From an optimization exercise on the open Yosys and OpenROAD flow, aimed at small area; shortcuts taken in it are not production practice.
At most, simulation tests tie the RTL to the original design; equivalence was not proved.
Some runs may be left out. An edit can pass the tests and still lose a function that they never use.
The RTL of runs 20 to 23 and 25 was laid out without a check of its function.
Power is estimated from default activity; no workload was simulated.

==> design/flow/config.mk <==
export PLATFORM = sky130hd
export DESIGN_NAME = ALU_sync
export DESIGN_NICKNAME = ALU_sync
export VERILOG_FILES = /design/flow/design.v
export SDC_FILE = /design/flow/constraint.sdc
export NUM_CORES = 4
export LEC_CHECK = 0
export ABC_AREA = 1
export CAP_MARGIN = 20
export CORE_MARGIN = 2
export CORE_UTILIZATION = 40
export SLEW_MARGIN = 20
==> design/flow/constraint.sdc <==
create_clock -name core_clock -period 35.0 [get_ports {clk}]
set_input_delay 7.0000 -clock core_clock [delete_from_list [all_inputs] [get_ports {clk}]]
set_output_delay 7.0000 -clock core_clock [all_outputs]
set_load 0.01 [all_outputs]
==> design/flow/design.v <==
module ALU_sync (
  input  wire        clk,
  input  wire [15:0] A, B,
  input  wire [3:0]  ALU_FUN,
  output reg  [15:0] ALU_OUT,
  output reg         Carry_flag,
  output reg         Arith_flag,
  output reg         Logic_flag,
  output reg         CMP_flag,
  output reg         Shift_flag
);
  wire op_add = (ALU_FUN == 4'b0000);
  wire op_sub = (ALU_FUN == 4'b0001);
  wire op_mul = (ALU_FUN == 4'b0010);
  wire op_div = (ALU_FUN == 4'b0011);
  wire op_eq  = (ALU_FUN == 4'b1010);
  wire op_gt  = (ALU_FUN == 4'b1011);
  wire op_lt  = (ALU_FUN == 4'b1100);
  wire op_shr = (ALU_FUN == 4'b1101);
  wire op_shl = (ALU_FUN == 4'b1110);
  wire op_cmp = op_eq | op_gt | op_lt;
  wire sub0 = op_sub | op_cmp | op_div;
  wire fresh_en = ~op_mul;
  wire [15:0] bz;
  assign bz[0] = 1'b1;
  assign bz[1] = ~|B[15:15];
  assign bz[2] = ~|B[15:14];
  assign bz[3] = ~|B[15:13];
  assign bz[4] = ~|B[15:12];
  assign bz[5] = ~|B[15:11];
  assign bz[6] = ~|B[15:10];
  assign bz[7] = ~|B[15:9];
  assign bz[8] = ~|B[15:8];
  assign bz[9] = ~|B[15:7];
  assign bz[10] = ~|B[15:6];
  assign bz[11] = ~|B[15:5];
  assign bz[12] = ~|B[15:4];
  assign bz[13] = ~|B[15:3];
  assign bz[14] = ~|B[15:2];
  assign bz[15] = ~|B[15:1];
  wire bnz = |B;
  wire [0:0] x15, y15, s15;
  wire c15, q15;
  assign x15 = A[15] & fresh_en;
  assign y15 = op_mul ? (A[0:0] & {1{B[15]}}) : ~B[0:0];
  wire [1:0] k15;
  assign k15[0] = ~op_mul;
  assign s15[0] = x15[0] ^ y15[0] ^ k15[0];
  assign k15[1] = (x15[0] & y15[0]) | (k15[0] & (x15[0] ^ y15[0]));
  assign c15 = k15[1];
  assign q15 = c15 & bz[15];
  wire sel15 = op_mul | (op_div & q15);
  wire [0:0] o15 = sel15 ? s15 : x15;
  wire [1:0] x14, y14, s14;
  wire c14, q14;
  assign x14 = {o15, A[14] & fresh_en};
  assign y14 = op_mul ? (A[1:0] & {2{B[14]}}) : ~B[1:0];
  wire [2:0] k14;
  assign k14[0] = ~op_mul;
  assign s14[0] = x14[0] ^ y14[0] ^ k14[0];
  assign k14[1] = (x14[0] & y14[0]) | (k14[0] & (x14[0] ^ y14[0]));
  assign s14[1] = x14[1] ^ y14[1] ^ k14[1];
  assign k14[2] = (x14[1] & y14[1]) | (k14[1] & (x14[1] ^ y14[1]));
  assign c14 = k14[2];
  assign q14 = c14 & bz[14];
  wire sel14 = op_mul | (op_div & q14);
  wire [1:0] o14 = sel14 ? s14 : x14;
  wire [2:0] x13, y13, s13;
  wire c13, q13;
  assign x13 = {o14, A[13] & fresh_en};
  assign y13 = op_mul ? (A[2:0] & {3{B[13]}}) : ~B[2:0];
  wire [2:0] p13 = x13 ^ y13;
  wire [2:0] g13;
  assign g13[0] = (x13[0] & y13[0]) | (~op_mul & p13[0]);
  assign g13[2:1] = x13[2:1] & y13[2:1];
  wire G13_0 = g13[1] | (p13[1] & g13[0]);
  wire G13_1 = g13[2] | (p13[2] & G13_0);
  assign s13[0] = p13[0] ^ ~op_mul;
  assign s13[1] = p13[1] ^ g13[0];
  assign s13[2] = p13[2] ^ G13_0;
  assign c13 = G13_1;
  assign q13 = c13 & bz[13];
  wire sel13 = op_mul | (op_div & q13);
  wire [2:0] o13 = sel13 ? s13 : x13;
  wire [3:0] x12, y12, s12;
  wire c12, q12;
  assign x12 = {o13, A[12] & fresh_en};
  assign y12 = op_mul ? (A[3:0] & {4{B[12]}}) : ~B[3:0];
  wire [3:0] p12 = x12 ^ y12;
  wire [3:0] g12;
  assign g12[0] = (x12[0] & y12[0]) | (~op_mul & p12[0]);
  assign g12[3:1] = x12[3:1] & y12[3:1];
  wire G12_0 = g12[1] | (p12[1] & g12[0]);
  wire G12_1 = g12[3] | (p12[3] & g12[2]);
  wire P12_1 = p12[3] & p12[2];
  wire G12_2 = g12[2] | (p12[2] & G12_0);
  wire G12_3 = G12_1 | (P12_1 & G12_0);
  assign s12[0] = p12[0] ^ ~op_mul;
  assign s12[1] = p12[1] ^ g12[0];
  assign s12[2] = p12[2] ^ G12_0;
  assign s12[3] = p12[3] ^ G12_2;
  assign c12 = G12_3;
  assign q12 = c12 & bz[12];
  wire sel12 = op_mul | (op_div & q12);
  wire [3:0] o12 = sel12 ? s12 : x12;
  wire [4:0] x11, y11, s11;
  wire c11, q11;
  assign x11 = {o12, A[11] & fresh_en};
  assign y11 = op_mul ? (A[4:0] & {5{B[11]}}) : ~B[4:0];
  wire [4:0] p11 = x11 ^ y11;
  wire [4:0] g11;
  assign g11[0] = (x11[0] & y11[0]) | (~op_mul & p11[0]);
  assign g11[4:1] = x11[4:1] & y11[4:1];
  wire G11_0 = g11[1] | (p11[1] & g11[0]);
  wire G11_1 = g11[3] | (p11[3] & g11[2]);
  wire P11_1 = p11[3] & p11[2];
  wire G11_2 = g11[2] | (p11[2] & G11_0);
  wire G11_3 = G11_1 | (P11_1 & G11_0);
  wire G11_4 = g11[4] | (p11[4] & G11_3);
  assign s11[0] = p11[0] ^ ~op_mul;
  assign s11[1] = p11[1] ^ g11[0];
  assign s11[2] = p11[2] ^ G11_0;
  assign s11[3] = p11[3] ^ G11_2;
  assign s11[4] = p11[4] ^ G11_3;
  assign c11 = G11_4;
  assign q11 = c11 & bz[11];
  wire sel11 = op_mul | (op_div & q11);
  wire [4:0] o11 = sel11 ? s11 : x11;
  wire [5:0] x10, y10, s10;
  wire c10, q10;
  assign x10 = {o11, A[10] & fresh_en};
  assign y10 = op_mul ? (A[5:0] & {6{B[10]}}) : ~B[5:0];
  wire [5:0] p10 = x10 ^ y10;
  wire [5:0] g10;
  assign g10[0] = (x10[0] & y10[0]) | (~op_mul & p10[0]);
  assign g10[5:1] = x10[5:1] & y10[5:1];
  wire G10_0 = g10[1] | (p10[1] & g10[0]);
  wire G10_1 = g10[3] | (p10[3] & g10[2]);
  wire P10_1 = p10[3] & p10[2];
  wire G10_2 = g10[5] | (p10[5] & g10[4]);
  wire P10_2 = p10[5] & p10[4];
  wire G10_3 = g10[2] | (p10[2] & G10_0);
  wire G10_4 = G10_1 | (P10_1 & G10_0);
  wire G10_5 = g10[4] | (p10[4] & G10_4);
  wire G10_6 = G10_2 | (P10_2 & G10_4);
  assign s10[0] = p10[0] ^ ~op_mul;
  assign s10[1] = p10[1] ^ g10[0];
  assign s10[2] = p10[2] ^ G10_0;
  assign s10[3] = p10[3] ^ G10_3;
  assign s10[4] = p10[4] ^ G10_4;
  assign s10[5] = p10[5] ^ G10_5;
  assign c10 = G10_6;
  assign q10 = c10 & bz[10];
  wire sel10 = op_mul | (op_div & q10);
  wire [5:0] o10 = sel10 ? s10 : x10;
  wire [6:0] x9, y9, s9;
  wire c9, q9;
  assign x9 = {o10, A[9] & fresh_en};
  assign y9 = op_mul ? (A[6:0] & {7{B[9]}}) : ~B[6:0];
  wire [6:0] p9 = x9 ^ y9;
  wire [6:0] g9;
  assign g9[0] = (x9[0] & y9[0]) | (~op_mul & p9[0]);
  assign g9[6:1] = x9[6:1] & y9[6:1];
  wire G9_0 = g9[1] | (p9[1] & g9[0]);
  wire G9_1 = g9[3] | (p9[3] & g9[2]);
  wire P9_1 = p9[3] & p9[2];
  wire G9_2 = g9[5] | (p9[5] & g9[4]);
  wire P9_2 = p9[5] & p9[4];
  wire G9_3 = g9[2] | (p9[2] & G9_0);
  wire G9_4 = G9_1 | (P9_1 & G9_0);
  wire G9_5 = g9[6] | (p9[6] & G9_2);
  wire P9_5 = p9[6] & P9_2;
  wire G9_6 = g9[4] | (p9[4] & G9_4);
  wire G9_7 = G9_2 | (P9_2 & G9_4);
  wire G9_8 = G9_5 | (P9_5 & G9_4);
  assign s9[0] = p9[0] ^ ~op_mul;
  assign s9[1] = p9[1] ^ g9[0];
  assign s9[2] = p9[2] ^ G9_0;
  assign s9[3] = p9[3] ^ G9_3;
  assign s9[4] = p9[4] ^ G9_4;
  assign s9[5] = p9[5] ^ G9_6;
  assign s9[6] = p9[6] ^ G9_7;
  assign c9 = G9_8;
  assign q9 = c9 & bz[9];
  wire sel9 = op_mul | (op_div & q9);
  wire [6:0] o9 = sel9 ? s9 : x9;
  wire [7:0] x8, y8, s8;
  wire c8, q8;
  assign x8 = {o9, A[8] & fresh_en};
  assign y8 = op_mul ? (A[7:0] & {8{B[8]}}) : ~B[7:0];
  wire [7:0] p8 = x8 ^ y8;
  wire [7:0] g8;
  assign g8[0] = (x8[0] & y8[0]) | (~op_mul & p8[0]);
  assign g8[7:1] = x8[7:1] & y8[7:1];
  wire G8_0 = g8[1] | (p8[1] & g8[0]);
  wire G8_1 = g8[3] | (p8[3] & g8[2]);
  wire P8_1 = p8[3] & p8[2];
  wire G8_2 = g8[5] | (p8[5] & g8[4]);
  wire P8_2 = p8[5] & p8[4];
  wire G8_3 = g8[7] | (p8[7] & g8[6]);
  wire P8_3 = p8[7] & p8[6];
  wire G8_4 = g8[2] | (p8[2] & G8_0);
  wire G8_5 = G8_1 | (P8_1 & G8_0);
  wire G8_6 = g8[6] | (p8[6] & G8_2);
  wire P8_6 = p8[6] & P8_2;
  wire G8_7 = G8_3 | (P8_3 & G8_2);
  wire P8_7 = P8_3 & P8_2;
  wire G8_8 = g8[4] | (p8[4] & G8_5);
  wire G8_9 = G8_2 | (P8_2 & G8_5);
  wire G8_10 = G8_6 | (P8_6 & G8_5);
  wire G8_11 = G8_7 | (P8_7 & G8_5);
  assign s8[0] = p8[0] ^ ~op_mul;
  assign s8[1] = p8[1] ^ g8[0];
  assign s8[2] = p8[2] ^ G8_0;
  assign s8[3] = p8[3] ^ G8_4;
  assign s8[4] = p8[4] ^ G8_5;
  assign s8[5] = p8[5] ^ G8_8;
  assign s8[6] = p8[6] ^ G8_9;
  assign s8[7] = p8[7] ^ G8_10;
  assign c8 = G8_11;
  assign q8 = c8 & bz[8];
  wire sel8 = op_mul | (op_div & q8);
  wire [7:0] o8 = sel8 ? s8 : x8;
  wire [8:0] x7, y7, s7;
  wire c7, q7;
  assign x7 = {o8, A[7] & fresh_en};
  assign y7 = op_mul ? (A[8:0] & {9{B[7]}}) : ~B[8:0];
  wire [8:0] p7 = x7 ^ y7;
  wire [8:0] g7;
  assign g7[0] = (x7[0] & y7[0]) | (~op_mul & p7[0]);
  assign g7[8:1] = x7[8:1] & y7[8:1];
  wire G7_0 = g7[1] | (p7[1] & g7[0]);
  wire G7_1 = g7[3] | (p7[3] & g7[2]);
  wire P7_1 = p7[3] & p7[2];
  wire G7_2 = g7[5] | (p7[5] & g7[4]);
  wire P7_2 = p7[5] & p7[4];
  wire G7_3 = g7[7] | (p7[7] & g7[6]);
  wire P7_3 = p7[7] & p7[6];
  wire G7_4 = g7[2] | (p7[2] & G7_0);
  wire G7_5 = G7_1 | (P7_1 & G7_0);
  wire G7_6 = g7[6] | (p7[6] & G7_2);
  wire P7_6 = p7[6] & P7_2;
  wire G7_7 = G7_3 | (P7_3 & G7_2);
  wire P7_7 = P7_3 & P7_2;
  wire G7_8 = g7[4] | (p7[4] & G7_5);
  wire G7_9 = G7_2 | (P7_2 & G7_5);
  wire G7_10 = G7_6 | (P7_6 & G7_5);
  wire G7_11 = G7_7 | (P7_7 & G7_5);
  wire G7_12 = g7[8] | (p7[8] & G7_11);
  assign s7[0] = p7[0] ^ ~op_mul;
  assign s7[1] = p7[1] ^ g7[0];
  assign s7[2] = p7[2] ^ G7_0;
  assign s7[3] = p7[3] ^ G7_4;
  assign s7[4] = p7[4] ^ G7_5;
  assign s7[5] = p7[5] ^ G7_8;
  assign s7[6] = p7[6] ^ G7_9;
  assign s7[7] = p7[7] ^ G7_10;
  assign s7[8] = p7[8] ^ G7_11;
  assign c7 = G7_12;
  assign q7 = c7 & bz[7];
  wire sel7 = op_mul | (op_div & q7);
  wire [8:0] o7 = sel7 ? s7 : x7;
  wire [9:0] x6, y6, s6;
  wire c6, q6;
  assign x6 = {o7, A[6] & fresh_en};
  assign y6 = op_mul ? (A[9:0] & {10{B[6]}}) : ~B[9:0];
  wire [9:0] p6 = x6 ^ y6;
  wire [9:0] g6;
  assign g6[0] = (x6[0] & y6[0]) | (~op_mul & p6[0]);
  assign g6[9:1] = x6[9:1] & y6[9:1];
  wire G6_0 = g6[1] | (p6[1] & g6[0]);
  wire G6_1 = g6[3] | (p6[3] & g6[2]);
  wire P6_1 = p6[3] & p6[2];
  wire G6_2 = g6[5] | (p6[5] & g6[4]);
  wire P6_2 = p6[5] & p6[4];
  wire G6_3 = g6[7] | (p6[7] & g6[6]);
  wire P6_3 = p6[7] & p6[6];
  wire G6_4 = g6[9] | (p6[9] & g6[8]);
  wire P6_4 = p6[9] & p6[8];
  wire G6_5 = g6[2] | (p6[2] & G6_0);
  wire G6_6 = G6_1 | (P6_1 & G6_0);
  wire G6_7 = g6[6] | (p6[6] & G6_2);
  wire P6_7 = p6[6] & P6_2;
  wire G6_8 = G6_3 | (P6_3 & G6_2);
  wire P6_8 = P6_3 & P6_2;
  wire G6_9 = g6[4] | (p6[4] & G6_6);
  wire G6_10 = G6_2 | (P6_2 & G6_6);
  wire G6_11 = G6_7 | (P6_7 & G6_6);
  wire G6_12 = G6_8 | (P6_8 & G6_6);
  wire G6_13 = g6[8] | (p6[8] & G6_12);
  wire G6_14 = G6_4 | (P6_4 & G6_12);
  assign s6[0] = p6[0] ^ ~op_mul;
  assign s6[1] = p6[1] ^ g6[0];
  assign s6[2] = p6[2] ^ G6_0;
  assign s6[3] = p6[3] ^ G6_5;
  assign s6[4] = p6[4] ^ G6_6;
  assign s6[5] = p6[5] ^ G6_9;
  assign s6[6] = p6[6] ^ G6_10;
  assign s6[7] = p6[7] ^ G6_11;
  assign s6[8] = p6[8] ^ G6_12;
  assign s6[9] = p6[9] ^ G6_13;
  assign c6 = G6_14;
  assign q6 = c6 & bz[6];
  wire sel6 = op_mul | (op_div & q6);
  wire [9:0] o6 = sel6 ? s6 : x6;
  wire [10:0] x5, y5, s5;
  wire c5, q5;
  assign x5 = {o6, A[5] & fresh_en};
  assign y5 = op_mul ? (A[10:0] & {11{B[5]}}) : ~B[10:0];
  wire [10:0] p5 = x5 ^ y5;
  wire [10:0] g5;
  assign g5[0] = (x5[0] & y5[0]) | (~op_mul & p5[0]);
  assign g5[10:1] = x5[10:1] & y5[10:1];
  wire G5_0 = g5[1] | (p5[1] & g5[0]);
  wire G5_1 = g5[3] | (p5[3] & g5[2]);
  wire P5_1 = p5[3] & p5[2];
  wire G5_2 = g5[5] | (p5[5] & g5[4]);
  wire P5_2 = p5[5] & p5[4];
  wire G5_3 = g5[7] | (p5[7] & g5[6]);
  wire P5_3 = p5[7] & p5[6];
  wire G5_4 = g5[9] | (p5[9] & g5[8]);
  wire P5_4 = p5[9] & p5[8];
  wire G5_5 = g5[2] | (p5[2] & G5_0);
  wire G5_6 = G5_1 | (P5_1 & G5_0);
  wire G5_7 = g5[6] | (p5[6] & G5_2);
  wire P5_7 = p5[6] & P5_2;
  wire G5_8 = G5_3 | (P5_3 & G5_2);
  wire P5_8 = P5_3 & P5_2;
  wire G5_9 = g5[10] | (p5[10] & G5_4);
  wire P5_9 = p5[10] & P5_4;
  wire G5_10 = g5[4] | (p5[4] & G5_6);
  wire G5_11 = G5_2 | (P5_2 & G5_6);
  wire G5_12 = G5_7 | (P5_7 & G5_6);
  wire G5_13 = G5_8 | (P5_8 & G5_6);
  wire G5_14 = g5[8] | (p5[8] & G5_13);
  wire G5_15 = G5_4 | (P5_4 & G5_13);
  wire G5_16 = G5_9 | (P5_9 & G5_13);
  assign s5[0] = p5[0] ^ ~op_mul;
  assign s5[1] = p5[1] ^ g5[0];
  assign s5[2] = p5[2] ^ G5_0;
  assign s5[3] = p5[3] ^ G5_5;
  assign s5[4] = p5[4] ^ G5_6;
  assign s5[5] = p5[5] ^ G5_10;
  assign s5[6] = p5[6] ^ G5_11;
  assign s5[7] = p5[7] ^ G5_12;
  assign s5[8] = p5[8] ^ G5_13;
  assign s5[9] = p5[9] ^ G5_14;
  assign s5[10] = p5[10] ^ G5_15;
  assign c5 = G5_16;
  assign q5 = c5 & bz[5];
  wire sel5 = op_mul | (op_div & q5);
  wire [10:0] o5 = sel5 ? s5 : x5;
  wire [11:0] x4, y4, s4;
  wire c4, q4;
  assign x4 = {o5, A[4] & fresh_en};
  assign y4 = op_mul ? (A[11:0] & {12{B[4]}}) : ~B[11:0];
  wire [11:0] p4 = x4 ^ y4;
  wire [11:0] g4;
  assign g4[0] = (x4[0] & y4[0]) | (~op_mul & p4[0]);
  assign g4[11:1] = x4[11:1] & y4[11:1];
  wire G4_0 = g4[1] | (p4[1] & g4[0]);
  wire G4_1 = g4[3] | (p4[3] & g4[2]);
  wire P4_1 = p4[3] & p4[2];
  wire G4_2 = g4[5] | (p4[5] & g4[4]);
  wire P4_2 = p4[5] & p4[4];
  wire G4_3 = g4[7] | (p4[7] & g4[6]);
  wire P4_3 = p4[7] & p4[6];
  wire G4_4 = g4[9] | (p4[9] & g4[8]);
  wire P4_4 = p4[9] & p4[8];
  wire G4_5 = g4[11] | (p4[11] & g4[10]);
  wire P4_5 = p4[11] & p4[10];
  wire G4_6 = g4[2] | (p4[2] & G4_0);
  wire G4_7 = G4_1 | (P4_1 & G4_0);
  wire G4_8 = g4[6] | (p4[6] & G4_2);
  wire P4_8 = p4[6] & P4_2;
  wire G4_9 = G4_3 | (P4_3 & G4_2);
  wire P4_9 = P4_3 & P4_2;
  wire G4_10 = g4[10] | (p4[10] & G4_4);
  wire P4_10 = p4[10] & P4_4;
  wire G4_11 = G4_5 | (P4_5 & G4_4);
  wire P4_11 = P4_5 & P4_4;
  wire G4_12 = g4[4] | (p4[4] & G4_7);
  wire G4_13 = G4_2 | (P4_2 & G4_7);
  wire G4_14 = G4_8 | (P4_8 & G4_7);
  wire G4_15 = G4_9 | (P4_9 & G4_7);
  wire G4_16 = g4[8] | (p4[8] & G4_15);
  wire G4_17 = G4_4 | (P4_4 & G4_15);
  wire G4_18 = G4_10 | (P4_10 & G4_15);
  wire G4_19 = G4_11 | (P4_11 & G4_15);
  assign s4[0] = p4[0] ^ ~op_mul;
  assign s4[1] = p4[1] ^ g4[0];
  assign s4[2] = p4[2] ^ G4_0;
  assign s4[3] = p4[3] ^ G4_6;
  assign s4[4] = p4[4] ^ G4_7;
  assign s4[5] = p4[5] ^ G4_12;
  assign s4[6] = p4[6] ^ G4_13;
  assign s4[7] = p4[7] ^ G4_14;
  assign s4[8] = p4[8] ^ G4_15;
  assign s4[9] = p4[9] ^ G4_16;
  assign s4[10] = p4[10] ^ G4_17;
  assign s4[11] = p4[11] ^ G4_18;
  assign c4 = G4_19;
  assign q4 = c4 & bz[4];
  wire sel4 = op_mul | (op_div & q4);
  wire [11:0] o4 = sel4 ? s4 : x4;
  wire [12:0] x3, y3, s3;
  wire c3, q3;
  assign x3 = {o4, A[3] & fresh_en};
  assign y3 = op_mul ? (A[12:0] & {13{B[3]}}) : ~B[12:0];
  wire [12:0] p3 = x3 ^ y3;
  wire [12:0] g3;
  assign g3[0] = (x3[0] & y3[0]) | (~op_mul & p3[0]);
  assign g3[12:1] = x3[12:1] & y3[12:1];
  wire G3_0 = g3[1] | (p3[1] & g3[0]);
  wire G3_1 = g3[3] | (p3[3] & g3[2]);
  wire P3_1 = p3[3] & p3[2];
  wire G3_2 = g3[5] | (p3[5] & g3[4]);
  wire P3_2 = p3[5] & p3[4];
  wire G3_3 = g3[7] | (p3[7] & g3[6]);
  wire P3_3 = p3[7] & p3[6];
  wire G3_4 = g3[9] | (p3[9] & g3[8]);
  wire P3_4 = p3[9] & p3[8];
  wire G3_5 = g3[11] | (p3[11] & g3[10]);
  wire P3_5 = p3[11] & p3[10];
  wire G3_6 = g3[2] | (p3[2] & G3_0);
  wire G3_7 = G3_1 | (P3_1 & G3_0);
  wire G3_8 = g3[6] | (p3[6] & G3_2);
  wire P3_8 = p3[6] & P3_2;
  wire G3_9 = G3_3 | (P3_3 & G3_2);
  wire P3_9 = P3_3 & P3_2;
  wire G3_10 = g3[10] | (p3[10] & G3_4);
  wire P3_10 = p3[10] & P3_4;
  wire G3_11 = G3_5 | (P3_5 & G3_4);
  wire P3_11 = P3_5 & P3_4;
  wire G3_12 = g3[4] | (p3[4] & G3_7);
  wire G3_13 = G3_2 | (P3_2 & G3_7);
  wire G3_14 = G3_8 | (P3_8 & G3_7);
  wire G3_15 = G3_9 | (P3_9 & G3_7);
  wire G3_16 = g3[12] | (p3[12] & G3_11);
  wire P3_16 = p3[12] & P3_11;
  wire G3_17 = g3[8] | (p3[8] & G3_15);
  wire G3_18 = G3_4 | (P3_4 & G3_15);
  wire G3_19 = G3_10 | (P3_10 & G3_15);
  wire G3_20 = G3_11 | (P3_11 & G3_15);
  wire G3_21 = G3_16 | (P3_16 & G3_15);
  assign s3[0] = p3[0] ^ ~op_mul;
  assign s3[1] = p3[1] ^ g3[0];
  assign s3[2] = p3[2] ^ G3_0;
  assign s3[3] = p3[3] ^ G3_6;
  assign s3[4] = p3[4] ^ G3_7;
  assign s3[5] = p3[5] ^ G3_12;
  assign s3[6] = p3[6] ^ G3_13;
  assign s3[7] = p3[7] ^ G3_14;
  assign s3[8] = p3[8] ^ G3_15;
  assign s3[9] = p3[9] ^ G3_17;
  assign s3[10] = p3[10] ^ G3_18;
  assign s3[11] = p3[11] ^ G3_19;
  assign s3[12] = p3[12] ^ G3_20;
  assign c3 = G3_21;
  assign q3 = c3 & bz[3];
  wire sel3 = op_mul | (op_div & q3);
  wire [12:0] o3 = sel3 ? s3 : x3;
  wire [13:0] x2, y2, s2;
  wire c2, q2;
  assign x2 = {o3, A[2] & fresh_en};
  assign y2 = op_mul ? (A[13:0] & {14{B[2]}}) : ~B[13:0];
  wire [13:0] p2 = x2 ^ y2;
  wire [13:0] g2;
  assign g2[0] = (x2[0] & y2[0]) | (~op_mul & p2[0]);
  assign g2[13:1] = x2[13:1] & y2[13:1];
  wire G2_0 = g2[1] | (p2[1] & g2[0]);
  wire G2_1 = g2[3] | (p2[3] & g2[2]);
  wire P2_1 = p2[3] & p2[2];
  wire G2_2 = g2[5] | (p2[5] & g2[4]);
  wire P2_2 = p2[5] & p2[4];
  wire G2_3 = g2[7] | (p2[7] & g2[6]);
  wire P2_3 = p2[7] & p2[6];
  wire G2_4 = g2[9] | (p2[9] & g2[8]);
  wire P2_4 = p2[9] & p2[8];
  wire G2_5 = g2[11] | (p2[11] & g2[10]);
  wire P2_5 = p2[11] & p2[10];
  wire G2_6 = g2[13] | (p2[13] & g2[12]);
  wire P2_6 = p2[13] & p2[12];
  wire G2_7 = g2[2] | (p2[2] & G2_0);
  wire G2_8 = G2_1 | (P2_1 & G2_0);
  wire G2_9 = g2[6] | (p2[6] & G2_2);
  wire P2_9 = p2[6] & P2_2;
  wire G2_10 = G2_3 | (P2_3 & G2_2);
  wire P2_10 = P2_3 & P2_2;
  wire G2_11 = g2[10] | (p2[10] & G2_4);
  wire P2_11 = p2[10] & P2_4;
  wire G2_12 = G2_5 | (P2_5 & G2_4);
  wire P2_12 = P2_5 & P2_4;
  wire G2_13 = g2[4] | (p2[4] & G2_8);
  wire G2_14 = G2_2 | (P2_2 & G2_8);
  wire G2_15 = G2_9 | (P2_9 & G2_8);
  wire G2_16 = G2_10 | (P2_10 & G2_8);
  wire G2_17 = g2[12] | (p2[12] & G2_12);
  wire P2_17 = p2[12] & P2_12;
  wire G2_18 = G2_6 | (P2_6 & G2_12);
  wire P2_18 = P2_6 & P2_12;
  wire G2_19 = g2[8] | (p2[8] & G2_16);
  wire G2_20 = G2_4 | (P2_4 & G2_16);
  wire G2_21 = G2_11 | (P2_11 & G2_16);
  wire G2_22 = G2_12 | (P2_12 & G2_16);
  wire G2_23 = G2_17 | (P2_17 & G2_16);
  wire G2_24 = G2_18 | (P2_18 & G2_16);
  assign s2[0] = p2[0] ^ ~op_mul;
  assign s2[1] = p2[1] ^ g2[0];
  assign s2[2] = p2[2] ^ G2_0;
  assign s2[3] = p2[3] ^ G2_7;
  assign s2[4] = p2[4] ^ G2_8;
  assign s2[5] = p2[5] ^ G2_13;
  assign s2[6] = p2[6] ^ G2_14;
  assign s2[7] = p2[7] ^ G2_15;
  assign s2[8] = p2[8] ^ G2_16;
  assign s2[9] = p2[9] ^ G2_19;
  assign s2[10] = p2[10] ^ G2_20;
  assign s2[11] = p2[11] ^ G2_21;
  assign s2[12] = p2[12] ^ G2_22;
  assign s2[13] = p2[13] ^ G2_23;
  assign c2 = G2_24;
  assign q2 = c2 & bz[2];
  wire sel2 = op_mul | (op_div & q2);
  wire [13:0] o2 = sel2 ? s2 : x2;
  wire [14:0] x1, y1, s1;
  wire c1, q1;
  assign x1 = {o2, A[1] & fresh_en};
  assign y1 = op_mul ? (A[14:0] & {15{B[1]}}) : ~B[14:0];
  wire [14:0] p1 = x1 ^ y1;
  wire [14:0] g1;
  assign g1[0] = (x1[0] & y1[0]) | (~op_mul & p1[0]);
  assign g1[14:1] = x1[14:1] & y1[14:1];
  wire G1_0 = g1[1] | (p1[1] & g1[0]);
  wire G1_1 = g1[3] | (p1[3] & g1[2]);
  wire P1_1 = p1[3] & p1[2];
  wire G1_2 = g1[5] | (p1[5] & g1[4]);
  wire P1_2 = p1[5] & p1[4];
  wire G1_3 = g1[7] | (p1[7] & g1[6]);
  wire P1_3 = p1[7] & p1[6];
  wire G1_4 = g1[9] | (p1[9] & g1[8]);
  wire P1_4 = p1[9] & p1[8];
  wire G1_5 = g1[11] | (p1[11] & g1[10]);
  wire P1_5 = p1[11] & p1[10];
  wire G1_6 = g1[13] | (p1[13] & g1[12]);
  wire P1_6 = p1[13] & p1[12];
  wire G1_7 = g1[2] | (p1[2] & G1_0);
  wire G1_8 = G1_1 | (P1_1 & G1_0);
  wire G1_9 = g1[6] | (p1[6] & G1_2);
  wire P1_9 = p1[6] & P1_2;
  wire G1_10 = G1_3 | (P1_3 & G1_2);
  wire P1_10 = P1_3 & P1_2;
  wire G1_11 = g1[10] | (p1[10] & G1_4);
  wire P1_11 = p1[10] & P1_4;
  wire G1_12 = G1_5 | (P1_5 & G1_4);
  wire P1_12 = P1_5 & P1_4;
  wire G1_13 = g1[14] | (p1[14] & G1_6);
  wire P1_13 = p1[14] & P1_6;
  wire G1_14 = g1[4] | (p1[4] & G1_8);
  wire G1_15 = G1_2 | (P1_2 & G1_8);
  wire G1_16 = G1_9 | (P1_9 & G1_8);
  wire G1_17 = G1_10 | (P1_10 & G1_8);
  wire G1_18 = g1[12] | (p1[12] & G1_12);
  wire P1_18 = p1[12] & P1_12;
  wire G1_19 = G1_6 | (P1_6 & G1_12);
  wire P1_19 = P1_6 & P1_12;
  wire G1_20 = G1_13 | (P1_13 & G1_12);
  wire P1_20 = P1_13 & P1_12;
  wire G1_21 = g1[8] | (p1[8] & G1_17);
  wire G1_22 = G1_4 | (P1_4 & G1_17);
  wire G1_23 = G1_11 | (P1_11 & G1_17);
  wire G1_24 = G1_12 | (P1_12 & G1_17);
  wire G1_25 = G1_18 | (P1_18 & G1_17);
  wire G1_26 = G1_19 | (P1_19 & G1_17);
  wire G1_27 = G1_20 | (P1_20 & G1_17);
  assign s1[0] = p1[0] ^ ~op_mul;
  assign s1[1] = p1[1] ^ g1[0];
  assign s1[2] = p1[2] ^ G1_0;
  assign s1[3] = p1[3] ^ G1_7;
  assign s1[4] = p1[4] ^ G1_8;
  assign s1[5] = p1[5] ^ G1_14;
  assign s1[6] = p1[6] ^ G1_15;
  assign s1[7] = p1[7] ^ G1_16;
  assign s1[8] = p1[8] ^ G1_17;
  assign s1[9] = p1[9] ^ G1_21;
  assign s1[10] = p1[10] ^ G1_22;
  assign s1[11] = p1[11] ^ G1_23;
  assign s1[12] = p1[12] ^ G1_24;
  assign s1[13] = p1[13] ^ G1_25;
  assign s1[14] = p1[14] ^ G1_26;
  assign c1 = G1_27;
  assign q1 = c1 & bz[1];
  wire sel1 = op_mul | (op_div & q1);
  wire [14:0] o1 = sel1 ? s1 : x1;
  wire [15:0] x0, y0, s0;
  wire c0, q0;
  assign x0 = {o1, A[0] & fresh_en};
  assign y0 = op_mul ? (A & {16{B[0]}}) : (B ^ {16{sub0}});
  wire [15:0] p0 = x0 ^ y0;
  wire [15:0] g0;
  assign g0[0] = (x0[0] & y0[0]) | (sub0 & p0[0]);
  assign g0[15:1] = x0[15:1] & y0[15:1];
  wire G0_0 = g0[1] | (p0[1] & g0[0]);
  wire G0_1 = g0[3] | (p0[3] & g0[2]);
  wire P0_1 = p0[3] & p0[2];
  wire G0_2 = g0[5] | (p0[5] & g0[4]);
  wire P0_2 = p0[5] & p0[4];
  wire G0_3 = g0[7] | (p0[7] & g0[6]);
  wire P0_3 = p0[7] & p0[6];
  wire G0_4 = g0[9] | (p0[9] & g0[8]);
  wire P0_4 = p0[9] & p0[8];
  wire G0_5 = g0[11] | (p0[11] & g0[10]);
  wire P0_5 = p0[11] & p0[10];
  wire G0_6 = g0[13] | (p0[13] & g0[12]);
  wire P0_6 = p0[13] & p0[12];
  wire G0_7 = g0[15] | (p0[15] & g0[14]);
  wire P0_7 = p0[15] & p0[14];
  wire G0_8 = g0[2] | (p0[2] & G0_0);
  wire G0_9 = G0_1 | (P0_1 & G0_0);
  wire G0_10 = g0[6] | (p0[6] & G0_2);
  wire P0_10 = p0[6] & P0_2;
  wire G0_11 = G0_3 | (P0_3 & G0_2);
  wire P0_11 = P0_3 & P0_2;
  wire G0_12 = g0[10] | (p0[10] & G0_4);
  wire P0_12 = p0[10] & P0_4;
  wire G0_13 = G0_5 | (P0_5 & G0_4);
  wire P0_13 = P0_5 & P0_4;
  wire G0_14 = g0[14] | (p0[14] & G0_6);
  wire P0_14 = p0[14] & P0_6;
  wire G0_15 = G0_7 | (P0_7 & G0_6);
  wire P0_15 = P0_7 & P0_6;
  wire G0_16 = g0[4] | (p0[4] & G0_9);
  wire G0_17 = G0_2 | (P0_2 & G0_9);
  wire G0_18 = G0_10 | (P0_10 & G0_9);
  wire G0_19 = G0_11 | (P0_11 & G0_9);
  wire G0_20 = g0[12] | (p0[12] & G0_13);
  wire P0_20 = p0[12] & P0_13;
  wire G0_21 = G0_6 | (P0_6 & G0_13);
  wire P0_21 = P0_6 & P0_13;
  wire G0_22 = G0_14 | (P0_14 & G0_13);
  wire P0_22 = P0_14 & P0_13;
  wire G0_23 = G0_15 | (P0_15 & G0_13);
  wire P0_23 = P0_15 & P0_13;
  wire G0_24 = g0[8] | (p0[8] & G0_19);
  wire G0_25 = G0_4 | (P0_4 & G0_19);
  wire G0_26 = G0_12 | (P0_12 & G0_19);
  wire G0_27 = G0_13 | (P0_13 & G0_19);
  wire G0_28 = G0_20 | (P0_20 & G0_19);
  wire G0_29 = G0_21 | (P0_21 & G0_19);
  wire G0_30 = G0_22 | (P0_22 & G0_19);
  wire G0_31 = G0_23 | (P0_23 & G0_19);
  assign s0[0] = p0[0] ^ sub0;
  assign s0[1] = p0[1] ^ g0[0];
  assign s0[2] = p0[2] ^ G0_0;
  assign s0[3] = p0[3] ^ G0_8;
  assign s0[4] = p0[4] ^ G0_9;
  assign s0[5] = p0[5] ^ G0_16;
  assign s0[6] = p0[6] ^ G0_17;
  assign s0[7] = p0[7] ^ G0_18;
  assign s0[8] = p0[8] ^ G0_19;
  assign s0[9] = p0[9] ^ G0_24;
  assign s0[10] = p0[10] ^ G0_25;
  assign s0[11] = p0[11] ^ G0_26;
  assign s0[12] = p0[12] ^ G0_27;
  assign s0[13] = p0[13] ^ G0_28;
  assign s0[14] = p0[14] ^ G0_29;
  assign s0[15] = p0[15] ^ G0_30;
  assign c0 = G0_31;
  assign q0 = c0 & bz[0];
  wire [15:0] quo = {q15, q14, q13, q12, q11, q10, q9, q8, q7, q6, q5, q4, q3, q2, q1, q0};
  wire c0_out = c0;
  wire eq = ~|s0;
  wire lt = ~c0;
  wire gt = c0 & ~eq;
  reg [15:0] logic_out;
  always @(*) begin
    case (ALU_FUN)
      4'b0100: logic_out = A & B;
      4'b0101: logic_out = A | B;
      4'b0110: logic_out = ~(A & B);
      4'b0111: logic_out = ~(A | B);
      4'b1000: logic_out = A ^ B;
      4'b1001: logic_out = ~(A ^ B);
      default: logic_out = 16'b0;
    endcase
  end
  wire arith0 = op_add | op_sub | op_mul;
  wire [15:0] res = ({16{arith0}} & s0)
                  | ({16{op_div & bnz}} & quo)
                  | logic_out
                  | {14'b0, (op_gt & gt) | (op_lt & lt), (op_eq & eq) | (op_lt & lt)}
                  | ({16{op_shr}} & {1'b0, A[15:1]})
                  | ({16{op_shl}} & {A[14:0], 1'b0});
  always @(posedge clk) begin
    ALU_OUT    <= res;
    Carry_flag <= (op_add & c0) | (op_sub & ~c0);
    Arith_flag <= (ALU_FUN[3:2] == 2'b00);
    Logic_flag <= (ALU_FUN >= 4'b0100) & (ALU_FUN <= 4'b1001);
    CMP_flag   <= op_cmp;
    Shift_flag <= op_shr | op_shl;
  end
endmodule
==> design/flow/flow/run.sh <==
#!/bin/bash
# The standard layout with two changes:
# - ABC's area script maps for area only (flow/abc_area.script);
# - the port buffers are the platform's smallest plain buffer.
# ORFS reads its scripts from a copy in this folder that differs from the
# installed one only in abc_area.script.
set -euo pipefail
here=$(pwd)
rm -rf "$here/orfs_scripts"
cp -r "$FLOW_HOME/scripts" "$here/orfs_scripts"
cp "$here/flow/abc_area.script" "$here/orfs_scripts/abc_area.script"
export BUFFER_PORTS_ARGS="-buffer_cell sky130_fd_sc_hd__buf_1"
bash standard.sh "SCRIPTS_DIR=$here/orfs_scripts" \
  "BUFFER_PORTS_ARGS=-buffer_cell sky130_fd_sc_hd__buf_1" finish > standard.log 2>&1
==> design/flow/flow/abc_area.script <==
strash
dch
map -a
topo
stime -c
buffer -c
upsize -c
dnsize -c
==> design/flow/standard.sh <==
#!/bin/bash
# synth_recipe.tcl (not shown) runs the flow's synth.tcl, then flattens the netlist and writes it again
# the make line also repeats each setting of config.mk as NAME=value (left out here)
make -C /OpenROAD-flow-scripts/flow DESIGN_CONFIG=/design/flow/config.mk WORK_HOME=/design/flow/orfs CLKGATE_MAP_FILE= SYNTH_SCRIPT=/design/flow/synth_recipe.tcl "${@:-finish}"
run_1/clock_nets.png
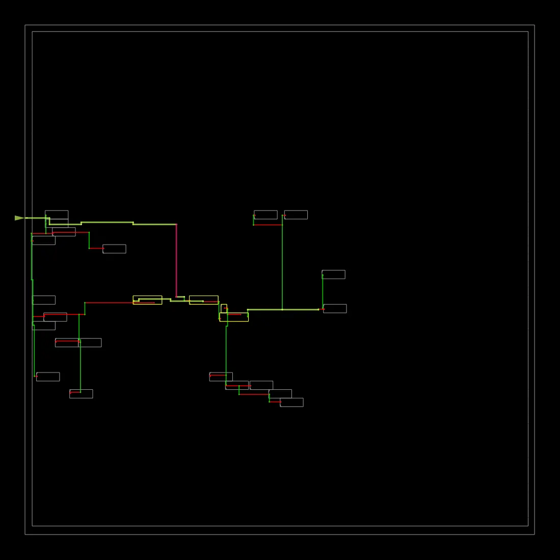
clkbuf count: 3
P_clk: 0.0000262 W
clock net sink count: 21

run_1/port_trees.png
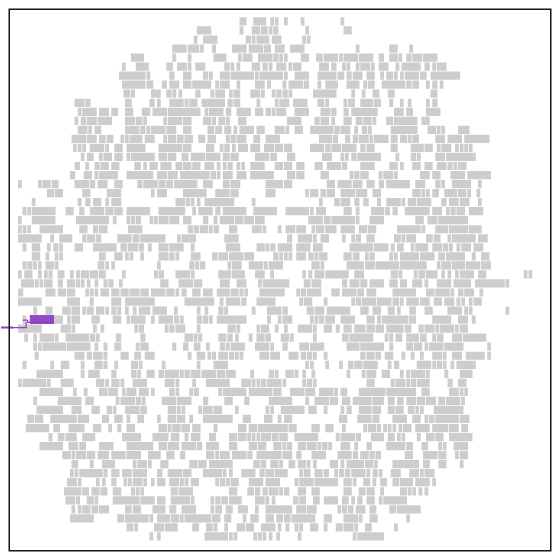
| color | port | bits | direction | end cells | wire |
|---|---|---|---|---|---|
| purple | `Arith_flag` | 1 | output | 1 | 15.8 um |

run_1/m2.png
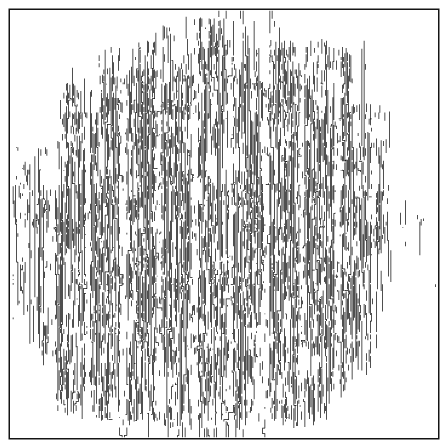
main direction: vertical
wire length on this layer: 18400 um
nets with wire on the layer: 1523

run_1/pinout.png
Pins as bars across the die edge, other pins in gray.
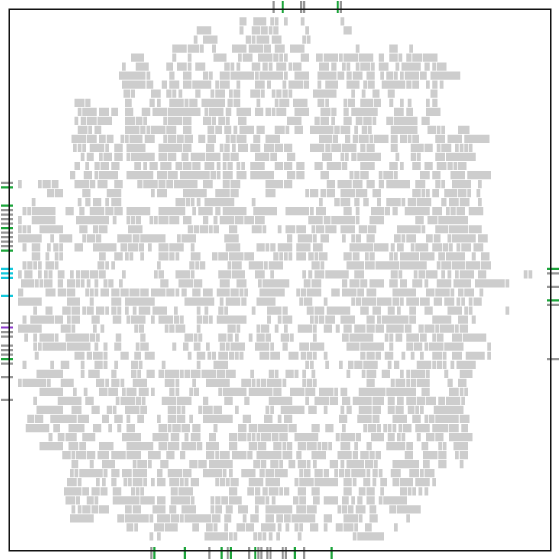
| color | port | pins | direction | edge |
|---|---|---|---|---|
| green | `B` | 16 | input | 7 bottom, 5 left, 2 top, 2 right |
| cyan | `ALU_FUN` | 4 | input | left |
| purple | `Arith_flag` | 1 | output | left |

## run 1: flip-flops by register name, summed over array words and instances (netlist names)
signal and count:
ALU_OUT 16, CMP_flag 1, Logic_flag 1, Carry_flag 1, Arith_flag 1, Shift_flag 1
## run 1: what timing repair did
item,CTS,global route
cloned,0,9
hold endpoints to repair,0,0
setup endpoints to repair,4,17
buffers inserted,3,69
resized for setup,12,200
pin swaps,1,93
## run 1: layer usage
layer	GRT usage [%]	share of wire, %
met2	46.9	46
met3	4.30	8.4
met5	0	0
met1	37.0	41
met4	9.65	4.1
## run 1: area by class of cell
cell class,instances,area [um^2],share of cell area [%]
timing repair buffer,217,1480,11.8
clock buffer,3,75.1,0.601
inverter,182,723,5.79
sequential,21,420,3.37
multi-input combinational,1162,9370,75.1
tap,330,413,3.31
clock inverter,1,5.00,0.0401
## run 1: kinds of logic after synthesis
| logic type | count (synthesis) |
|---|---|
| adder cells (fa/ha/maj) | 188 |
| AO/OA/AOI/OAI | 426 |
| multiplexers | 8 |
| AND/OR/NAND/NOR | 455 |
| XOR/XNOR | 77 |
| buffers and inverters | 248 |
| flip-flops | 21 |
==> out/qor.csv, run 1 <==
metric;value;unit
DR pass1 iterations;6;
gr usage total;28.1;%
crit path to;ALU_OUT[1];
CP Depth;170;
Worst Path Arrival;33.90;ns
post-route setup slack;1.24;ns
P per Cell Area;31.9;nW/um^2
Top Consumer;combinational cells;
Setup TNS;0;ns
post-synth cell types;69;
Worst VDD drop;0.0000246;V
std cell rows;58;
CP startpoint;ALU_FUN[1];
layout cells sized above 1;29.3;%
TritonCTS clock tree;built;
commonest cells in the netlist;nor2_1, nand2_1, inv_1;
GP Congestion;0.965;
relative slew slack;47.0;%
die area;26400;um^2
Die Span X;163;um
Diodes inserted;0;
Synth Flop Type;dfxtp_1;
top-area cell type share of the netlist area;16.8;%
Buf/Inv on CP;23;
WHS Path Cells;3;
critical path fanouts, max;8;
clock root cell;clkbuf_16;
Crit path required time;35.14;ns
YS warnings;1;
dpl cell area;10900;um^2
mux contribution to synthesized area;0.858;%
post-route minimum period;33.76;ns
synth top area cells;ha_1, fa_1, nor2_1;
Synth Net Count;1648;
max cap viols;0;
DRT iter0 DRCs;973;
comb pwr;0.000340;W
delay of the slowest cell on the worst path;0.47;ns
Post-CTS Hold Buffers;0;
Clock transition at path regs;0.07;ns
final std cells w/o fill;1916;
antenna-violating nets left;0;
Post-Synth Simple-Gate Area;21.4;%
Core ar.;25000;um^2
vias in the first global route;10200;
flip-flop and latch count after synthesis;21;
Worst Tran Pin Value;0.795;ns
fin crit share;96.5;%
P_int;0.000180;W
status;finished clean;
Sw Ratio;54.7;%
Initial Util;40.3;%
Min-Delay Startpoint;ALU_FUN[1];
setup violators final;0;
Fillers;2517;
==> inputs of run 2 (changes only) <==
==> design/flow/flow/run.sh (replaced) <==
#!/bin/bash
# The standard layout, with the input and output port buffers made from
# the platform's smallest plain buffer instead of the resizer's default pick.
set -euo pipefail
export BUFFER_PORTS_ARGS="-buffer_cell sky130_fd_sc_hd__buf_1"
bash standard.sh "BUFFER_PORTS_ARGS=-buffer_cell sky130_fd_sc_hd__buf_1" finish > standard.log 2>&1
--- a/design/flow/config.mk
+++ b/design/flow/config.mk
@@ -9,4 +9,5 @@
 export CAP_MARGIN = 20
 export CORE_MARGIN = 2
 export CORE_UTILIZATION = 40
+export SETUP_SLACK_MARGIN = -0.8
 export SLEW_MARGIN = 20
removed: design/flow/flow/abc_area.script
==> run 2 against run 1 <==
  * Die area grew 2.4%
  * Critical path depth grew 2
  * Via count up 1.3%
  * Worst hold slack got worse by 0.026 ns
  * Cell count increased by 2.2%
  * Count of clock-buffer cells in the layout is the same
  * First-iteration DRC count down 0.10%
  * Largest power group unchanged
  * Sequential cell count is the same
  * Critical endpoint unchanged
  * Non-clock buffer count shrank 109
  * Still clean
  * Cell area down 10%
==> out/qor.csv, run 2 <==
metric;value;unit;change
vias in the first global route;10600;;+3.7%
dpl cell area;11000;um^2;+0.41%
flip-flop and latch area;420;um^2;unchanged
Non-CTS buffers;108;;-50%
P_clk;0.0000271;W;+3%
GP Congestion;1.01;;+5.0%
DR pass1 iterations;5;;-1
final std cells w/o fill;1958;;+2.2%
crit path to;ALU_OUT[1];;
CP startpoint;ALU_FUN[2];;
Core ar.;25300;um^2;+1.2%
delay of the slowest cell on the worst path;0.53;ns;+0.06 ns
Seq Cell Count;21;;unchanged
Top Consumer;combinational cells;;
flip-flop and latch count after synthesis;21;;unchanged
post-route setup slack;1.47;ns;+0.234 ns
antenna-violating nets left;0;;unchanged
Setup TNS;0;ns;unchanged
layout cells sized above 1;11.3;%;-18 points
clock net sink count;21;;unchanged
status;finished clean;;
max reg flops;16;;unchanged
max cap viols;0;;unchanged
die area;27100;um^2;+2.4%
clock root cell;clkbuf_16;;
Largest area class, layout;multi-input gates;;
commonest cells in the netlist;nand2_1, inv_1, ha_1;;
YS warnings;1;;unchanged
Die Span X;165;um;+1.2%
P per Cell Area;30.9;nW/um^2;-3.3%
Post-CTS Hold Buffers;0;;unchanged
top-area cell type share of the netlist area;16.4;%;-0.41 points
Diodes inserted;0;;unchanged
Sw Ratio;56.5;%;+1.7 points
WHS Path Cells;2;;-1
setup violators final;0;;unchanged
Largest Register;ALU_OUT;;
Layout clock area frac;0.716;%;+0.074 points
fin crit share;95.8;%;-0.67 points
nonclk inv count;214;;+18%
Worst Tran Pin Value;0.924;ns;+0.129 ns
comb pwr;0.000288;W;-15%
Synth Flop Type;dfxtp_1;;
most frequent cells in the layout;nand2_1, inv_1, ha_1;;
num tapcells;330;;unchanged
area taken by multi-input logic gates;8820;um^2;-5.9%
Crit path required time;35.13;ns;about the same
critical path fanouts, max;17;;+9
Synth Net Count;1801;;+9.3%
Min-Delay Startpoint;ALU_FUN[3];;
multi-input gate count;1281;;+10%
DRT iter0 DRCs;972;;-0.10%
TritonCTS clock tree;built;;
Worst Path Arrival;33.66;ns;-0.24 ns
post-synth cell types;60;;-13%
fraction of area in registers;3.76;%;+0.39 points
relative slew slack;38.4;%;-8.7 points
synth top area cells;ha_1, nand2_1, fa_1;;
fraction of area in multi-input gates;78.8;%;+3.8 points
## run 2: cells by family after synthesis
kind of cell               Yosys count  share of synthesized area (%)
DFF                                 21                           4.08
AOI/OAI and AO/OA                  379                           23.0
buffers and inverters              274                           11.2
and+or+nand+nor                    647                           29.3
adders and majority gates          188                           26.7
xor gates and xnor gates            62                           5.27
muxes                                5                          0.498
## run 2: worst max-delay path: cells and delay by family
kind / cells / cell delay (ns)
simple gates: 106 / 11.37
buf+inv: 17 / 2.27
compound gates: 27 / 4.54
mux: 1 / 0.27
fa+ha+maj: 20 / 7.95
xor+xnor: 1 / 0.16
## run 2: routing by layer
layer	vias to the layer above	routed length [um]	track usage [%]
li1	5483	-	-
met1	5238	16800	38.6
met2	586	17600	46.2
met3	132	3450	3.82
met4	0	1790	10.8
met5	-	0	0
## run 2: stage by stage
step | util [%] | power [W]
floorplan | - | 0.000237
global placement | 43.4 | 0.000310
detailed placement | 43.4 | 0.000309
CTS | 43.7 | 0.000337
global route | 44.3 | 0.000379
finish | 44.3 | 0.000345
## run 2: repair_timing
item	CTS	global route
resized for setup	0	42
setup endpoints to repair	0	17
buffers inserted	0	3
run_2/m2.png
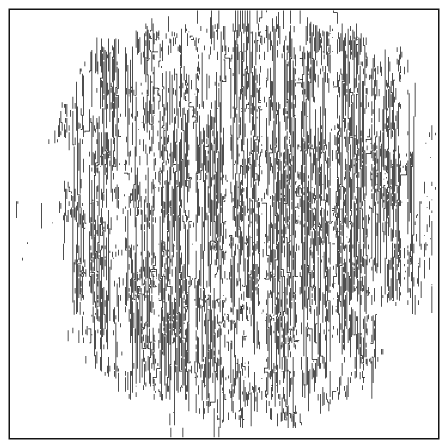
share of all routed wire: 44%
wire length on this layer: 17600 um

run_2/closeup.png
Window x 98 to 148, y 16 to 66 um. Cells in gray, sequential cells in the stronger gray; small squares are vias.
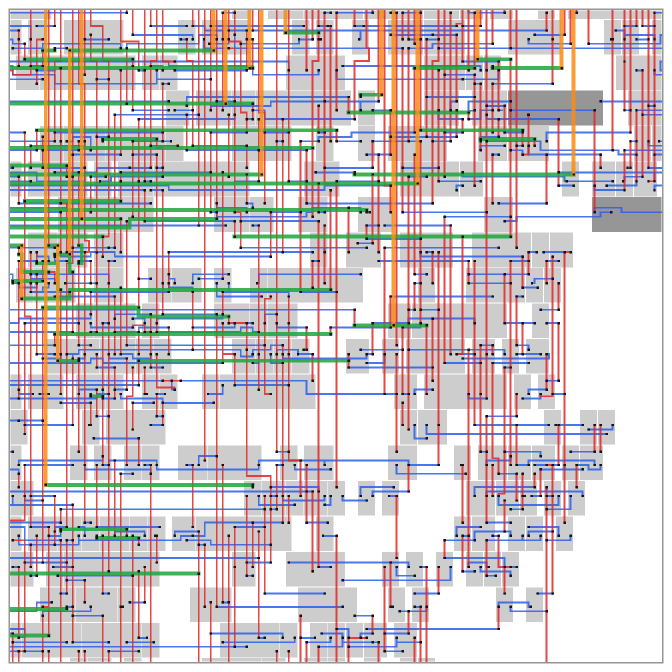
| color | layer |
|---|---|
| orange | M4 |
| blue | M1 |
| green | M3 |
| red | M2 |
netlist names of flops here include: `ALU_OUT` (2)
most frequent: nand2_1 (52), inv_1 (32), nand3_1 (23)
cells with their middle in the window: 202
sequential cells in the window: 2

run_2/pinout.png
Pins as bars across the die edge, other pins in gray.
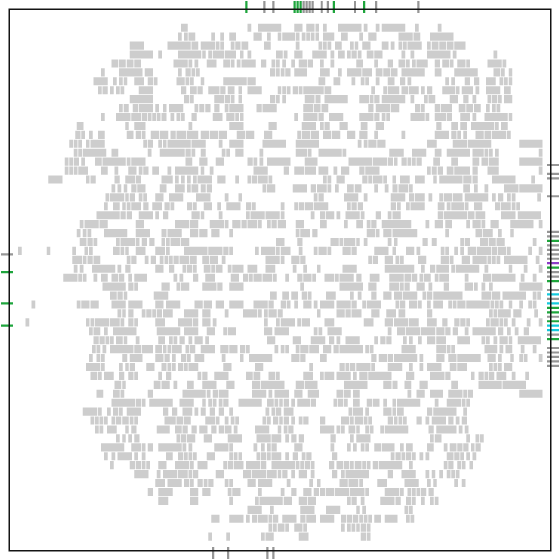
| color | port | pins | direction | edge |
|---|---|---|---|---|
| green | `B` | 16 | input | 7 right, 6 top, 3 left |
| purple | `Arith_flag` | 1 | output | right |
| cyan | `ALU_FUN` | 4 | input | right |
all pins by edge: 33 right, 17 top, 4 bottom, 4 left

run_2/port_trees.png
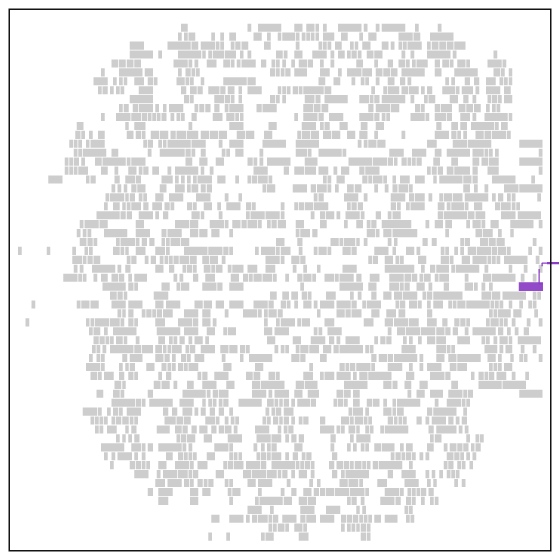
| color | port | bits | direction | end cells | wire |
|---|---|---|---|---|---|
| purple | `Arith_flag` | 1 | output | 1 | 8.30 um |

==> inputs of run 3 (changes only) <==
--- a/design/flow/config.mk
+++ b/design/flow/config.mk
@@ -8,6 +8,5 @@
 export ABC_AREA = 1
 export CAP_MARGIN = 20
 export CORE_MARGIN = 2
-export CORE_UTILIZATION = 40
-export SETUP_SLACK_MARGIN = -0.8
+export CORE_UTILIZATION = 50
 export SLEW_MARGIN = 20
==> run 3 against run 2 <==
  * Count of clock-buffer cells in the layout unchanged
  * Die area decreased by 20%
  * Utilization increased by 13 points
  * Routed wire length increased by 3.1%
  * First-iteration DRC count increased by 17%
  * Critical path type unchanged
  * Largest cell class unchanged
==> out/qor.csv, run 3 <==
metric;value;unit;change
flip-flop and latch count after synthesis;21;;unchanged
mux contribution to synthesized area;0.498;%;unchanged
status;finished clean;;
setup violators final;0;;unchanged
Power, Total;0.000360;W;+4.3%
clock root cell;clkbuf_16;;
GR peak layer;met2;;
metal2 WL;17.5;mm;-0.74%
relative slew slack;39.3;%;+0.95 points
GP Congestion;0.997;;-1.6%
largest family of logic cells by synthesized area;simple AND/OR/NAND/NOR gates;;
Crit path required time;35.14;ns;about the same
Sw Ratio;56.4;%;-0.061 points
Setup TNS;0;ns;unchanged
GR Util met2;55.7;%;+9.5 points
Die Span X;148;um;-10%
commonest cells in the netlist;nand2_1, inv_1, ha_1;;
comb pwr;0.000302;W;+5%
crit path to;ALU_OUT[1];;
clock net sink count;21;;unchanged
max cap viols;0;;unchanged
layout cells sized above 1;15.5;%;+4.2 points
WHS Path Cells;2;;unchanged
Core ar.;20200;um^2;-20%
dpl cell area;10900;um^2;-0.46%
most frequent cells in the layout;nand2_1, inv_1, ha_1;;
fin crit share;94.8;%;-0.97 points
DRT iter0 DRCs;1141;;+17%
Post-Synth XOR/XNOR Area;5.27;%;unchanged
Worst Path Arrival;33.33;ns;-0.33 ns
YS warnings;1;;unchanged
top-area cell type share of the netlist area;16.4;%;unchanged
Synth Flop Type;dfxtp_1;;
Diodes inserted;0;;unchanged
Top Consumer;combinational cells;;
DR pass1 iterations;6;;+1
CP startpoint;ALU_FUN[3];;
GR Layer Usage met3;6.27;%;+2.4 points
post-synth cell types;60;;unchanged
[run 3: what timing repair did]
action / 4_1_cts / 5_1_grt
gates resized for setup: 0 / 78
setup endpoints to repair: 0 / 17
setup buffers: 0 / 44
[run 3: per-stage QoR]
step,hold slack (ns),std cells
2_1_floorplan,7.10,1576
3_3_place_gp,7.37,1891
3_5_place_dp,7.38,1891
4_1_cts,7.10,1895
5_1_grt,7.05,1949
6_report,7.03,1949
[run 3: logic make-up after synthesis]
family	count (synthesis)
DFF	21
adders and majority gates	188
xor gates and xnor gates	62
muxes	5
buffers and inverters	274
and+or+nand+nor	647
AOI/OAI and AO/OA	379
[run 3: cell type report]
type | count | area share [%]
Tap cell | 270 | 2.92
Timing Repair Buffer | 154 | 8.16
Sequential cell | 21 | 3.63
Inverter | 209 | 6.99
Multi-Input combinational cell | 1284 | 77.2
Clock inverter | 1 | 0.0432
Timing Repair inverter | 7 | 0.411
Clock buffer | 3 | 0.648
[run 3: worst max-delay path, delay by kind of cell]
kind                       cells  cell delay [ns]
muxes                          1             0.28
AOI/OAI and AO/OA             30             5.03
xor gates and xnor gates       1             0.19
and+or+nand+nor              100            10.60
buffers and inverters         21             2.78
adders and majority gates     20             7.41
run_3/clock_nets.png
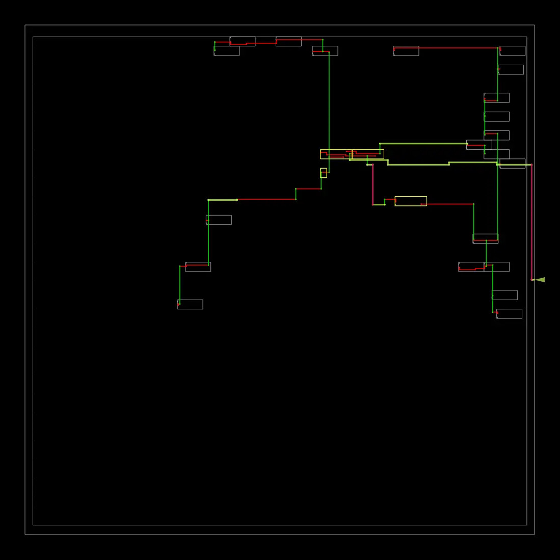
Seq Cell Count: 21
P_clk: 0.0000276 W
Num CTS Buffers: 3

run_3/closeup.png
Window x 86 to 136, y 12 to 62 um. Cells in gray, sequential cells in the stronger gray; small squares are vias.
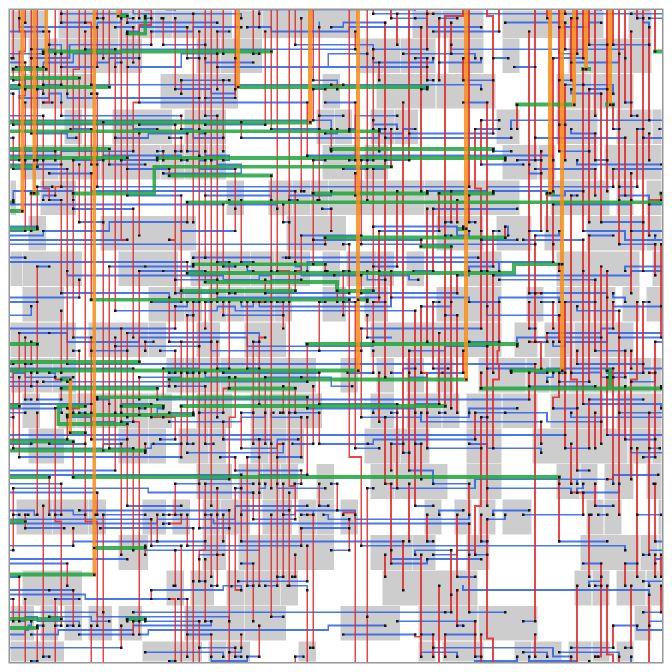
| color | layer |
|---|---|
| green | M3 |
| blue | M1 |
| red | M2 |
| orange | M4 |
sequential cells in the window: 0
cells with their middle in the window: 227
most frequent: nand2_1 (47), ha_1 (28), inv_1 (25)

run_3/m2.png
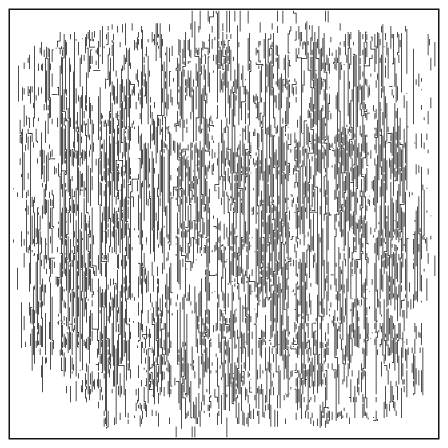
wire length on this layer: 17500 um
longest straight run: 70.7 um
share of all routed wire: 43%

run_3/pinout.png
Pins as bars across the die edge, other pins in gray.
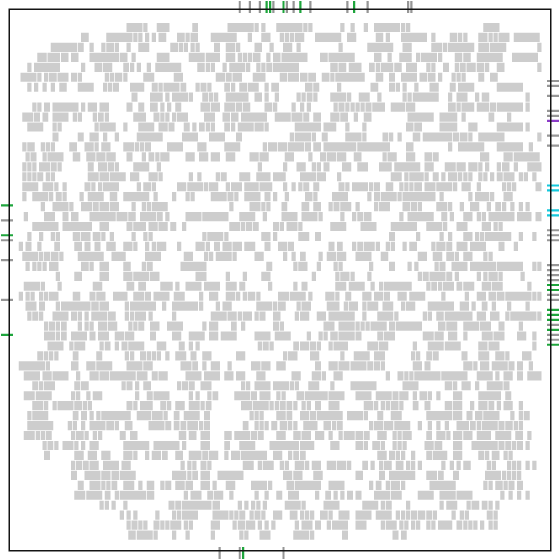
| color | port | pins | direction | edge |
|---|---|---|---|---|
| green | `B` | 16 | input | 7 right, 5 top, 3 left, 1 bottom |
| cyan | `ALU_FUN` | 4 | input | right |
| purple | `Arith_flag` | 1 | output | right |
all pins by edge: 31 right, 16 top, 7 left, 4 bottom

==> inputs of run 4 (changes only) <==
--- a/design/flow/config.mk
+++ b/design/flow/config.mk
@@ -8,5 +8,5 @@
 export ABC_AREA = 1
 export CAP_MARGIN = 20
 export CORE_MARGIN = 2
-export CORE_UTILIZATION = 50
+export CORE_UTILIZATION = 30
 export SLEW_MARGIN = 20
==> run 4 against run 3 <==
  * Clock power is essentially flat
  * Setup slack better by 0.31 ns
  * Largest power group unchanged
  * Fmax grew 0.95%
  * Routed wire length rose by 0.15%
  * Worst hold slack better by 0.025 ns
  * Count of clock-buffer cells in the layout grew 1
  * Non-clock buffer count is 25 lower
  * Area after synthesis unchanged
  * Critical path type unchanged
  * Critical path depth up 2
==> out/qor.csv, run 4 <==
metric;value;unit;change
Crit path required time;35.14;ns;about the same
status;finished clean;;
DR pass1 iterations;6;;unchanged
Power, Total;0.000355;W;-1.4%
relative slew slack;32.4;%;-6.9 points
Sw Ratio;56.7;%;+0.25 points
Die Span X;189;um;+28%
P_clk;0.0000277;W;about the same
GR Layer Usage met3;2.09;%;-4.2 points
GP Congestion;0.985;;-1.2%
critical path fanouts, max;16;;
mux contribution to synthesized area;0.498;%;unchanged
clock root cell;clkbuf_16;;
Mapped Cells;1576;;
Core ar.;33700;um^2;+67%
Buf/Inv on CP;18;;-14%
GR peak layer;met2;;
flip-flop and latch count after synthesis;21;;unchanged
DRT iter0 DRCs;1396;;+22%
kind of cell adding the most delay to the critical path;simple AND/OR/NAND/NOR gates;;
Sequential Power Share;8.6;%;
metal2 WL;17.8;mm;+2.1%
Post-Synth XOR/XNOR Area;5.27;%;unchanged
fin crit share;93.9;%;-0.89 points
top-area cell type share of the netlist area;16.4;%;unchanged
post-synth cell types;60;;unchanged
Hold Fails Final Rpt;0;;
layout cells sized above 1;13.7;%;-1.9 points
commonest cells in the netlist;nand2_1, inv_1, ha_1;;
YS warnings;1;;unchanged
most frequent cells in the layout;nand2_1, inv_1, ha_1;;
Top Consumer;combinational cells;;
vias in the first global route;11200;;
max cap viols;0;;unchanged
Synth Flop Type;dfxtp_1;;
Layout area overhead;12.4;%;
Num CTS Buffers;3;;unchanged
GR Util met2;34.9;%;-21 points
Worst Path Arrival;33.02;ns;-0.31 ns
## run 4: cell types whose count changed in the layout (fill, tap and decap cells not counted), sizes merged
cell    change
diode       +1
inv         +1
clkinv      -2
nand2       -2
buf        -24
## run 4: worst paths after layout
path              depth (start not counted)  startpoint    endpoint  slack [ns]
hold / removal                            3  ALU_FUN[1]    CMP_flag        7.06
setup / recovery                        175  ALU_FUN[2]  ALU_OUT[1]        2.12
## run 4: stage by stage
stage               setup TNS (ns)  std cells  area [um^2]  hold slack, ns
floorplan                        0       1576        10300            7.10
global placement                 0       2056        11000            7.34
detailed placement               0       2056        11000            7.34
CTS                              0       2060        11100            7.06
global route                -0.154       2100        11600            7.07
finish                           0       2101        11600            7.06
## run 4: repair_timing
item | in CTS | in global routing
setup buffers | 0 | 32
hold endpoints to repair | 0 | 0
endpoints found under the setup margin | 0 | 17
resized for setup | 0 | 79
## run 4: final cells by class
type | count | share of cell area (%)
tap | 448 | 4.84
inverter | 209 | 6.99
timing repair inverter | 7 | 0.432
clock buffer | 4 | 0.680
sequential | 21 | 3.63
multi-input combinational | 1282 | 76.9
timing repair buffer | 129 | 6.52
antenna | 1 | 0.0216
run_4/closeup.png
Window x 117 to 167, y 22 to 72 um. Cells in gray, sequential cells in the stronger gray; small squares are vias.
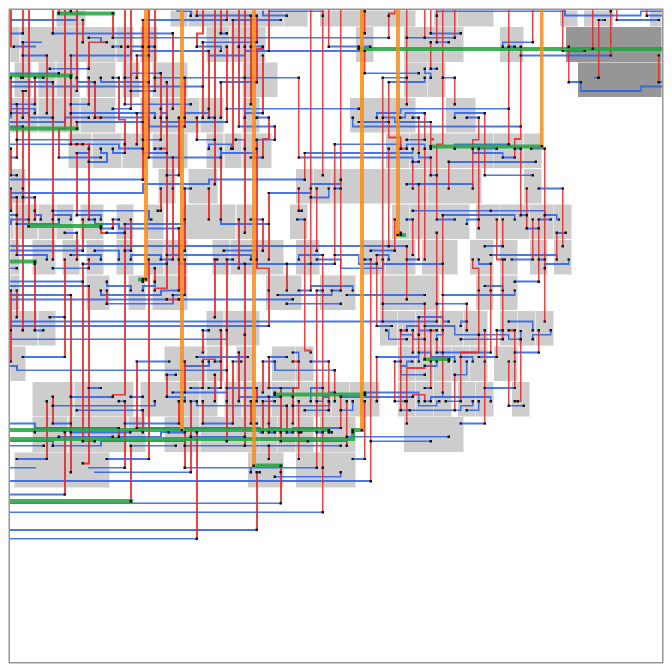
| color | layer |
|---|---|
| red | M2 |
| orange | M4 |
| green | M3 |
| blue | M1 |
netlist names of flops here include: `ALU_OUT` (2)
cells with their middle in the window: 145
sequential cells in the window: 2
most frequent: nand2_1 (45), nand3_1 (22), inv_1 (19)

run_4/pinout.png
Pins as bars across the die edge, other pins in gray.
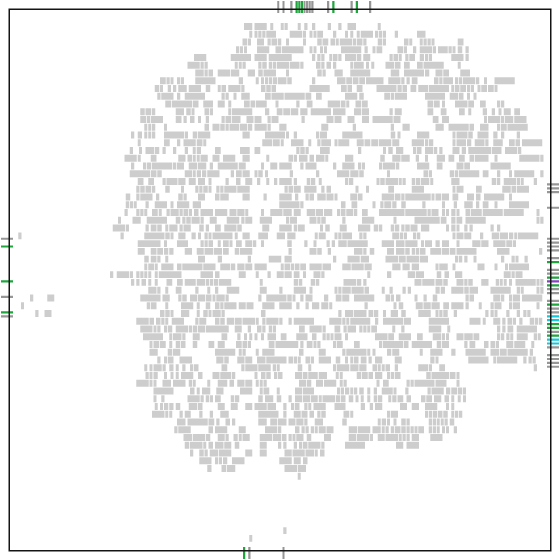
| color | port | pins | direction | edge |
|---|---|---|---|---|
| green | `B` | 16 | input | 7 right, 5 top, 3 left, 1 bottom |
| cyan | `ALU_FUN` | 4 | input | right |
| purple | `Arith_flag` | 1 | output | right |

run_4/m2.png
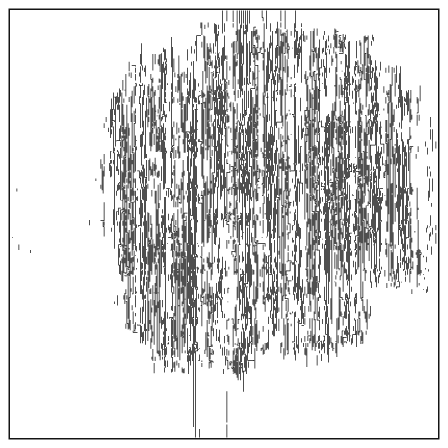
share of all routed wire: 44%
longest straight run: 58.1 um

run_4/port_trees.png
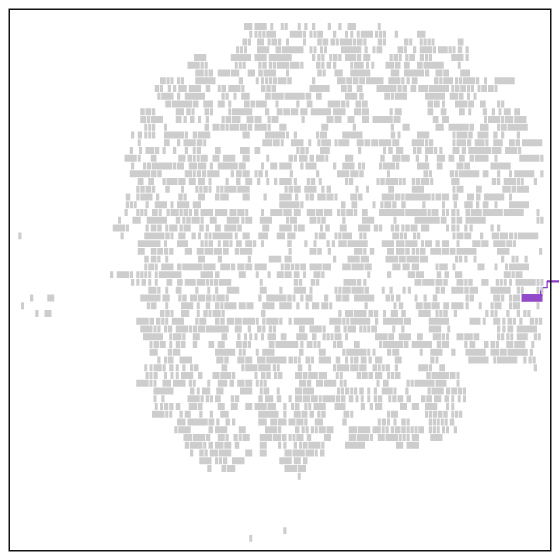
| color | port | bits | direction | end cells | wire |
|---|---|---|---|---|---|
| purple | `Arith_flag` | 1 | output | 1 | 6.40 um |

==> inputs of run 5 (changes only) <==
--- a/design/flow/config.mk
+++ b/design/flow/config.mk
@@ -8,5 +8,6 @@
 export ABC_AREA = 1
 export CAP_MARGIN = 20
 export CORE_MARGIN = 2
-export CORE_UTILIZATION = 30
+export CORE_UTILIZATION = 40
+export CTS_BUF_LIST = sky130_fd_sc_hd__clkbuf_4 sky130_fd_sc_hd__clkbuf_8
 export SLEW_MARGIN = 20
==> run 5 against run 4 <==
  * Sequential cell count stayed put
  * Count of clock-buffer cells in the layout is 1 lower
  * Global-route usage is 6.6 points higher
  * Sequential share of layout area is 0.093 points higher
  * Synthesized cell count stayed put
  * Routed wire length is 2.5% lower
  * Largest cell class unchanged
  * Highest routed layer unchanged
==> out/qor.csv, run 5 <==
metric;value;unit;change
status;finished clean;;
final std cells w/o fill;1971;;-6.2%
most frequent cells in the layout;nand2_1, inv_1, ha_1;;
Hold Fails Final Rpt;0;;unchanged
final hold slack;7.04;ns;-0.0141 ns
kind of cell adding the most delay to the critical path;simple AND/OR/NAND/NOR gates;;
Setup TNS;0;ns;unchanged
Crit path required time;35.16;ns;+0.02 ns
top-area cell type share of the netlist area;16.4;%;unchanged
antenna-violating nets left;0;;
fin crit share;94.2;%;+0.24 points
max cap viols;0;;unchanged
Post-Synth XOR/XNOR Area;5.27;%;unchanged
dpl cell area;11000;um^2;-0.68%
mux contribution to synthesized area;0.498;%;unchanged
clock root cell;clkbuf_8;;
critical path fanouts, max;16;;unchanged
vias in the first global route;10600;;-5.1%
initial antenna violation count;0;;
CP startpoint;ALU_FUN[2];;
post-synth cell types;60;;unchanged
synth top area cells;ha_1, nand2_1, fa_1;;
Core ar.;25300;um^2;-25%
CTS HTree Levels;1;;
layout cells sized above 1;12.6;%;-1.1 points
DR pass1 iterations;6;;unchanged
Buf/Inv on CP;16;;-2
dpl cells;1946;;-5.4%
DRT iter0 DRCs;1055;;-24%
relative slew slack;37.4;%;+5.0 points
Mapped Cells;1576;;unchanged
YS warnings;1;;unchanged
commonest cells in the netlist;nand2_1, inv_1, ha_1;;
Diodes inserted;0;;-1
nets;1867;;
pre-CTS setup slack;0.323;ns;
flip-flop and latch count after synthesis;21;;unchanged
Core Util, Final;44.7;%;
Die Span X;165;um;-13%
max reg flops;16;;
Mean Syn Cell Area;6.54;um^2;
GP Congestion;1.01;;+2.8%
Power, Total;0.000341;W;-4.1%
Layout area overhead;9.63;%;
Worst Path Arrival;33.12;ns;+0.10 ns
Num CTS Buffers;3;;unchanged
Post-synth EDFFs;0;;
fin area;11300;um^2;-2.5%
Synth Flop Type;dfxtp_1;;
Min-Delay Startpoint;ALU_FUN[3];;
-- run 5: cell counts after synthesis --
No cell type changed its count.
-- run 5: power by group --
| part | leakage [nW] | internal, W | switching, W |
|---|---|---|---|
| registers | 0.176 | 0.0000286 | 0.00000171 |
| clock network | 0.0255 | 0.00000804 | 0.0000115 |
| logic | 5.30 | 0.000108 | 0.000183 |
| total | 5.51 | 0.000144 | 0.000197 |
-- run 5: area by class of cell --
class / instances / area, um^2
clock buffers: 3 / 41.3
clock inverters: 1 / 5.00
fillers: 2694 / 14000
inverters: 209 / 810
multi-input cells: 1282 / 8880
flip-flops and latches: 21 / 420
well taps: 330 / 413
repair buffers: 117 / 678
repair inverters: 8 / 55.1
-- run 5: final timing paths --
check / to / slack [ns] / cells past startpoint
min: Carry_flag / 7.04 / 2
max: ALU_OUT[1] / 2.04 / 171
-- run 5: layer usage --
layer	track usage [%]	share of wire [%]
met3	4.29	8.5
met2	46.4	45
met4	9.96	4.0
met5	0	0
met1	38.3	43
-- run 5: repair_timing --
action,in CTS,in global routing
buffers inserted,0,12
endpoints found under the setup margin,0,17
gates resized for setup,0,61
run_5/m2.png
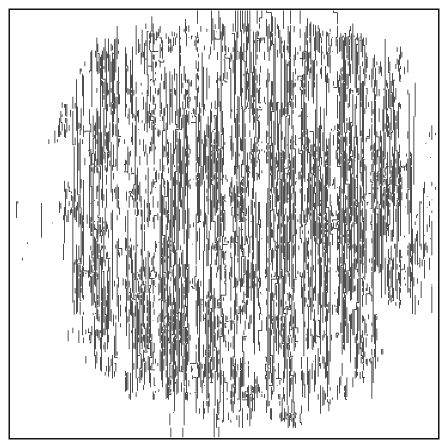
share of all routed wire: 45%
nets with wire on the layer: 1477
longest straight run: 62.2 um
wire length on this layer: 17900 um

run_5/closeup.png
Window x 98 to 148, y 16 to 66 um. Cells in gray, sequential cells in the stronger gray; small squares are vias.
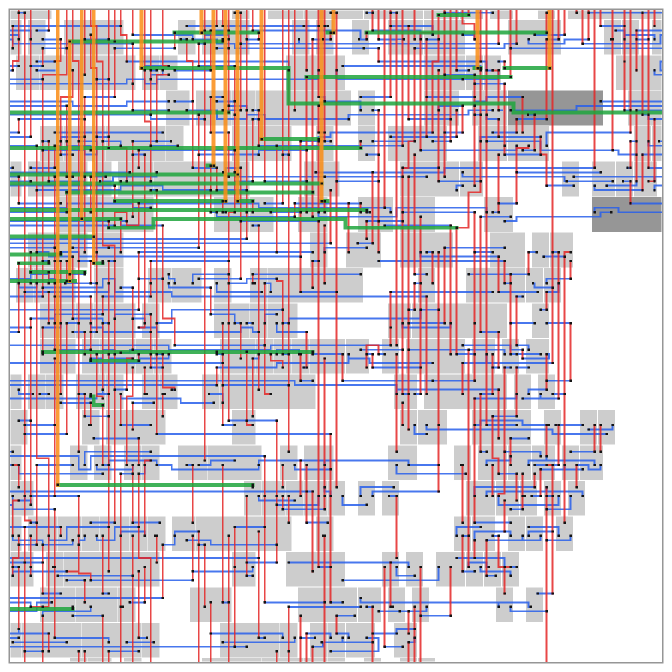
| color | layer |
|---|---|
| blue | M1 |
| green | M3 |
| orange | M4 |
| red | M2 |
most frequent: nand2_1 (52), inv_1 (32), nand3_1 (23)
sequential cells in the window: 2
netlist names of flops here include: `ALU_OUT` (2)
cells with their middle in the window: 207

run_5/port_trees.png
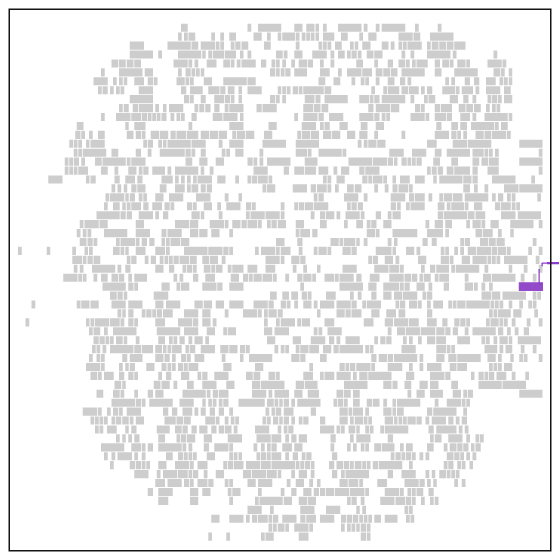
| color | port | bits | direction | end cells | wire |
|---|---|---|---|---|---|
| purple | `Arith_flag` | 1 | output | 1 | 8.30 um |

run_5/clock_nets.png
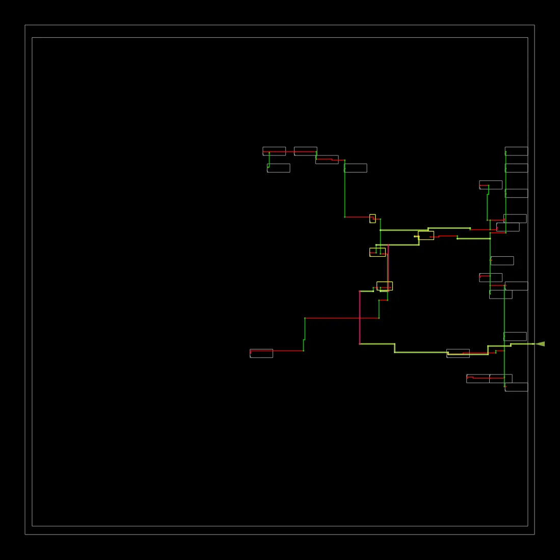
P_clk: 0.0000195 W

==> inputs of run 6 (changes only) <==
--- a/design/flow/config.mk
+++ b/design/flow/config.mk
@@ -9,5 +9,6 @@
 export CAP_MARGIN = 20
 export CORE_MARGIN = 2
 export CORE_UTILIZATION = 40
-export CTS_BUF_LIST = sky130_fd_sc_hd__clkbuf_4 sky130_fd_sc_hd__clkbuf_8
+export CTS_BUF_LIST = sky130_fd_sc_hd__clkbuf_8
+export PLACE_DENSITY = 0.45
 export SLEW_MARGIN = 20
==> run 6 against run 5 <==
  * Die area unchanged
  * Combinational power up 4%
  * Cell area rose by 2.3%
  * Utilization is 1.0 points higher
  * Area after synthesis stayed put
  * Count of clock-buffer cells in the layout stayed put
  * Worst hold slack worse by 0.0046 ns
  * Largest cell class unchanged
  * Largest power group unchanged
==> out/qor.csv, run 6 <==
metric;value;unit;change
status;finished clean;;
Mapped Cells;1576;;unchanged
WHS Path Cells;2;;unchanged
Fillers;2746;;+1.9%
Sequential Power Share;8.5;%;-0.4 points
Crit path required time;35.17;ns;about the same
CTS HTree Levels;1;;unchanged
max reg flops;16;;unchanged
CP startpoint;ALU_FUN[1];;
clock group share of total power;5.6;%;about the same
vias in the first global route;10900;;+3.0%
Power, Total;0.000354;W;+3.9%
Core ar.;25300;um^2;unchanged
Layout area overhead;12.1;%;
Sw Ratio;57.8;%;+0.14 points
Post-CTS Setup Inserts;0;;unchanged
Diodes inserted;0;;unchanged
dpl cells;1956;;+0.51%
switching pwr;0.000205;W;+4.1%
YS warnings;1;;unchanged
Min-Delay Startpoint;ALU_FUN[2];;
fin crit share;93.6;%;-0.57 points
combinational fraction of design power;85.9;%;+0.5 points
crit path to;ALU_OUT[1];;
fin area;11600;um^2;+2.3%
max cap viols;0;;unchanged
worst hold endpoint;Carry_flag;;
initial antenna violation count;0;;unchanged
Synth Flop Type;dfxtp_1;;
commonest cells in the netlist;nand2_1, inv_1, ha_1;;
final hold slack;7.04;ns;-0.00458 ns
DR pass1 iterations;8;;+2
Die Span X;165;um;unchanged
Worst Path Arrival;32.93;ns;-0.19 ns
kind of cell adding the most delay to the critical path;simple AND/OR/NAND/NOR gates;;
flip-flop and latch count after synthesis;21;;unchanged
Post-Synth XOR/XNOR Area;5.27;%;unchanged
post-cts sizing count;0;;unchanged
run 6: cell types whose count changed in the layout (fill, tap and decap cells not counted), moves of 3 or more:
cell	change
a21oi_1	-4
a21oi_2	+4
a31oi_1	+4
a31oi_2	-3
buf_4	+26
fa_1	-5
fa_2	+5
o21ai_0	-8
o21ai_2	+6
run 6: final cells by class:
class,instances,area [um^2],area share [%]
clock inverter,1,5.00,0.0433
inverter,209,808,6.99
sequential,21,420,3.64
tap,330,413,3.57
multi-input combinational,1283,8930,77.2
clock buffer,3,41.3,0.357
timing repair inverter,7,47.5,0.411
timing repair buffer,144,896,7.75
run 6: kinds of logic (layout without fill, tap and decap cells):
kind of cell | Yosys count | after routing
adder cells (fa/ha/maj) | 188 | 188
multiplexers | 5 | 5
buffers and inverters | 274 | 364
AND/OR/NAND/NOR | 647 | 649
flip-flops | 21 | 21
XOR/XNOR | 62 | 62
AO/OA/AOI/OAI | 379 | 379
run 6: layer usage:
metal | vias to the layer above | GRT usage [%] | wire length (um)
met1 | 5454 | 43.9 | 19200
li1 | 5567 | - | -
met3 | 108 | 4.65 | 3460
met2 | 506 | 50.7 | 19300
met4 | 0 | 11.6 | 1770
met5 | - | 0 | 0
run_6/port_trees.png
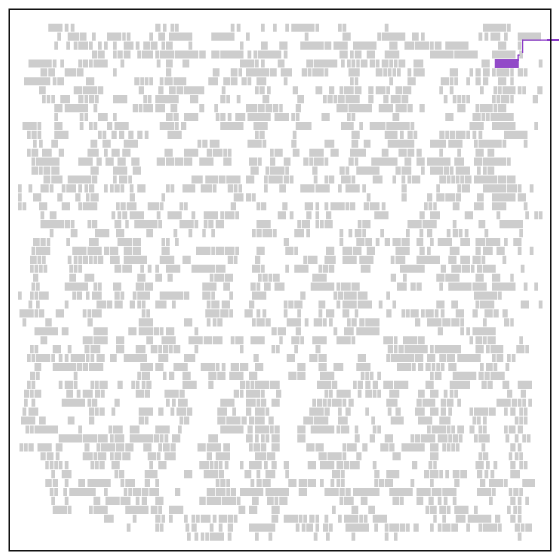
| color | port | bits | direction | end cells | wire |
|---|---|---|---|---|---|
| purple | `Arith_flag` | 1 | output | 1 | 14.1 um |

run_6/pinout.png
Pins as bars across the die edge, other pins in gray.
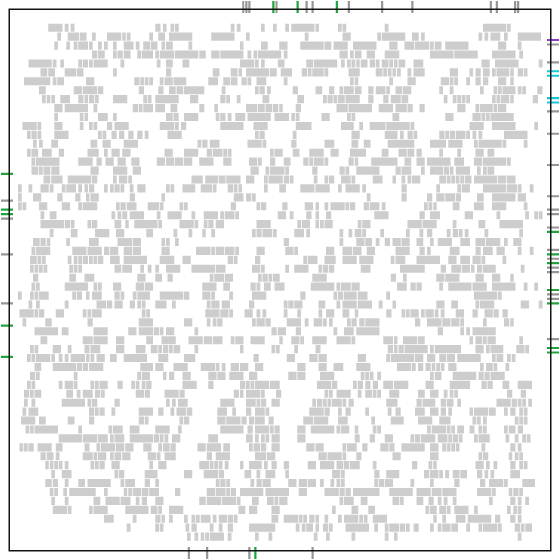
| color | port | pins | direction | edge |
|---|---|---|---|---|
| purple | `Arith_flag` | 1 | output | right |
| green | `B` | 16 | input | 7 right, 5 left, 3 top, 1 bottom |
| cyan | `ALU_FUN` | 4 | input | right |
all pins by edge: 28 right, 16 top, 9 left, 5 bottom

run_6/clock_nets.png
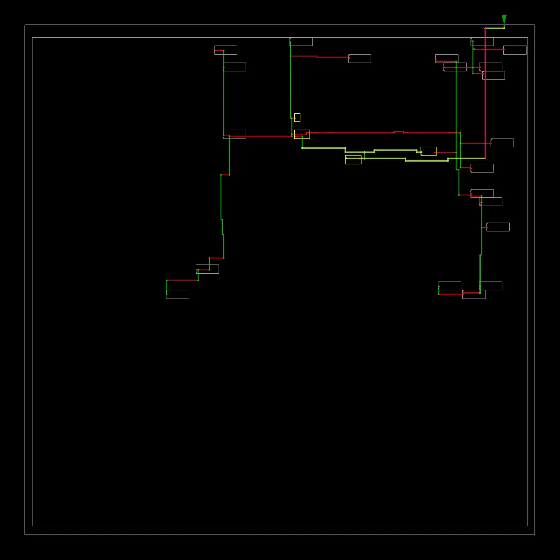
P_clk: 0.0000198 W

run_6/m2.png
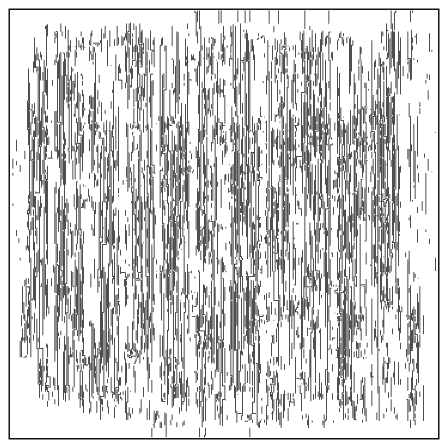
wire length on this layer: 19300 um
share of all routed wire: 44%
nets with wire on the layer: 1514
longest straight run: 69.0 um

==> inputs of run 7 (changes only) <==
--- a/design/flow/config.mk
+++ b/design/flow/config.mk
@@ -10,5 +10,5 @@
 export CORE_MARGIN = 2
 export CORE_UTILIZATION = 40
 export CTS_BUF_LIST = sky130_fd_sc_hd__clkbuf_8
-export PLACE_DENSITY = 0.45
+export PLACE_DENSITY = 0.75
 export SLEW_MARGIN = 20
==> run 7 against run 6 <==
  * Fmax shrank 1.4%
  * Clock power shrank 2%
  * Utilization shrank 0.94 points
  * Sequential cell count is the same
  * Via count grew 2.0%
  * Count of clock-buffer cells in the layout is the same
  * First-iteration DRC count grew 32%
  * Combinational power shrank 3%
  * Sequential share of layout area grew 0.076 points
  * Cell count shrank 1.3%
  * Still clean on timing, DRC and antenna
  * Critical endpoint unchanged
  * Cell area shrank 2.1%
  * Critical path type unchanged
  * Worst hold slack gained 0.044 ns
==> out/qor.csv, run 7 <==
metric;value;unit;change
flip-flop and latch count after synthesis;21;;unchanged
Worst Path Arrival;33.37;ns;+0.44 ns
Non-CTS buffers;124;;-14%
Fillers;2573;;-6.3%
fin area;11300;um^2;-2.1%
Mapped Cells;1576;;unchanged
non-clk buf share;6.44;%;-1.3 points
status;finished clean;;
Die Span X;165;um;unchanged
Largest area class, layout;multi-input gates;;
Core ar.;25300;um^2;unchanged
fraction of area in multi-input gates;78.5;%;+1.2 points
num tapcells;330;;unchanged
Layout clock area frac;0.409;%;+0.0084 points
fraction of area in registers;3.71;%;+0.076 points
clkbuf count;3;;unchanged
vias in the first global route;10700;;-1.6%
post-cts sizing count;0;;unchanged
Layout area overhead;9.82;%;
multi-input gate count;1281;;-0.16%
YS warnings;1;;unchanged
Diodes inserted;0;;unchanged
commonest cells in the netlist;nand2_1, inv_1, ha_1;;
fin crit share;94.9;%;+1.3 points
nonclk inv count;212;;-1.9%
final hold slack;7.08;ns;+0.0440 ns
DR pass1 iterations;6;;-2
Crit path required time;35.15;ns;-0.02 ns
Post-CTS Setup Inserts;0;;unchanged
Synth Flop Type;dfxtp_1;;
initial antenna violation count;2;;+2
top-count cell post-synth;nand2_1;;
flip-flop and latch area;420;um^2;unchanged
run 7: cell counts after synthesis:
Identical to the previous run, type by type.
run 7: path summary, 6_finish.rpt:
kind,slack (ns),to,from
setup / recovery,1.78,ALU_OUT[1],ALU_FUN[2]
hold / removal,7.08,CMP_flag,ALU_FUN[1]
run 7: cells by family (layout without fill, tap and decap cells):
group	Yosys count	count (layout)	share of synthesized area, %
xor gates and xnor gates	62	62	5.27
AOI/OAI and AO/OA	379	379	23.0
adders and majority gates	188	188	26.7
buffers and inverters	274	340	11.2
muxes	5	5	0.498
and+or+nand+nor	647	647	29.3
DFF	21	21	4.08
run 7: per-layer routing:
metal  wire length [um]  track usage, %  vias up
met1              15000            36.0     5411
li1                   -               -     5500
met2              16300            41.7      780
met3               4590            4.87      175
met5                 16               0        -
met4               1950            12.8        2
run 7: power breakdown:
group          switching [W]   total, W  internal [W]
combinational       0.000185   0.000294      0.000109
sequential        0.00000185  0.0000304     0.0000286
clock              0.0000114  0.0000194    0.00000803
run 7: stage by stage:
stage,cells,utilization [%],power [W]
floorplan,1576,-,0.000237
finish,1972,44.8,0.000344
global placement,1934,42.9,0.000304
CTS,1938,43.1,0.000326
detailed placement,1934,42.9,0.000306
global route,1972,44.8,0.000376
run_7/clock_nets.png
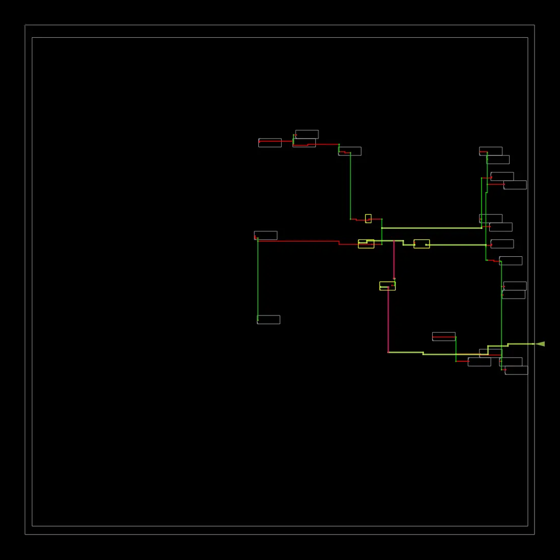
P_clk: 0.0000194 W

run_7/port_trees.png
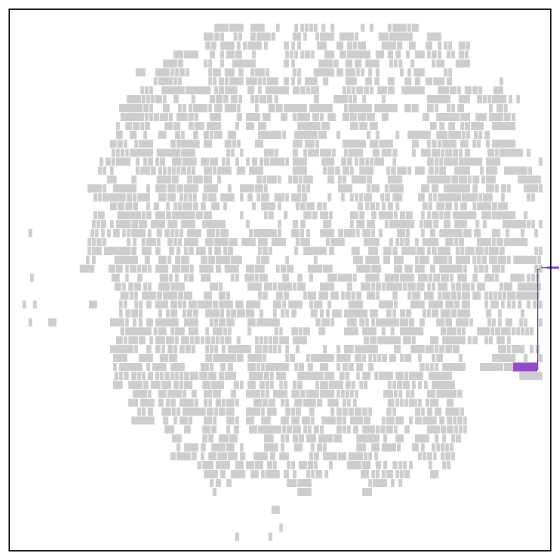
| color | port | bits | direction | end cells | wire |
|---|---|---|---|---|---|
| purple | `Arith_flag` | 1 | output | 1 | 33.8 um |

run_7/m2.png
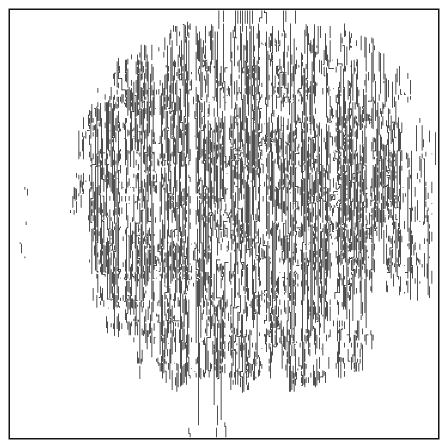
nets with wire on the layer: 1524
wire length on this layer: 16300 um
longest straight run: 56.8 um
main direction: vertical

run_7/pinout.png
Pins as bars across the die edge, other pins in gray.
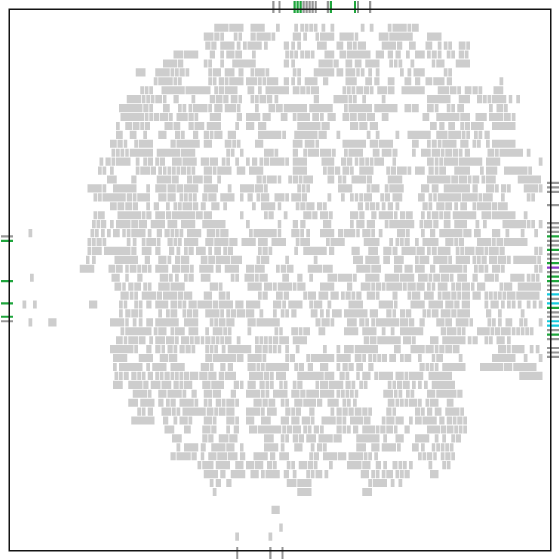
| color | port | pins | direction | edge |
|---|---|---|---|---|
| cyan | `ALU_FUN` | 4 | input | right |
| purple | `Arith_flag` | 1 | output | right |
| green | `B` | 16 | input | 7 right, 5 top, 4 left |
all pins by edge: 34 right, 15 top, 6 left, 3 bottom

==> inputs of run 8 (changes only) <==
--- a/design/flow/design.v
+++ b/design/flow/design.v
@@ -39,49 +39,16 @@
   assign bz[14] = ~|B[15:2];
   assign bz[15] = ~|B[15:1];
   wire bnz = |B;
-  wire [0:0] x15, y15, s15;
-  wire c15, q15;
-  assign x15 = A[15] & fresh_en;
-  assign y15 = op_mul ? (A[0:0] & {1{B[15]}}) : ~B[0:0];
-  wire [1:0] k15;
-  assign k15[0] = ~op_mul;
-  assign s15[0] = x15[0] ^ y15[0] ^ k15[0];
-  assign k15[1] = (x15[0] & y15[0]) | (k15[0] & (x15[0] ^ y15[0]));
-  assign c15 = k15[1];
-  assign q15 = c15 & bz[15];
-  wire sel15 = op_mul | (op_div & q15);
-  wire [0:0] o15 = sel15 ? s15 : x15;
-  wire [1:0] x14, y14, s14;
-  wire c14, q14;
-  assign x14 = {o15, A[14] & fresh_en};
-  assign y14 = op_mul ? (A[1:0] & {2{B[14]}}) : ~B[1:0];
-  wire [2:0] k14;
-  assign k14[0] = ~op_mul;
-  assign s14[0] = x14[0] ^ y14[0] ^ k14[0];
-  assign k14[1] = (x14[0] & y14[0]) | (k14[0] & (x14[0] ^ y14[0]));
-  assign s14[1] = x14[1] ^ y14[1] ^ k14[1];
-  assign k14[2] = (x14[1] & y14[1]) | (k14[1] & (x14[1] ^ y14[1]));
-  assign c14 = k14[2];
-  assign q14 = c14 & bz[14];
-  wire sel14 = op_mul | (op_div & q14);
-  wire [1:0] o14 = sel14 ? s14 : x14;
-  wire [2:0] x13, y13, s13;
-  wire c13, q13;
-  assign x13 = {o14, A[13] & fresh_en};
-  assign y13 = op_mul ? (A[2:0] & {3{B[13]}}) : ~B[2:0];
-  wire [2:0] p13 = x13 ^ y13;
-  wire [2:0] g13;
-  assign g13[0] = (x13[0] & y13[0]) | (~op_mul & p13[0]);
-  assign g13[2:1] = x13[2:1] & y13[2:1];
-  wire G13_0 = g13[1] | (p13[1] & g13[0]);
-  wire G13_1 = g13[2] | (p13[2] & G13_0);
-  assign s13[0] = p13[0] ^ ~op_mul;
-  assign s13[1] = p13[1] ^ g13[0];
-  assign s13[2] = p13[2] ^ G13_0;
-  assign c13 = G13_1;
-  assign q13 = c13 & bz[13];
-  wire sel13 = op_mul | (op_div & q13);
-  wire [2:0] o13 = sel13 ? s13 : x13;
+  wire [2:0] ta = A[15:13];
+  wire [2:0] tb = B[2:0];
+  wire tdiv = bz[13] & (tb != 3'd0);
+  wire [2:0] tq = tdiv ? ta / tb : 3'd0;
+  wire [2:0] tr = tdiv ? ta % tb : ta;
+  wire [2:0] tm = A[2:0] * B[15:13];
+  wire [2:0] o13 = op_mul ? tm : (op_div ? tr : ta);
+  wire q15 = tq[2];
+  wire q14 = tq[1];
+  wire q13 = tq[0];
   wire [3:0] x12, y12, s12;
   wire c12, q12;
   assign x12 = {o13, A[12] & fresh_en};
--- a/design/flow/config.mk
+++ b/design/flow/config.mk
@@ -9,6 +9,5 @@
 export CAP_MARGIN = 20
 export CORE_MARGIN = 2
 export CORE_UTILIZATION = 40
-export CTS_BUF_LIST = sky130_fd_sc_hd__clkbuf_8
-export PLACE_DENSITY = 0.75
+export SETUP_SLACK_MARGIN = -1.2
 export SLEW_MARGIN = 20
==> run 8 against run 7 <==
  * Still clean
  * Critical path depth is 9 lower
  * Non-clock buffer count is 43 lower
  * Fmax is 0.63% lower
  * Routed wire length is 5.8% higher
  * Cell area is 2.6% lower
  * Worst hold slack worse by 0.042 ns
  * Area after synthesis is 1.0% higher
  * Utilization is 2.1 points lower
  * Sequential power hardly changed
  * Critical endpoint is now ALU_OUT[0]
  * Largest cell class unchanged
  * Largest power group unchanged
==> out/qor.csv, run 8 <==
metric;value;unit;change
GR Layer Usage met3;5.57;%;+0.70 points
final std cells w/o fill;1972;;unchanged
Mapped Cells;1617;;+2.6%
Post-synth EDFFs;0;;
first-pass GRT wire length;61.1;mm;
final hold slack;7.04;ns;-0.0421 ns
clock group share of total power;8.5;%;+2.9 points
most frequent cells in the layout;nand2_1, inv_1, ha_1;;
seq pwr;0.0000302;W;about the same
fin area;11000;um^2;-2.6%
Sw Ratio;57.2;%;-0.37 points
delay of the slowest cell on the worst path;0.46;ns;
Top Layer Used;met4;;
Die Span X;165;um;+0.51%
GR Util met2;45.3;%;+3.6 points
critical path fanouts, max;21;;
Min-Delay Startpoint;ALU_FUN[1];;
Buf/Inv on CP;18;;
Top Consumer;combinational cells;;
dpl cells;1963;;+1.5%
Sequential Power Share;8.9;%;about the same
Worst Hold Class;input pin to register;;
Core Util, Final;42.7;%;-2.1 points
GR peak layer;met2;;
Fillers;2813;;+9.3%
status;finished clean;;
Post-CTS Setup Inserts;0;;unchanged
comb pwr;0.000280;W;-5%
switching pwr;0.000194;W;-2.0%
Worst Path Arrival;33.57;ns;+0.20 ns
initial antenna violation count;0;;-2
synth top area cells;ha_1, nand2_1, fa_1;;
fin crit share;95.5;%;+0.61 points
YS warnings;1;;unchanged
Diodes inserted;0;;unchanged
commonest cells in the netlist;nand2_1, inv_1, ha_1;;
vias in the first global route;10700;;+0.0093%
post-cts sizing count;0;;unchanged
flip-flop and latch count after synthesis;21;;unchanged
Synth Net Count;1848;;
Final Max Tran Viols;0;;
DR pass1 iterations;8;;+2
combinational fraction of design power;82.6;%;-2.9 points
post-synth cell types;51;;
M1 GR Usage;40.1;%;+4.1 points
Post-Route M1 WL;17.2;mm;+15%
Layout area overhead;5.87;%;
metal3 WL;3.94;mm;-14%
Synth Flop Type;dfxtp_1;;
Power, Total;0.000339;W;-1.3%
flip-flop and latch area;420;um^2;unchanged
relative slew slack;40.6;%;
Crit path required time;35.13;ns;-0.02 ns
[run 8: cell types whose count changed after synthesis, moves of 7 or more]
cell,before,now
ha_1,135,144
inv_1,192,224
a221oi_1,8,1
o22ai_1,8,15
a31oi_1,53,33
nand3_2,18,10
a21oi_1,73,82
nand2_2,52,38
o21ai_0,105,133
nand2_1,349,336
nand3_1,72,82
[run 8: cell type report]
| cell class | instances | area share [%] |
|---|---|---|
| Multi-Input combinational cell | 1291 | 79.7 |
| Inverter | 240 | 8.41 |
| Sequential cell | 21 | 3.81 |
| Tap cell | 335 | 3.80 |
| Timing Repair Buffer | 81 | 3.57 |
| Clock buffer | 3 | 0.681 |
| Clock inverter | 1 | 0.0681 |
[run 8: cells by family (layout without fill, tap and decap cells)]
family,count (synthesis),in the layout,synth area share [%]
simple gates,637,637,28.6
compound gates,392,392,22.8
buf+inv,305,325,11.9
fa+ha+maj,194,194,26.9
xor+xnor,65,65,5.47
flops,21,21,4.04
mux,3,3,0.288
[run 8: path summary, 6_finish.rpt]
| kind | cells after the start | to |
|---|---|---|
| min | 2 | Logic_flag |
| max | 168 | ALU_OUT[0] |
run_8/clock_nets.png
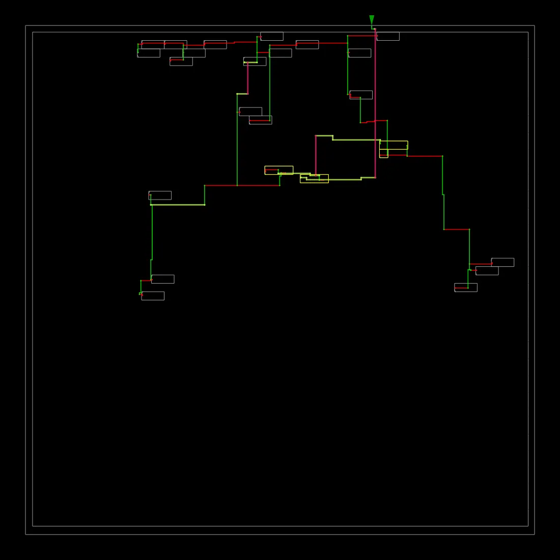
P_clk: 0.0000288 W

run_8/pinout.png
Pins as bars across the die edge, other pins in gray.
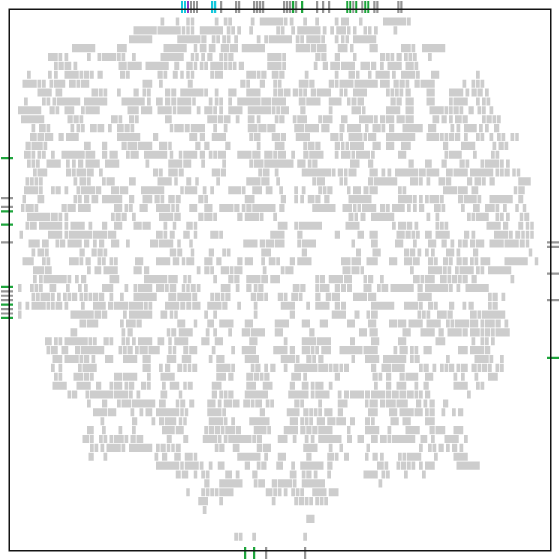
| color | port | pins | direction | edge |
|---|---|---|---|---|
| green | `B` | 16 | input | 7 top, 6 left, 2 bottom, 1 right |
| cyan | `ALU_FUN` | 4 | input | top |
| purple | `Arith_flag` | 1 | output | top |
all pins by edge: 35 top, 14 left, 5 right, 4 bottom

run_8/closeup.png
Window x 99 to 149, y 16 to 66 um. Cells in gray, sequential cells in the stronger gray; small squares are vias.
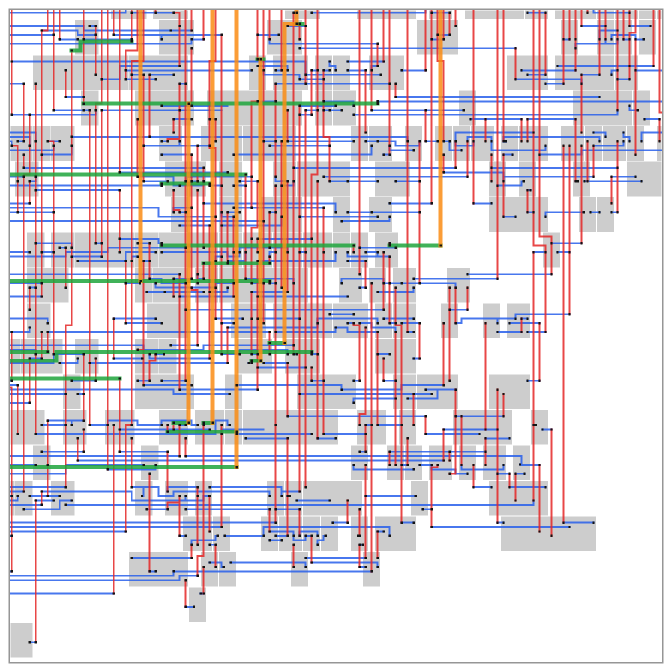
| color | layer |
|---|---|
| red | M2 |
| green | M3 |
| blue | M1 |
| orange | M4 |
most frequent: nand2_1 (38), inv_1 (21), o21ai_0 (15)
sequential cells in the window: 0
cells with their middle in the window: 155

run_8/m2.png
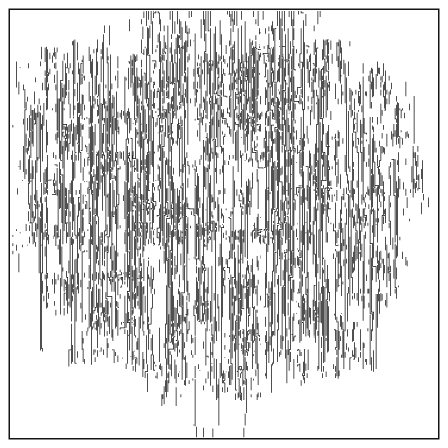
longest straight run: 57.3 um
nets with wire on the layer: 1466

==> inputs of run 9 (changes only) <==
--- a/design/flow/config.mk
+++ b/design/flow/config.mk
@@ -9,5 +9,5 @@
 export CAP_MARGIN = 20
 export CORE_MARGIN = 2
 export CORE_UTILIZATION = 40
-export SETUP_SLACK_MARGIN = -1.2
+export SETUP_SLACK_MARGIN = -0.8
 export SLEW_MARGIN = 20
==> run 9 against run 8 <==
  * Sequential cell count is the same
  * Critical path depth grew 2
  * Cell count is essentially flat
==> out/qor.csv, run 9 <==
metric;value;unit;change
status;finished clean;;
Core Util, Final;42.8;%;+0.092 points
Worst Hold Class;input pin to register;;
dpl cells;1963;;unchanged
final hold slack;7.05;ns;+0.00454 ns
Synth Flop Type;dfxtp_1;;
Synth Area in Adders;26.9;%;unchanged
Final Max Tran Viols;0;;unchanged
critical path fanouts, max;21;;unchanged
Fillers;2811;;-0.071%
commonest cells in the netlist;nand2_1, inv_1, ha_1;;
synth top area cells;ha_1, nand2_1, fa_1;;
combinational fraction of design power;82.5;%;about the same
switching pwr;0.000194;W;+0.23%
post-cts sizing count;0;;unchanged
Seq Cell Count;21;;unchanged
Power, Total;0.000340;W;+0.21%
post-synth cell types;51;;unchanged
Layout area overhead;6.10;%;
non-clk buf share;3.67;%;+0.094 points
first-pass GRT wire length;61.1;mm;unchanged
most frequent cells in the layout;nand2_1, inv_1, ha_1;;
final std cells w/o fill;1973;;+0.051%
fraction of area in multi-input gates;79.6;%;about the same
relative slew slack;40.7;%;+0.059 points
Post-Synth XOR/XNOR Area;5.47;%;unchanged
DR pass1 iterations;8;;unchanged
Crit path required time;35.13;ns;about the same
Post-synth EDFFs;0;;unchanged
largest family of logic cells by synthesized area;simple AND/OR/NAND/NOR gates;;
fin area;11100;um^2;+0.22%
Sw Ratio;57.2;%;about the same
Diodes inserted;0;;unchanged
Largest area class, layout;multi-input gates;;
num tapcells;335;;unchanged
-- run 9: cell counts after synthesis --
Identical to the previous run, type by type.
-- run 9: critical path, delay by kind of cell --
family | cells | cell delay (ns)
buffers and inverters | 19 | 2.57
and+or+nand+nor | 87 | 9.21
AOI/OAI and AO/OA | 46 | 8.26
adders and majority gates | 18 | 6.11
-- run 9: metal layers --
| layer | vias up | GRT usage (%) | wire length (um) |
|---|---|---|---|
| li1 | 5510 | - | - |
| met1 | 5254 | 40.1 | 17300 |
| met2 | 543 | 45.3 | 17100 |
| met3 | 128 | 5.57 | 3830 |
| met4 | 0 | 10.8 | 1710 |
| met5 | - | 0 | 0 |
-- run 9: worst paths after layout --
| check | start | endpoint | slack (ns) | depth (start not counted) |
|---|---|---|---|---|
| worst max-delay path | B[0] | ALU_OUT[0] | 1.95 | 170 |
| worst min-delay path | ALU_FUN[1] | Logic_flag | 7.05 | 2 |
-- run 9: cells by family (layout without fill, tap and decap cells) --
kind of cell | Yosys count | count (layout)
DFF | 21 | 21
xor gates and xnor gates | 65 | 65
buffers and inverters | 305 | 326
adders and majority gates | 194 | 194
AOI/OAI and AO/OA | 392 | 392
and+or+nand+nor | 637 | 637
muxes | 3 | 3
run_9/clock_nets.png
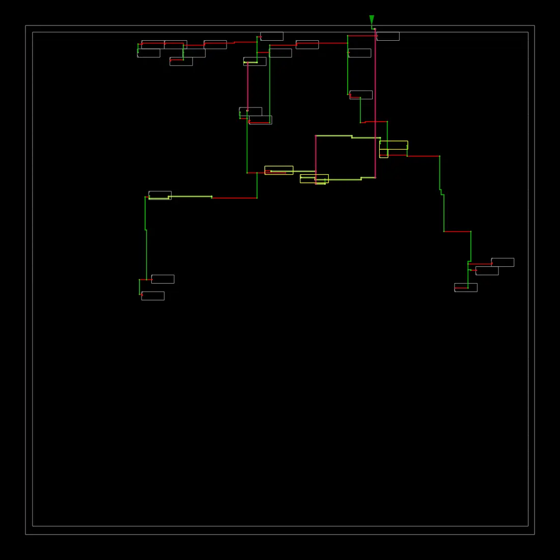
P_clk: 0.0000292 W

run_9/m2.png
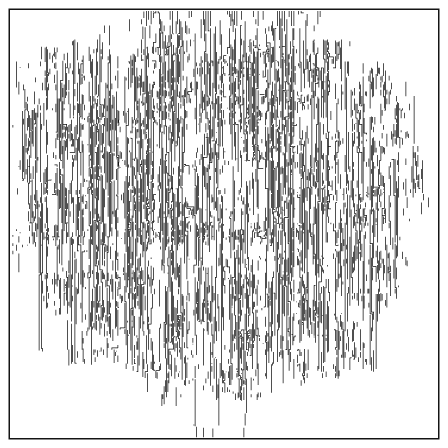
longest straight run: 58.8 um
share of all routed wire: 43%
wire length on this layer: 17100 um

run_9/closeup.png
Window x 99 to 149, y 16 to 66 um. Cells in gray, sequential cells in the stronger gray; small squares are vias.
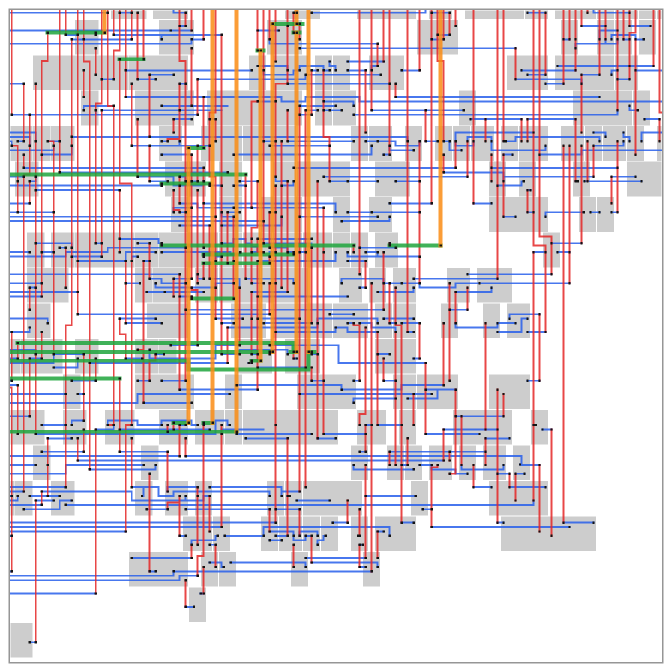
| color | layer |
|---|---|
| red | M2 |
| blue | M1 |
| green | M3 |
| orange | M4 |
cells with their middle in the window: 156
most frequent: nand2_1 (38), inv_1 (21)
sequential cells in the window: 0

run_9/port_trees.png
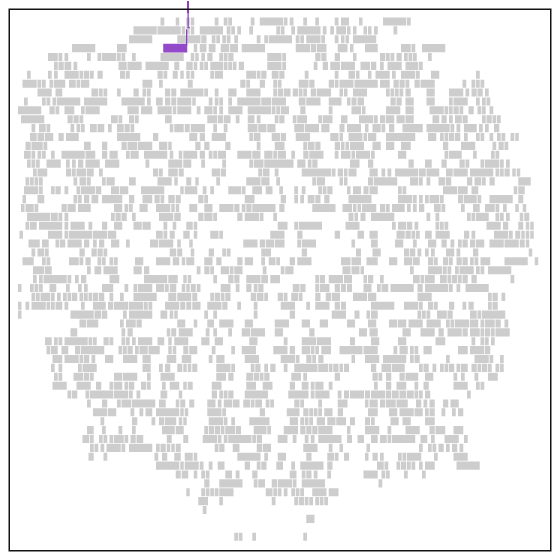
| color | port | bits | direction | end cells | wire |
|---|---|---|---|---|---|
| purple | `Arith_flag` | 1 | output | 1 | 10.1 um |

==> inputs of run 10 (changes only) <==
==> design/flow/flow/run.sh (replaced) <==
#!/bin/bash
# The standard layout with two changes:
# - ABC's area script maps for area only (flow/abc_area.script);
# - the port buffers are the platform's smallest plain buffer.
# ORFS reads its scripts from a copy in this folder that differs from the
# installed one only in abc_area.script.
set -euo pipefail
here=$(pwd)
rm -rf "$here/orfs_scripts"
cp -r "$FLOW_HOME/scripts" "$here/orfs_scripts"
cp "$here/flow/abc_area.script" "$here/orfs_scripts/abc_area.script"
export BUFFER_PORTS_ARGS="-buffer_cell sky130_fd_sc_hd__buf_1"
bash standard.sh "SCRIPTS_DIR=$here/orfs_scripts" \
  "BUFFER_PORTS_ARGS=-buffer_cell sky130_fd_sc_hd__buf_1" finish > standard.log 2>&1
==> design/flow/flow/abc_area.script (new file) <==
strash
dch
map -a
topo
stime -c
buffer -c
upsize -c
dnsize -c
==> run 10 against run 9 <==
  * Utilization rose by 0.53 points
  * Routed wire length shrank 3.6%
  * Cell area decreased by 1.9%
  * Clock power fell by 9.2%
  * Cell count fell by 8.4%
==> out/qor.csv, run 10 <==
metric;value;unit;change
metal2 WL;17.5;mm;+2.8%
Diodes inserted;0;;unchanged
mux contribution to synthesized area;0.715;%;
combinational fraction of design power;83.4;%;+0.9 points
fin area;10800;um^2;-1.9%
Worst VDD drop;0.0000188;V;
Power, Total;0.000342;W;+0.64%
YS warnings;1;;
GR peak layer;met2;;
metal3 WL;3.42;mm;-11%
post-synth cell types;73;;+43%
relative slew slack;46.2;%;+5.6 points
Top Layer Used;met5;;
Synth Area in Adders;27.6;%;+0.72 points
status;finished clean;;
post-cts sizing count;0;;unchanged
Layout area overhead;6.86;%;
final hold slack;7.05;ns;+0.00554 ns
most frequent cells in the layout;nor2_1, inv_1, nand2_1;;
synth top area cells;ha_1, fa_1, nor2_1;;
DR pass1 iterations;8;;unchanged
Synth Flop Type;dfxtp_1;;
first-pass GRT wire length;58.6;mm;-4.1%
Core Util, Final;43.3;%;+0.53 points
largest family of logic cells by synthesized area;compound AO/OA/AOI/OAI gates;;
M1 GR Usage;37.4;%;-2.7 points
Worst Hold Class;input pin to register;;
Final Max Tran Viols;0;;unchanged
critical path fanouts, max;25;;+19%
final std cells w/o fill;1807;;-8.4%
Fillers;2604;;-7.4%
Post-Synth XOR/XNOR Area;6.97;%;+1.5 points
Post-Route M1 WL;15.8;mm;-8.8%
commonest cells in the netlist;nor2_1, inv_1, nand2_1;;
Post-synth EDFFs;0;;unchanged
dpl cells;1801;;-8.3%
==> run 10: path summary, 6_finish.rpt <==
| kind | cells past startpoint | end | startpoint | slack, ns |
|---|---|---|---|---|
| max | 164 | ALU_OUT[0] | A[15] | 1.44 |
| min | 2 | Logic_flag | ALU_FUN[1] | 7.05 |
==> run 10: final cells by class <==
type                    count  area (um^2)  area share [%]
clock buffers               3         75.1           0.693
clock inverters             1         7.51          0.0693
inverters                 202          812            7.49
multi-input cells        1163         8660            79.9
flip-flops and latches     21          420            3.88
well taps                 330          413            3.81
repair buffers             87          453            4.18
==> run 10: critical path, delay by kind of cell <==
kind,cells,cell delay (ns)
AO/OA/AOI/OAI,62,9.90
AND/OR/NAND/NOR,62,7.39
adder cells (fa/ha/maj),19,7.24
buffers and inverters,20,1.78
multiplexers,1,0.33
==> run 10: logic make-up after synthesis <==
| logic type | count (synthesis) |
|---|---|
| AO/OA/AOI/OAI | 435 |
| multiplexers | 5 |
| XOR/XNOR | 79 |
| adder cells (fa/ha/maj) | 194 |
| buffers and inverters | 262 |
| AND/OR/NAND/NOR | 450 |
| flip-flops | 21 |
run_10/m2.png
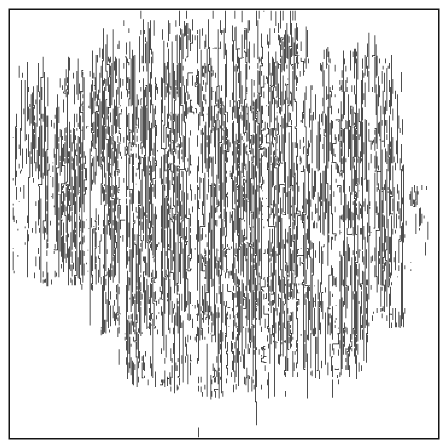
nets with wire on the layer: 1393
main direction: vertical

run_10/port_trees.png
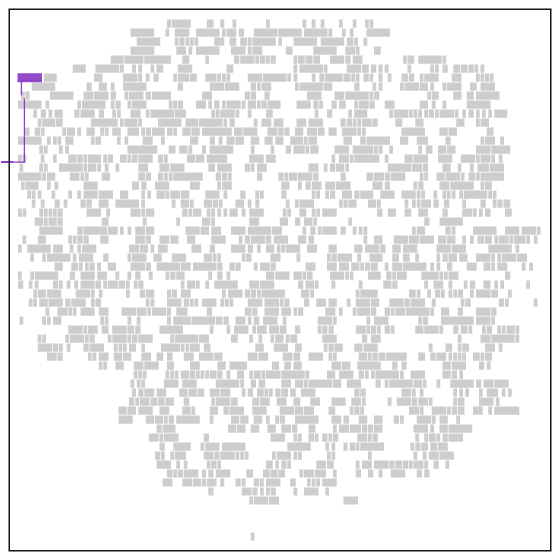
| color | port | bits | direction | end cells | wire |
|---|---|---|---|---|---|
| purple | `Arith_flag` | 1 | output | 1 | 33.5 um |

run_10/clock_nets.png
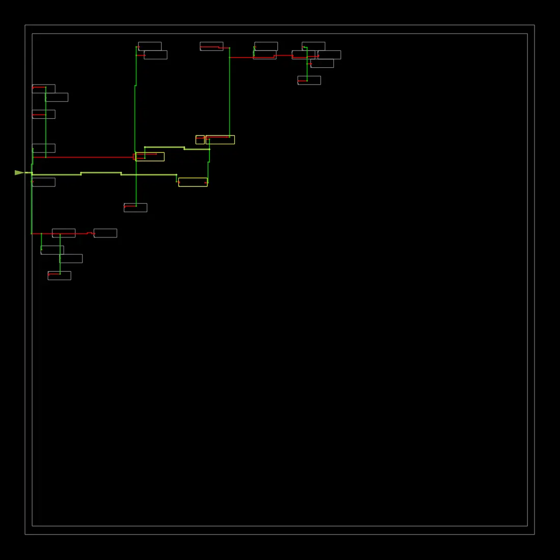
P_clk: 0.0000265 W

run_10/closeup.png
Window x 97 to 147, y 16 to 66 um. Cells in gray, sequential cells in the stronger gray; small squares are vias.
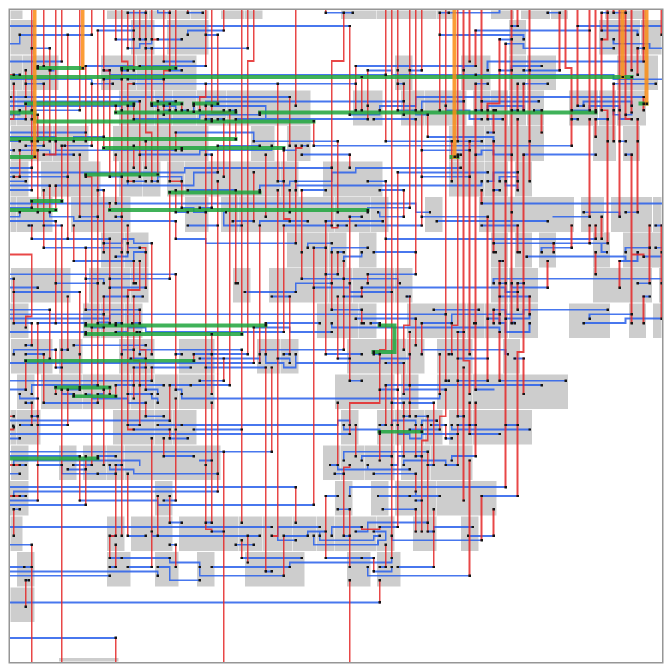
| color | layer |
|---|---|
| red | M2 |
| blue | M1 |
| orange | M4 |
| green | M3 |
cells with their middle in the window: 157
sequential cells in the window: 0
most frequent: nor2_1 (23), a21oi_1 (20), inv_1 (19)

==> inputs of run 11 (changes only) <==
--- a/design/flow/config.mk
+++ b/design/flow/config.mk
@@ -9,5 +9,6 @@
 export CAP_MARGIN = 20
 export CORE_MARGIN = 2
 export CORE_UTILIZATION = 40
+export GPL_ROUTABILITY_DRIVEN = 0
 export SETUP_SLACK_MARGIN = -0.8
 export SLEW_MARGIN = 20
==> run 11 against run 10 <==
  * Sequential share of layout area is essentially flat
  * Setup slack got worse by 0.046 ns
  * Synthesized cell count unchanged
  * Sequential power is essentially flat
  * Critical endpoint is now ALU_OUT[1]
  * Largest cell class unchanged
  * Highest routed layer is now met4
==> out/qor.csv, run 11 <==
metric;value;unit;change
final hold slack;7.06;ns;+0.00950 ns
die area;26700;um^2;
clkbuf count;3;;unchanged
YS warnings;1;;unchanged
Mapped Cells;1446;;
Worst Hold Class;input pin to register;;
Post-Route M1 WL;15.8;mm;about the same
Power, Total;0.000339;W;-0.78%
Final Max Tran Viols;0;;unchanged
multi-input gate count;1163;;unchanged
most frequent cells in the layout;nor2_1, inv_1, nand2_1;;
num tapcells;330;;unchanged
dpl cell area;10600;um^2;
top-count cell post-synth;nor2_1;;
kind of cell adding the most delay to the critical path;compound AO/OA/AOI/OAI gates;;
dpl cells;1801;;unchanged
worst hold endpoint;Logic_flag;;
Top Layer Used;met4;;
GR peak layer;met2;;
nonclk inv count;202;;unchanged
Core Util, Final;43.3;%;about the same
M1 GR Usage;37.3;%;-0.15 points
Non-CTS buffers;87;;unchanged
post-synth cell types;73;;unchanged
commonest cells in the netlist;nor2_1, inv_1, nand2_1;;
metal3 WL;3.19;mm;-6.5%
critical path endpoint category;register;;
final std cells w/o fill;1807;;unchanged
Layout area overhead;6.81;%;about the same
synth top area cells;ha_1, fa_1, nor2_1;;
Post-synth EDFFs;0;;unchanged
Synth Flop Type;dfxtp_1;;
Core ar.;25000;um^2;
DR pass1 iterations;6;;-2
critical path fanouts, max;25;;unchanged
fraction of area in multi-input gates;80.0;%;+0.13 points
non-clk buf share;4.06;%;-0.11 points
Worst VDD drop;0.0000243;V;+29%
WL per Instance;21.0;um;
status;finished clean;;
Diodes inserted;0;;unchanged
flip-flop and latch area;420;um^2;unchanged
fin area;10800;um^2;about the same
fraction of area in registers;3.88;%;about the same
metal2 WL;17.0;mm;-3.0%
Layout clock area frac;0.739;%;-0.023 points
first-pass GRT wire length;57.7;mm;-1.6%
Min-Delay Startpoint;ALU_FUN[1];;
## run 11: cell counts after synthesis
Identical to the previous run, type by type.
## run 11: report_power, final
group	switching, W	internal (W)
sequential	0.00000126	0.0000288
clock	0.0000101	0.0000154
combinational	0.000178	0.000106
## run 11: kinds of logic (layout without fill, tap and decap cells)
family / Yosys count / in the layout / synth area share [%]
XOR/XNOR: 79 / 79 / 6.97
multiplexers: 5 / 5 / 0.715
AND/OR/NAND/NOR: 450 / 450 / 20.7
flip-flops: 21 / 21 / 4.14
adder cells (fa/ha/maj): 194 / 194 / 27.6
AO/OA/AOI/OAI: 435 / 435 / 28.2
buffers and inverters: 262 / 293 / 11.6
## run 11: worst max-delay path by stage
stage	startpoint	to	cells after the start
floorplan	B[0]	ALU_OUT[0]	173
global placement	A[15]	ALU_OUT[1]	164
detailed placement	A[15]	ALU_OUT[0]	166
CTS	A[15]	ALU_OUT[0]	168
global route	B[0]	ALU_OUT[1]	172
finish	A[15]	ALU_OUT[1]	159
## run 11: what timing repair did
action                                  CTS  global route
setup buffers                             0             2
gates resized for setup                   0            36
endpoints found under the setup margin    0            17
endpoints found under the hold margin     0             0
run_11/port_trees.png
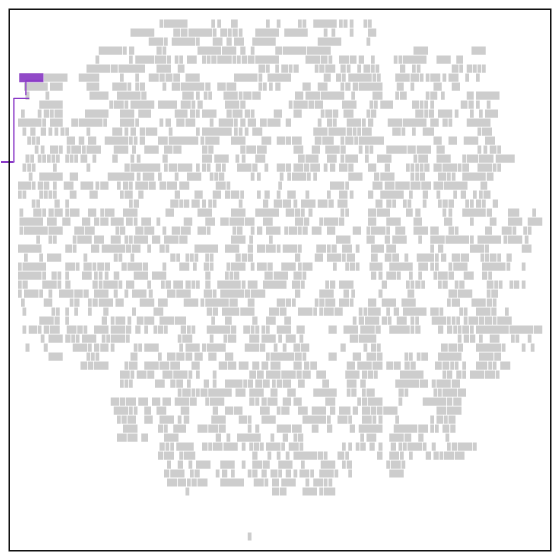
| color | port | bits | direction | end cells | wire |
|---|---|---|---|---|---|
| purple | `Arith_flag` | 1 | output | 1 | 34.0 um |

run_11/pinout.png
Pins as bars across the die edge, other pins in gray.
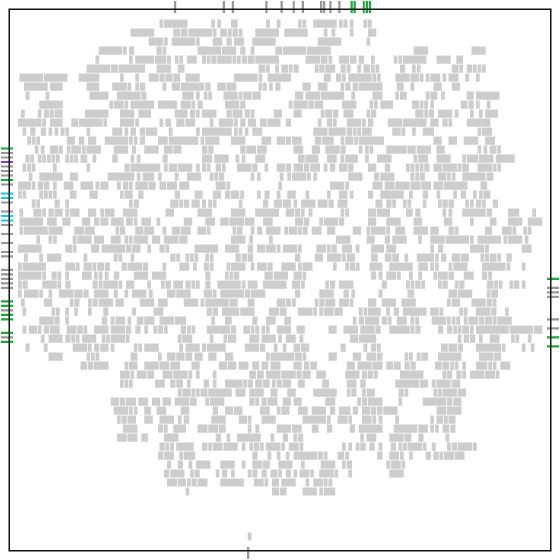
| color | port | pins | direction | edge |
|---|---|---|---|---|
| cyan | `ALU_FUN` | 4 | input | left |
| green | `B` | 16 | input | 8 left, 5 top, 3 right |
| purple | `Arith_flag` | 1 | output | left |
all pins by edge: 33 left, 16 top, 8 right, 1 bottom

run_11/clock_nets.png
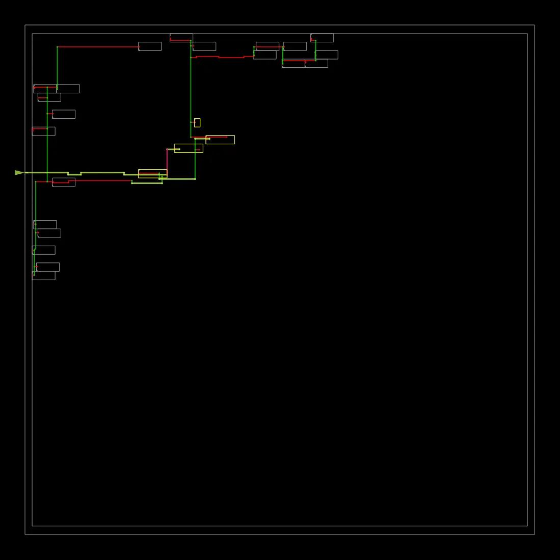
P_clk: 0.0000254 W

run_11/m2.png
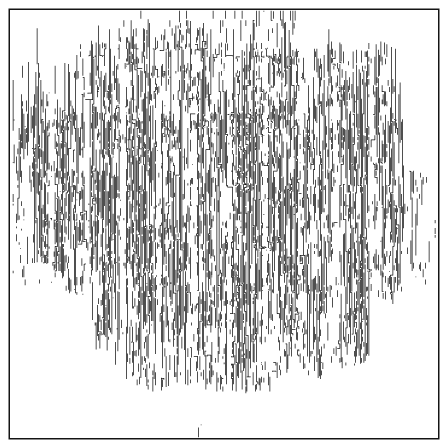
nets with wire on the layer: 1388
share of all routed wire: 45%
wire length on this layer: 17000 um
longest straight run: 74.1 um

==> inputs of run 12 (changes only) <==
--- a/design/flow/config.mk
+++ b/design/flow/config.mk
@@ -8,7 +8,6 @@
 export ABC_AREA = 1
 export CAP_MARGIN = 20
 export CORE_MARGIN = 2
-export CORE_UTILIZATION = 40
-export GPL_ROUTABILITY_DRIVEN = 0
+export CORE_UTILIZATION = 45
 export SETUP_SLACK_MARGIN = -0.8
 export SLEW_MARGIN = 20
==> run 12 against run 11 <==
  * Still clean
  * Critical endpoint unchanged
  * Fmax is 0.13% higher
  * Global-route usage increased by 3.9 points
  * Utilization rose by 6.3 points
  * Count of clock-buffer cells in the layout increased by 1
==> out/qor.csv, run 12 <==
metric;value;unit;change
status;finished clean;;
M1 GR Usage;41.2;%;+3.9 points
top-count cell post-synth;nor2_1;;
Mapped Cells;1446;;unchanged
metal3 WL;3.46;mm;+8.2%
Layout area overhead;7.23;%;
worst hold endpoint;Logic_flag;;
Top Layer Used;met4;;
mux contribution to synthesized area;0.715;%;unchanged
Core ar.;22000;um^2;-12%
die area;23800;um^2;-11%
commonest cells in the netlist;nor2_1, inv_1, nand2_1;;
initial antenna violation count;0;;
crit path to;ALU_OUT[1];;
max cap viols;0;;
Synth Flop Type;dfxtp_1;;
Post-synth ARST share;0;%;
final hold slack;7.07;ns;+0.00520 ns
Synth Area in Adders;27.6;%;unchanged
CTS HTree Levels;1;;
most frequent cells in the layout;nor2_1, inv_1, nand2_1;;
metal2 WL;17.2;mm;+1.4%
Post-Route M1 WL;15.4;mm;-2.2%
Die Span X;154;um;
Post-Synth XOR/XNOR Area;6.97;%;unchanged
DR pass1 iterations;5;;-1
largest family of logic cells by synthesized area;compound AO/OA/AOI/OAI gates;;
Largest Register;ALU_OUT;;
YS warnings;1;;unchanged
top-area cell type share of the netlist area;17.8;%;
GR peak layer;met2;;
synth top area cells;ha_1, fa_1, nor2_1;;
critical path fanouts, max;25;;unchanged
clock net sink count;21;;
post-synth cell types;73;;unchanged
Worst VDD drop;0.0000206;V;-15%
CP startpoint;B[0];;
Final Max Tran Viols;0;;unchanged
Post-synth EDFFs;0;;unchanged
critical path endpoint category;register;;
dpl cells;1756;;-2.5%
Power, Total;0.000343;W;+1.1%
final std cells w/o fill;1770;;-2.0%
first-pass GRT wire length;59.0;mm;+2.2%
Initial Util;46.2;%;
std cell rows;54;;
Post-Synth Simple-Gate Area;20.7;%;unchanged
WL per Instance;21.8;um;+4.1%
post-synthesis compound-gate area fraction;28.2;%;unchanged
dpl hpwl;29.1;mm;
Diodes inserted;0;;unchanged
Min-Delay Startpoint;ALU_FUN[1];;
Worst Hold Class;input pin to register;;
[run 12: through the flow]
step           cell area [um^2]  utilization (%)  setup slack [ns]
3_3_place_gp              10600             48.3             0.773
3_5_place_dp              10600             48.3          -0.00141
2_1_floorplan             10100                -              3.40
6_report                  10900             49.5              1.44
4_1_cts                   10700             48.6             0.212
5_1_grt                   10900             49.5            -0.845
[run 12: timing repair]
| item | in CTS | in global routing |
|---|---|---|
| setup endpoints to repair | 0 | 17 |
| endpoints found under the hold margin | 0 | 0 |
| resized for setup | 0 | 37 |
| buffers inserted | 0 | 11 |
[run 12: worst max-delay path, delay by kind of cell]
kind | cells | cell delay, ns
compound gates | 52 | 8.60
xor+xnor | 1 | 0.14
fa+ha+maj | 20 | 7.27
buf+inv | 24 | 2.32
mux | 1 | 0.33
simple gates | 67 | 7.85
[run 12: power by group]
group | internal (W) | switching, W
logic | 0.000108 | 0.000180
clock network | 0.0000155 | 0.00000921
registers | 0.0000288 | 0.00000132
total | 0.000152 | 0.000191
[run 12: final cells by class]
class / instances / area, um^2
fillers: 2263 / 11100
well taps: 280 / 350
inverters: 202 / 812
flip-flops and latches: 21 / 420
repair buffers: 100 / 537
clock buffers: 4 / 78.8
multi-input cells: 1163 / 8680
run_12/clock_nets.png
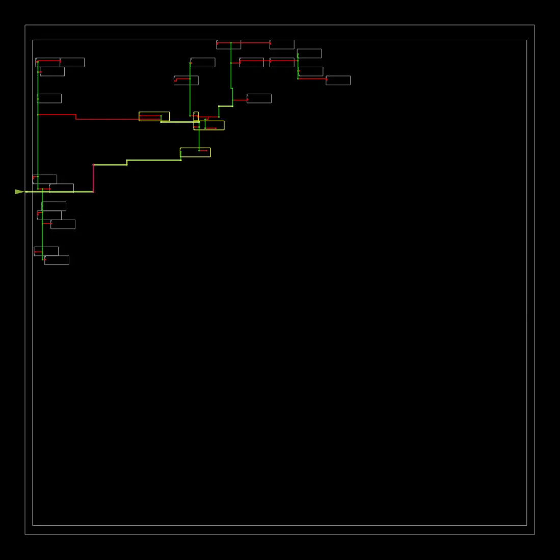
P_clk: 0.0000247 W
clkbuf count: 4

run_12/m2.png
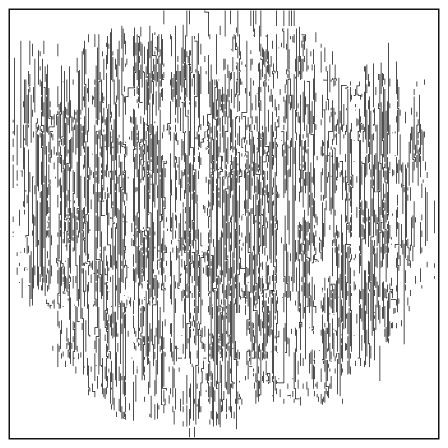
main direction: vertical
nets with wire on the layer: 1403
share of all routed wire: 45%
wire length on this layer: 17200 um
longest straight run: 75.5 um

run_12/pinout.png
Pins as bars across the die edge, other pins in gray.
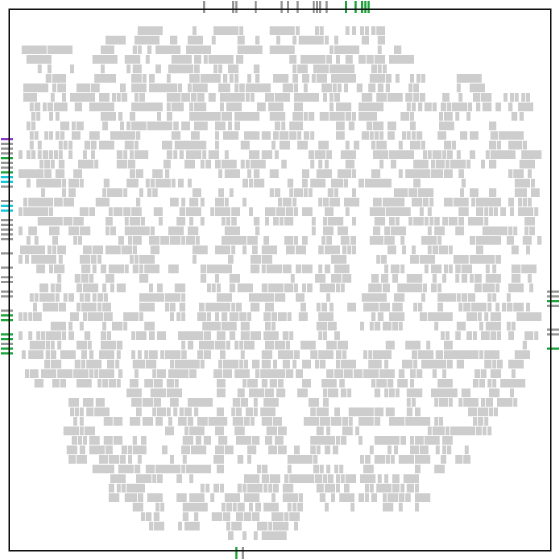
| color | port | pins | direction | edge |
|---|---|---|---|---|
| purple | `Arith_flag` | 1 | output | left |
| green | `B` | 16 | input | 8 left, 5 top, 2 right, 1 bottom |
| cyan | `ALU_FUN` | 4 | input | left |
all pins by edge: 33 left, 16 top, 7 right, 2 bottom

run_12/closeup.png
Window x 91 to 141, y 14 to 64 um. Cells in gray, sequential cells in the stronger gray; small squares are vias.
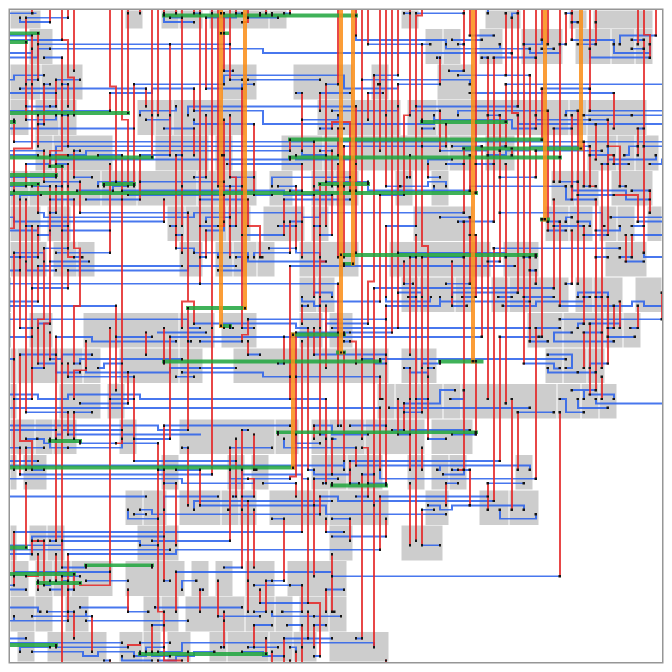
| color | layer |
|---|---|
| blue | M1 |
| red | M2 |
| green | M3 |
| orange | M4 |
cells with their middle in the window: 189
sequential cells in the window: 0
most frequent: nor2_1 (28), a21oi_1 (26), inv_1 (23)

==> inputs of run 13 (changes only) <==
--- a/design/flow/config.mk
+++ b/design/flow/config.mk
@@ -8,6 +8,6 @@
 export ABC_AREA = 1
 export CAP_MARGIN = 20
 export CORE_MARGIN = 2
-export CORE_UTILIZATION = 45
-export SETUP_SLACK_MARGIN = -0.8
+export CORE_UTILIZATION = 40
+export SETUP_SLACK_MARGIN = -1.1
 export SLEW_MARGIN = 20
==> run 13 against run 12 <==
  * Still clean on timing, DRC and antenna
  * Critical path depth decreased by 1
  * Sequential share of layout area about the same
  * Worst hold slack got worse by 0.016 ns
  * Count of clock-buffer cells in the layout decreased by 1
  * Sequential cell count unchanged
  * Sequential power about the same
  * Global-route usage decreased by 3.3 points
  * Synthesized cell count unchanged
  * Cell count increased by 2.0%
  * Utilization decreased by 6.4 points
  * First-iteration DRC count decreased by 8.2%
  * Combinational power decreased by 1%
  * Critical endpoint is now ALU_OUT[0]
==> out/qor.csv, run 13 <==
metric;value;unit;change
fin area;10800;um^2;-0.62%
Core Util, Final;43.2;%;-6.4 points
Post-Synth XOR/XNOR Area;6.97;%;unchanged
commonest cells in the netlist;nor2_1, inv_1, nand2_1;;
final std cells w/o fill;1805;;+2.0%
top-area cell type share of the netlist area;17.8;%;unchanged
critical path endpoint category;register;;
dpl cell area;10600;um^2;+0.19%
Mapped Cells;1446;;unchanged
CP startpoint;A[15];;
Top Layer Used;met5;;
Post-synth EDFFs;0;;unchanged
most frequent cells in the layout;nor2_1, inv_1, nand2_1;;
status;finished clean;;
post-route setup slack;1.18;ns;-0.252 ns
Diodes inserted;0;;unchanged
initial antenna violation count;1;;+1
Post-synth ARST share;0;%;unchanged
top-count cell post-synth;nor2_1;;
Synth Flop Type;dfxtp_1;;
post-cts sizing count;0;;unchanged
max cap viols;0;;unchanged
final hold slack;7.05;ns;-0.0162 ns
first-pass GRT wire length;58.6;mm;-0.65%
M1 GR Usage;37.4;%;-3.8 points
Post-Route M1 WL;15.7;mm;+1.6%
Core ar.;25000;um^2;+14%
post-synth cell types;73;;unchanged
Post-Synth Simple-Gate Area;20.7;%;unchanged
crit path to;ALU_OUT[0];;
YS warnings;1;;unchanged
Post-CTS Setup Inserts;0;;unchanged
Layout area overhead;6.56;%;
mux contribution to synthesized area;0.715;%;unchanged
Worst VDD drop;0.0000188;V;-8.7%
dpl cells;1801;;+2.6%
Power, Total;0.000341;W;-0.72%
DR pass1 iterations;5;;unchanged
GR peak layer;met2;;
WL per Instance;21.3;um;-2.3%
Worst Hold Class;input pin to register;;
die area;26700;um^2;+12%
-- run 13: worst max-delay path, delay by kind of cell --
family	cells	cell delay (ns)
multiplexers	1	0.33
buffers and inverters	21	1.91
AND/OR/NAND/NOR	61	7.04
AO/OA/AOI/OAI	62	10.14
adder cells (fa/ha/maj)	19	7.48
-- run 13: cells by family after synthesis --
family | after synthesis
and+or+nand+nor | 450
AOI/OAI and AO/OA | 435
buffers and inverters | 262
adders and majority gates | 194
xor gates and xnor gates | 79
DFF | 21
muxes | 5
-- run 13: area by class of cell --
| class | instances | area, um^2 |
|---|---|---|
| Clock buffer | 3 | 75.1 |
| Clock inverter | 1 | 7.51 |
| Fill cell | 2607 | 14200 |
| Inverter | 202 | 812 |
| Multi-Input combinational cell | 1163 | 8640 |
| Sequential cell | 21 | 420 |
| Tap cell | 330 | 413 |
| Timing Repair Buffer | 85 | 438 |
-- run 13: where the power goes --
group	switching [W]	leakage [nW]	internal (W)
registers	0.00000145	0.176	0.0000288
clock network	0.0000108	0.0371	0.0000155
logic	0.000178	4.72	0.000106
run_13/closeup.png
Window x 97 to 147, y 16 to 66 um. Cells in gray, sequential cells in the stronger gray; small squares are vias.
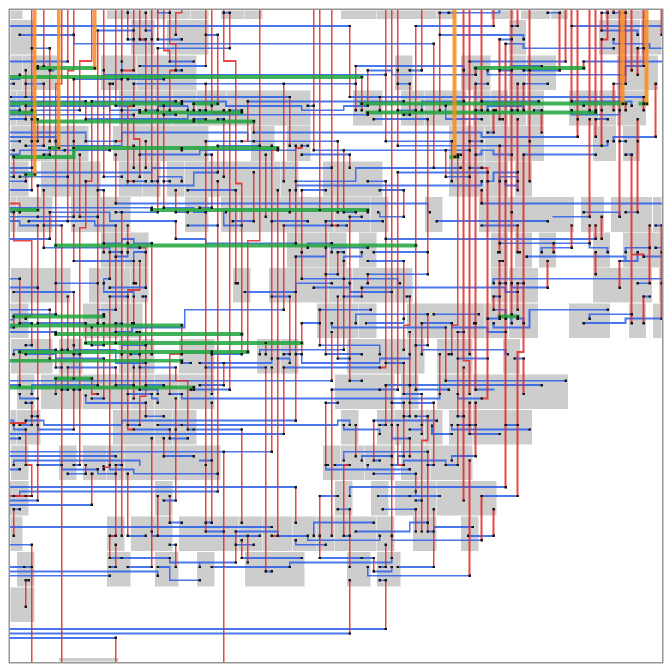
| color | layer |
|---|---|
| red | M2 |
| green | M3 |
| orange | M4 |
| blue | M1 |
most frequent: nor2_1 (23), a21oi_1 (20), inv_1 (19)
cells with their middle in the window: 157
sequential cells in the window: 0

run_13/m2.png
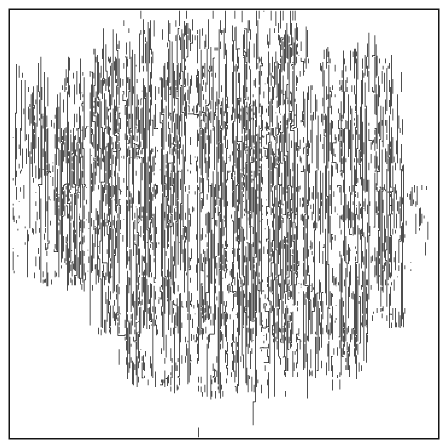
share of all routed wire: 45%
nets with wire on the layer: 1388
longest straight run: 81.4 um
main direction: vertical

run_13/pinout.png
Pins as bars across the die edge, other pins in gray.
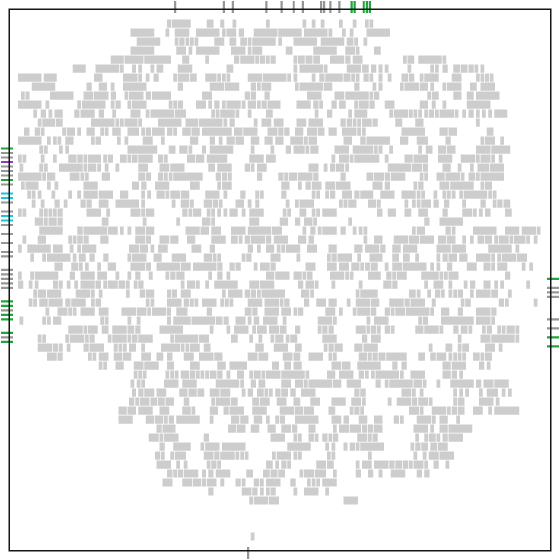
| color | port | pins | direction | edge |
|---|---|---|---|---|
| cyan | `ALU_FUN` | 4 | input | left |
| green | `B` | 16 | input | 8 left, 5 top, 3 right |
| purple | `Arith_flag` | 1 | output | left |
all pins by edge: 33 left, 16 top, 8 right, 1 bottom

run_13/port_trees.png
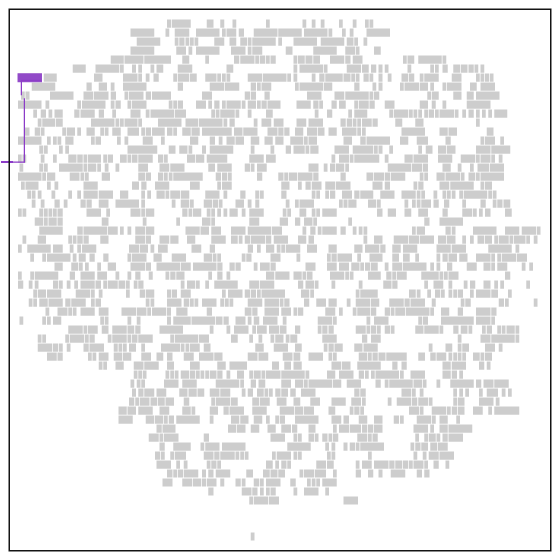
| color | port | bits | direction | end cells | wire |
|---|---|---|---|---|---|
| purple | `Arith_flag` | 1 | output | 1 | 33.5 um |

==> inputs of run 14 (changes only) <==
--- a/design/flow/flow/run.sh
+++ b/design/flow/flow/run.sh
@@ -1,6 +1,6 @@
 #!/bin/bash
 # The standard layout with two changes:
-# - ABC's area script maps for area only (flow/abc_area.script);
+# - ABC's area script maps for area only, twice (flow/abc_area.script);
 # - the port buffers are the platform's smallest plain buffer.
 # ORFS reads its scripts from a copy in this folder that differs from the
 # installed one only in abc_area.script.
==> design/flow/flow/abc_area.script (replaced) <==
strash
dch
map -a
strash
dch
map -a
topo
stime -c
buffer -c
upsize -c
dnsize -c
--- a/design/flow/config.mk
+++ b/design/flow/config.mk
@@ -9,5 +9,5 @@
 export CAP_MARGIN = 20
 export CORE_MARGIN = 2
 export CORE_UTILIZATION = 40
-export SETUP_SLACK_MARGIN = -1.1
+export SETUP_SLACK_MARGIN = -0.8
 export SLEW_MARGIN = 20
==> run 14 against run 13 <==
  * Routed wire length shrank 5.6%
  * Fmax is essentially flat
  * Worst hold slack lost 0.023 ns
  * Sequential cell count is the same
  * First-iteration DRC count grew 6.8%
  * Die area shrank 3.9%
  * Clock power grew 5%
  * Still clean on timing, DRC and antenna
  * Count of clock-buffer cells in the layout is the same
==> out/qor.csv, run 14 <==
metric;value;unit;change
num tapcells;324;;-1.8%
Layout clock area frac;0.760;%;-0.0035 points
Post-synth EDFFs;0;;unchanged
first-pass GRT wire length;55.1;mm;-6.0%
non-clk buf share;6.19;%;+2.1 points
status;finished clean;;
P_int;0.000151;W;+0.68%
Top Layer Used;met4;;
post-cts sizing count;0;;unchanged
Largest area class, layout;multi-input gates;;
flip-flop and latch area;420;um^2;unchanged
top-area cell type share of the netlist area;18.5;%;+0.75 points
Post-Synth XOR/XNOR Area;6.90;%;-0.066 points
area taken by multi-input logic gates;8550;um^2;-1.1%
YS warnings;1;;unchanged
Mapped Cells;1405;;-2.8%
WL per Instance;20.1;um;-5.8%
critical path endpoint category;register;;
fraction of area in multi-input gates;78.7;%;-1.3 points
Post-Route M1 WL;15.6;mm;-0.48%
combinational fraction of design power;82.8;%;-0.6 points
max cap viols;0;;unchanged
fraction of area in registers;3.87;%;-0.018 points
commonest cells in the netlist;nand2_1, inv_1, o21ai_0;;
Core Util, Final;45.1;%;+1.9 points
Worst Hold Class;input pin to register;;
Post-Synth Simple-Gate Area;19.8;%;-0.94 points
multi-input gate count;1154;;-0.77%
==> run 14: changes by cell type after synthesis, sizes merged, moves of 8 or more <==
cell	before	now
xnor2	19	28
nand2	193	207
a31oi	42	20
nand3	29	21
o31ai	69	2
inv	193	182
o21ai	87	177
o22ai	6	14
xor2	60	47
o2111ai	17	7
clkbuf	50	32
a21oi	138	147
nor2	191	170
==> run 14: metrics by stage <==
step	instances	power (W)	hold slack, ns
after CTS	1797	0.000321	7.04
after global placement	1793	0.000289	7.34
after global routing	1810	0.000367	7.04
final	1810	0.000335	7.03
after floorplan	1405	0.000228	7.08
after detailed placement	1793	0.000293	7.33
==> run 14: power by group through the flow <==
stage | logic, W | registers [W] | clock network [W]
after floorplan | 0.000196 | 0.0000327 | 0
after global placement | 0.000259 | 0.0000304 | 0
after detailed placement | 0.000262 | 0.0000305 | 0
after CTS | 0.000264 | 0.0000300 | 0.0000277
after global routing | 0.000309 | 0.0000302 | 0.0000281
final | 0.000278 | 0.0000299 | 0.0000277
==> run 14: final timing paths <==
path        from          to  depth (start not counted)
min   ALU_FUN[2]  Arith_flag                          2
max         B[0]  ALU_OUT[1]                        168
run_14/port_trees.png
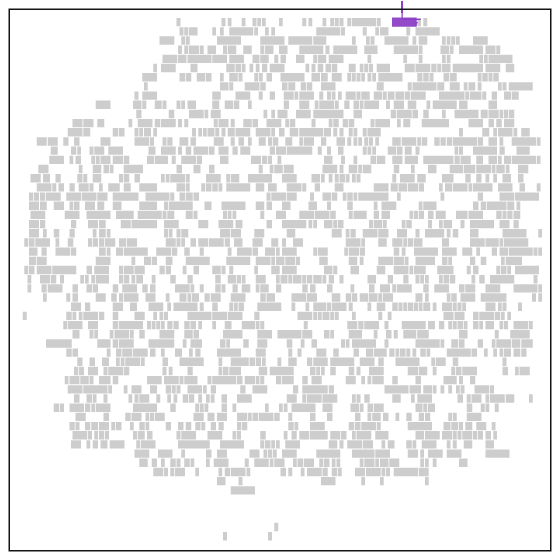
| color | port | bits | direction | end cells | wire |
|---|---|---|---|---|---|
| purple | `Arith_flag` | 1 | output | 1 | 9.20 um |

run_14/clock_nets.png
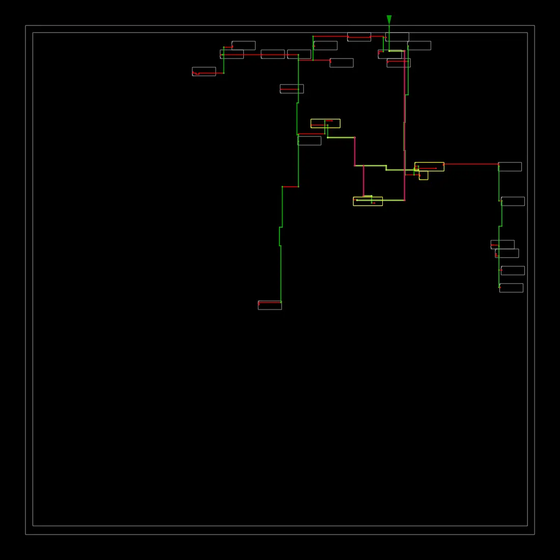
P_clk: 0.0000277 W
clkbuf count: 3

run_14/pinout.png
Pins as bars across the die edge, other pins in gray.
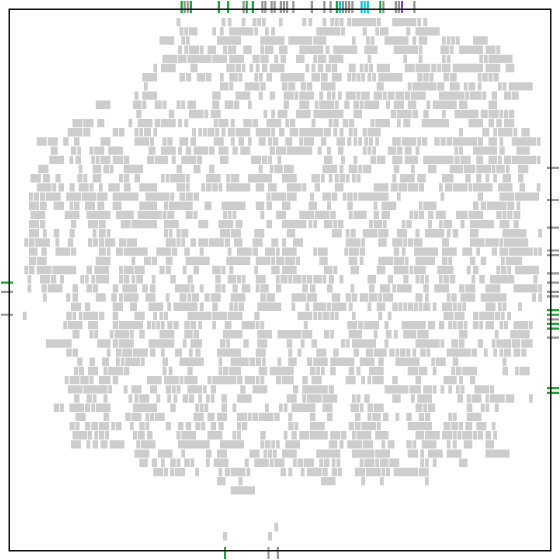
| color | port | pins | direction | edge |
|---|---|---|---|---|
| purple | `Arith_flag` | 1 | output | top |
| cyan | `ALU_FUN` | 4 | input | top |
| green | `B` | 16 | input | 8 top, 6 right, 1 left, 1 bottom |

run_14/m2.png
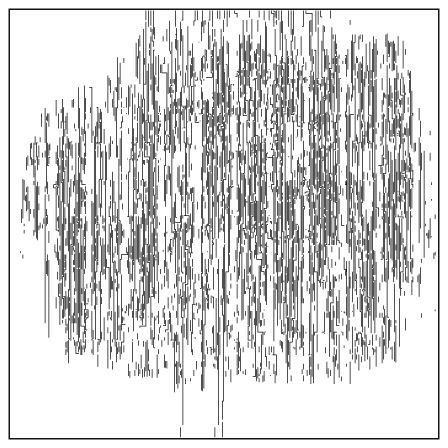
longest straight run: 61.9 um
wire length on this layer: 16400 um
nets with wire on the layer: 1420
share of all routed wire: 45%
main direction: vertical

==> inputs of run 15 (changes only) <==
--- a/design/flow/flow/run.sh
+++ b/design/flow/flow/run.sh
@@ -1,6 +1,6 @@
 #!/bin/bash
 # The standard layout with two changes:
-# - ABC's area script maps for area only, twice (flow/abc_area.script);
+# - ABC's area script maps for area only and sizes without buffering (flow/abc_area.script);
 # - the port buffers are the platform's smallest plain buffer.
 # ORFS reads its scripts from a copy in this folder that differs from the
 # installed one only in abc_area.script.
==> design/flow/flow/abc_area.script (replaced) <==
strash
dch
map -a
topo
stime -c
upsize -c
dnsize -c
==> run 15 against run 14 <==
  * Synthesized cell count shrank 1.4%
  * Clock power grew 3%
  * Sequential power grew 5%
  * Highest routed layer unchanged
==> out/qor.csv, run 15 <==
metric;value;unit;change
flip-flop and latch area;420;um^2;unchanged
critical path endpoint category;register;;
Post-synth EDFFs;0;;unchanged
dpl cells;1797;;+0.22%
Worst Tran Pin Value;1.14;ns;
status;finished clean;;
Post-Synth XOR/XNOR Area;7.17;%;+0.27 points
Post-CTS Setup Inserts;0;;
final std cells w/o fill;1814;;+0.22%
top-area cell type share of the netlist area;18.3;%;-0.23 points
clock net sink count;21;;
max reg flops;16;;
post-cts sizing count;3;;+3
Worst Hold Class;input pin to register;;
max cap viols;0;;unchanged
GRT overflow;0;;
Layout area overhead;12.7;%;
type of origin of the critical path;input pin;;
YS warnings;1;;unchanged
final hold slack;7.05;ns;+0.0265 ns
post-route minimum period;33.68;ns;
Power, Total;0.000345;W;+3.0%
pin count of the biggest net entering global routing;78;;
Clock transition at path regs;0.07;ns;
vias per cell;5.84;;
mux contribution to synthesized area;0.736;%;
post-synth cell types;71;;
area taken by multi-input logic gates;8850;um^2;+3.5%
DR pass1 iterations;5;;
Mean Syn Cell Area;7.11;um^2;
Mapped Cells;1386;;-1.4%
CTS HTree Levels;1;;
sequential area share after synthesis;4.27;%;
Synth Area in Adders;28.4;%;
most frequent cells in the layout;nor2_1, clkinv_1, nand2_1;;
Final Max Tran Viols;0;;
mapped cell area;9850;um^2;
first-pass GRT wire length;56.0;mm;+1.6%
Core ar.;24200;um^2;
GR Layer Usage met3;3.93;%;
die area;25900;um^2;
clock buffer depth;2;;
Core Util, Final;45.8;%;+0.74 points
Post-synth ARST share;0;%;
Crit Path Category;input pin to register;;
commonest cells in the netlist;nor2_1, clkinv_1, nand2_1;;
Post-Synth Simple-Gate Area;22.2;%;+2.4 points
Routed WL;36.5;mm;
kind of cell adding the most delay to the critical path;compound AO/OA/AOI/OAI gates;;
WL per Instance;20.1;um;+0.16%
==> run 15: cell count changes after synthesis, moves of 10 or more <==
cell	change
o31ai_1	+66
a31oi_1	+29
inv_1	-152
o21ai_2	-10
clkbuf_1	-28
xor2_1	+12
nand2_2	-15
nor2_1	+27
o21ai_0	-81
o2111ai_1	+10
clkinv_1	+163
==> run 15: layer usage <==
layer  routed length (um)  part of all wire, %
met5                    0                    0
met4                 1920                  5.3
met3                 2870                  7.9
met2                16000                   44
met1                15700                   43
==> run 15: area by class of cell <==
type,count,area share (%)
clock inverters,1,0.0451
inverters,202,7.31
multi-input cells,1165,79.7
flip-flops and latches,21,3.79
well taps,324,3.65
repair buffers,98,4.81
clock buffers,3,0.676
==> run 15: path summary, 6_finish.rpt <==
kind / from / to / slack, ns / depth (start not counted)
max: B[0] / ALU_OUT[0] / 1.32 / 161
min: ALU_FUN[3] / Arith_flag / 7.05 / 2
==> run 15: report_power, final <==
part | switching, W | internal [W] | leakage, nW
clock | 0.0000130 | 0.0000155 | 0.0409
combinational | 0.000176 | 0.000109 | 4.31
sequential | 0.00000246 | 0.0000288 | 0.176
run_15/clock_nets.png
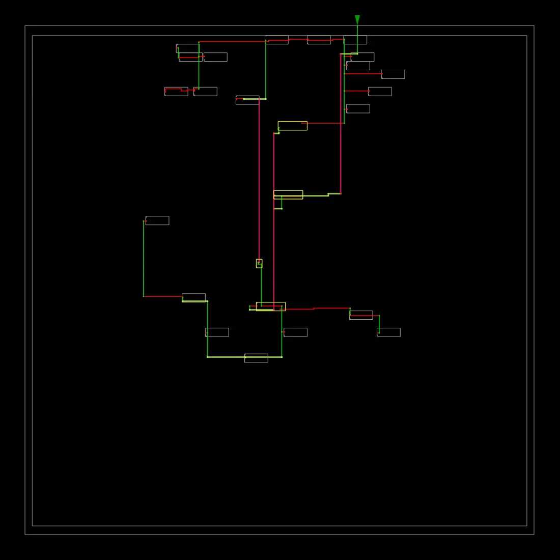
P_clk: 0.0000285 W

run_15/closeup.png
Window x 96 to 146, y 15 to 65 um. Cells in gray, sequential cells in the stronger gray; small squares are vias.
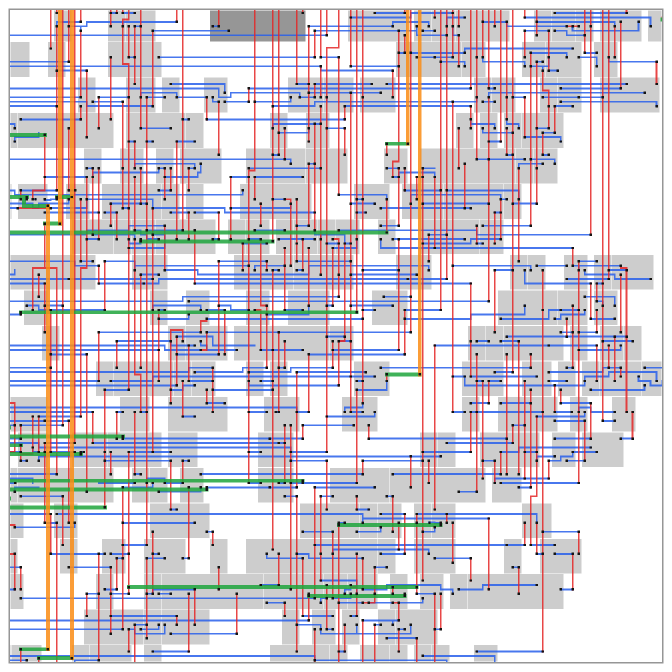
| color | layer |
|---|---|
| orange | M4 |
| green | M3 |
| blue | M1 |
| red | M2 |
cells with their middle in the window: 181
most frequent: clkinv_1 (26), a21oi_1 (25), nor2_1 (22)
sequential cells in the window: 1
netlist names of flops here include: `ALU_OUT` (1)

run_15/port_trees.png
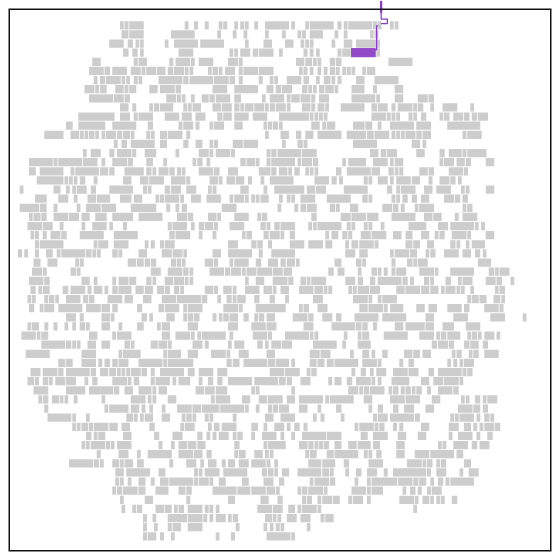
| color | port | bits | direction | end cells | wire |
|---|---|---|---|---|---|
| purple | `Arith_flag` | 1 | output | 1 | 15.5 um |

run_15/pinout.png
Pins as bars across the die edge, other pins in gray.
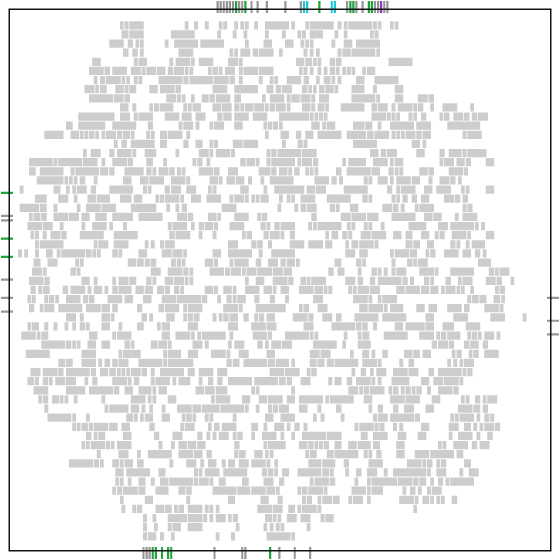
| color | port | pins | direction | edge |
|---|---|---|---|---|
| cyan | `ALU_FUN` | 4 | input | top |
| purple | `Arith_flag` | 1 | output | top |
| green | `B` | 16 | input | 7 top, 6 bottom, 3 left |
all pins by edge: 32 top, 15 bottom, 8 left, 3 right

==> inputs of run 16 (changes only) <==
--- a/design/flow/flow/run.sh
+++ b/design/flow/flow/run.sh
@@ -1,6 +1,6 @@
 #!/bin/bash
 # The standard layout with two changes:
-# - ABC's area script maps for area only and sizes without buffering (flow/abc_area.script);
+# - ABC's area script maps for area only, after a fast choice computation (flow/abc_area.script);
 # - the port buffers are the platform's smallest plain buffer.
 # ORFS reads its scripts from a copy in this folder that differs from the
 # installed one only in abc_area.script.
==> design/flow/flow/abc_area.script (replaced) <==
strash
dch -f
map -a
topo
stime -c
buffer -c
upsize -c
dnsize -c
==> run 16 against run 15 <==
  * Critical path type unchanged
  * Sequential power shrank 4%
  * Global-route usage up 0.98 points
  * Area after synthesis up 0.13%
  * Fmax decreased by 0.83%
  * First-iteration DRC count rose by 28%
  * Critical path depth increased by 12
  * Worst hold slack worse by 0.019 ns
  * Clock power decreased by 12%
==> out/qor.csv, run 16 <==
metric;value;unit;change
critical path endpoint category;register;;
Clock transition at path regs;0.06;ns;about the same
post-synth cell types;64;;-9.9%
first-pass GRT wire length;58.3;mm;+4.1%
Routed WL;38.7;mm;+6.0%
DR pass1 iterations;6;;+1
type of origin of the critical path;input pin;;
Core Util, Final;45.6;%;-0.16 points
WL per Instance;20.8;um;+3.3%
Layout area overhead;12.1;%;
mux contribution to synthesized area;0.583;%;-0.15 points
die area;25900;um^2;+0.12%
status;finished clean;;
mapped cell area;9870;um^2;+0.13%
max cap viols;0;;unchanged
Post-Route M1 WL;16.6;mm;+5.8%
pin count of the biggest net entering global routing;52;;-33%
Post-Synth Simple-Gate Area;19.9;%;-2.3 points
metal3 WL;3.25;mm;+13%
Top Layer Used;met4;;
Post-synth EDFFs;0;;unchanged
sequential area share after synthesis;4.26;%;-0.0054 points
post-route minimum period;33.97;ns;+0.283 ns
Final Max Tran Viols;0;;unchanged
Mean Syn Cell Area;6.73;um^2;-5.3%
flip-flop and latch area;420;um^2;unchanged
commonest cells in the netlist;nand2_1, inv_1, nor2_1;;
clock buffer depth;2;;unchanged
Crit Path Category;input pin to register;;
Post-Synth XOR/XNOR Area;7.41;%;+0.23 points
post-cts sizing count;0;;-3
Power, Total;0.000339;W;-1.8%
top-area cell type share of the netlist area;18.3;%;-0.023 points
Worst Hold Class;input pin to register;;
vias per cell;5.90;;+0.93%
Post-CTS Setup Inserts;0;;unchanged
-- run 16: cell types whose count changed after synthesis, sizes merged, moves of 18 or more --
cell,previous run,this run
clkbuf,0,43
nor2,191,168
buf,0,18
o21ai,87,118
clkinv,170,7
nand2,193,215
a21oi,138,100
inv,31,216
-- run 16: area by class of cell --
cell class | instances | area share [%]
sequential | 21 | 3.80
inverter | 223 | 7.61
multi-input combinational | 1166 | 77.8
clock buffer | 4 | 0.712
tap | 324 | 3.66
timing repair buffer | 123 | 6.39
-- run 16: worst paths after layout --
path                        from         end  cells after the start
worst max-delay path        B[0]  ALU_OUT[1]                    173
worst min-delay path  ALU_FUN[2]  Arith_flag                      2
-- run 16: where the power goes --
part	total, W	internal, W	leakage (nW)	switching (W)
logic	0.000284	0.000106	5.01	0.000178
registers	0.0000299	0.0000286	0.176	0.00000137
clock network	0.0000250	0.0000156	0.0382	0.00000947
-- run 16: per-stage QoR --
stage	instance area, um^2	instances
after floorplan	9870	1466
after global placement	10600	1839
after detailed placement	10600	1839
after CTS	10700	1843
after global routing	11100	1861
final	11100	1861
run_16/port_trees.png
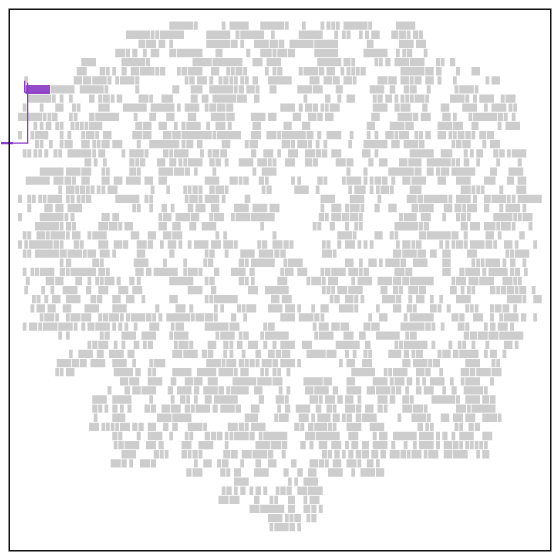
| color | port | bits | direction | end cells | wire |
|---|---|---|---|---|---|
| purple | `Arith_flag` | 1 | output | 1 | 33.4 um |

run_16/clock_nets.png
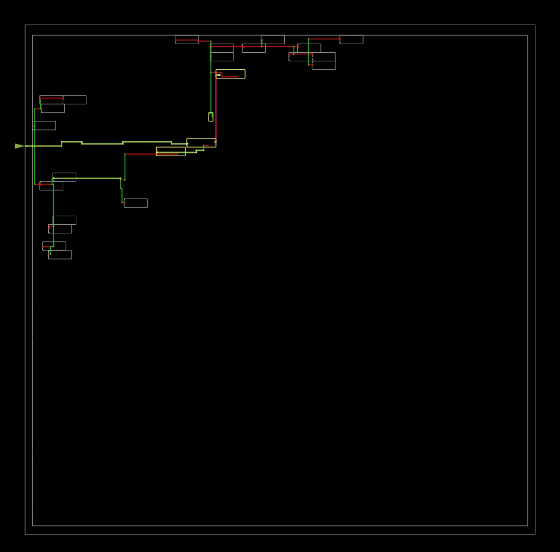
clkbuf count: 4
P_clk: 0.0000250 W

run_16/m2.png
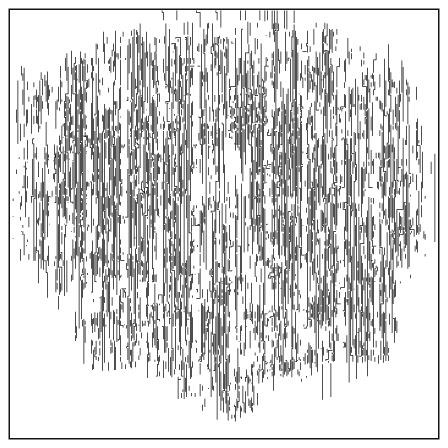
longest straight run: 69.7 um
wire length on this layer: 17300 um
main direction: vertical

run_16/pinout.png
Pins as bars across the die edge, other pins in gray.
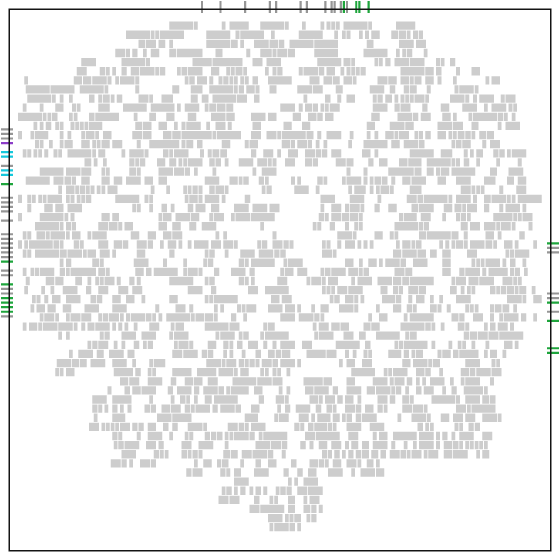
| color | port | pins | direction | edge |
|---|---|---|---|---|
| cyan | `ALU_FUN` | 4 | input | left |
| purple | `Arith_flag` | 1 | output | left |
| green | `B` | 16 | input | 7 left, 5 right, 4 top |
all pins by edge: 32 left, 16 top, 10 right

==> inputs of run 17 (changes only) <==
--- a/design/flow/flow/run.sh
+++ b/design/flow/flow/run.sh
@@ -1,6 +1,6 @@
 #!/bin/bash
 # The standard layout with two changes:
-# - ABC's area script maps for area only, after a fast choice computation (flow/abc_area.script);
+# - ABC's area script maps twice, each time with structural choices (flow/abc_area.script);
 # - the port buffers are the platform's smallest plain buffer.
 # ORFS reads its scripts from a copy in this folder that differs from the
 # installed one only in abc_area.script.
==> design/flow/flow/abc_area.script (replaced) <==
strash
dch
map -B 0.9
strash
dch
map -B 0.9
topo
stime -c
buffer -c
upsize -c
dnsize -c
==> run 17 against run 16 <==
  * Cell area down 1.5%
  * Worst hold slack better by 0.027 ns
  * Via count grew 3.2%
  * Clock power is 18% higher
  * Power shrank 3.0%
  * Routed wire length fell by 1.1%
  * Global-route usage decreased by 0.51 points
  * Sequential power barely moved
  * Area after synthesis increased by 3.5%
  * Die area grew 3.4%
  * Non-clock buffer count shrank 50
  * Critical endpoint unchanged
==> out/qor.csv, run 17 <==
metric;value;unit;change
type of origin of the critical path;input pin;;
Power, Total;0.000329;W;-3.0%
dpl cells;1977;;+7.5%
clock buffer depth;2;;unchanged
WL per Instance;19.2;um;-7.5%
die area;26800;um^2;+3.4%
post-synth cell types;53;;-17%
final std cells w/o fill;1989;;+6.9%
dpl cell area;10700;um^2;+0.77%
initial antenna violation count;0;;
Post-synth ARST share;0;%;
status;finished clean;;
Post-synth EDFFs;0;;unchanged
Die Y-Extent;164;um;
Layout area overhead;6.74;%;
post-cts sizing count;0;;unchanged
fin area;10900;um^2;-1.5%
sequential area share after synthesis;4.12;%;-0.14 points
mapped cell area;10200;um^2;+3.5%
vias per cell;5.69;;-3.4%
pin count of the biggest net entering global routing;42;;-19%
DR pass1 iterations;6;;unchanged
Clock transition at path regs;0.07;ns;about the same
post-route minimum period;33.38;ns;-0.586 ns
first-pass GRT wire length;58.3;mm;about the same
top-area cell type share of the netlist area;17.6;%;-0.62 points
max cap viols;0;;unchanged
Mean Syn Cell Area;6.26;um^2;-7.0%
Routed WL;38.2;mm;-1.1%
Most Frequent Cell on Critical Path;nand2_2;;
critical path endpoint category;register;;
Core Util, Final;43.4;%;-2.2 points
commonest cells in the netlist;nand2_1, inv_1, o21ai_0;;
Worst Hold Class;input pin to register;;
CTS HTree Levels;1;;
[run 17: power by group]
part	total, W	internal (W)	switching [W]
registers	0.0000301	0.0000286	0.00000154
logic	0.000269	0.0000965	0.000173
clock network	0.0000294	0.0000157	0.0000136
[run 17: kinds of logic after synthesis]
| logic type | Yosys count | share of synthesized area (%) |
|---|---|---|
| simple gates | 651 | 29.8 |
| mux | 2 | 0.196 |
| fa+ha+maj | 194 | 27.4 |
| compound gates | 390 | 21.6 |
| buf+inv | 316 | 11.9 |
| xor+xnor | 58 | 4.97 |
| flops | 21 | 4.12 |
[run 17: final cells by class]
class	instances	area, um^2
Timing Repair inverter	4	27.5
Tap cell	330	413
Inverter	262	998
Timing Repair Buffer	73	337
Clock buffer	4	78.8
Multi-Input combinational cell	1295	8630
Fill cell	2743	14200
Sequential cell	21	420
[run 17: final timing paths]
kind	from	endpoint	slack, ns	cells after the start
max	A[15]	ALU_OUT[1]	1.62	165
min	ALU_FUN[1]	Logic_flag	7.06	2
[run 17: routing by layer]
layer,global-route usage [%],part of all wire [%]
met5,0,0
met4,8.77,3.4
met3,4.02,8.7
met2,44.8,44
met1,39.0,43
run_17/pinout.png
Pins as bars across the die edge, other pins in gray.
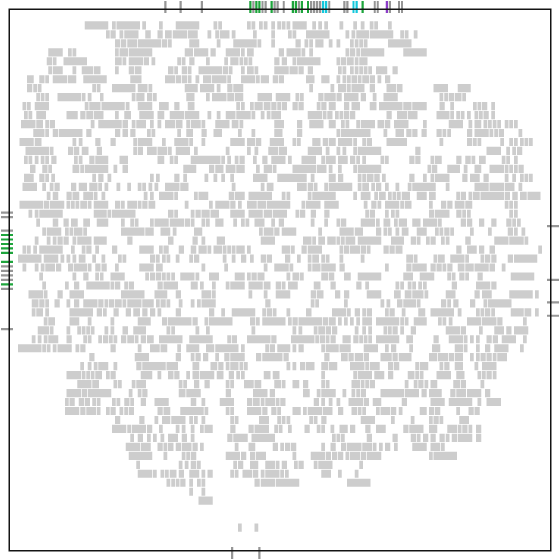
| color | port | pins | direction | edge |
|---|---|---|---|---|
| purple | `Arith_flag` | 1 | output | top |
| cyan | `ALU_FUN` | 4 | input | top |
| green | `B` | 16 | input | 9 top, 7 left |

run_17/closeup.png
Window x 98 to 148, y 16 to 66 um. Cells in gray, sequential cells in the stronger gray; small squares are vias.
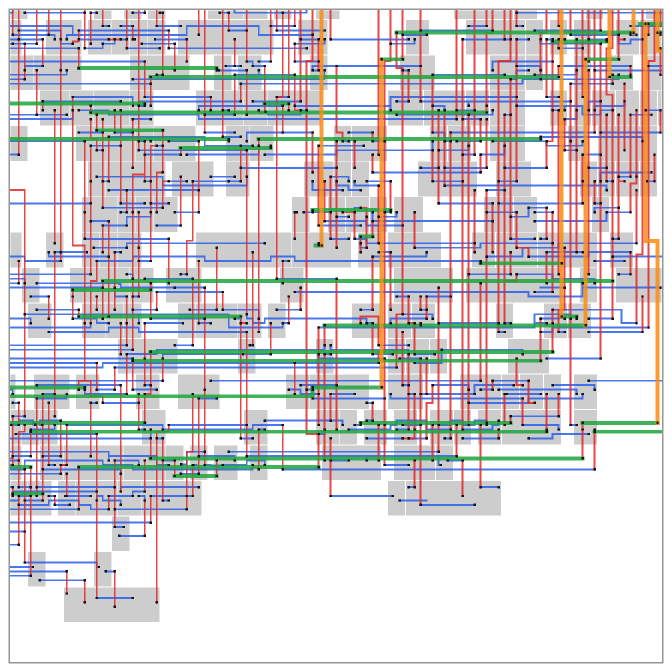
| color | layer |
|---|---|
| green | M3 |
| red | M2 |
| orange | M4 |
| blue | M1 |
sequential cells in the window: 0
most frequent: nand2_1 (34), o21ai_0 (26), inv_1 (19)
cells with their middle in the window: 167

run_17/m2.png
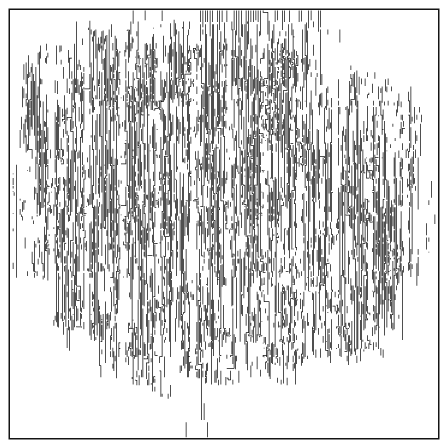
main direction: vertical
longest straight run: 55.6 um

run_17/clock_nets.png
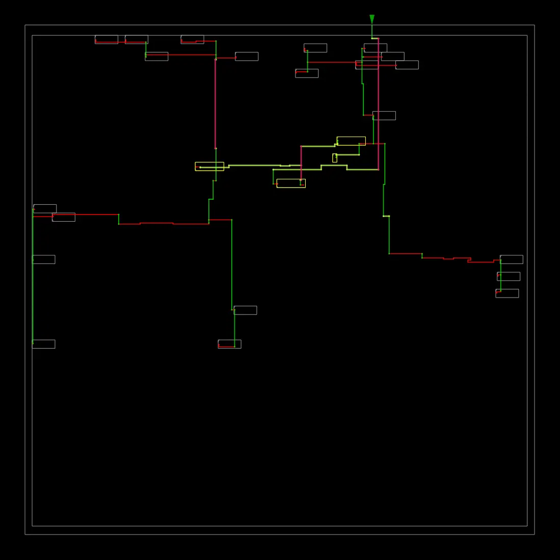
P_clk: 0.0000294 W

==> inputs of run 18 (changes only) <==
--- a/design/flow/design.v
+++ b/design/flow/design.v
@@ -636,18 +636,19 @@
   assign q0 = c0 & bz[0];
   wire [15:0] quo = {q15, q14, q13, q12, q11, q10, q9, q8, q7, q6, q5, q4, q3, q2, q1, q0};
   wire c0_out = c0;
-  wire eq = ~|s0;
+  wire eq = &p0;
   wire lt = ~c0;
   wire gt = c0 & ~eq;
+  wire [15:0] la = g0, lx = p0, lo = p0 | g0;
   reg [15:0] logic_out;
   always @(*) begin
     case (ALU_FUN)
-      4'b0100: logic_out = A & B;
-      4'b0101: logic_out = A | B;
-      4'b0110: logic_out = ~(A & B);
-      4'b0111: logic_out = ~(A | B);
-      4'b1000: logic_out = A ^ B;
-      4'b1001: logic_out = ~(A ^ B);
+      4'b0100: logic_out = la;
+      4'b0101: logic_out = lo;
+      4'b0110: logic_out = ~la;
+      4'b0111: logic_out = ~lo;
+      4'b1000: logic_out = lx;
+      4'b1001: logic_out = ~lx;
       default: logic_out = 16'b0;
     endcase
   end
--- a/design/flow/flow/run.sh
+++ b/design/flow/flow/run.sh
@@ -1,6 +1,6 @@
 #!/bin/bash
 # The standard layout with two changes:
-# - ABC's area script maps twice, each time with structural choices (flow/abc_area.script);
+# - ABC's area script maps for area only (flow/abc_area.script);
 # - the port buffers are the platform's smallest plain buffer.
 # ORFS reads its scripts from a copy in this folder that differs from the
 # installed one only in abc_area.script.
==> design/flow/flow/abc_area.script (replaced) <==
strash
dch
map -a
topo
stime -c
buffer -c
upsize -c
dnsize -c
==> run 18 against run 17 <==
  * Highest routed layer unchanged
  * Sequential power up 8.3%
  * Critical path type unchanged
  * Still clean on timing, DRC and antenna
  * Cell count decreased by 5.2%
  * Clock power fell by 18%
  * Die area fell by 2.9%
  * Utilization up 0.34 points
  * Critical path depth increased by 3
  * Power grew 6.8%
  * Cell area is 2.4% lower
==> out/qor.csv, run 18 <==
metric;value;unit;change
Mean Syn Cell Area;6.47;um^2;+3.3%
Die Y-Extent;161;um;-1.4%
Post-Route M1 WL;15.3;mm;-7.8%
M1 GR Usage;36.6;%;-2.5 points
critical path endpoint category;register;;
post-synthesis compound-gate area fraction;26.7;%;+5.1 points
Post-Synth Simple-Gate Area;24.4;%;-5.3 points
mapped cell area;9910;um^2;-2.9%
metal2 WL;16.2;mm;-4.4%
initial antenna violation count;0;;unchanged
Fillers;2564;;-6.5%
dpl cells;1880;;-4.9%
status;finished clean;;
sequential area share after synthesis;4.24;%;+0.12 points
pin count of the biggest net entering global routing;43;;+2.4%
Post-synth ARST share;0;%;unchanged
Routed WL;36.1;mm;-5.6%
CP startpoint;B[0];;
first-pass GRT wire length;56.4;mm;-3.3%
Synth Area in Adders;26.4;%;-1.1 points
Top Layer Used;met4;;
Post-synth EDFFs;0;;unchanged
Clock transition at path regs;0.06;ns;about the same
post-route minimum period;33.38;ns;-0.0000500 ns
clock buffer depth;2;;unchanged
top-area cell type share of the netlist area;16.3;%;-1.4 points
DR pass1 iterations;6;;unchanged
Worst Hold Class;input pin to register;;
post-synth cell types;65;;+23%
largest family of logic cells by synthesized area;compound AO/OA/AOI/OAI gates;;
fin area;10600;um^2;-2.4%
Power, Total;0.000351;W;+6.8%
GR peak layer;met2;;
die area;26100;um^2;-2.9%
mux contribution to synthesized area;0.202;%;+0.0059 points
type of origin of the critical path;input pin;;
vias per cell;5.64;;-0.84%
GR Util met2;44.7;%;-0.13 points
run 18: changes by cell type in the layout (fill, tap and decap cells not counted), moves of 45 or more:
cell / delta
a21oi_1: +75
inv_1: -56
nand2_1: -131
o21ai_0: -100
nor2_1: +115
nand3_1: -45
run 18: what timing repair did:
action                                  in CTS  in global routing
endpoints found under the setup margin       0                 17
endpoints found under the hold margin        0                  0
buffers inserted                             0                  2
resized for setup                            0                 36
run 18: area by class of cell:
cell class,instances,area [um^2],area share (%)
clock buffer,4,78.8,0.741
inverter,231,875,8.22
multi-input combinational,1226,8480,79.6
sequential,21,420,3.95
tap,324,405,3.81
timing repair buffer,80,387,3.63
run 18: per-stage QoR:
step | hold slack [ns] | util (%)
CTS | 7.05 | 43.3
floorplan | 7.12 | -
global route | 7.09 | 43.8
finish | 7.05 | 43.8
global placement | 7.30 | 42.9
detailed placement | 7.31 | 42.9
run 18: report_power, final:
part | switching (W) | internal [W] | total, W
sequential | 0.00000156 | 0.0000310 | 0.0000326
clock | 0.00000857 | 0.0000155 | 0.0000241
combinational | 0.000187 | 0.000108 | 0.000295
total | 0.000197 | 0.000154 | 0.000351
run_18/m2.png
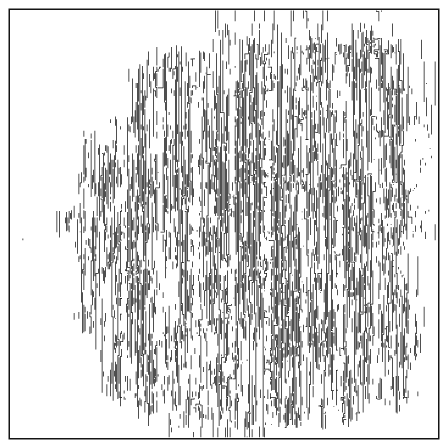
share of all routed wire: 45%
nets with wire on the layer: 1402
longest straight run: 58.8 um
wire length on this layer: 16200 um

run_18/pinout.png
Pins as bars across the die edge, other pins in gray.
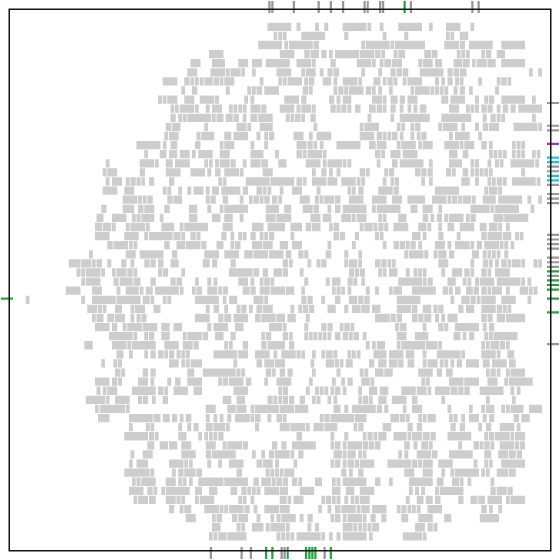
| color | port | pins | direction | edge |
|---|---|---|---|---|
| cyan | `ALU_FUN` | 4 | input | right |
| purple | `Arith_flag` | 1 | output | right |
| green | `B` | 16 | input | 8 bottom, 6 right, 1 top, 1 left |
all pins by edge: 29 right, 14 top, 14 bottom, 1 left

run_18/port_trees.png
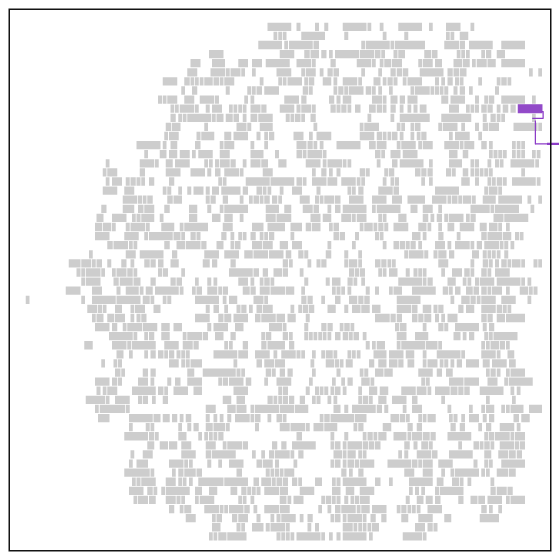
| color | port | bits | direction | end cells | wire |
|---|---|---|---|---|---|
| purple | `Arith_flag` | 1 | output | 1 | 16.6 um |

run_18/closeup.png
Window x 96 to 146, y 15 to 65 um. Cells in gray, sequential cells in the stronger gray; small squares are vias.
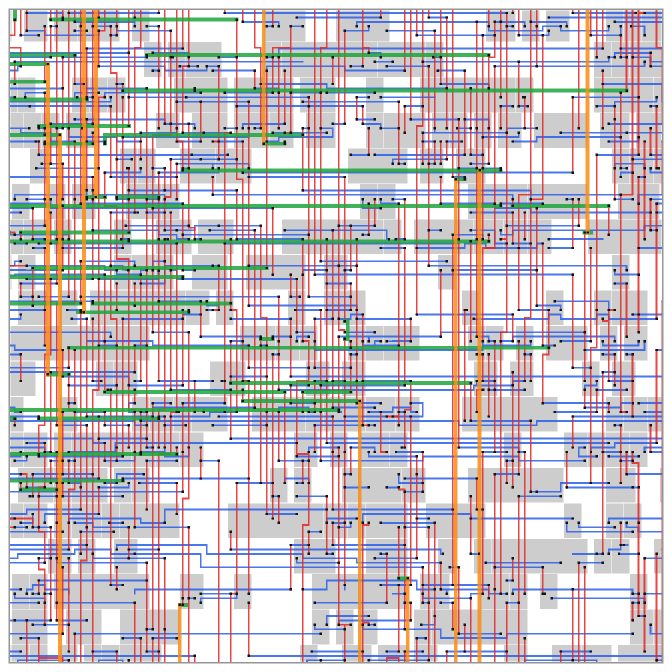
| color | layer |
|---|---|
| red | M2 |
| blue | M1 |
| green | M3 |
| orange | M4 |
most frequent: nand2_1 (38), nor2_1 (31), inv_1 (25)
cells with their middle in the window: 211
sequential cells in the window: 0

==> inputs of run 19 (changes only) <==
--- a/design/flow/design.v
+++ b/design/flow/design.v
@@ -39,16 +39,32 @@
   assign bz[14] = ~|B[15:2];
   assign bz[15] = ~|B[15:1];
   wire bnz = |B;
-  wire [2:0] ta = A[15:13];
-  wire [2:0] tb = B[2:0];
-  wire tdiv = bz[13] & (tb != 3'd0);
-  wire [2:0] tq = tdiv ? ta / tb : 3'd0;
-  wire [2:0] tr = tdiv ? ta % tb : ta;
-  wire [2:0] tm = A[2:0] * B[15:13];
-  wire [2:0] o13 = op_mul ? tm : (op_div ? tr : ta);
-  wire q15 = tq[2];
-  wire q14 = tq[1];
-  wire q13 = tq[0];
+  wire [1:0] ta = A[15:14];
+  wire [1:0] tb = B[1:0];
+  wire tdiv = bz[14] & (tb != 2'd0);
+  wire [1:0] tq = tdiv ? ta / tb : 2'd0;
+  wire [1:0] tr = tdiv ? ta % tb : ta;
+  wire [1:0] tm = A[1:0] * B[15:14];
+  wire [1:0] o14 = op_mul ? tm : (op_div ? tr : ta);
+  wire q15 = tq[1];
+  wire q14 = tq[0];
+  wire [2:0] x13, y13, s13;
+  wire c13, q13;
+  assign x13 = {o14, A[13] & fresh_en};
+  assign y13 = op_mul ? (A[2:0] & {3{B[13]}}) : ~B[2:0];
+  wire [2:0] p13 = x13 ^ y13;
+  wire [2:0] g13;
+  assign g13[0] = (x13[0] & y13[0]) | (~op_mul & p13[0]);
+  assign g13[2:1] = x13[2:1] & y13[2:1];
+  wire G13_0 = g13[1] | (p13[1] & g13[0]);
+  wire G13_1 = g13[2] | (p13[2] & G13_0);
+  assign s13[0] = p13[0] ^ ~op_mul;
+  assign s13[1] = p13[1] ^ g13[0];
+  assign s13[2] = p13[2] ^ G13_0;
+  assign c13 = G13_1;
+  assign q13 = c13 & bz[13];
+  wire sel13 = op_mul | (op_div & q13);
+  wire [2:0] o13 = sel13 ? s13 : x13;
   wire [3:0] x12, y12, s12;
   wire c12, q12;
   assign x12 = {o13, A[12] & fresh_en};
==> run 19 against run 18 <==
  * Critical path depth decreased by 11
  * Power down 2.5%
  * Sequential power fell by 6%
  * Sequential cell count stayed put
  * Count of clock-buffer cells in the layout shrank 1
  * Cell count is 0.69% lower
  * Still clean on timing, DRC and antenna
  * Highest routed layer unchanged
  * Routed wire length grew 1.5%
==> out/qor.csv, run 19 <==
metric;value;unit;change
num tapcells;324;;unchanged
GR Util met2;44.2;%;-0.42 points
first-pass GRT wire length;57.0;mm;+0.98%
metal2 WL;16.2;mm;about the same
Worst Hold Class;input pin to register;;
GR peak layer;met2;;
status;finished clean;;
largest family of logic cells by synthesized area;compound AO/OA/AOI/OAI gates;;
Clock transition at path regs;0.06;ns;about the same
fraction of area in multi-input gates;79.0;%;-0.68 points
post-synth cell types;69;;+6.2%
nonclk inv count;240;;+3.9%
area taken by multi-input logic gates;8270;um^2;-2.5%
Core Util, Final;43.3;%;-0.47 points
top-area cell type share of the netlist area;15.9;%;-0.34 points
initial antenna violation count;0;;unchanged
Post-Synth Simple-Gate Area;23.9;%;-0.55 points
Post-synth ARST share;0;%;unchanged
post-synthesis compound-gate area fraction;26.8;%;+0.11 points
dpl cells;1866;;-0.74%
fin area;10500;um^2;-1.7%
Mean Syn Cell Area;6.45;um^2;-0.25%
pin count of the biggest net entering global routing;69;;+60%
mux contribution to synthesized area;0.306;%;+0.10 points
Seq Cell Count;21;;unchanged
final hold slack;7.03;ns;-0.0243 ns
fraction of area in registers;4.02;%;+0.067 points
flip-flop and latch area;420;um^2;unchanged
Post-Route M1 WL;16.2;mm;+5.7%
Non-CTS buffers;77;;-3.8%
Synth Area in Adders;26.3;%;-0.030 points
Power, Total;0.000343;W;-2.5%
M1 GR Usage;39.5;%;+2.9 points
run 19: changes by cell type in the layout (fill, tap and decap cells not counted), moves of 6 or more:
cell,previous run,this run
inv_2,24,31
o31ai_1,38,23
nand2_1,201,190
o21ai_2,10,16
nor2_1,224,213
a21oi_1,147,153
a22oi_1,4,10
run 19: power by group:
group	total, W	switching, W	internal (W)	leakage [nW]
sequential	0.0000307	0.00000154	0.0000291	0.175
combinational	0.000287	0.000183	0.000104	4.71
clock	0.0000250	0.00000958	0.0000154	0.0409
total	0.000343	0.000194	0.000148	4.92
run 19: repair_timing:
| action | in CTS | in global routing |
|---|---|---|
| hold buffers | 0 | 0 |
| setup buffers | 0 | 2 |
| resized for setup | 0 | 31 |
| endpoints found under the setup margin | 0 | 17 |
run 19: worst max-delay path by stage:
| stage | end | from |
|---|---|---|
| final | ALU_OUT[0] | A[15] |
| after global routing | ALU_OUT[15] | A[15] |
| after CTS | ALU_OUT[15] | A[15] |
| after detailed placement | ALU_OUT[15] | A[15] |
| after global placement | ALU_OUT[0] | A[15] |
| after floorplan | ALU_OUT[15] | ALU_FUN[1] |
run_19/pinout.png
Pins as bars across the die edge, other pins in gray.
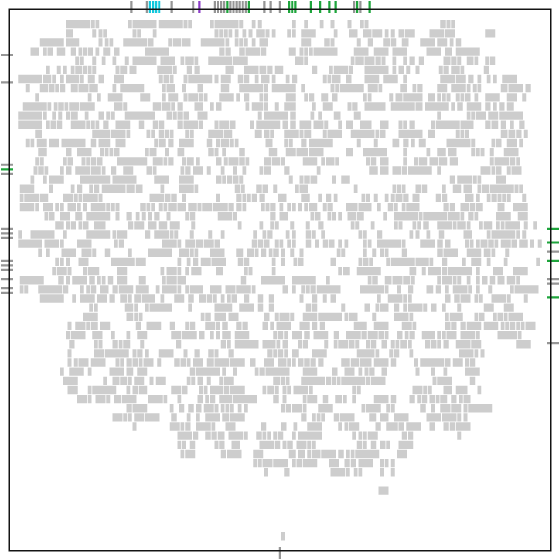
| color | port | pins | direction | edge |
|---|---|---|---|---|
| green | `B` | 16 | input | 11 top, 4 right, 1 left |
| cyan | `ALU_FUN` | 4 | input | top |
| purple | `Arith_flag` | 1 | output | top |
all pins by edge: 35 top, 14 left, 8 right, 1 bottom

run_19/clock_nets.png
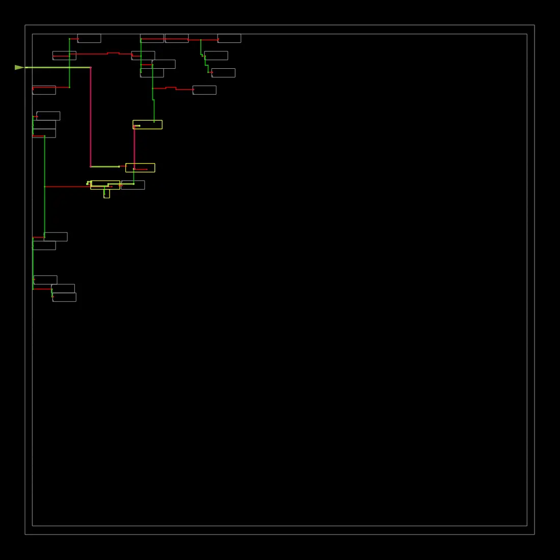
clkbuf count: 3
P_clk: 0.0000250 W

run_19/m2.png
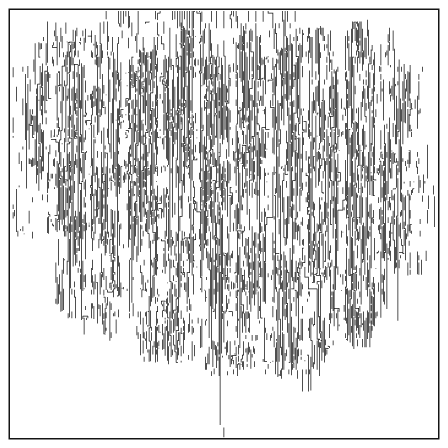
longest straight run: 68.3 um
share of all routed wire: 44%
nets with wire on the layer: 1415
main direction: vertical

run_19/closeup.png
Window x 95 to 145, y 15 to 65 um. Cells in gray, sequential cells in the stronger gray; small squares are vias.
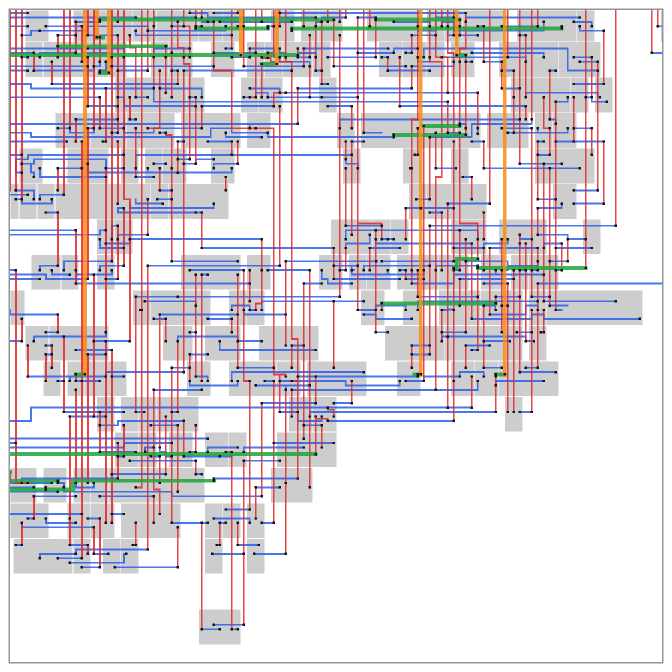
| color | layer |
|---|---|
| green | M3 |
| orange | M4 |
| red | M2 |
| blue | M1 |
most frequent: nor2_1 (26), nand2_1 (19), a21oi_1 (19)
cells with their middle in the window: 153
sequential cells in the window: 0

==> inputs of run 20 (changes only) <==
--- a/design/flow/design.v
+++ b/design/flow/design.v
@@ -39,53 +39,17 @@
   assign bz[14] = ~|B[15:2];
   assign bz[15] = ~|B[15:1];
   wire bnz = |B;
-  wire [1:0] ta = A[15:14];
-  wire [1:0] tb = B[1:0];
-  wire tdiv = bz[14] & (tb != 2'd0);
-  wire [1:0] tq = tdiv ? ta / tb : 2'd0;
-  wire [1:0] tr = tdiv ? ta % tb : ta;
-  wire [1:0] tm = A[1:0] * B[15:14];
-  wire [1:0] o14 = op_mul ? tm : (op_div ? tr : ta);
-  wire q15 = tq[1];
-  wire q14 = tq[0];
-  wire [2:0] x13, y13, s13;
-  wire c13, q13;
-  assign x13 = {o14, A[13] & fresh_en};
-  assign y13 = op_mul ? (A[2:0] & {3{B[13]}}) : ~B[2:0];
-  wire [2:0] p13 = x13 ^ y13;
-  wire [2:0] g13;
-  assign g13[0] = (x13[0] & y13[0]) | (~op_mul & p13[0]);
-  assign g13[2:1] = x13[2:1] & y13[2:1];
-  wire G13_0 = g13[1] | (p13[1] & g13[0]);
-  wire G13_1 = g13[2] | (p13[2] & G13_0);
-  assign s13[0] = p13[0] ^ ~op_mul;
-  assign s13[1] = p13[1] ^ g13[0];
-  assign s13[2] = p13[2] ^ G13_0;
-  assign c13 = G13_1;
-  assign q13 = c13 & bz[13];
-  wire sel13 = op_mul | (op_div & q13);
-  wire [2:0] o13 = sel13 ? s13 : x13;
-  wire [3:0] x12, y12, s12;
-  wire c12, q12;
-  assign x12 = {o13, A[12] & fresh_en};
-  assign y12 = op_mul ? (A[3:0] & {4{B[12]}}) : ~B[3:0];
-  wire [3:0] p12 = x12 ^ y12;
-  wire [3:0] g12;
-  assign g12[0] = (x12[0] & y12[0]) | (~op_mul & p12[0]);
-  assign g12[3:1] = x12[3:1] & y12[3:1];
-  wire G12_0 = g12[1] | (p12[1] & g12[0]);
-  wire G12_1 = g12[3] | (p12[3] & g12[2]);
-  wire P12_1 = p12[3] & p12[2];
-  wire G12_2 = g12[2] | (p12[2] & G12_0);
-  wire G12_3 = G12_1 | (P12_1 & G12_0);
-  assign s12[0] = p12[0] ^ ~op_mul;
-  assign s12[1] = p12[1] ^ g12[0];
-  assign s12[2] = p12[2] ^ G12_0;
-  assign s12[3] = p12[3] ^ G12_2;
-  assign c12 = G12_3;
-  assign q12 = c12 & bz[12];
-  wire sel12 = op_mul | (op_div & q12);
-  wire [3:0] o12 = sel12 ? s12 : x12;
+  wire [3:0] ta = A[15:12];
+  wire [3:0] tb = B[3:0];
+  wire tdiv = bz[12] & (tb != 4'd0);
+  wire [3:0] tq = tdiv ? ta / tb : 4'd0;
+  wire [3:0] tr = tdiv ? ta % tb : ta;
+  wire [3:0] tm = A[3:0] * B[15:12];
+  wire [3:0] o12 = op_mul ? tm : (op_div ? tr : ta);
+  wire q15 = tq[3];
+  wire q14 = tq[2];
+  wire q13 = tq[1];
+  wire q12 = tq[0];
   wire [4:0] x11, y11, s11;
   wire c11, q11;
   assign x11 = {o12, A[11] & fresh_en};
==> run 20 against run 19 <==
  * Sequential cell count unchanged
  * Via count grew 0.44%
  * Still clean on timing, DRC and antenna
  * Power grew 0.32%
  * Critical endpoint is now ALU_OUT[15]
  * Highest routed layer is now met5
  * Area after synthesis is 0.54% higher
  * Die area increased by 0.52%
  * Non-clock buffer count grew 4
==> out/qor.csv, run 20 <==
metric;value;unit;change
GR Util met2;43.5;%;-0.74 points
Hold Fails Final Rpt;0;;
dpl cells;1877;;+0.59%
fraction of area in multi-input gates;79.1;%;+0.15 points
initial antenna violation count;1;;+1
vias in the first global route;10200;;
post-synth cell types;68;;-1.4%
Mean Syn Cell Area;6.45;um^2;about the same
clkbuf count;3;;unchanged
largest family of logic cells by synthesized area;compound AO/OA/AOI/OAI gates;;
Worst Hold Class;input pin to register;;
sequential area share after synthesis;4.26;%;
synth top area cells;ha_1, fa_1, nor2_1;;
mux contribution to synthesized area;0.203;%;-0.10 points
GR peak layer;met2;;
Most Frequent Cell on Critical Path;nor2_1;;
nonclk inv count;241;;+0.42%
pin count of the biggest net entering global routing;74;;+7.2%
Seq Cell Count;21;;unchanged
Post-CTS Setup Inserts;0;;unchanged
relative slew slack;25.5;%;
Initial Util;40.7;%;
critical path endpoint category;register;;
commonest non-fill, non-tap cell in the layout;nor2_1;;
Crit Path Category;input pin to register;;
post-cts sizing count;0;;unchanged
area taken by multi-input logic gates;8380;um^2;+1.4%
Post-Synth XOR/XNOR Area;6.79;%;
crit path to;ALU_OUT[15];;
post-synthesis compound-gate area fraction;26.9;%;+0.11 points
flip-flop and latch area;420;um^2;unchanged
fraction of area in registers;3.97;%;-0.049 points
Power, Total;0.000344;W;+0.32%
num tapcells;324;;unchanged
Post-Synth Simple-Gate Area;23.3;%;-0.60 points
max cap viols;0;;
fin area;10600;um^2;+1.2%
YS warnings;1;;
final hold slack;7.04;ns;+0.00873 ns
TritonCTS clock tree;built;;
Non-CTS buffers;81;;+5.2%
Crit path required time;35.09;ns;
DR pass1 iterations;8;;
Core ar.;24200;um^2;
Post-synth EDFFs;0;;
CP startpoint;B[0];;
Post-synth ARST share;0;%;unchanged
first-pass GRT wire length;56.2;mm;-1.3%
status;finished clean;;
Die Y-Extent;161;um;
Post-CTS Hold Buffers;0;;unchanged
Clock transition at path regs;0.06;ns;about the same
multi-input gate count;1218;;
M1 GR Usage;36.9;%;-2.6 points
Layout area overhead;7.42;%;
Synth Area in Adders;26.8;%;+0.44 points
Core Util, Final;43.7;%;+0.40 points
top-area cell type share of the netlist area;17.3;%;+1.3 points
WL per Instance;19.3;um;
==> run 20: power by group <==
group / switching [W] / internal, W / total [W]
clock: 0.00000930 / 0.0000154 / 0.0000247
sequential: 0.00000185 / 0.0000303 / 0.0000322
combinational: 0.000183 / 0.000104 / 0.000287
total: 0.000194 / 0.000150 / 0.000344
==> run 20: metal layers <==
metal / share of wire [%] / routed length (um)
met1: 43 / 15600
met3: 9.2 / 3350
met4: 3.7 / 1360
met2: 44 / 16100
met5: 0.036 / 13
==> run 20: cells by family after synthesis <==
kind of cell | Yosys count
muxes | 2
buffers and inverters | 291
AOI/OAI and AO/OA | 428
adders and majority gates | 183
and+or+nand+nor | 530
xor gates and xnor gates | 73
DFF | 21
==> run 20: worst min-delay path by stage <==
stage	from	to	slack [ns]	depth (start not counted)
global route	ALU_FUN[2]	Arith_flag	7.06	2
CTS	ALU_FUN[2]	Arith_flag	7.03	2
floorplan	ALU_FUN[2]	Arith_flag	7.09	1
finish	ALU_FUN[2]	Arith_flag	7.04	2
detailed placement	ALU_FUN[2]	Arith_flag	7.30	2
global placement	ALU_FUN[2]	Arith_flag	7.29	2
run_20/port_trees.png
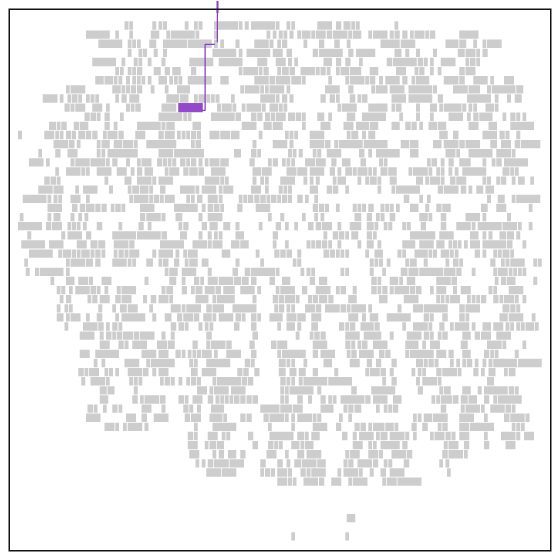
| color | port | bits | direction | end cells | wire |
|---|---|---|---|---|---|
| purple | `Arith_flag` | 1 | output | 1 | 32.8 um |

run_20/closeup.png
Window x 96 to 146, y 15 to 65 um. Cells in gray, sequential cells in the stronger gray; small squares are vias.
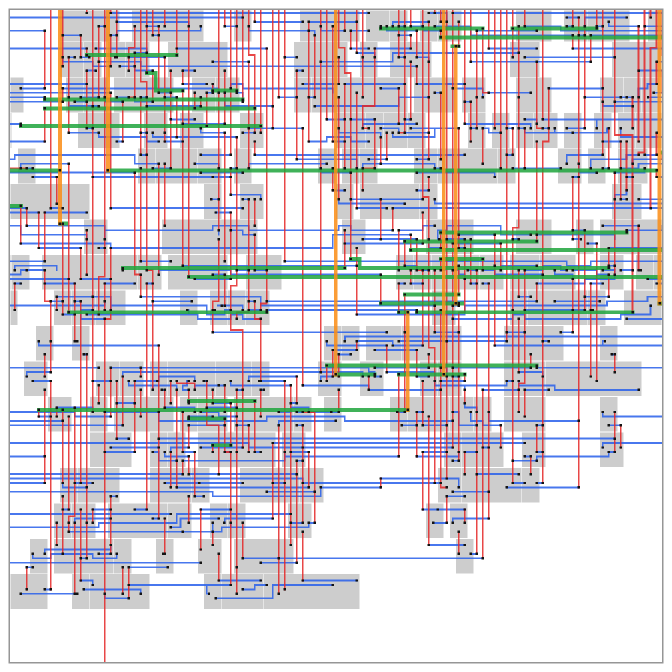
| color | layer |
|---|---|
| red | M2 |
| blue | M1 |
| green | M3 |
| orange | M4 |
most frequent: nor2_1 (25), a21oi_1 (23), nand2_1 (23)
cells with their middle in the window: 178
sequential cells in the window: 0

run_20/clock_nets.png
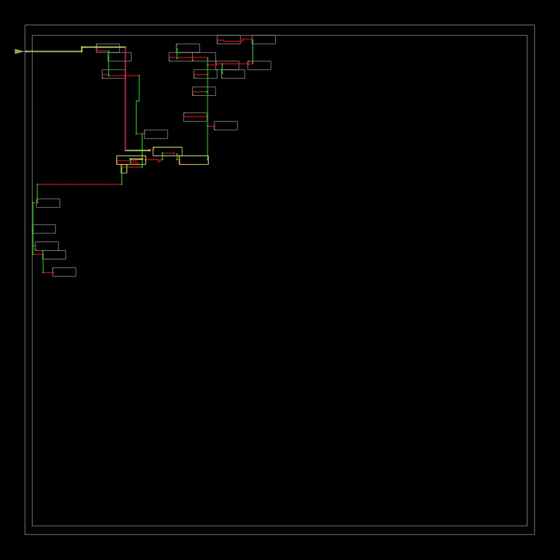
P_clk: 0.0000247 W

run_20/m2.png
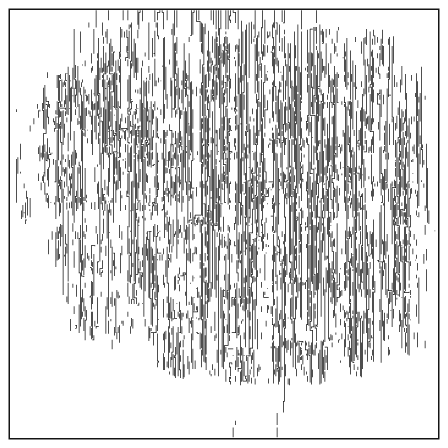
wire length on this layer: 16100 um
longest straight run: 69.4 um
nets with wire on the layer: 1419
share of all routed wire: 44%
main direction: vertical

==> inputs of run 21 (changes only) <==
--- a/design/flow/design.v
+++ b/design/flow/design.v
@@ -616,19 +616,18 @@
   assign q0 = c0 & bz[0];
   wire [15:0] quo = {q15, q14, q13, q12, q11, q10, q9, q8, q7, q6, q5, q4, q3, q2, q1, q0};
   wire c0_out = c0;
-  wire eq = &p0;
+  wire eq = ~|s0;
   wire lt = ~c0;
   wire gt = c0 & ~eq;
-  wire [15:0] la = g0, lx = p0, lo = p0 | g0;
   reg [15:0] logic_out;
   always @(*) begin
     case (ALU_FUN)
-      4'b0100: logic_out = la;
-      4'b0101: logic_out = lo;
-      4'b0110: logic_out = ~la;
-      4'b0111: logic_out = ~lo;
-      4'b1000: logic_out = lx;
-      4'b1001: logic_out = ~lx;
+      4'b0100: logic_out = A & B;
+      4'b0101: logic_out = A | B;
+      4'b0110: logic_out = ~(A & B);
+      4'b0111: logic_out = ~(A | B);
+      4'b1000: logic_out = A ^ B;
+      4'b1001: logic_out = ~(A ^ B);
       default: logic_out = 16'b0;
     endcase
   end
==> design/flow/flow/run.sh (replaced) <==
#!/bin/bash
# The standard layout, with the input and output port buffers made from
# the platform's smallest plain buffer instead of the resizer's default pick.
set -euo pipefail
export BUFFER_PORTS_ARGS="-buffer_cell sky130_fd_sc_hd__buf_1"
bash standard.sh "BUFFER_PORTS_ARGS=-buffer_cell sky130_fd_sc_hd__buf_1" finish > standard.log 2>&1
removed: design/flow/flow/abc_area.script
==> run 21 against run 20 <==
  * Cell count rose by 4.6%
  * First-iteration DRC count up 22%
  * Area after synthesis is 7.1% higher
  * Still clean
  * Combinational power shrank 2%
  * Sequential power fell by 5%
  * Worst hold slack better by 0.076 ns
  * Critical path depth shrank 8
  * Setup slack got worse by 0.25 ns
  * Synthesized cell count up 5.2%
  * Largest power group unchanged
  * Via count increased by 8.1%
==> out/qor.csv, run 21 <==
metric;value;unit;change
Top Consumer;combinational cells;;
status;finished clean;;
CP startpoint;B[2];;
area taken by multi-input logic gates;8900;um^2;+6.1%
nonclk inv count;230;;-4.6%
flip-flop and latch area;420;um^2;unchanged
Crit path required time;35.12;ns;+0.03 ns
Post-synth EDFFs;0;;unchanged
fin area;11200;um^2;+5.4%
max cap viols;0;;unchanged
Layout area overhead;5.72;%;
Min-Delay Startpoint;A[15];;
Synth Net Count;1842;;
relative slew slack;42.3;%;+17 points
std cell rows;59;;
vias in the first global route;10800;;+5.8%
TritonCTS clock tree;built;;
top-area cell type share of the netlist area;17.9;%;+0.63 points
synth top area cells;ha_1, nand2_1, fa_1;;
post-synth cell types;60;;-12%
clock group share of total power;8.3;%;+1.1 points
Post-synth ARST share;0;%;unchanged
multi-input gate count;1298;;+6.6%
Most Frequent Cell on Critical Path;nand2_1;;
Sw Ratio;57.3;%;+0.74 points
WHS Path Cells;3;;+1
Seq Cell Count;21;;unchanged
Core ar.;26000;um^2;+7.2%
Sequential Power Share;9.0;%;-0.4 points
fraction of area in multi-input gates;79.7;%;+0.55 points
Hold Fails Final Rpt;0;;unchanged
num tapcells;335;;+3.4%
dpl cells;1958;;+4.3%
DR pass1 iterations;6;;-2
commonest non-fill, non-tap cell in the layout;nand2_1;;
Clock transition at path regs;0.07;ns;about the same
Core Util, Final;43.0;%;-0.71 points
crit path to;ALU_OUT[0];;
WL per Instance;20.3;um;+5.3%
YS warnings;1;;unchanged
P_int;0.000146;W;-2.6%
Worst Hold Class;input pin to register;;
sequential area share after synthesis;3.98;%;-0.28 points
Initial Util;40.7;%;about the same
Crit Path Category;input pin to register;;
Non-CTS buffers;88;;+8.6%
==> run 21: cell types whose count changed after synthesis, moves of 17 or more <==
| cell | change |
|---|---|
| nand2_1 | +124 |
| nand2_2 | +35 |
| a21oi_1 | -29 |
| nand3_1 | +44 |
| inv_2 | -27 |
| nor3_1 | -17 |
| o31ai_1 | +38 |
| nor2_1 | -116 |
==> run 21: timing repair <==
action                     in CTS  in global routing
buffers inserted                0                 11
gates resized for setup         0                 45
setup endpoints to repair       0                 17
==> run 21: kinds of logic after synthesis <==
| logic type | Yosys count | synth area share (%) |
|---|---|---|
| flip-flops | 21 | 3.98 |
| XOR/XNOR | 68 | 5.64 |
| adder cells (fa/ha/maj) | 198 | 26.8 |
| multiplexers | 2 | 0.201 |
| AND/OR/NAND/NOR | 621 | 27.4 |
| AO/OA/AOI/OAI | 409 | 23.7 |
| buffers and inverters | 288 | 12.2 |
==> run 21: routing by layer <==
layer | global-route usage [%] | wire, um | vias up
met5 | 0 | 0 | -
met4 | 11.3 | 1590 | 0
met1 | 38.6 | 16900 | 5425
met2 | 44.1 | 17800 | 601
li1 | - | - | 5552
met3 | 3.07 | 3860 | 119
run_21/port_trees.png
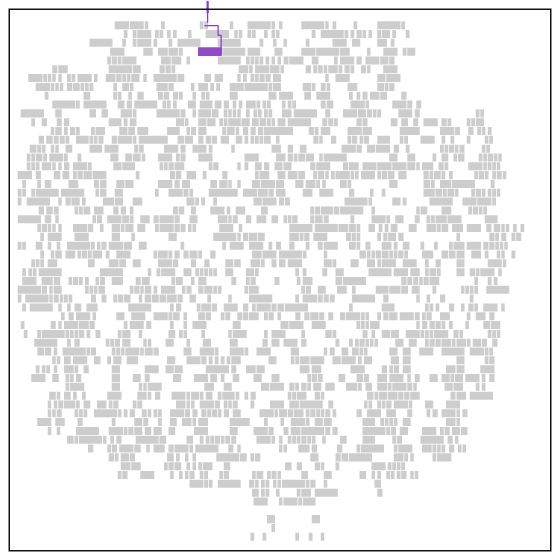
| color | port | bits | direction | end cells | wire |
|---|---|---|---|---|---|
| purple | `Arith_flag` | 1 | output | 1 | 17.5 um |

run_21/clock_nets.png
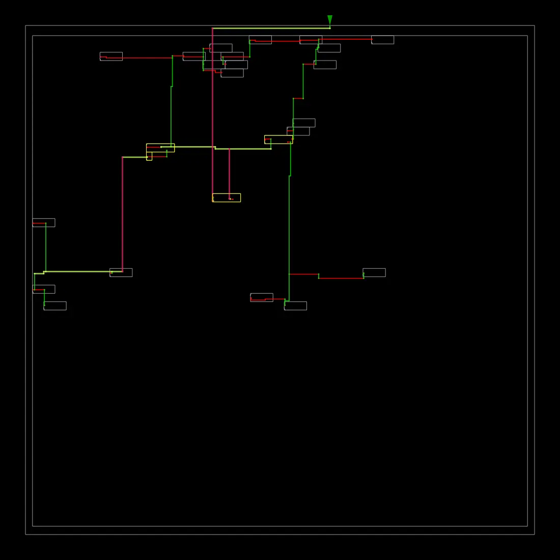
P_clk: 0.0000281 W

run_21/pinout.png
Pins as bars across the die edge, other pins in gray.
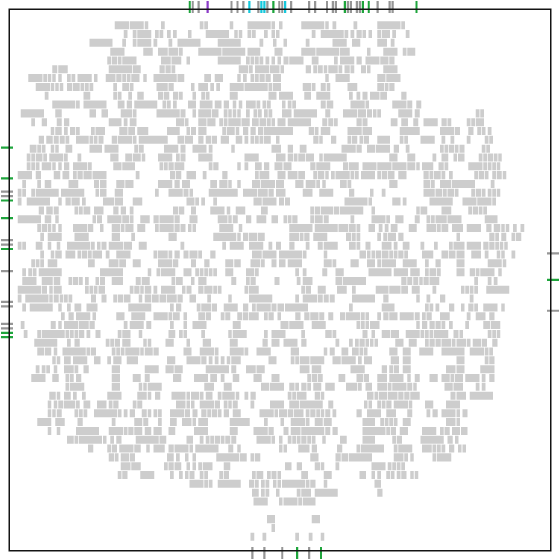
| color | port | pins | direction | edge |
|---|---|---|---|---|
| purple | `Arith_flag` | 1 | output | top |
| green | `B` | 16 | input | 7 left, 6 top, 2 bottom, 1 right |
| cyan | `ALU_FUN` | 4 | input | top |
all pins by edge: 33 top, 16 left, 6 bottom, 3 right

run_21/closeup.png
Window x 100 to 150, y 17 to 67 um. Cells in gray, sequential cells in the stronger gray; small squares are vias.
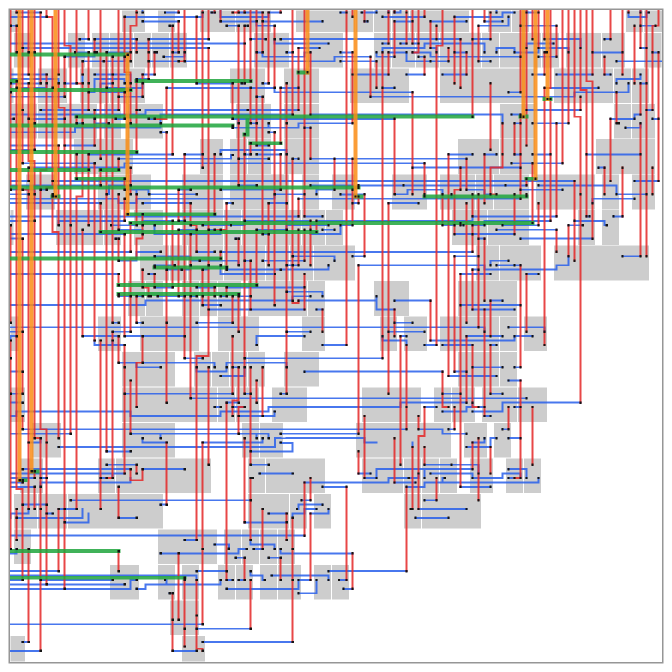
| color | layer |
|---|---|
| red | M2 |
| green | M3 |
| blue | M1 |
| orange | M4 |
sequential cells in the window: 0
cells with their middle in the window: 178
most frequent: nand2_1 (41), inv_1 (25), ha_1 (18)

==> inputs of run 22 (changes only) <==
--- a/design/flow/design.v
+++ b/design/flow/design.v
@@ -39,67 +39,19 @@
   assign bz[14] = ~|B[15:2];
   assign bz[15] = ~|B[15:1];
   wire bnz = |B;
-  wire [3:0] ta = A[15:12];
-  wire [3:0] tb = B[3:0];
-  wire tdiv = bz[12] & (tb != 4'd0);
-  wire [3:0] tq = tdiv ? ta / tb : 4'd0;
-  wire [3:0] tr = tdiv ? ta % tb : ta;
-  wire [3:0] tm = A[3:0] * B[15:12];
-  wire [3:0] o12 = op_mul ? tm : (op_div ? tr : ta);
-  wire q15 = tq[3];
-  wire q14 = tq[2];
-  wire q13 = tq[1];
-  wire q12 = tq[0];
-  wire [4:0] x11, y11, s11;
-  wire c11, q11;
-  assign x11 = {o12, A[11] & fresh_en};
-  assign y11 = op_mul ? (A[4:0] & {5{B[11]}}) : ~B[4:0];
-  wire [4:0] p11 = x11 ^ y11;
-  wire [4:0] g11;
-  assign g11[0] = (x11[0] & y11[0]) | (~op_mul & p11[0]);
-  assign g11[4:1] = x11[4:1] & y11[4:1];
-  wire G11_0 = g11[1] | (p11[1] & g11[0]);
-  wire G11_1 = g11[3] | (p11[3] & g11[2]);
-  wire P11_1 = p11[3] & p11[2];
-  wire G11_2 = g11[2] | (p11[2] & G11_0);
-  wire G11_3 = G11_1 | (P11_1 & G11_0);
-  wire G11_4 = g11[4] | (p11[4] & G11_3);
-  assign s11[0] = p11[0] ^ ~op_mul;
-  assign s11[1] = p11[1] ^ g11[0];
-  assign s11[2] = p11[2] ^ G11_0;
-  assign s11[3] = p11[3] ^ G11_2;
-  assign s11[4] = p11[4] ^ G11_3;
-  assign c11 = G11_4;
-  assign q11 = c11 & bz[11];
-  wire sel11 = op_mul | (op_div & q11);
-  wire [4:0] o11 = sel11 ? s11 : x11;
-  wire [5:0] x10, y10, s10;
-  wire c10, q10;
-  assign x10 = {o11, A[10] & fresh_en};
-  assign y10 = op_mul ? (A[5:0] & {6{B[10]}}) : ~B[5:0];
-  wire [5:0] p10 = x10 ^ y10;
-  wire [5:0] g10;
-  assign g10[0] = (x10[0] & y10[0]) | (~op_mul & p10[0]);
-  assign g10[5:1] = x10[5:1] & y10[5:1];
-  wire G10_0 = g10[1] | (p10[1] & g10[0]);
-  wire G10_1 = g10[3] | (p10[3] & g10[2]);
-  wire P10_1 = p10[3] & p10[2];
-  wire G10_2 = g10[5] | (p10[5] & g10[4]);
-  wire P10_2 = p10[5] & p10[4];
-  wire G10_3 = g10[2] | (p10[2] & G10_0);
-  wire G10_4 = G10_1 | (P10_1 & G10_0);
-  wire G10_5 = g10[4] | (p10[4] & G10_4);
-  wire G10_6 = G10_2 | (P10_2 & G10_4);
-  assign s10[0] = p10[0] ^ ~op_mul;
-  assign s10[1] = p10[1] ^ g10[0];
-  assign s10[2] = p10[2] ^ G10_0;
-  assign s10[3] = p10[3] ^ G10_3;
-  assign s10[4] = p10[4] ^ G10_4;
-  assign s10[5] = p10[5] ^ G10_5;
-  assign c10 = G10_6;
-  assign q10 = c10 & bz[10];
-  wire sel10 = op_mul | (op_div & q10);
-  wire [5:0] o10 = sel10 ? s10 : x10;
+  wire [5:0] ta = A[15:10];
+  wire [5:0] tb = B[5:0];
+  wire tdiv = bz[10] & (tb != 6'd0);
+  wire [5:0] tq = tdiv ? ta / tb : 6'd0;
+  wire [5:0] tr = tdiv ? ta % tb : ta;
+  wire [5:0] tm = A[5:0] * B[15:10];
+  wire [5:0] o10 = op_mul ? tm : (op_div ? tr : ta);
+  wire q15 = tq[5];
+  wire q14 = tq[4];
+  wire q13 = tq[3];
+  wire q12 = tq[2];
+  wire q11 = tq[1];
+  wire q10 = tq[0];
   wire [6:0] x9, y9, s9;
   wire c9, q9;
   assign x9 = {o10, A[9] & fresh_en};
==> run 22 against run 21 <==
  * Area after synthesis is 1.7% lower
  * Die area is 1.7% lower
  * Cell count is 0.86% higher
  * Sequential share of layout area about the same
  * Setup slack better by 0.51 ns
  * Global-route usage increased by 1.1 points
  * Critical endpoint unchanged
  * Synthesized cell count up 0.25%
  * Highest routed layer unchanged
  * Fmax is 1.5% higher
  * Critical path type unchanged
  * Sequential cell count unchanged
  * Clock power down 4%
==> out/qor.csv, run 22 <==
metric;value;unit;change
flip-flop and latch area;420;um^2;unchanged
post-synthesis compound-gate area fraction;23.8;%;+0.035 points
clock group share of total power;8.1;%;-0.2 points
Synth Flop Type;dfxtp_1;;
Post-CTS Setup Inserts;0;;unchanged
Crit Path Category;input pin to register;;
post-cts sizing count;0;;unchanged
Top Consumer;combinational cells;;
Synth Area in Adders;28.0;%;+1.2 points
antenna-violating nets left;0;;
Setup TNS;0;ns;
pre-CTS setup slack;0.177;ns;
Synth Net Count;1853;;+0.60%
Vias;11700;;
Post-Synth XOR/XNOR Area;6.75;%;+1.1 points
relative slew slack;43.6;%;+1.3 points
Sequential Power Share;9.0;%;about the same
Layout area overhead;8.86;%;
Post-synth ARST share;0;%;unchanged
DR pass1 iterations;6;;unchanged
status;finished clean;;
Most Frequent Cell on Critical Path;nand2_1;;
Post-Synth Simple-Gate Area;26.6;%;-0.84 points
top-area cell type share of the netlist area;19.2;%;+1.3 points
Initial Util;41.0;%;+0.33 points
Sw Ratio;56.6;%;-0.70 points
fin area;11300;um^2;+1.2%
P_int;0.000145;W;-0.74%
synth top area cells;ha_1, nand2_1, fa_1;;
area taken by multi-input logic gates;8930;um^2;+0.31%
Hold Fails Final Rpt;0;;unchanged
Worst Tran Pin Value;0.844;ns;
sequential area share after synthesis;4.05;%;+0.070 points
Core ar.;25300;um^2;-2.5%
Worst Hold Class;input pin to register;;
dpl cell area;10900;um^2;
WL per Instance;20.1;um;-0.91%
std cell rows;58;;-1.7%
Min-Delay Startpoint;ALU_FUN[3];;
TritonCTS clock tree;built;;
Post-synth EDFFs;0;;unchanged
Core Util, Final;44.6;%;+1.6 points
PortBufs;57;;
WHS Path Cells;2;;-1
commonest non-fill, non-tap cell in the layout;nand2_1;;
largest family of logic cells by synthesized area;adder cells;;
post-synth cell types;54;;-10%
Clock transition at path regs;0.07;ns;about the same
vias in the first global route;10800;;-0.61%
==> run 22: area by class of cell <==
cell class                      count  share of cell area (%)
Clock buffer                        3                   0.664
Timing Repair Buffer              102                    5.02
Tap cell                          330                    3.65
Timing Repair inverter              7                   0.399
Multi-Input combinational cell   1310                    79.0
Clock inverter                      1                  0.0443
Sequential cell                    21                    3.72
Inverter                          219                    7.52
==> run 22: logic make-up (layout without fill, tap and decap cells) <==
family                   after synthesis  after routing
multiplexers                           2              2
adder cells (fa/ha/maj)              205            205
flip-flops                            21             21
AND/OR/NAND/NOR                      624            624
XOR/XNOR                              80             80
AO/OA/AOI/OAI                        399            399
buffers and inverters                280            332
==> run 22: worst max path at each step <==
stage,startpoint,end,depth (start not counted)
floorplan,B[0],ALU_OUT[0],176
global placement,B[5],ALU_OUT[0],168
detailed placement,B[5],ALU_OUT[0],168
CTS,B[5],ALU_OUT[0],168
global route,B[3],ALU_OUT[0],170
finish,B[1],ALU_OUT[0],164
==> run 22: metal layers <==
layer	up-vias	part of all wire, %	GRT usage, %
met5	-	0	0
met4	0	3.7	10.7
met3	97	9.6	3.62
met2	578	43	44.8
met1	5417	44	41.1
li1	5572	-	-
run_22/port_trees.png
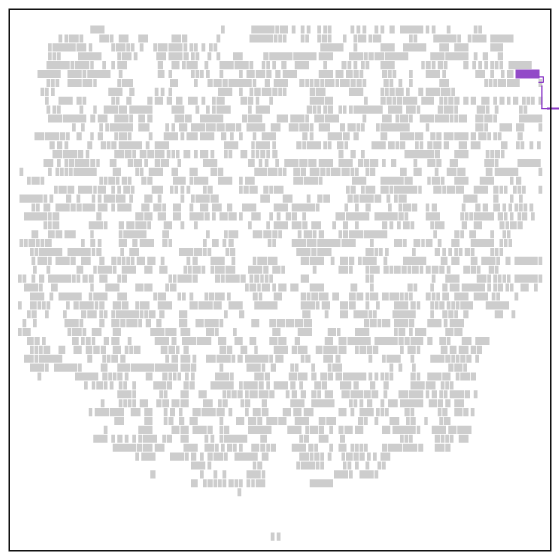
| color | port | bits | direction | end cells | wire |
|---|---|---|---|---|---|
| purple | `Arith_flag` | 1 | output | 1 | 13.5 um |

run_22/m2.png
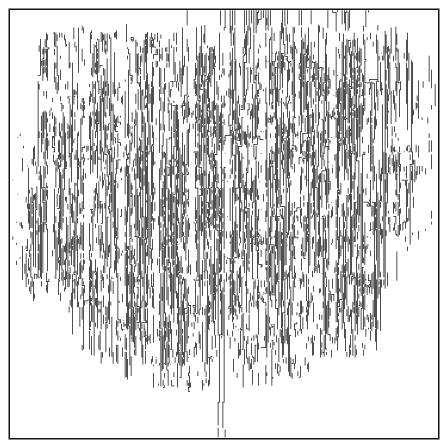
wire length on this layer: 17300 um
longest straight run: 68.7 um
main direction: vertical
share of all routed wire: 43%

run_22/clock_nets.png
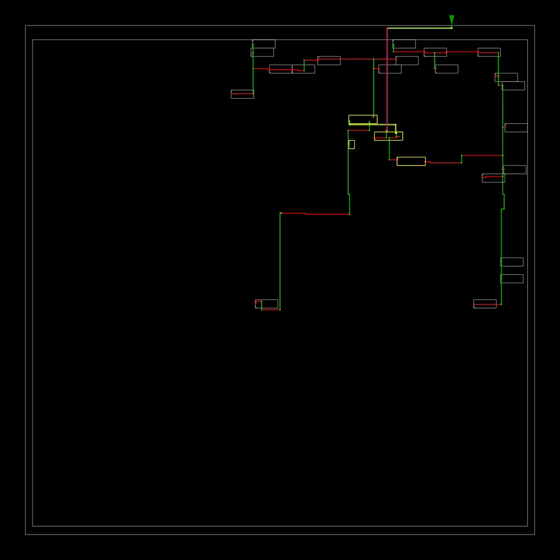
P_clk: 0.0000271 W

run_22/closeup.png
Window x 99 to 149, y 16 to 66 um. Cells in gray, sequential cells in the stronger gray; small squares are vias.
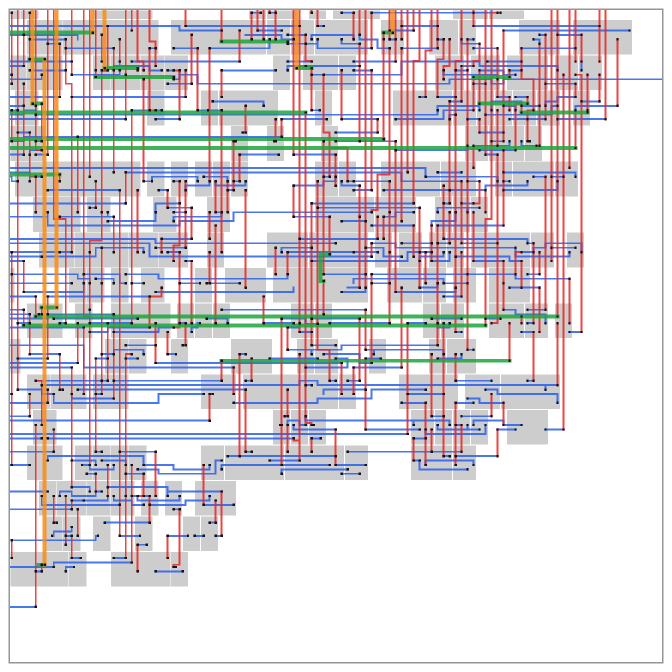
| color | layer |
|---|---|
| blue | M1 |
| green | M3 |
| red | M2 |
| orange | M4 |
most frequent: nand2_1 (41), inv_1 (19), ha_1 (14)
cells with their middle in the window: 159
sequential cells in the window: 0

==> inputs of run 23 (changes only) <==
--- a/design/flow/design.v
+++ b/design/flow/design.v
@@ -39,23 +39,92 @@
   assign bz[14] = ~|B[15:2];
   assign bz[15] = ~|B[15:1];
   wire bnz = |B;
-  wire [5:0] ta = A[15:10];
-  wire [5:0] tb = B[5:0];
-  wire tdiv = bz[10] & (tb != 6'd0);
-  wire [5:0] tq = tdiv ? ta / tb : 6'd0;
-  wire [5:0] tr = tdiv ? ta % tb : ta;
-  wire [5:0] tm = A[5:0] * B[15:10];
-  wire [5:0] o10 = op_mul ? tm : (op_div ? tr : ta);
-  wire q15 = tq[5];
-  wire q14 = tq[4];
-  wire q13 = tq[3];
-  wire q12 = tq[2];
-  wire q11 = tq[1];
-  wire q10 = tq[0];
+  wire [15:0] ya = op_mul ? A : ~B;
+  wire [2:0] ta = A[15:13];
+  wire [2:0] tb = B[2:0];
+  wire tdiv = bz[13] & (tb != 3'd0);
+  wire [2:0] tq = tdiv ? ta / tb : 3'd0;
+  wire [2:0] tr = tdiv ? ta % tb : ta;
+  wire [2:0] tm = A[2:0] * B[15:13];
+  wire [2:0] o13 = op_mul ? tm : (op_div ? tr : ta);
+  wire q15 = tq[2];
+  wire q14 = tq[1];
+  wire q13 = tq[0];
+  wire [3:0] x12, y12, s12;
+  wire c12, q12;
+  assign x12 = {o13, A[12] & fresh_en};
+  assign y12 = ya[3:0];
+  wire [3:0] p12 = x12 ^ y12;
+  wire [3:0] g12;
+  assign g12[0] = (x12[0] & y12[0]) | (~op_mul & p12[0]);
+  assign g12[3:1] = x12[3:1] & y12[3:1];
+  wire G12_0 = g12[1] | (p12[1] & g12[0]);
+  wire G12_1 = g12[3] | (p12[3] & g12[2]);
+  wire P12_1 = p12[3] & p12[2];
+  wire G12_2 = g12[2] | (p12[2] & G12_0);
+  wire G12_3 = G12_1 | (P12_1 & G12_0);
+  assign s12[0] = p12[0] ^ ~op_mul;
+  assign s12[1] = p12[1] ^ g12[0];
+  assign s12[2] = p12[2] ^ G12_0;
+  assign s12[3] = p12[3] ^ G12_2;
+  assign c12 = G12_3;
+  assign q12 = c12 & bz[12];
+  wire sel12 = (op_mul & B[12]) | (op_div & q12);
+  wire [3:0] o12 = sel12 ? s12 : x12;
+  wire [4:0] x11, y11, s11;
+  wire c11, q11;
+  assign x11 = {o12, A[11] & fresh_en};
+  assign y11 = ya[4:0];
+  wire [4:0] p11 = x11 ^ y11;
+  wire [4:0] g11;
+  assign g11[0] = (x11[0] & y11[0]) | (~op_mul & p11[0]);
+  assign g11[4:1] = x11[4:1] & y11[4:1];
+  wire G11_0 = g11[1] | (p11[1] & g11[0]);
+  wire G11_1 = g11[3] | (p11[3] & g11[2]);
+  wire P11_1 = p11[3] & p11[2];
+  wire G11_2 = g11[2] | (p11[2] & G11_0);
+  wire G11_3 = G11_1 | (P11_1 & G11_0);
+  wire G11_4 = g11[4] | (p11[4] & G11_3);
+  assign s11[0] = p11[0] ^ ~op_mul;
+  assign s11[1] = p11[1] ^ g11[0];
+  assign s11[2] = p11[2] ^ G11_0;
+  assign s11[3] = p11[3] ^ G11_2;
+  assign s11[4] = p11[4] ^ G11_3;
+  assign c11 = G11_4;
+  assign q11 = c11 & bz[11];
+  wire sel11 = (op_mul & B[11]) | (op_div & q11);
+  wire [4:0] o11 = sel11 ? s11 : x11;
+  wire [5:0] x10, y10, s10;
+  wire c10, q10;
+  assign x10 = {o11, A[10] & fresh_en};
+  assign y10 = ya[5:0];
+  wire [5:0] p10 = x10 ^ y10;
+  wire [5:0] g10;
+  assign g10[0] = (x10[0] & y10[0]) | (~op_mul & p10[0]);
+  assign g10[5:1] = x10[5:1] & y10[5:1];
+  wire G10_0 = g10[1] | (p10[1] & g10[0]);
+  wire G10_1 = g10[3] | (p10[3] & g10[2]);
+  wire P10_1 = p10[3] & p10[2];
+  wire G10_2 = g10[5] | (p10[5] & g10[4]);
+  wire P10_2 = p10[5] & p10[4];
+  wire G10_3 = g10[2] | (p10[2] & G10_0);
+  wire G10_4 = G10_1 | (P10_1 & G10_0);
+  wire G10_5 = g10[4] | (p10[4] & G10_4);
+  wire G10_6 = G10_2 | (P10_2 & G10_4);
+  assign s10[0] = p10[0] ^ ~op_mul;
+  assign s10[1] = p10[1] ^ g10[0];
+  assign s10[2] = p10[2] ^ G10_0;
+  assign s10[3] = p10[3] ^ G10_3;
+  assign s10[4] = p10[4] ^ G10_4;
+  assign s10[5] = p10[5] ^ G10_5;
+  assign c10 = G10_6;
+  assign q10 = c10 & bz[10];
+  wire sel10 = (op_mul & B[10]) | (op_div & q10);
+  wire [5:0] o10 = sel10 ? s10 : x10;
   wire [6:0] x9, y9, s9;
   wire c9, q9;
   assign x9 = {o10, A[9] & fresh_en};
-  assign y9 = op_mul ? (A[6:0] & {7{B[9]}}) : ~B[6:0];
+  assign y9 = ya[6:0];
   wire [6:0] p9 = x9 ^ y9;
   wire [6:0] g9;
   assign g9[0] = (x9[0] & y9[0]) | (~op_mul & p9[0]);
@@ -81,12 +150,12 @@
   assign s9[6] = p9[6] ^ G9_7;
   assign c9 = G9_8;
   assign q9 = c9 & bz[9];
-  wire sel9 = op_mul | (op_div & q9);
+  wire sel9 = (op_mul & B[9]) | (op_div & q9);
   wire [6:0] o9 = sel9 ? s9 : x9;
   wire [7:0] x8, y8, s8;
   wire c8, q8;
   assign x8 = {o9, A[8] & fresh_en};
-  assign y8 = op_mul ? (A[7:0] & {8{B[8]}}) : ~B[7:0];
+  assign y8 = ya[7:0];
   wire [7:0] p8 = x8 ^ y8;
   wire [7:0] g8;
   assign g8[0] = (x8[0] & y8[0]) | (~op_mul & p8[0]);
@@ -118,12 +187,12 @@
   assign s8[7] = p8[7] ^ G8_10;
   assign c8 = G8_11;
   assign q8 = c8 & bz[8];
-  wire sel8 = op_mul | (op_div & q8);
+  wire sel8 = (op_mul & B[8]) | (op_div & q8);
   wire [7:0] o8 = sel8 ? s8 : x8;
   wire [8:0] x7, y7, s7;
   wire c7, q7;
   assign x7 = {o8, A[7] & fresh_en};
-  assign y7 = op_mul ? (A[8:0] & {9{B[7]}}) : ~B[8:0];
+  assign y7 = ya[8:0];
   wire [8:0] p7 = x7 ^ y7;
   wire [8:0] g7;
   assign g7[0] = (x7[0] & y7[0]) | (~op_mul & p7[0]);
@@ -157,12 +226,12 @@
   assign s7[8] = p7[8] ^ G7_11;
   assign c7 = G7_12;
   assign q7 = c7 & bz[7];
-  wire sel7 = op_mul | (op_div & q7);
+  wire sel7 = (op_mul & B[7]) | (op_div & q7);
   wire [8:0] o7 = sel7 ? s7 : x7;
   wire [9:0] x6, y6, s6;
   wire c6, q6;
   assign x6 = {o7, A[6] & fresh_en};
-  assign y6 = op_mul ? (A[9:0] & {10{B[6]}}) : ~B[9:0];
+  assign y6 = ya[9:0];
   wire [9:0] p6 = x6 ^ y6;
   wire [9:0] g6;
   assign g6[0] = (x6[0] & y6[0]) | (~op_mul & p6[0]);
@@ -200,12 +269,12 @@
   assign s6[9] = p6[9] ^ G6_13;
   assign c6 = G6_14;
   assign q6 = c6 & bz[6];
-  wire sel6 = op_mul | (op_div & q6);
+  wire sel6 = (op_mul & B[6]) | (op_div & q6);
   wire [9:0] o6 = sel6 ? s6 : x6;
   wire [10:0] x5, y5, s5;
   wire c5, q5;
   assign x5 = {o6, A[5] & fresh_en};
-  assign y5 = op_mul ? (A[10:0] & {11{B[5]}}) : ~B[10:0];
+  assign y5 = ya[10:0];
   wire [10:0] p5 = x5 ^ y5;
   wire [10:0] g5;
   assign g5[0] = (x5[0] & y5[0]) | (~op_mul & p5[0]);
@@ -247,12 +316,12 @@
   assign s5[10] = p5[10] ^ G5_15;
   assign c5 = G5_16;
   assign q5 = c5 & bz[5];
-  wire sel5 = op_mul | (op_div & q5);
+  wire sel5 = (op_mul & B[5]) | (op_div & q5);
   wire [10:0] o5 = sel5 ? s5 : x5;
   wire [11:0] x4, y4, s4;
   wire c4, q4;
   assign x4 = {o5, A[4] & fresh_en};
-  assign y4 = op_mul ? (A[11:0] & {12{B[4]}}) : ~B[11:0];
+  assign y4 = ya[11:0];
   wire [11:0] p4 = x4 ^ y4;
   wire [11:0] g4;
   assign g4[0] = (x4[0] & y4[0]) | (~op_mul & p4[0]);
@@ -300,12 +369,12 @@
   assign s4[11] = p4[11] ^ G4_18;
   assign c4 = G4_19;
   assign q4 = c4 & bz[4];
-  wire sel4 = op_mul | (op_div & q4);
+  wire sel4 = (op_mul & B[4]) | (op_div & q4);
   wire [11:0] o4 = sel4 ? s4 : x4;
   wire [12:0] x3, y3, s3;
   wire c3, q3;
   assign x3 = {o4, A[3] & fresh_en};
-  assign y3 = op_mul ? (A[12:0] & {13{B[3]}}) : ~B[12:0];
+  assign y3 = ya[12:0];
   wire [12:0] p3 = x3 ^ y3;
   wire [12:0] g3;
   assign g3[0] = (x3[0] & y3[0]) | (~op_mul & p3[0]);
@@ -357,12 +426,12 @@
   assign s3[12] = p3[12] ^ G3_20;
   assign c3 = G3_21;
   assign q3 = c3 & bz[3];
-  wire sel3 = op_mul | (op_div & q3);
+  wire sel3 = (op_mul & B[3]) | (op_div & q3);
   wire [12:0] o3 = sel3 ? s3 : x3;
   wire [13:0] x2, y2, s2;
   wire c2, q2;
   assign x2 = {o3, A[2] & fresh_en};
-  assign y2 = op_mul ? (A[13:0] & {14{B[2]}}) : ~B[13:0];
+  assign y2 = ya[13:0];
   wire [13:0] p2 = x2 ^ y2;
   wire [13:0] g2;
   assign g2[0] = (x2[0] & y2[0]) | (~op_mul & p2[0]);
@@ -420,12 +489,12 @@
   assign s2[13] = p2[13] ^ G2_23;
   assign c2 = G2_24;
   assign q2 = c2 & bz[2];
-  wire sel2 = op_mul | (op_div & q2);
+  wire sel2 = (op_mul & B[2]) | (op_div & q2);
   wire [13:0] o2 = sel2 ? s2 : x2;
   wire [14:0] x1, y1, s1;
   wire c1, q1;
   assign x1 = {o2, A[1] & fresh_en};
-  assign y1 = op_mul ? (A[14:0] & {15{B[1]}}) : ~B[14:0];
+  assign y1 = ya[14:0];
   wire [14:0] p1 = x1 ^ y1;
   wire [14:0] g1;
   assign g1[0] = (x1[0] & y1[0]) | (~op_mul & p1[0]);
@@ -489,12 +558,12 @@
   assign s1[14] = p1[14] ^ G1_26;
   assign c1 = G1_27;
   assign q1 = c1 & bz[1];
-  wire sel1 = op_mul | (op_div & q1);
+  wire sel1 = (op_mul & B[1]) | (op_div & q1);
   wire [14:0] o1 = sel1 ? s1 : x1;
   wire [15:0] x0, y0, s0;
   wire c0, q0;
   assign x0 = {o1, A[0] & fresh_en};
-  assign y0 = op_mul ? (A & {16{B[0]}}) : (B ^ {16{sub0}});
+  assign y0 = op_mul ? A : (B ^ {16{sub0}});
   wire [15:0] p0 = x0 ^ y0;
   wire [15:0] g0;
   assign g0[0] = (x0[0] & y0[0]) | (sub0 & p0[0]);
@@ -583,8 +652,9 @@
       default: logic_out = 16'b0;
     endcase
   end
-  wire arith0 = op_add | op_sub | op_mul;
+  wire arith0 = op_add | op_sub | (op_mul & B[0]);
   wire [15:0] res = ({16{arith0}} & s0)
+                  | ({16{op_mul & ~B[0]}} & x0)
                   | ({16{op_div & bnz}} & quo)
                   | logic_out
                   | {14'b0, (op_gt & gt) | (op_lt & lt), (op_eq & eq) | (op_lt & lt)}
==> run 23 against run 22 <==
  * Still clean on timing, DRC and antenna
  * Non-clock buffer count rose by 36
  * Power fell by 11%
  * Sequential power fell by 3%
  * Setup slack got worse by 0.34 ns
  * Routed wire length fell by 18%
  * Count of clock-buffer cells in the layout did not move
  * Worst hold slack improved by 0.0062 ns
  * Cell count fell by 5.7%
  * Via count fell by 14%
  * Clock power fell by 12%
  * Largest cell class unchanged
==> out/qor.csv, run 23 <==
metric;value;unit;change
status;finished clean;;
DR pass1 iterations;5;;-1
Crit Path Category;input pin to register;;
Post-Synth XOR/XNOR Area;5.10;%;-1.6 points
Die Span X;160;um;
Initial Util;40.5;%;-0.50 points
initial antenna violation count;0;;
Worst Hold Class;input pin to register;;
GR Layer Usage met3;1.76;%;-1.9 points
Top Layer Used;met4;;
std cell rows;57;;-1.7%
synth top area cells;ha_1, nand2_1, fa_1;;
GR peak layer;met2;;
Post-synth EDFFs;0;;unchanged
Post-CTS Setup Inserts;0;;unchanged
sequential area share after synthesis;4.30;%;+0.25 points
TritonCTS clock tree;built;;
Synth Flop Type;dfxtp_1;;
Post-Synth Simple-Gate Area;36.1;%;+9.5 points
commonest non-fill, non-tap cell in the layout;nand2_1;;
Core ar.;24200;um^2;-4.5%
metal3 WL;1.64;mm;-58%
GR Util met2;43.1;%;-1.7 points
PortBufs;57;;unchanged
Layout area overhead;15.9;%;
relative slew slack;27.1;%;-16 points
Core Util, Final;46.9;%;+2.3 points
Mapped Cells;1441;;
Synth Net Count;1679;;-9.4%
Vias;10100;;-14%
Clock transition at path regs;0.06;ns;about the same
antenna-violating nets left;0;;unchanged
vias in the first global route;9514;;-12%
post-synthesis compound-gate area fraction;14.2;%;-9.6 points
Post-synth ARST share;0;%;unchanged
top-area cell type share of the netlist area;18.0;%;-1.1 points
Hold Fails Final Rpt;0;;unchanged
metal2 WL;15.6;mm;-9.8%
Worst Tran Pin Value;1.09;ns;+0.246 ns
Most Frequent Cell on Critical Path;nand2_1;;
WL per Instance;17.5;um;-13%
kind of cell adding the most delay to the critical path;simple AND/OR/NAND/NOR gates;;
largest family of logic cells by synthesized area;simple AND/OR/NAND/NOR gates;;
gr usage total;24.9;%;
top-count cell post-synth;nand2_1;;
Synth Area in Adders;30.3;%;+2.3 points
[run 23: power by group]
part	internal (W)	total (W)	switching (W)
sequential	0.0000282	0.0000291	0.000000975
clock	0.0000153	0.0000238	0.00000851
combinational	0.0000970	0.000243	0.000146
total	0.000140	0.000296	0.000156
[run 23: per-stage QoR]
step	cell area (um^2)	setup TNS, ns	cells	setup slack [ns]	total power [W]
3_5_place_dp	10500	-7.61	1829	-1.15	0.000253
2_1_floorplan	9790	0	1441	2.51	0.000195
6_report	11300	0	1879	1.43	0.000296
4_1_cts	10600	-3.70	1833	-0.756	0.000278
3_3_place_gp	10500	-2.30	1829	-0.570	0.000250
5_1_grt	11300	-10.66	1879	-1.20	0.000329
[run 23: layout make-up]
cell class                 instances  area [um^2]
multi-input combinational       1189         8780
inverter                         203          823
clock buffer                       3         75.1
sequential                        21          420
timing repair buffer             138          831
clock inverter                     1         5.00
fill                            2508        12800
tap                              324          405
[run 23: final timing paths]
| path | from | to | slack (ns) | cells past startpoint |
|---|---|---|---|---|
| setup / recovery | B[0] | ALU_OUT[1] | 1.43 | 223 |
| hold / removal | ALU_FUN[3] | Logic_flag | 7.07 | 2 |
run_23/clock_nets.png
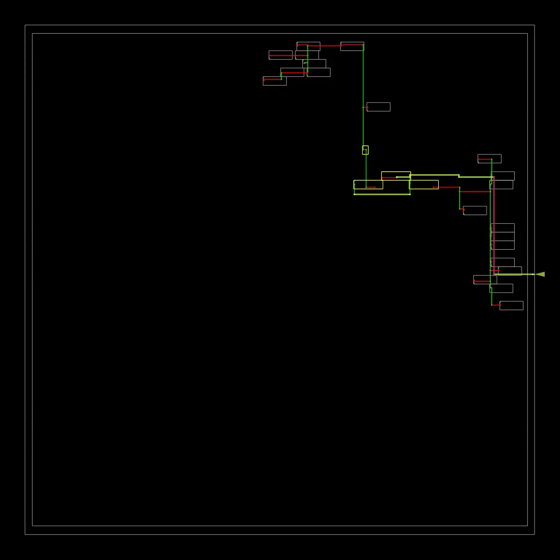
P_clk: 0.0000238 W

run_23/pinout.png
Pins as bars across the die edge, other pins in gray.
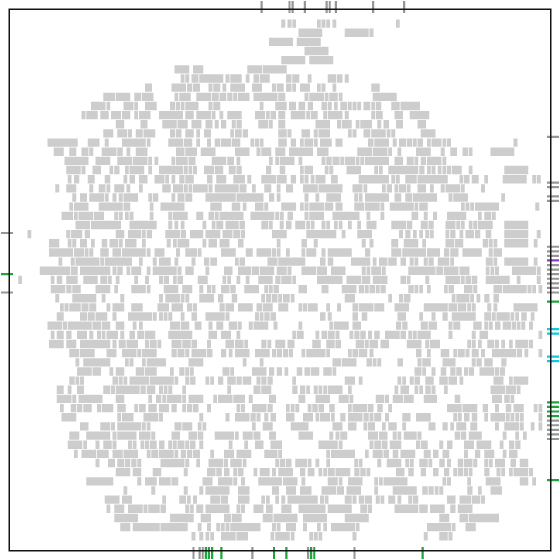
| color | port | pins | direction | edge |
|---|---|---|---|---|
| green | `B` | 16 | input | 9 bottom, 6 right, 1 left |
| purple | `Arith_flag` | 1 | output | right |
| cyan | `ALU_FUN` | 4 | input | right |
all pins by edge: 31 right, 15 bottom, 9 top, 3 left

run_23/m2.png
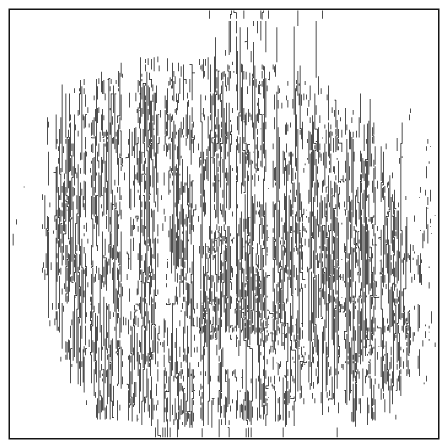
main direction: vertical
longest straight run: 68.3 um
nets with wire on the layer: 1441
share of all routed wire: 47%

run_23/closeup.png
Window x 95 to 145, y 15 to 65 um. Cells in gray, sequential cells in the stronger gray; small squares are vias.
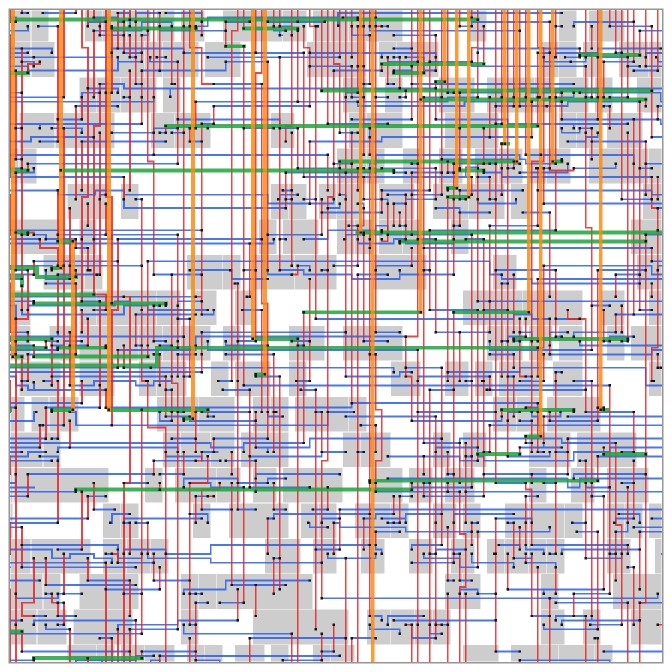
| color | layer |
|---|---|
| green | M3 |
| red | M2 |
| blue | M1 |
| orange | M4 |
cells with their middle in the window: 217
most frequent: nand2_1 (35), inv_1 (29), nor2_1 (21)
sequential cells in the window: 0

==> inputs of run 24 (changes only) <==
--- a/design/flow/design.v
+++ b/design/flow/design.v
@@ -40,16 +40,49 @@
   assign bz[15] = ~|B[15:1];
   wire bnz = |B;
   wire [15:0] ya = op_mul ? A : ~B;
-  wire [2:0] ta = A[15:13];
-  wire [2:0] tb = B[2:0];
-  wire tdiv = bz[13] & (tb != 3'd0);
-  wire [2:0] tq = tdiv ? ta / tb : 3'd0;
-  wire [2:0] tr = tdiv ? ta % tb : ta;
-  wire [2:0] tm = A[2:0] * B[15:13];
-  wire [2:0] o13 = op_mul ? tm : (op_div ? tr : ta);
-  wire q15 = tq[2];
-  wire q14 = tq[1];
-  wire q13 = tq[0];
+  wire [0:0] x15, y15, s15;
+  wire c15, q15;
+  assign x15 = A[15] & fresh_en;
+  assign y15 = ya[0:0];
+  wire [1:0] k15;
+  assign k15[0] = ~op_mul;
+  assign s15[0] = x15[0] ^ y15[0] ^ k15[0];
+  assign k15[1] = (x15[0] & y15[0]) | (k15[0] & (x15[0] ^ y15[0]));
+  assign c15 = k15[1];
+  assign q15 = c15 & bz[15];
+  wire sel15 = (op_mul & B[15]) | (op_div & q15);
+  wire [0:0] o15 = sel15 ? s15 : x15;
+  wire [1:0] x14, y14, s14;
+  wire c14, q14;
+  assign x14 = {o15, A[14] & fresh_en};
+  assign y14 = ya[1:0];
+  wire [2:0] k14;
+  assign k14[0] = ~op_mul;
+  assign s14[0] = x14[0] ^ y14[0] ^ k14[0];
+  assign k14[1] = (x14[0] & y14[0]) | (k14[0] & (x14[0] ^ y14[0]));
+  assign s14[1] = x14[1] ^ y14[1] ^ k14[1];
+  assign k14[2] = (x14[1] & y14[1]) | (k14[1] & (x14[1] ^ y14[1]));
+  assign c14 = k14[2];
+  assign q14 = c14 & bz[14];
+  wire sel14 = (op_mul & B[14]) | (op_div & q14);
+  wire [1:0] o14 = sel14 ? s14 : x14;
+  wire [2:0] x13, y13, s13;
+  wire c13, q13;
+  assign x13 = {o14, A[13] & fresh_en};
+  assign y13 = ya[2:0];
+  wire [2:0] p13 = x13 ^ y13;
+  wire [2:0] g13;
+  assign g13[0] = (x13[0] & y13[0]) | (~op_mul & p13[0]);
+  assign g13[2:1] = x13[2:1] & y13[2:1];
+  wire G13_0 = g13[1] | (p13[1] & g13[0]);
+  wire G13_1 = g13[2] | (p13[2] & G13_0);
+  assign s13[0] = p13[0] ^ ~op_mul;
+  assign s13[1] = p13[1] ^ g13[0];
+  assign s13[2] = p13[2] ^ G13_0;
+  assign c13 = G13_1;
+  assign q13 = c13 & bz[13];
+  wire sel13 = (op_mul & B[13]) | (op_div & q13);
+  wire [2:0] o13 = sel13 ? s13 : x13;
   wire [3:0] x12, y12, s12;
   wire c12, q12;
   assign x12 = {o13, A[12] & fresh_en};
==> design/flow/run.sh (new file) <==
#!/bin/bash
# synth_recipe.tcl (not shown) runs the flow's synth.tcl, then flattens the netlist and writes it again
# the make line also repeats each setting of config.mk as NAME=value (left out here)
make -C /OpenROAD-flow-scripts/flow DESIGN_CONFIG=/design/flow/config.mk WORK_HOME=/design/flow/orfs CLKGATE_MAP_FILE= SYNTH_SCRIPT=/design/flow/synth_recipe.tcl finish
--- a/design/flow/config.mk
+++ b/design/flow/config.mk
@@ -8,6 +8,5 @@
 export ABC_AREA = 1
 export CAP_MARGIN = 20
 export CORE_MARGIN = 2
-export CORE_UTILIZATION = 40
-export SETUP_SLACK_MARGIN = -0.8
+export CORE_UTILIZATION = 60
 export SLEW_MARGIN = 20
removed: design/flow/flow/run.sh
removed: design/flow/standard.sh
==> run 24 against run 23 <==
  * The flow now stops in 4_1_cts
  * Area after synthesis increased by 0.97%
  * Synthesized cell count decreased by 1.7%
==> out/qor.csv, run 24 <==
metric;value;unit;change
dpl cells;2075;;+13%
post-synth cell types;64;;
Synth Flop Type;dfxtp_1;;
YS warnings;1;;
stop err;[ERROR DPL-0038] Utilization greater than 100%, impossible to legalize;;
failing step;4_1_cts;;
Synth Net Count;1653;;-1.5%
Mapped Cells;1417;;-1.7%
GP Congestion;1.03;;
top-count cell post-synth;nand2_1;;
PortBufs;57;;unchanged
std cell rows;46;;-19%
Post-CTS Setup Inserts;218;;+218
clock net sink count;21;;
Die Span X;132;um;-18%
I/O pin cnt;58;;
synth top area cells;ha_1, fa_1, nand2_1;;
post-cts sizing count;153;;
CTS HTree Levels;1;;
area leader, netlist;ha_1;;
status;stopped before the end;;
Post-synth ARST share;0;%;unchanged
mapped cell area;9880;um^2;
Post-CTS Hold Buffers;0;;
clock buffer depth;2;;
top-area cell type share of the netlist area;17.0;%;-1.1 points
Initial Util;61.8;%;+21 points
Die Y-Extent;132;um;
Post-synth EDFFs;0;;unchanged
sequential area share after synthesis;4.25;%;-0.041 points
## run 24: cell types whose count changed after synthesis, moves of 7 or more
cell	change
a21oi_1	-9
nor2_1	+17
o21ai_2	+15
nand2_1	-65
nand3_1	-13
inv_1	+11
ha_1	-7
## run 24: power groups by stage
stage | Combinational, W | Sequential [W] | Clock (W)
detailed placement | 0.000304 | 0.0000297 | 0
global placement | 0.000290 | 0.0000296 | 0
floorplan | 0.000168 | 0.0000319 | 0
## run 24: worst max path at each step
stage	startpoint	end	slack [ns]	depth (start not counted)
detailed placement	ALU_FUN[0]	ALU_OUT[1]	-2.42	230
global placement	ALU_FUN[3]	ALU_OUT[0]	-1.18	234
floorplan	ALU_FUN[3]	ALU_OUT[1]	0.01	240
## run 24: logic make-up after synthesis
group / count (synthesis) / share of synthesized area (%)
buffers and inverters: 245 / 10.7
and+or+nand+nor: 668 / 33.5
AOI/OAI and AO/OA: 231 / 16.7
adders and majority gates: 199 / 30.1
xor gates and xnor gates: 53 / 4.70
DFF: 21 / 4.25
## run 24: metrics by stage
| step | area [um^2] | setup WS [ns] |
|---|---|---|
| 2_1_floorplan | 9950 | 0.0140 |
| 3_3_place_gp | 13700 | -1.18 |
| 3_5_place_dp | 13700 | -2.42 |
==> inputs of run 25 (changes only) <==
--- a/design/flow/design.v
+++ b/design/flow/design.v
@@ -673,15 +673,16 @@
   wire eq = ~|s0;
   wire lt = ~c0;
   wire gt = c0 & ~eq;
+  wire [15:0] la = g0, lx = p0, lo = p0 | g0;
   reg [15:0] logic_out;
   always @(*) begin
     case (ALU_FUN)
-      4'b0100: logic_out = A & B;
-      4'b0101: logic_out = A | B;
-      4'b0110: logic_out = ~(A & B);
-      4'b0111: logic_out = ~(A | B);
-      4'b1000: logic_out = A ^ B;
-      4'b1001: logic_out = ~(A ^ B);
+      4'b0100: logic_out = la;
+      4'b0101: logic_out = lo;
+      4'b0110: logic_out = ~la;
+      4'b0111: logic_out = ~lo;
+      4'b1000: logic_out = lx;
+      4'b1001: logic_out = ~lx;
       default: logic_out = 16'b0;
     endcase
   end
==> design/flow/flow/run.sh (new file) <==
#!/bin/bash
# The standard layout with three changes:
# - synthesis leaves adders to ABC (no fixed full/half-adder cells), so ABC
#   sees whole paths from the inputs to the registers;
# - ABC's area script maps against a delay target (flow/abc_area.script);
# - the port buffers are the platform's smallest plain buffer.
# ORFS reads its scripts from a copy in this folder that differs from the
# installed one only in abc_area.script.
set -euo pipefail
here=$(pwd)
rm -rf "$here/orfs_scripts"
cp -r "$FLOW_HOME/scripts" "$here/orfs_scripts"
cp "$here/flow/abc_area.script" "$here/orfs_scripts/abc_area.script"
export BUFFER_PORTS_ARGS="-buffer_cell sky130_fd_sc_hd__buf_1"
bash standard.sh "SCRIPTS_DIR=$here/orfs_scripts" "ADDER_MAP_FILE=" \
  "BUFFER_PORTS_ARGS=-buffer_cell sky130_fd_sc_hd__buf_1" finish > standard.log 2>&1
==> design/flow/flow/abc_area.script (new file) <==
strash
dch
map -D 24000
topo
stime -c
buffer -c
upsize -c
dnsize -c
==> design/flow/standard.sh (new file) <==
#!/bin/bash
# synth_recipe.tcl (not shown) runs the flow's synth.tcl, then flattens the netlist and writes it again
# the make line also repeats each setting of config.mk as NAME=value (left out here)
make -C /OpenROAD-flow-scripts/flow DESIGN_CONFIG=/design/flow/config.mk WORK_HOME=/design/flow/orfs CLKGATE_MAP_FILE= SYNTH_SCRIPT=/design/flow/synth_recipe.tcl "${@:-finish}"
--- a/design/flow/config.mk
+++ b/design/flow/config.mk
@@ -8,5 +8,5 @@
 export ABC_AREA = 1
 export CAP_MARGIN = 20
 export CORE_MARGIN = 2
-export CORE_UTILIZATION = 60
+export CORE_UTILIZATION = 40
 export SLEW_MARGIN = 20
removed: design/flow/run.sh
==> run 25 against run 24 <==
  * Now clean on timing, DRC and antenna
  * Synthesized cell count up 22%
  * Area after synthesis shrank 9.0%
==> out/qor.csv, run 25 <==
metric;value;unit;change
YS warnings;1;;unchanged
mapped cell area;8990;um^2;-9.0%
Die Span X;154;um;+16%
status;finished clean;;
synth top area cells;nand2_1, nor2_1, inv_1;;
std cell rows;54;;+17%
top-count cell post-synth;nand2_1;;
CTS HTree Levels;1;;unchanged
I/O pin cnt;58;;unchanged
dpl cell area;9480;um^2;-31%
Synth Flop Type;dfxtp_1;;
sequential area share after synthesis;4.67;%;+0.42 points
Post-synth EDFFs;0;;unchanged
Post-CTS Setup Inserts;5;;-98%
post-cts sizing count;26;;-83%
post-synth cell types;64;;unchanged
Mapped Cells;1730;;+22%
Synth Area in Adders;0.125;%;-30 points
Post-synth ARST share;0;%;unchanged
top-area cell type share of the netlist area;14.9;%;-2.1 points
dpl cells;2049;;-1.3%
mux contribution to synthesized area;0.111;%;+0.11 points
PortBufs;57;;unchanged
Post-Synth XOR/XNOR Area;10.7;%;+6.0 points
pre-CTS setup slack;-1.68;ns;+0.740 ns
==> run 25: cell types whose count changed after synthesis, sizes merged, moves of 20 or more <==
cell / delta
xor2: +58
o21ai: +81
o22ai: +20
or2: -24
fa: -65
nor3: +29
nand3: -118
ha: -134
inv: +81
and2: -23
a21oi: +46
nor2: +272
==> run 25: cell families after synthesis <==
| logic type | after synthesis |
|---|---|
| muxes | 1 |
| adders and majority gates | 1 |
| xor gates and xnor gates | 110 |
| and+or+nand+nor | 843 |
| AOI/OAI and AO/OA | 406 |
| buffers and inverters | 348 |
| DFF | 21 |
==> run 25: critical path, delay by kind of cell <==
kind / cells / cell delay, ns
buffers and inverters: 39 / 4.25
adders and majority gates: 1 / 0.35
AOI/OAI and AO/OA: 63 / 12.12
and+or+nand+nor: 86 / 10.58
==> run 25: power breakdown <==
part	internal [W]	leakage [nW]	switching [W]
combinational	0.000108	5.42	0.000194
sequential	0.0000285	0.175	0.00000117
clock	0.0000154	0.0409	0.00000914
==> run 25: layer usage <==
layer | wire, um | GRT usage [%]
met1 | 15100 | 36.1
met2 | 16600 | 43.0
met5 | 0 | 0
met4 | 1560 | 11.2
met3 | 3290 | 2.34
run_25/clock_nets.png
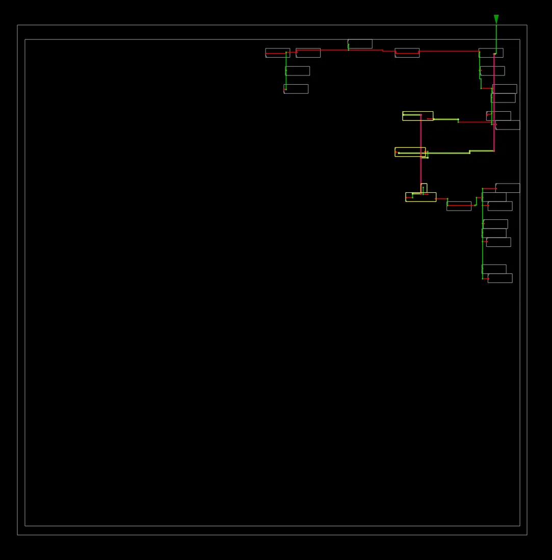
P_clk: 0.0000245 W

run_25/port_trees.png
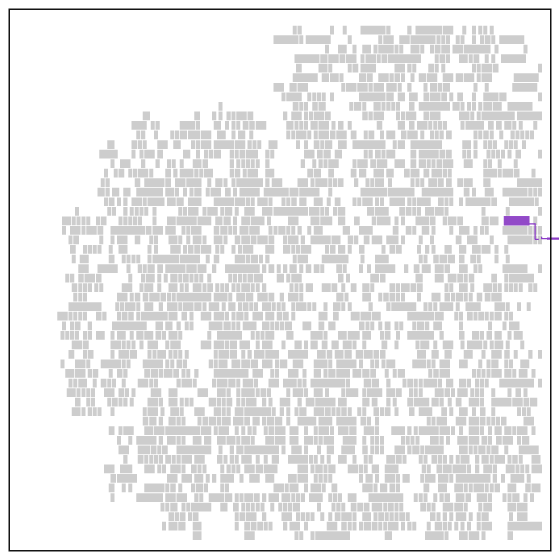
| color | port | bits | direction | end cells | wire |
|---|---|---|---|---|---|
| purple | `Arith_flag` | 1 | output | 1 | 9.30 um |

run_25/pinout.png
Pins as bars across the die edge, other pins in gray.
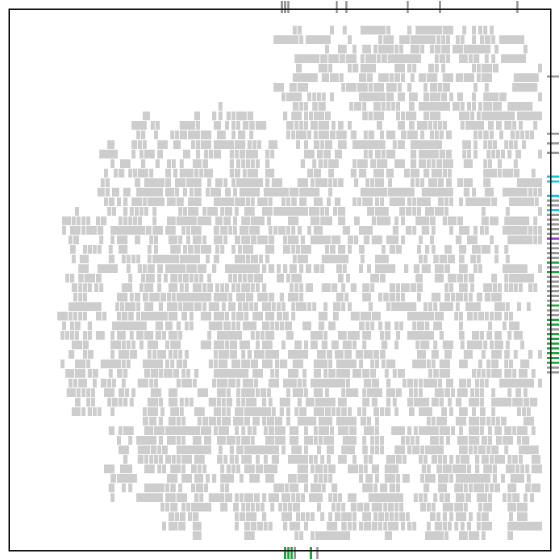
| color | port | pins | direction | edge |
|---|---|---|---|---|
| cyan | `ALU_FUN` | 4 | input | right |
| purple | `Arith_flag` | 1 | output | right |
| green | `B` | 16 | input | 12 right, 4 bottom |

run_25/closeup.png
Window x 90 to 140, y 13 to 63 um. Cells in gray, sequential cells in the stronger gray; small squares are vias.
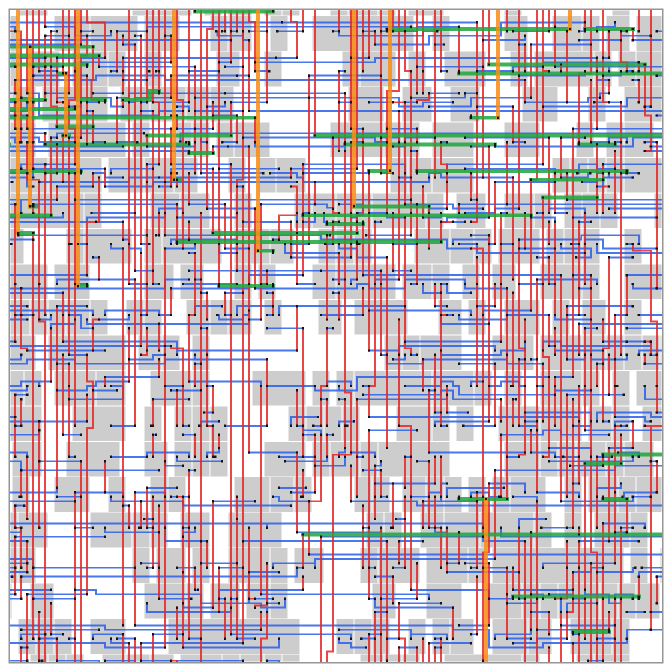
| color | layer |
|---|---|
| red | M2 |
| blue | M1 |
| orange | M4 |
| green | M3 |
sequential cells in the window: 0
cells with their middle in the window: 281
most frequent: nor2_1 (56), nand2_1 (40), inv_1 (38)


==> screenshots <==
Nets reached from selected ports.
picture 1
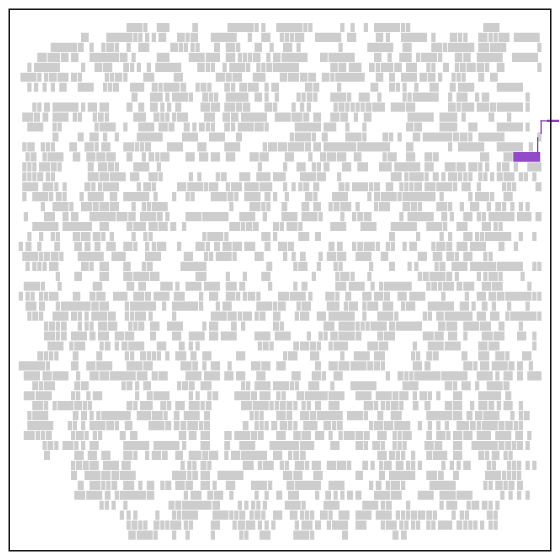
picture 2
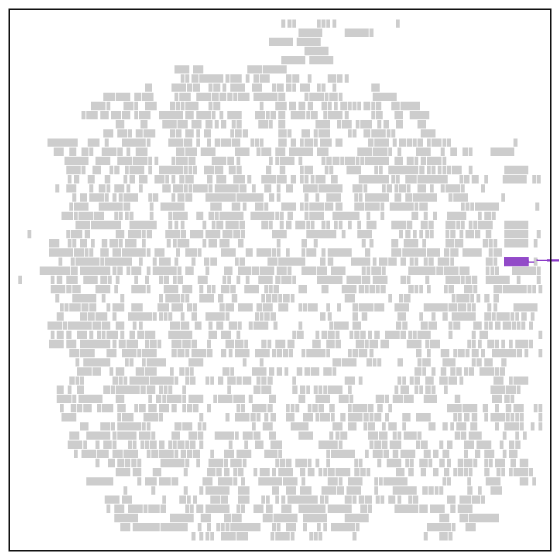
picture 3
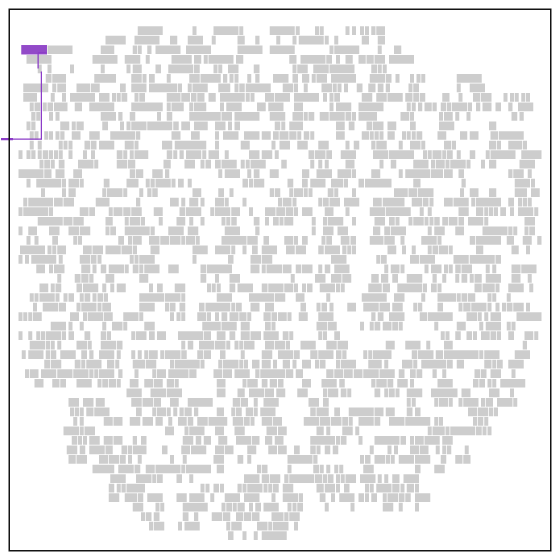
picture 4
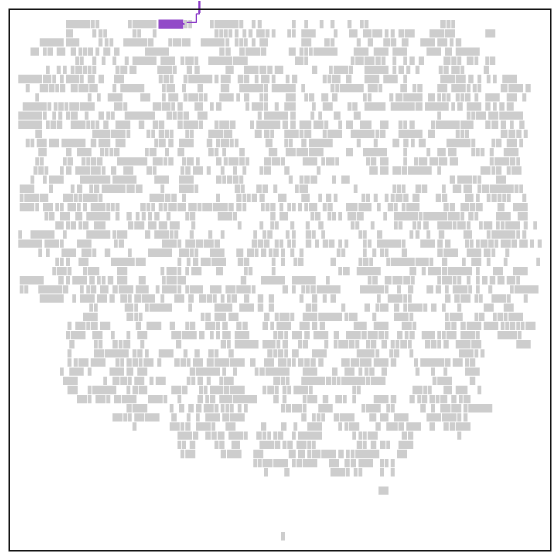
picture 5
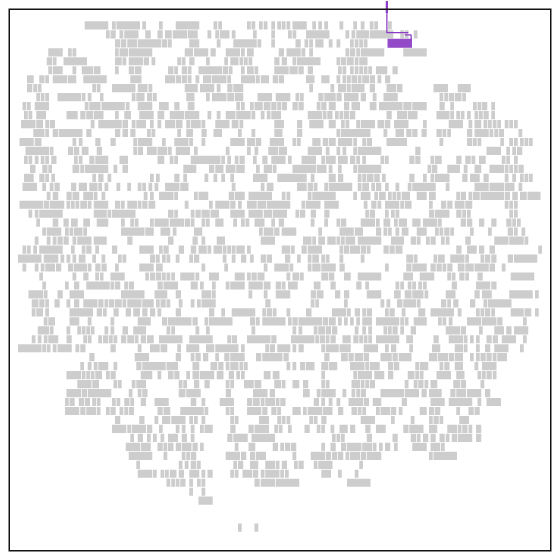
| from | picture |
|---|---|
| run 23 | picture 2 |
| run 3 | picture 1 |
| run 19 | picture 4 |
| run 17 | picture 5 |
| run 12 | picture 3 |

[re-timing with driven ports]
The results above use ideal ports. As a check the final layouts listed here were re-extracted and re-timed, cells and wires unchanged.
Step 1 sets driving cells, clkbuf_16 on the clock port and buf_2 on the other inputs (assumed; they add their load-dependent delay and slew).
Step 2 times the ports against the registers' clock, not the clock port: input delays grow and output delays shrink by t, the midpoint of the rising clock arrivals with the driver on.
Three values: ideal, step 1, step 2; two values: the first two.
| run | shift t [ns] | setup WS [ns] | slew at the worst register clock pin (ns) |
|---|---|---|---|
| run 1 | 0.298 | 1.238 / 1.254 / 0.956 | 0.07 / 0.07 |
| run 2 | 0.305 | 1.472 / 1.483 / 1.178 | 0.08 / 0.08 |
| run 3 | 0.304 | 1.810 / 1.826 / 1.522 | 0.08 / 0.08 |
| run 4 | 0.307 | 2.122 / 2.144 / 1.837 | 0.08 / 0.08 |
| run 5 | 0.321 | 2.038 / 2.044 / 1.723 | 0.12 / 0.12 |
| run 6 | 0.327 | 2.238 / 2.248 / 1.921 | 0.12 / 0.12 |
| run 7 | 0.316 | 1.778 / 1.787 / 1.471 | 0.12 / 0.12 |
| run 8 | 0.311 | 1.566 / 1.579 / 1.268 | 0.08 / 0.08 |
| run 9 | 0.312 | 1.953 / 1.966 / 1.653 | 0.08 / 0.08 |
| run 10 | 0.295 | 1.438 / 1.450 / 1.155 | 0.07 / 0.07 |
| run 11 | 0.292 | 1.392 / 1.405 / 1.113 | 0.07 / 0.07 |
| run 12 | 0.286 | 1.437 / 1.448 / 1.161 | 0.06 / 0.06 |
| run 13 | 0.295 | 1.185 / 1.197 / 0.901 | 0.07 / 0.07 |
| run 14 | 0.307 | 1.170 / 1.183 / 0.875 | 0.08 / 0.08 |
| run 15 | 0.314 | 1.317 / 1.326 / 1.012 | 0.08 / 0.08 |
| run 16 | 0.289 | 1.034 / 1.042 / 0.753 | 0.06 / 0.06 |
| run 17 | 0.317 | 1.620 / 1.641 / 1.324 | 0.08 / 0.08 |
| run 18 | 0.284 | 1.620 / 1.624 / 1.340 | 0.06 / 0.06 |
| run 19 | 0.291 | 1.708 / 1.718 / 1.427 | 0.06 / 0.06 |
| run 20 | 0.287 | 1.504 / 1.511 / 1.224 | 0.06 / 0.06 |
| run 21 | 0.310 | 1.258 / 1.225 / 0.915 | 0.07 / 0.07 |
| run 22 | 0.295 | 1.767 / 1.772 / 1.477 | 0.07 / 0.07 |
| run 23 | 0.284 | 1.431 / 1.444 / 1.159 | 0.06 / 0.06 |
| run 25 | 0.289 | 0.716 / 0.718 / 0.429 | 0.06 / 0.06 |
After both steps setup and hold are still met in every run listed. For run 21, which loses most, drivers alone change the setup slack by -0.033 ns; drivers and shift together by -0.343 ns.
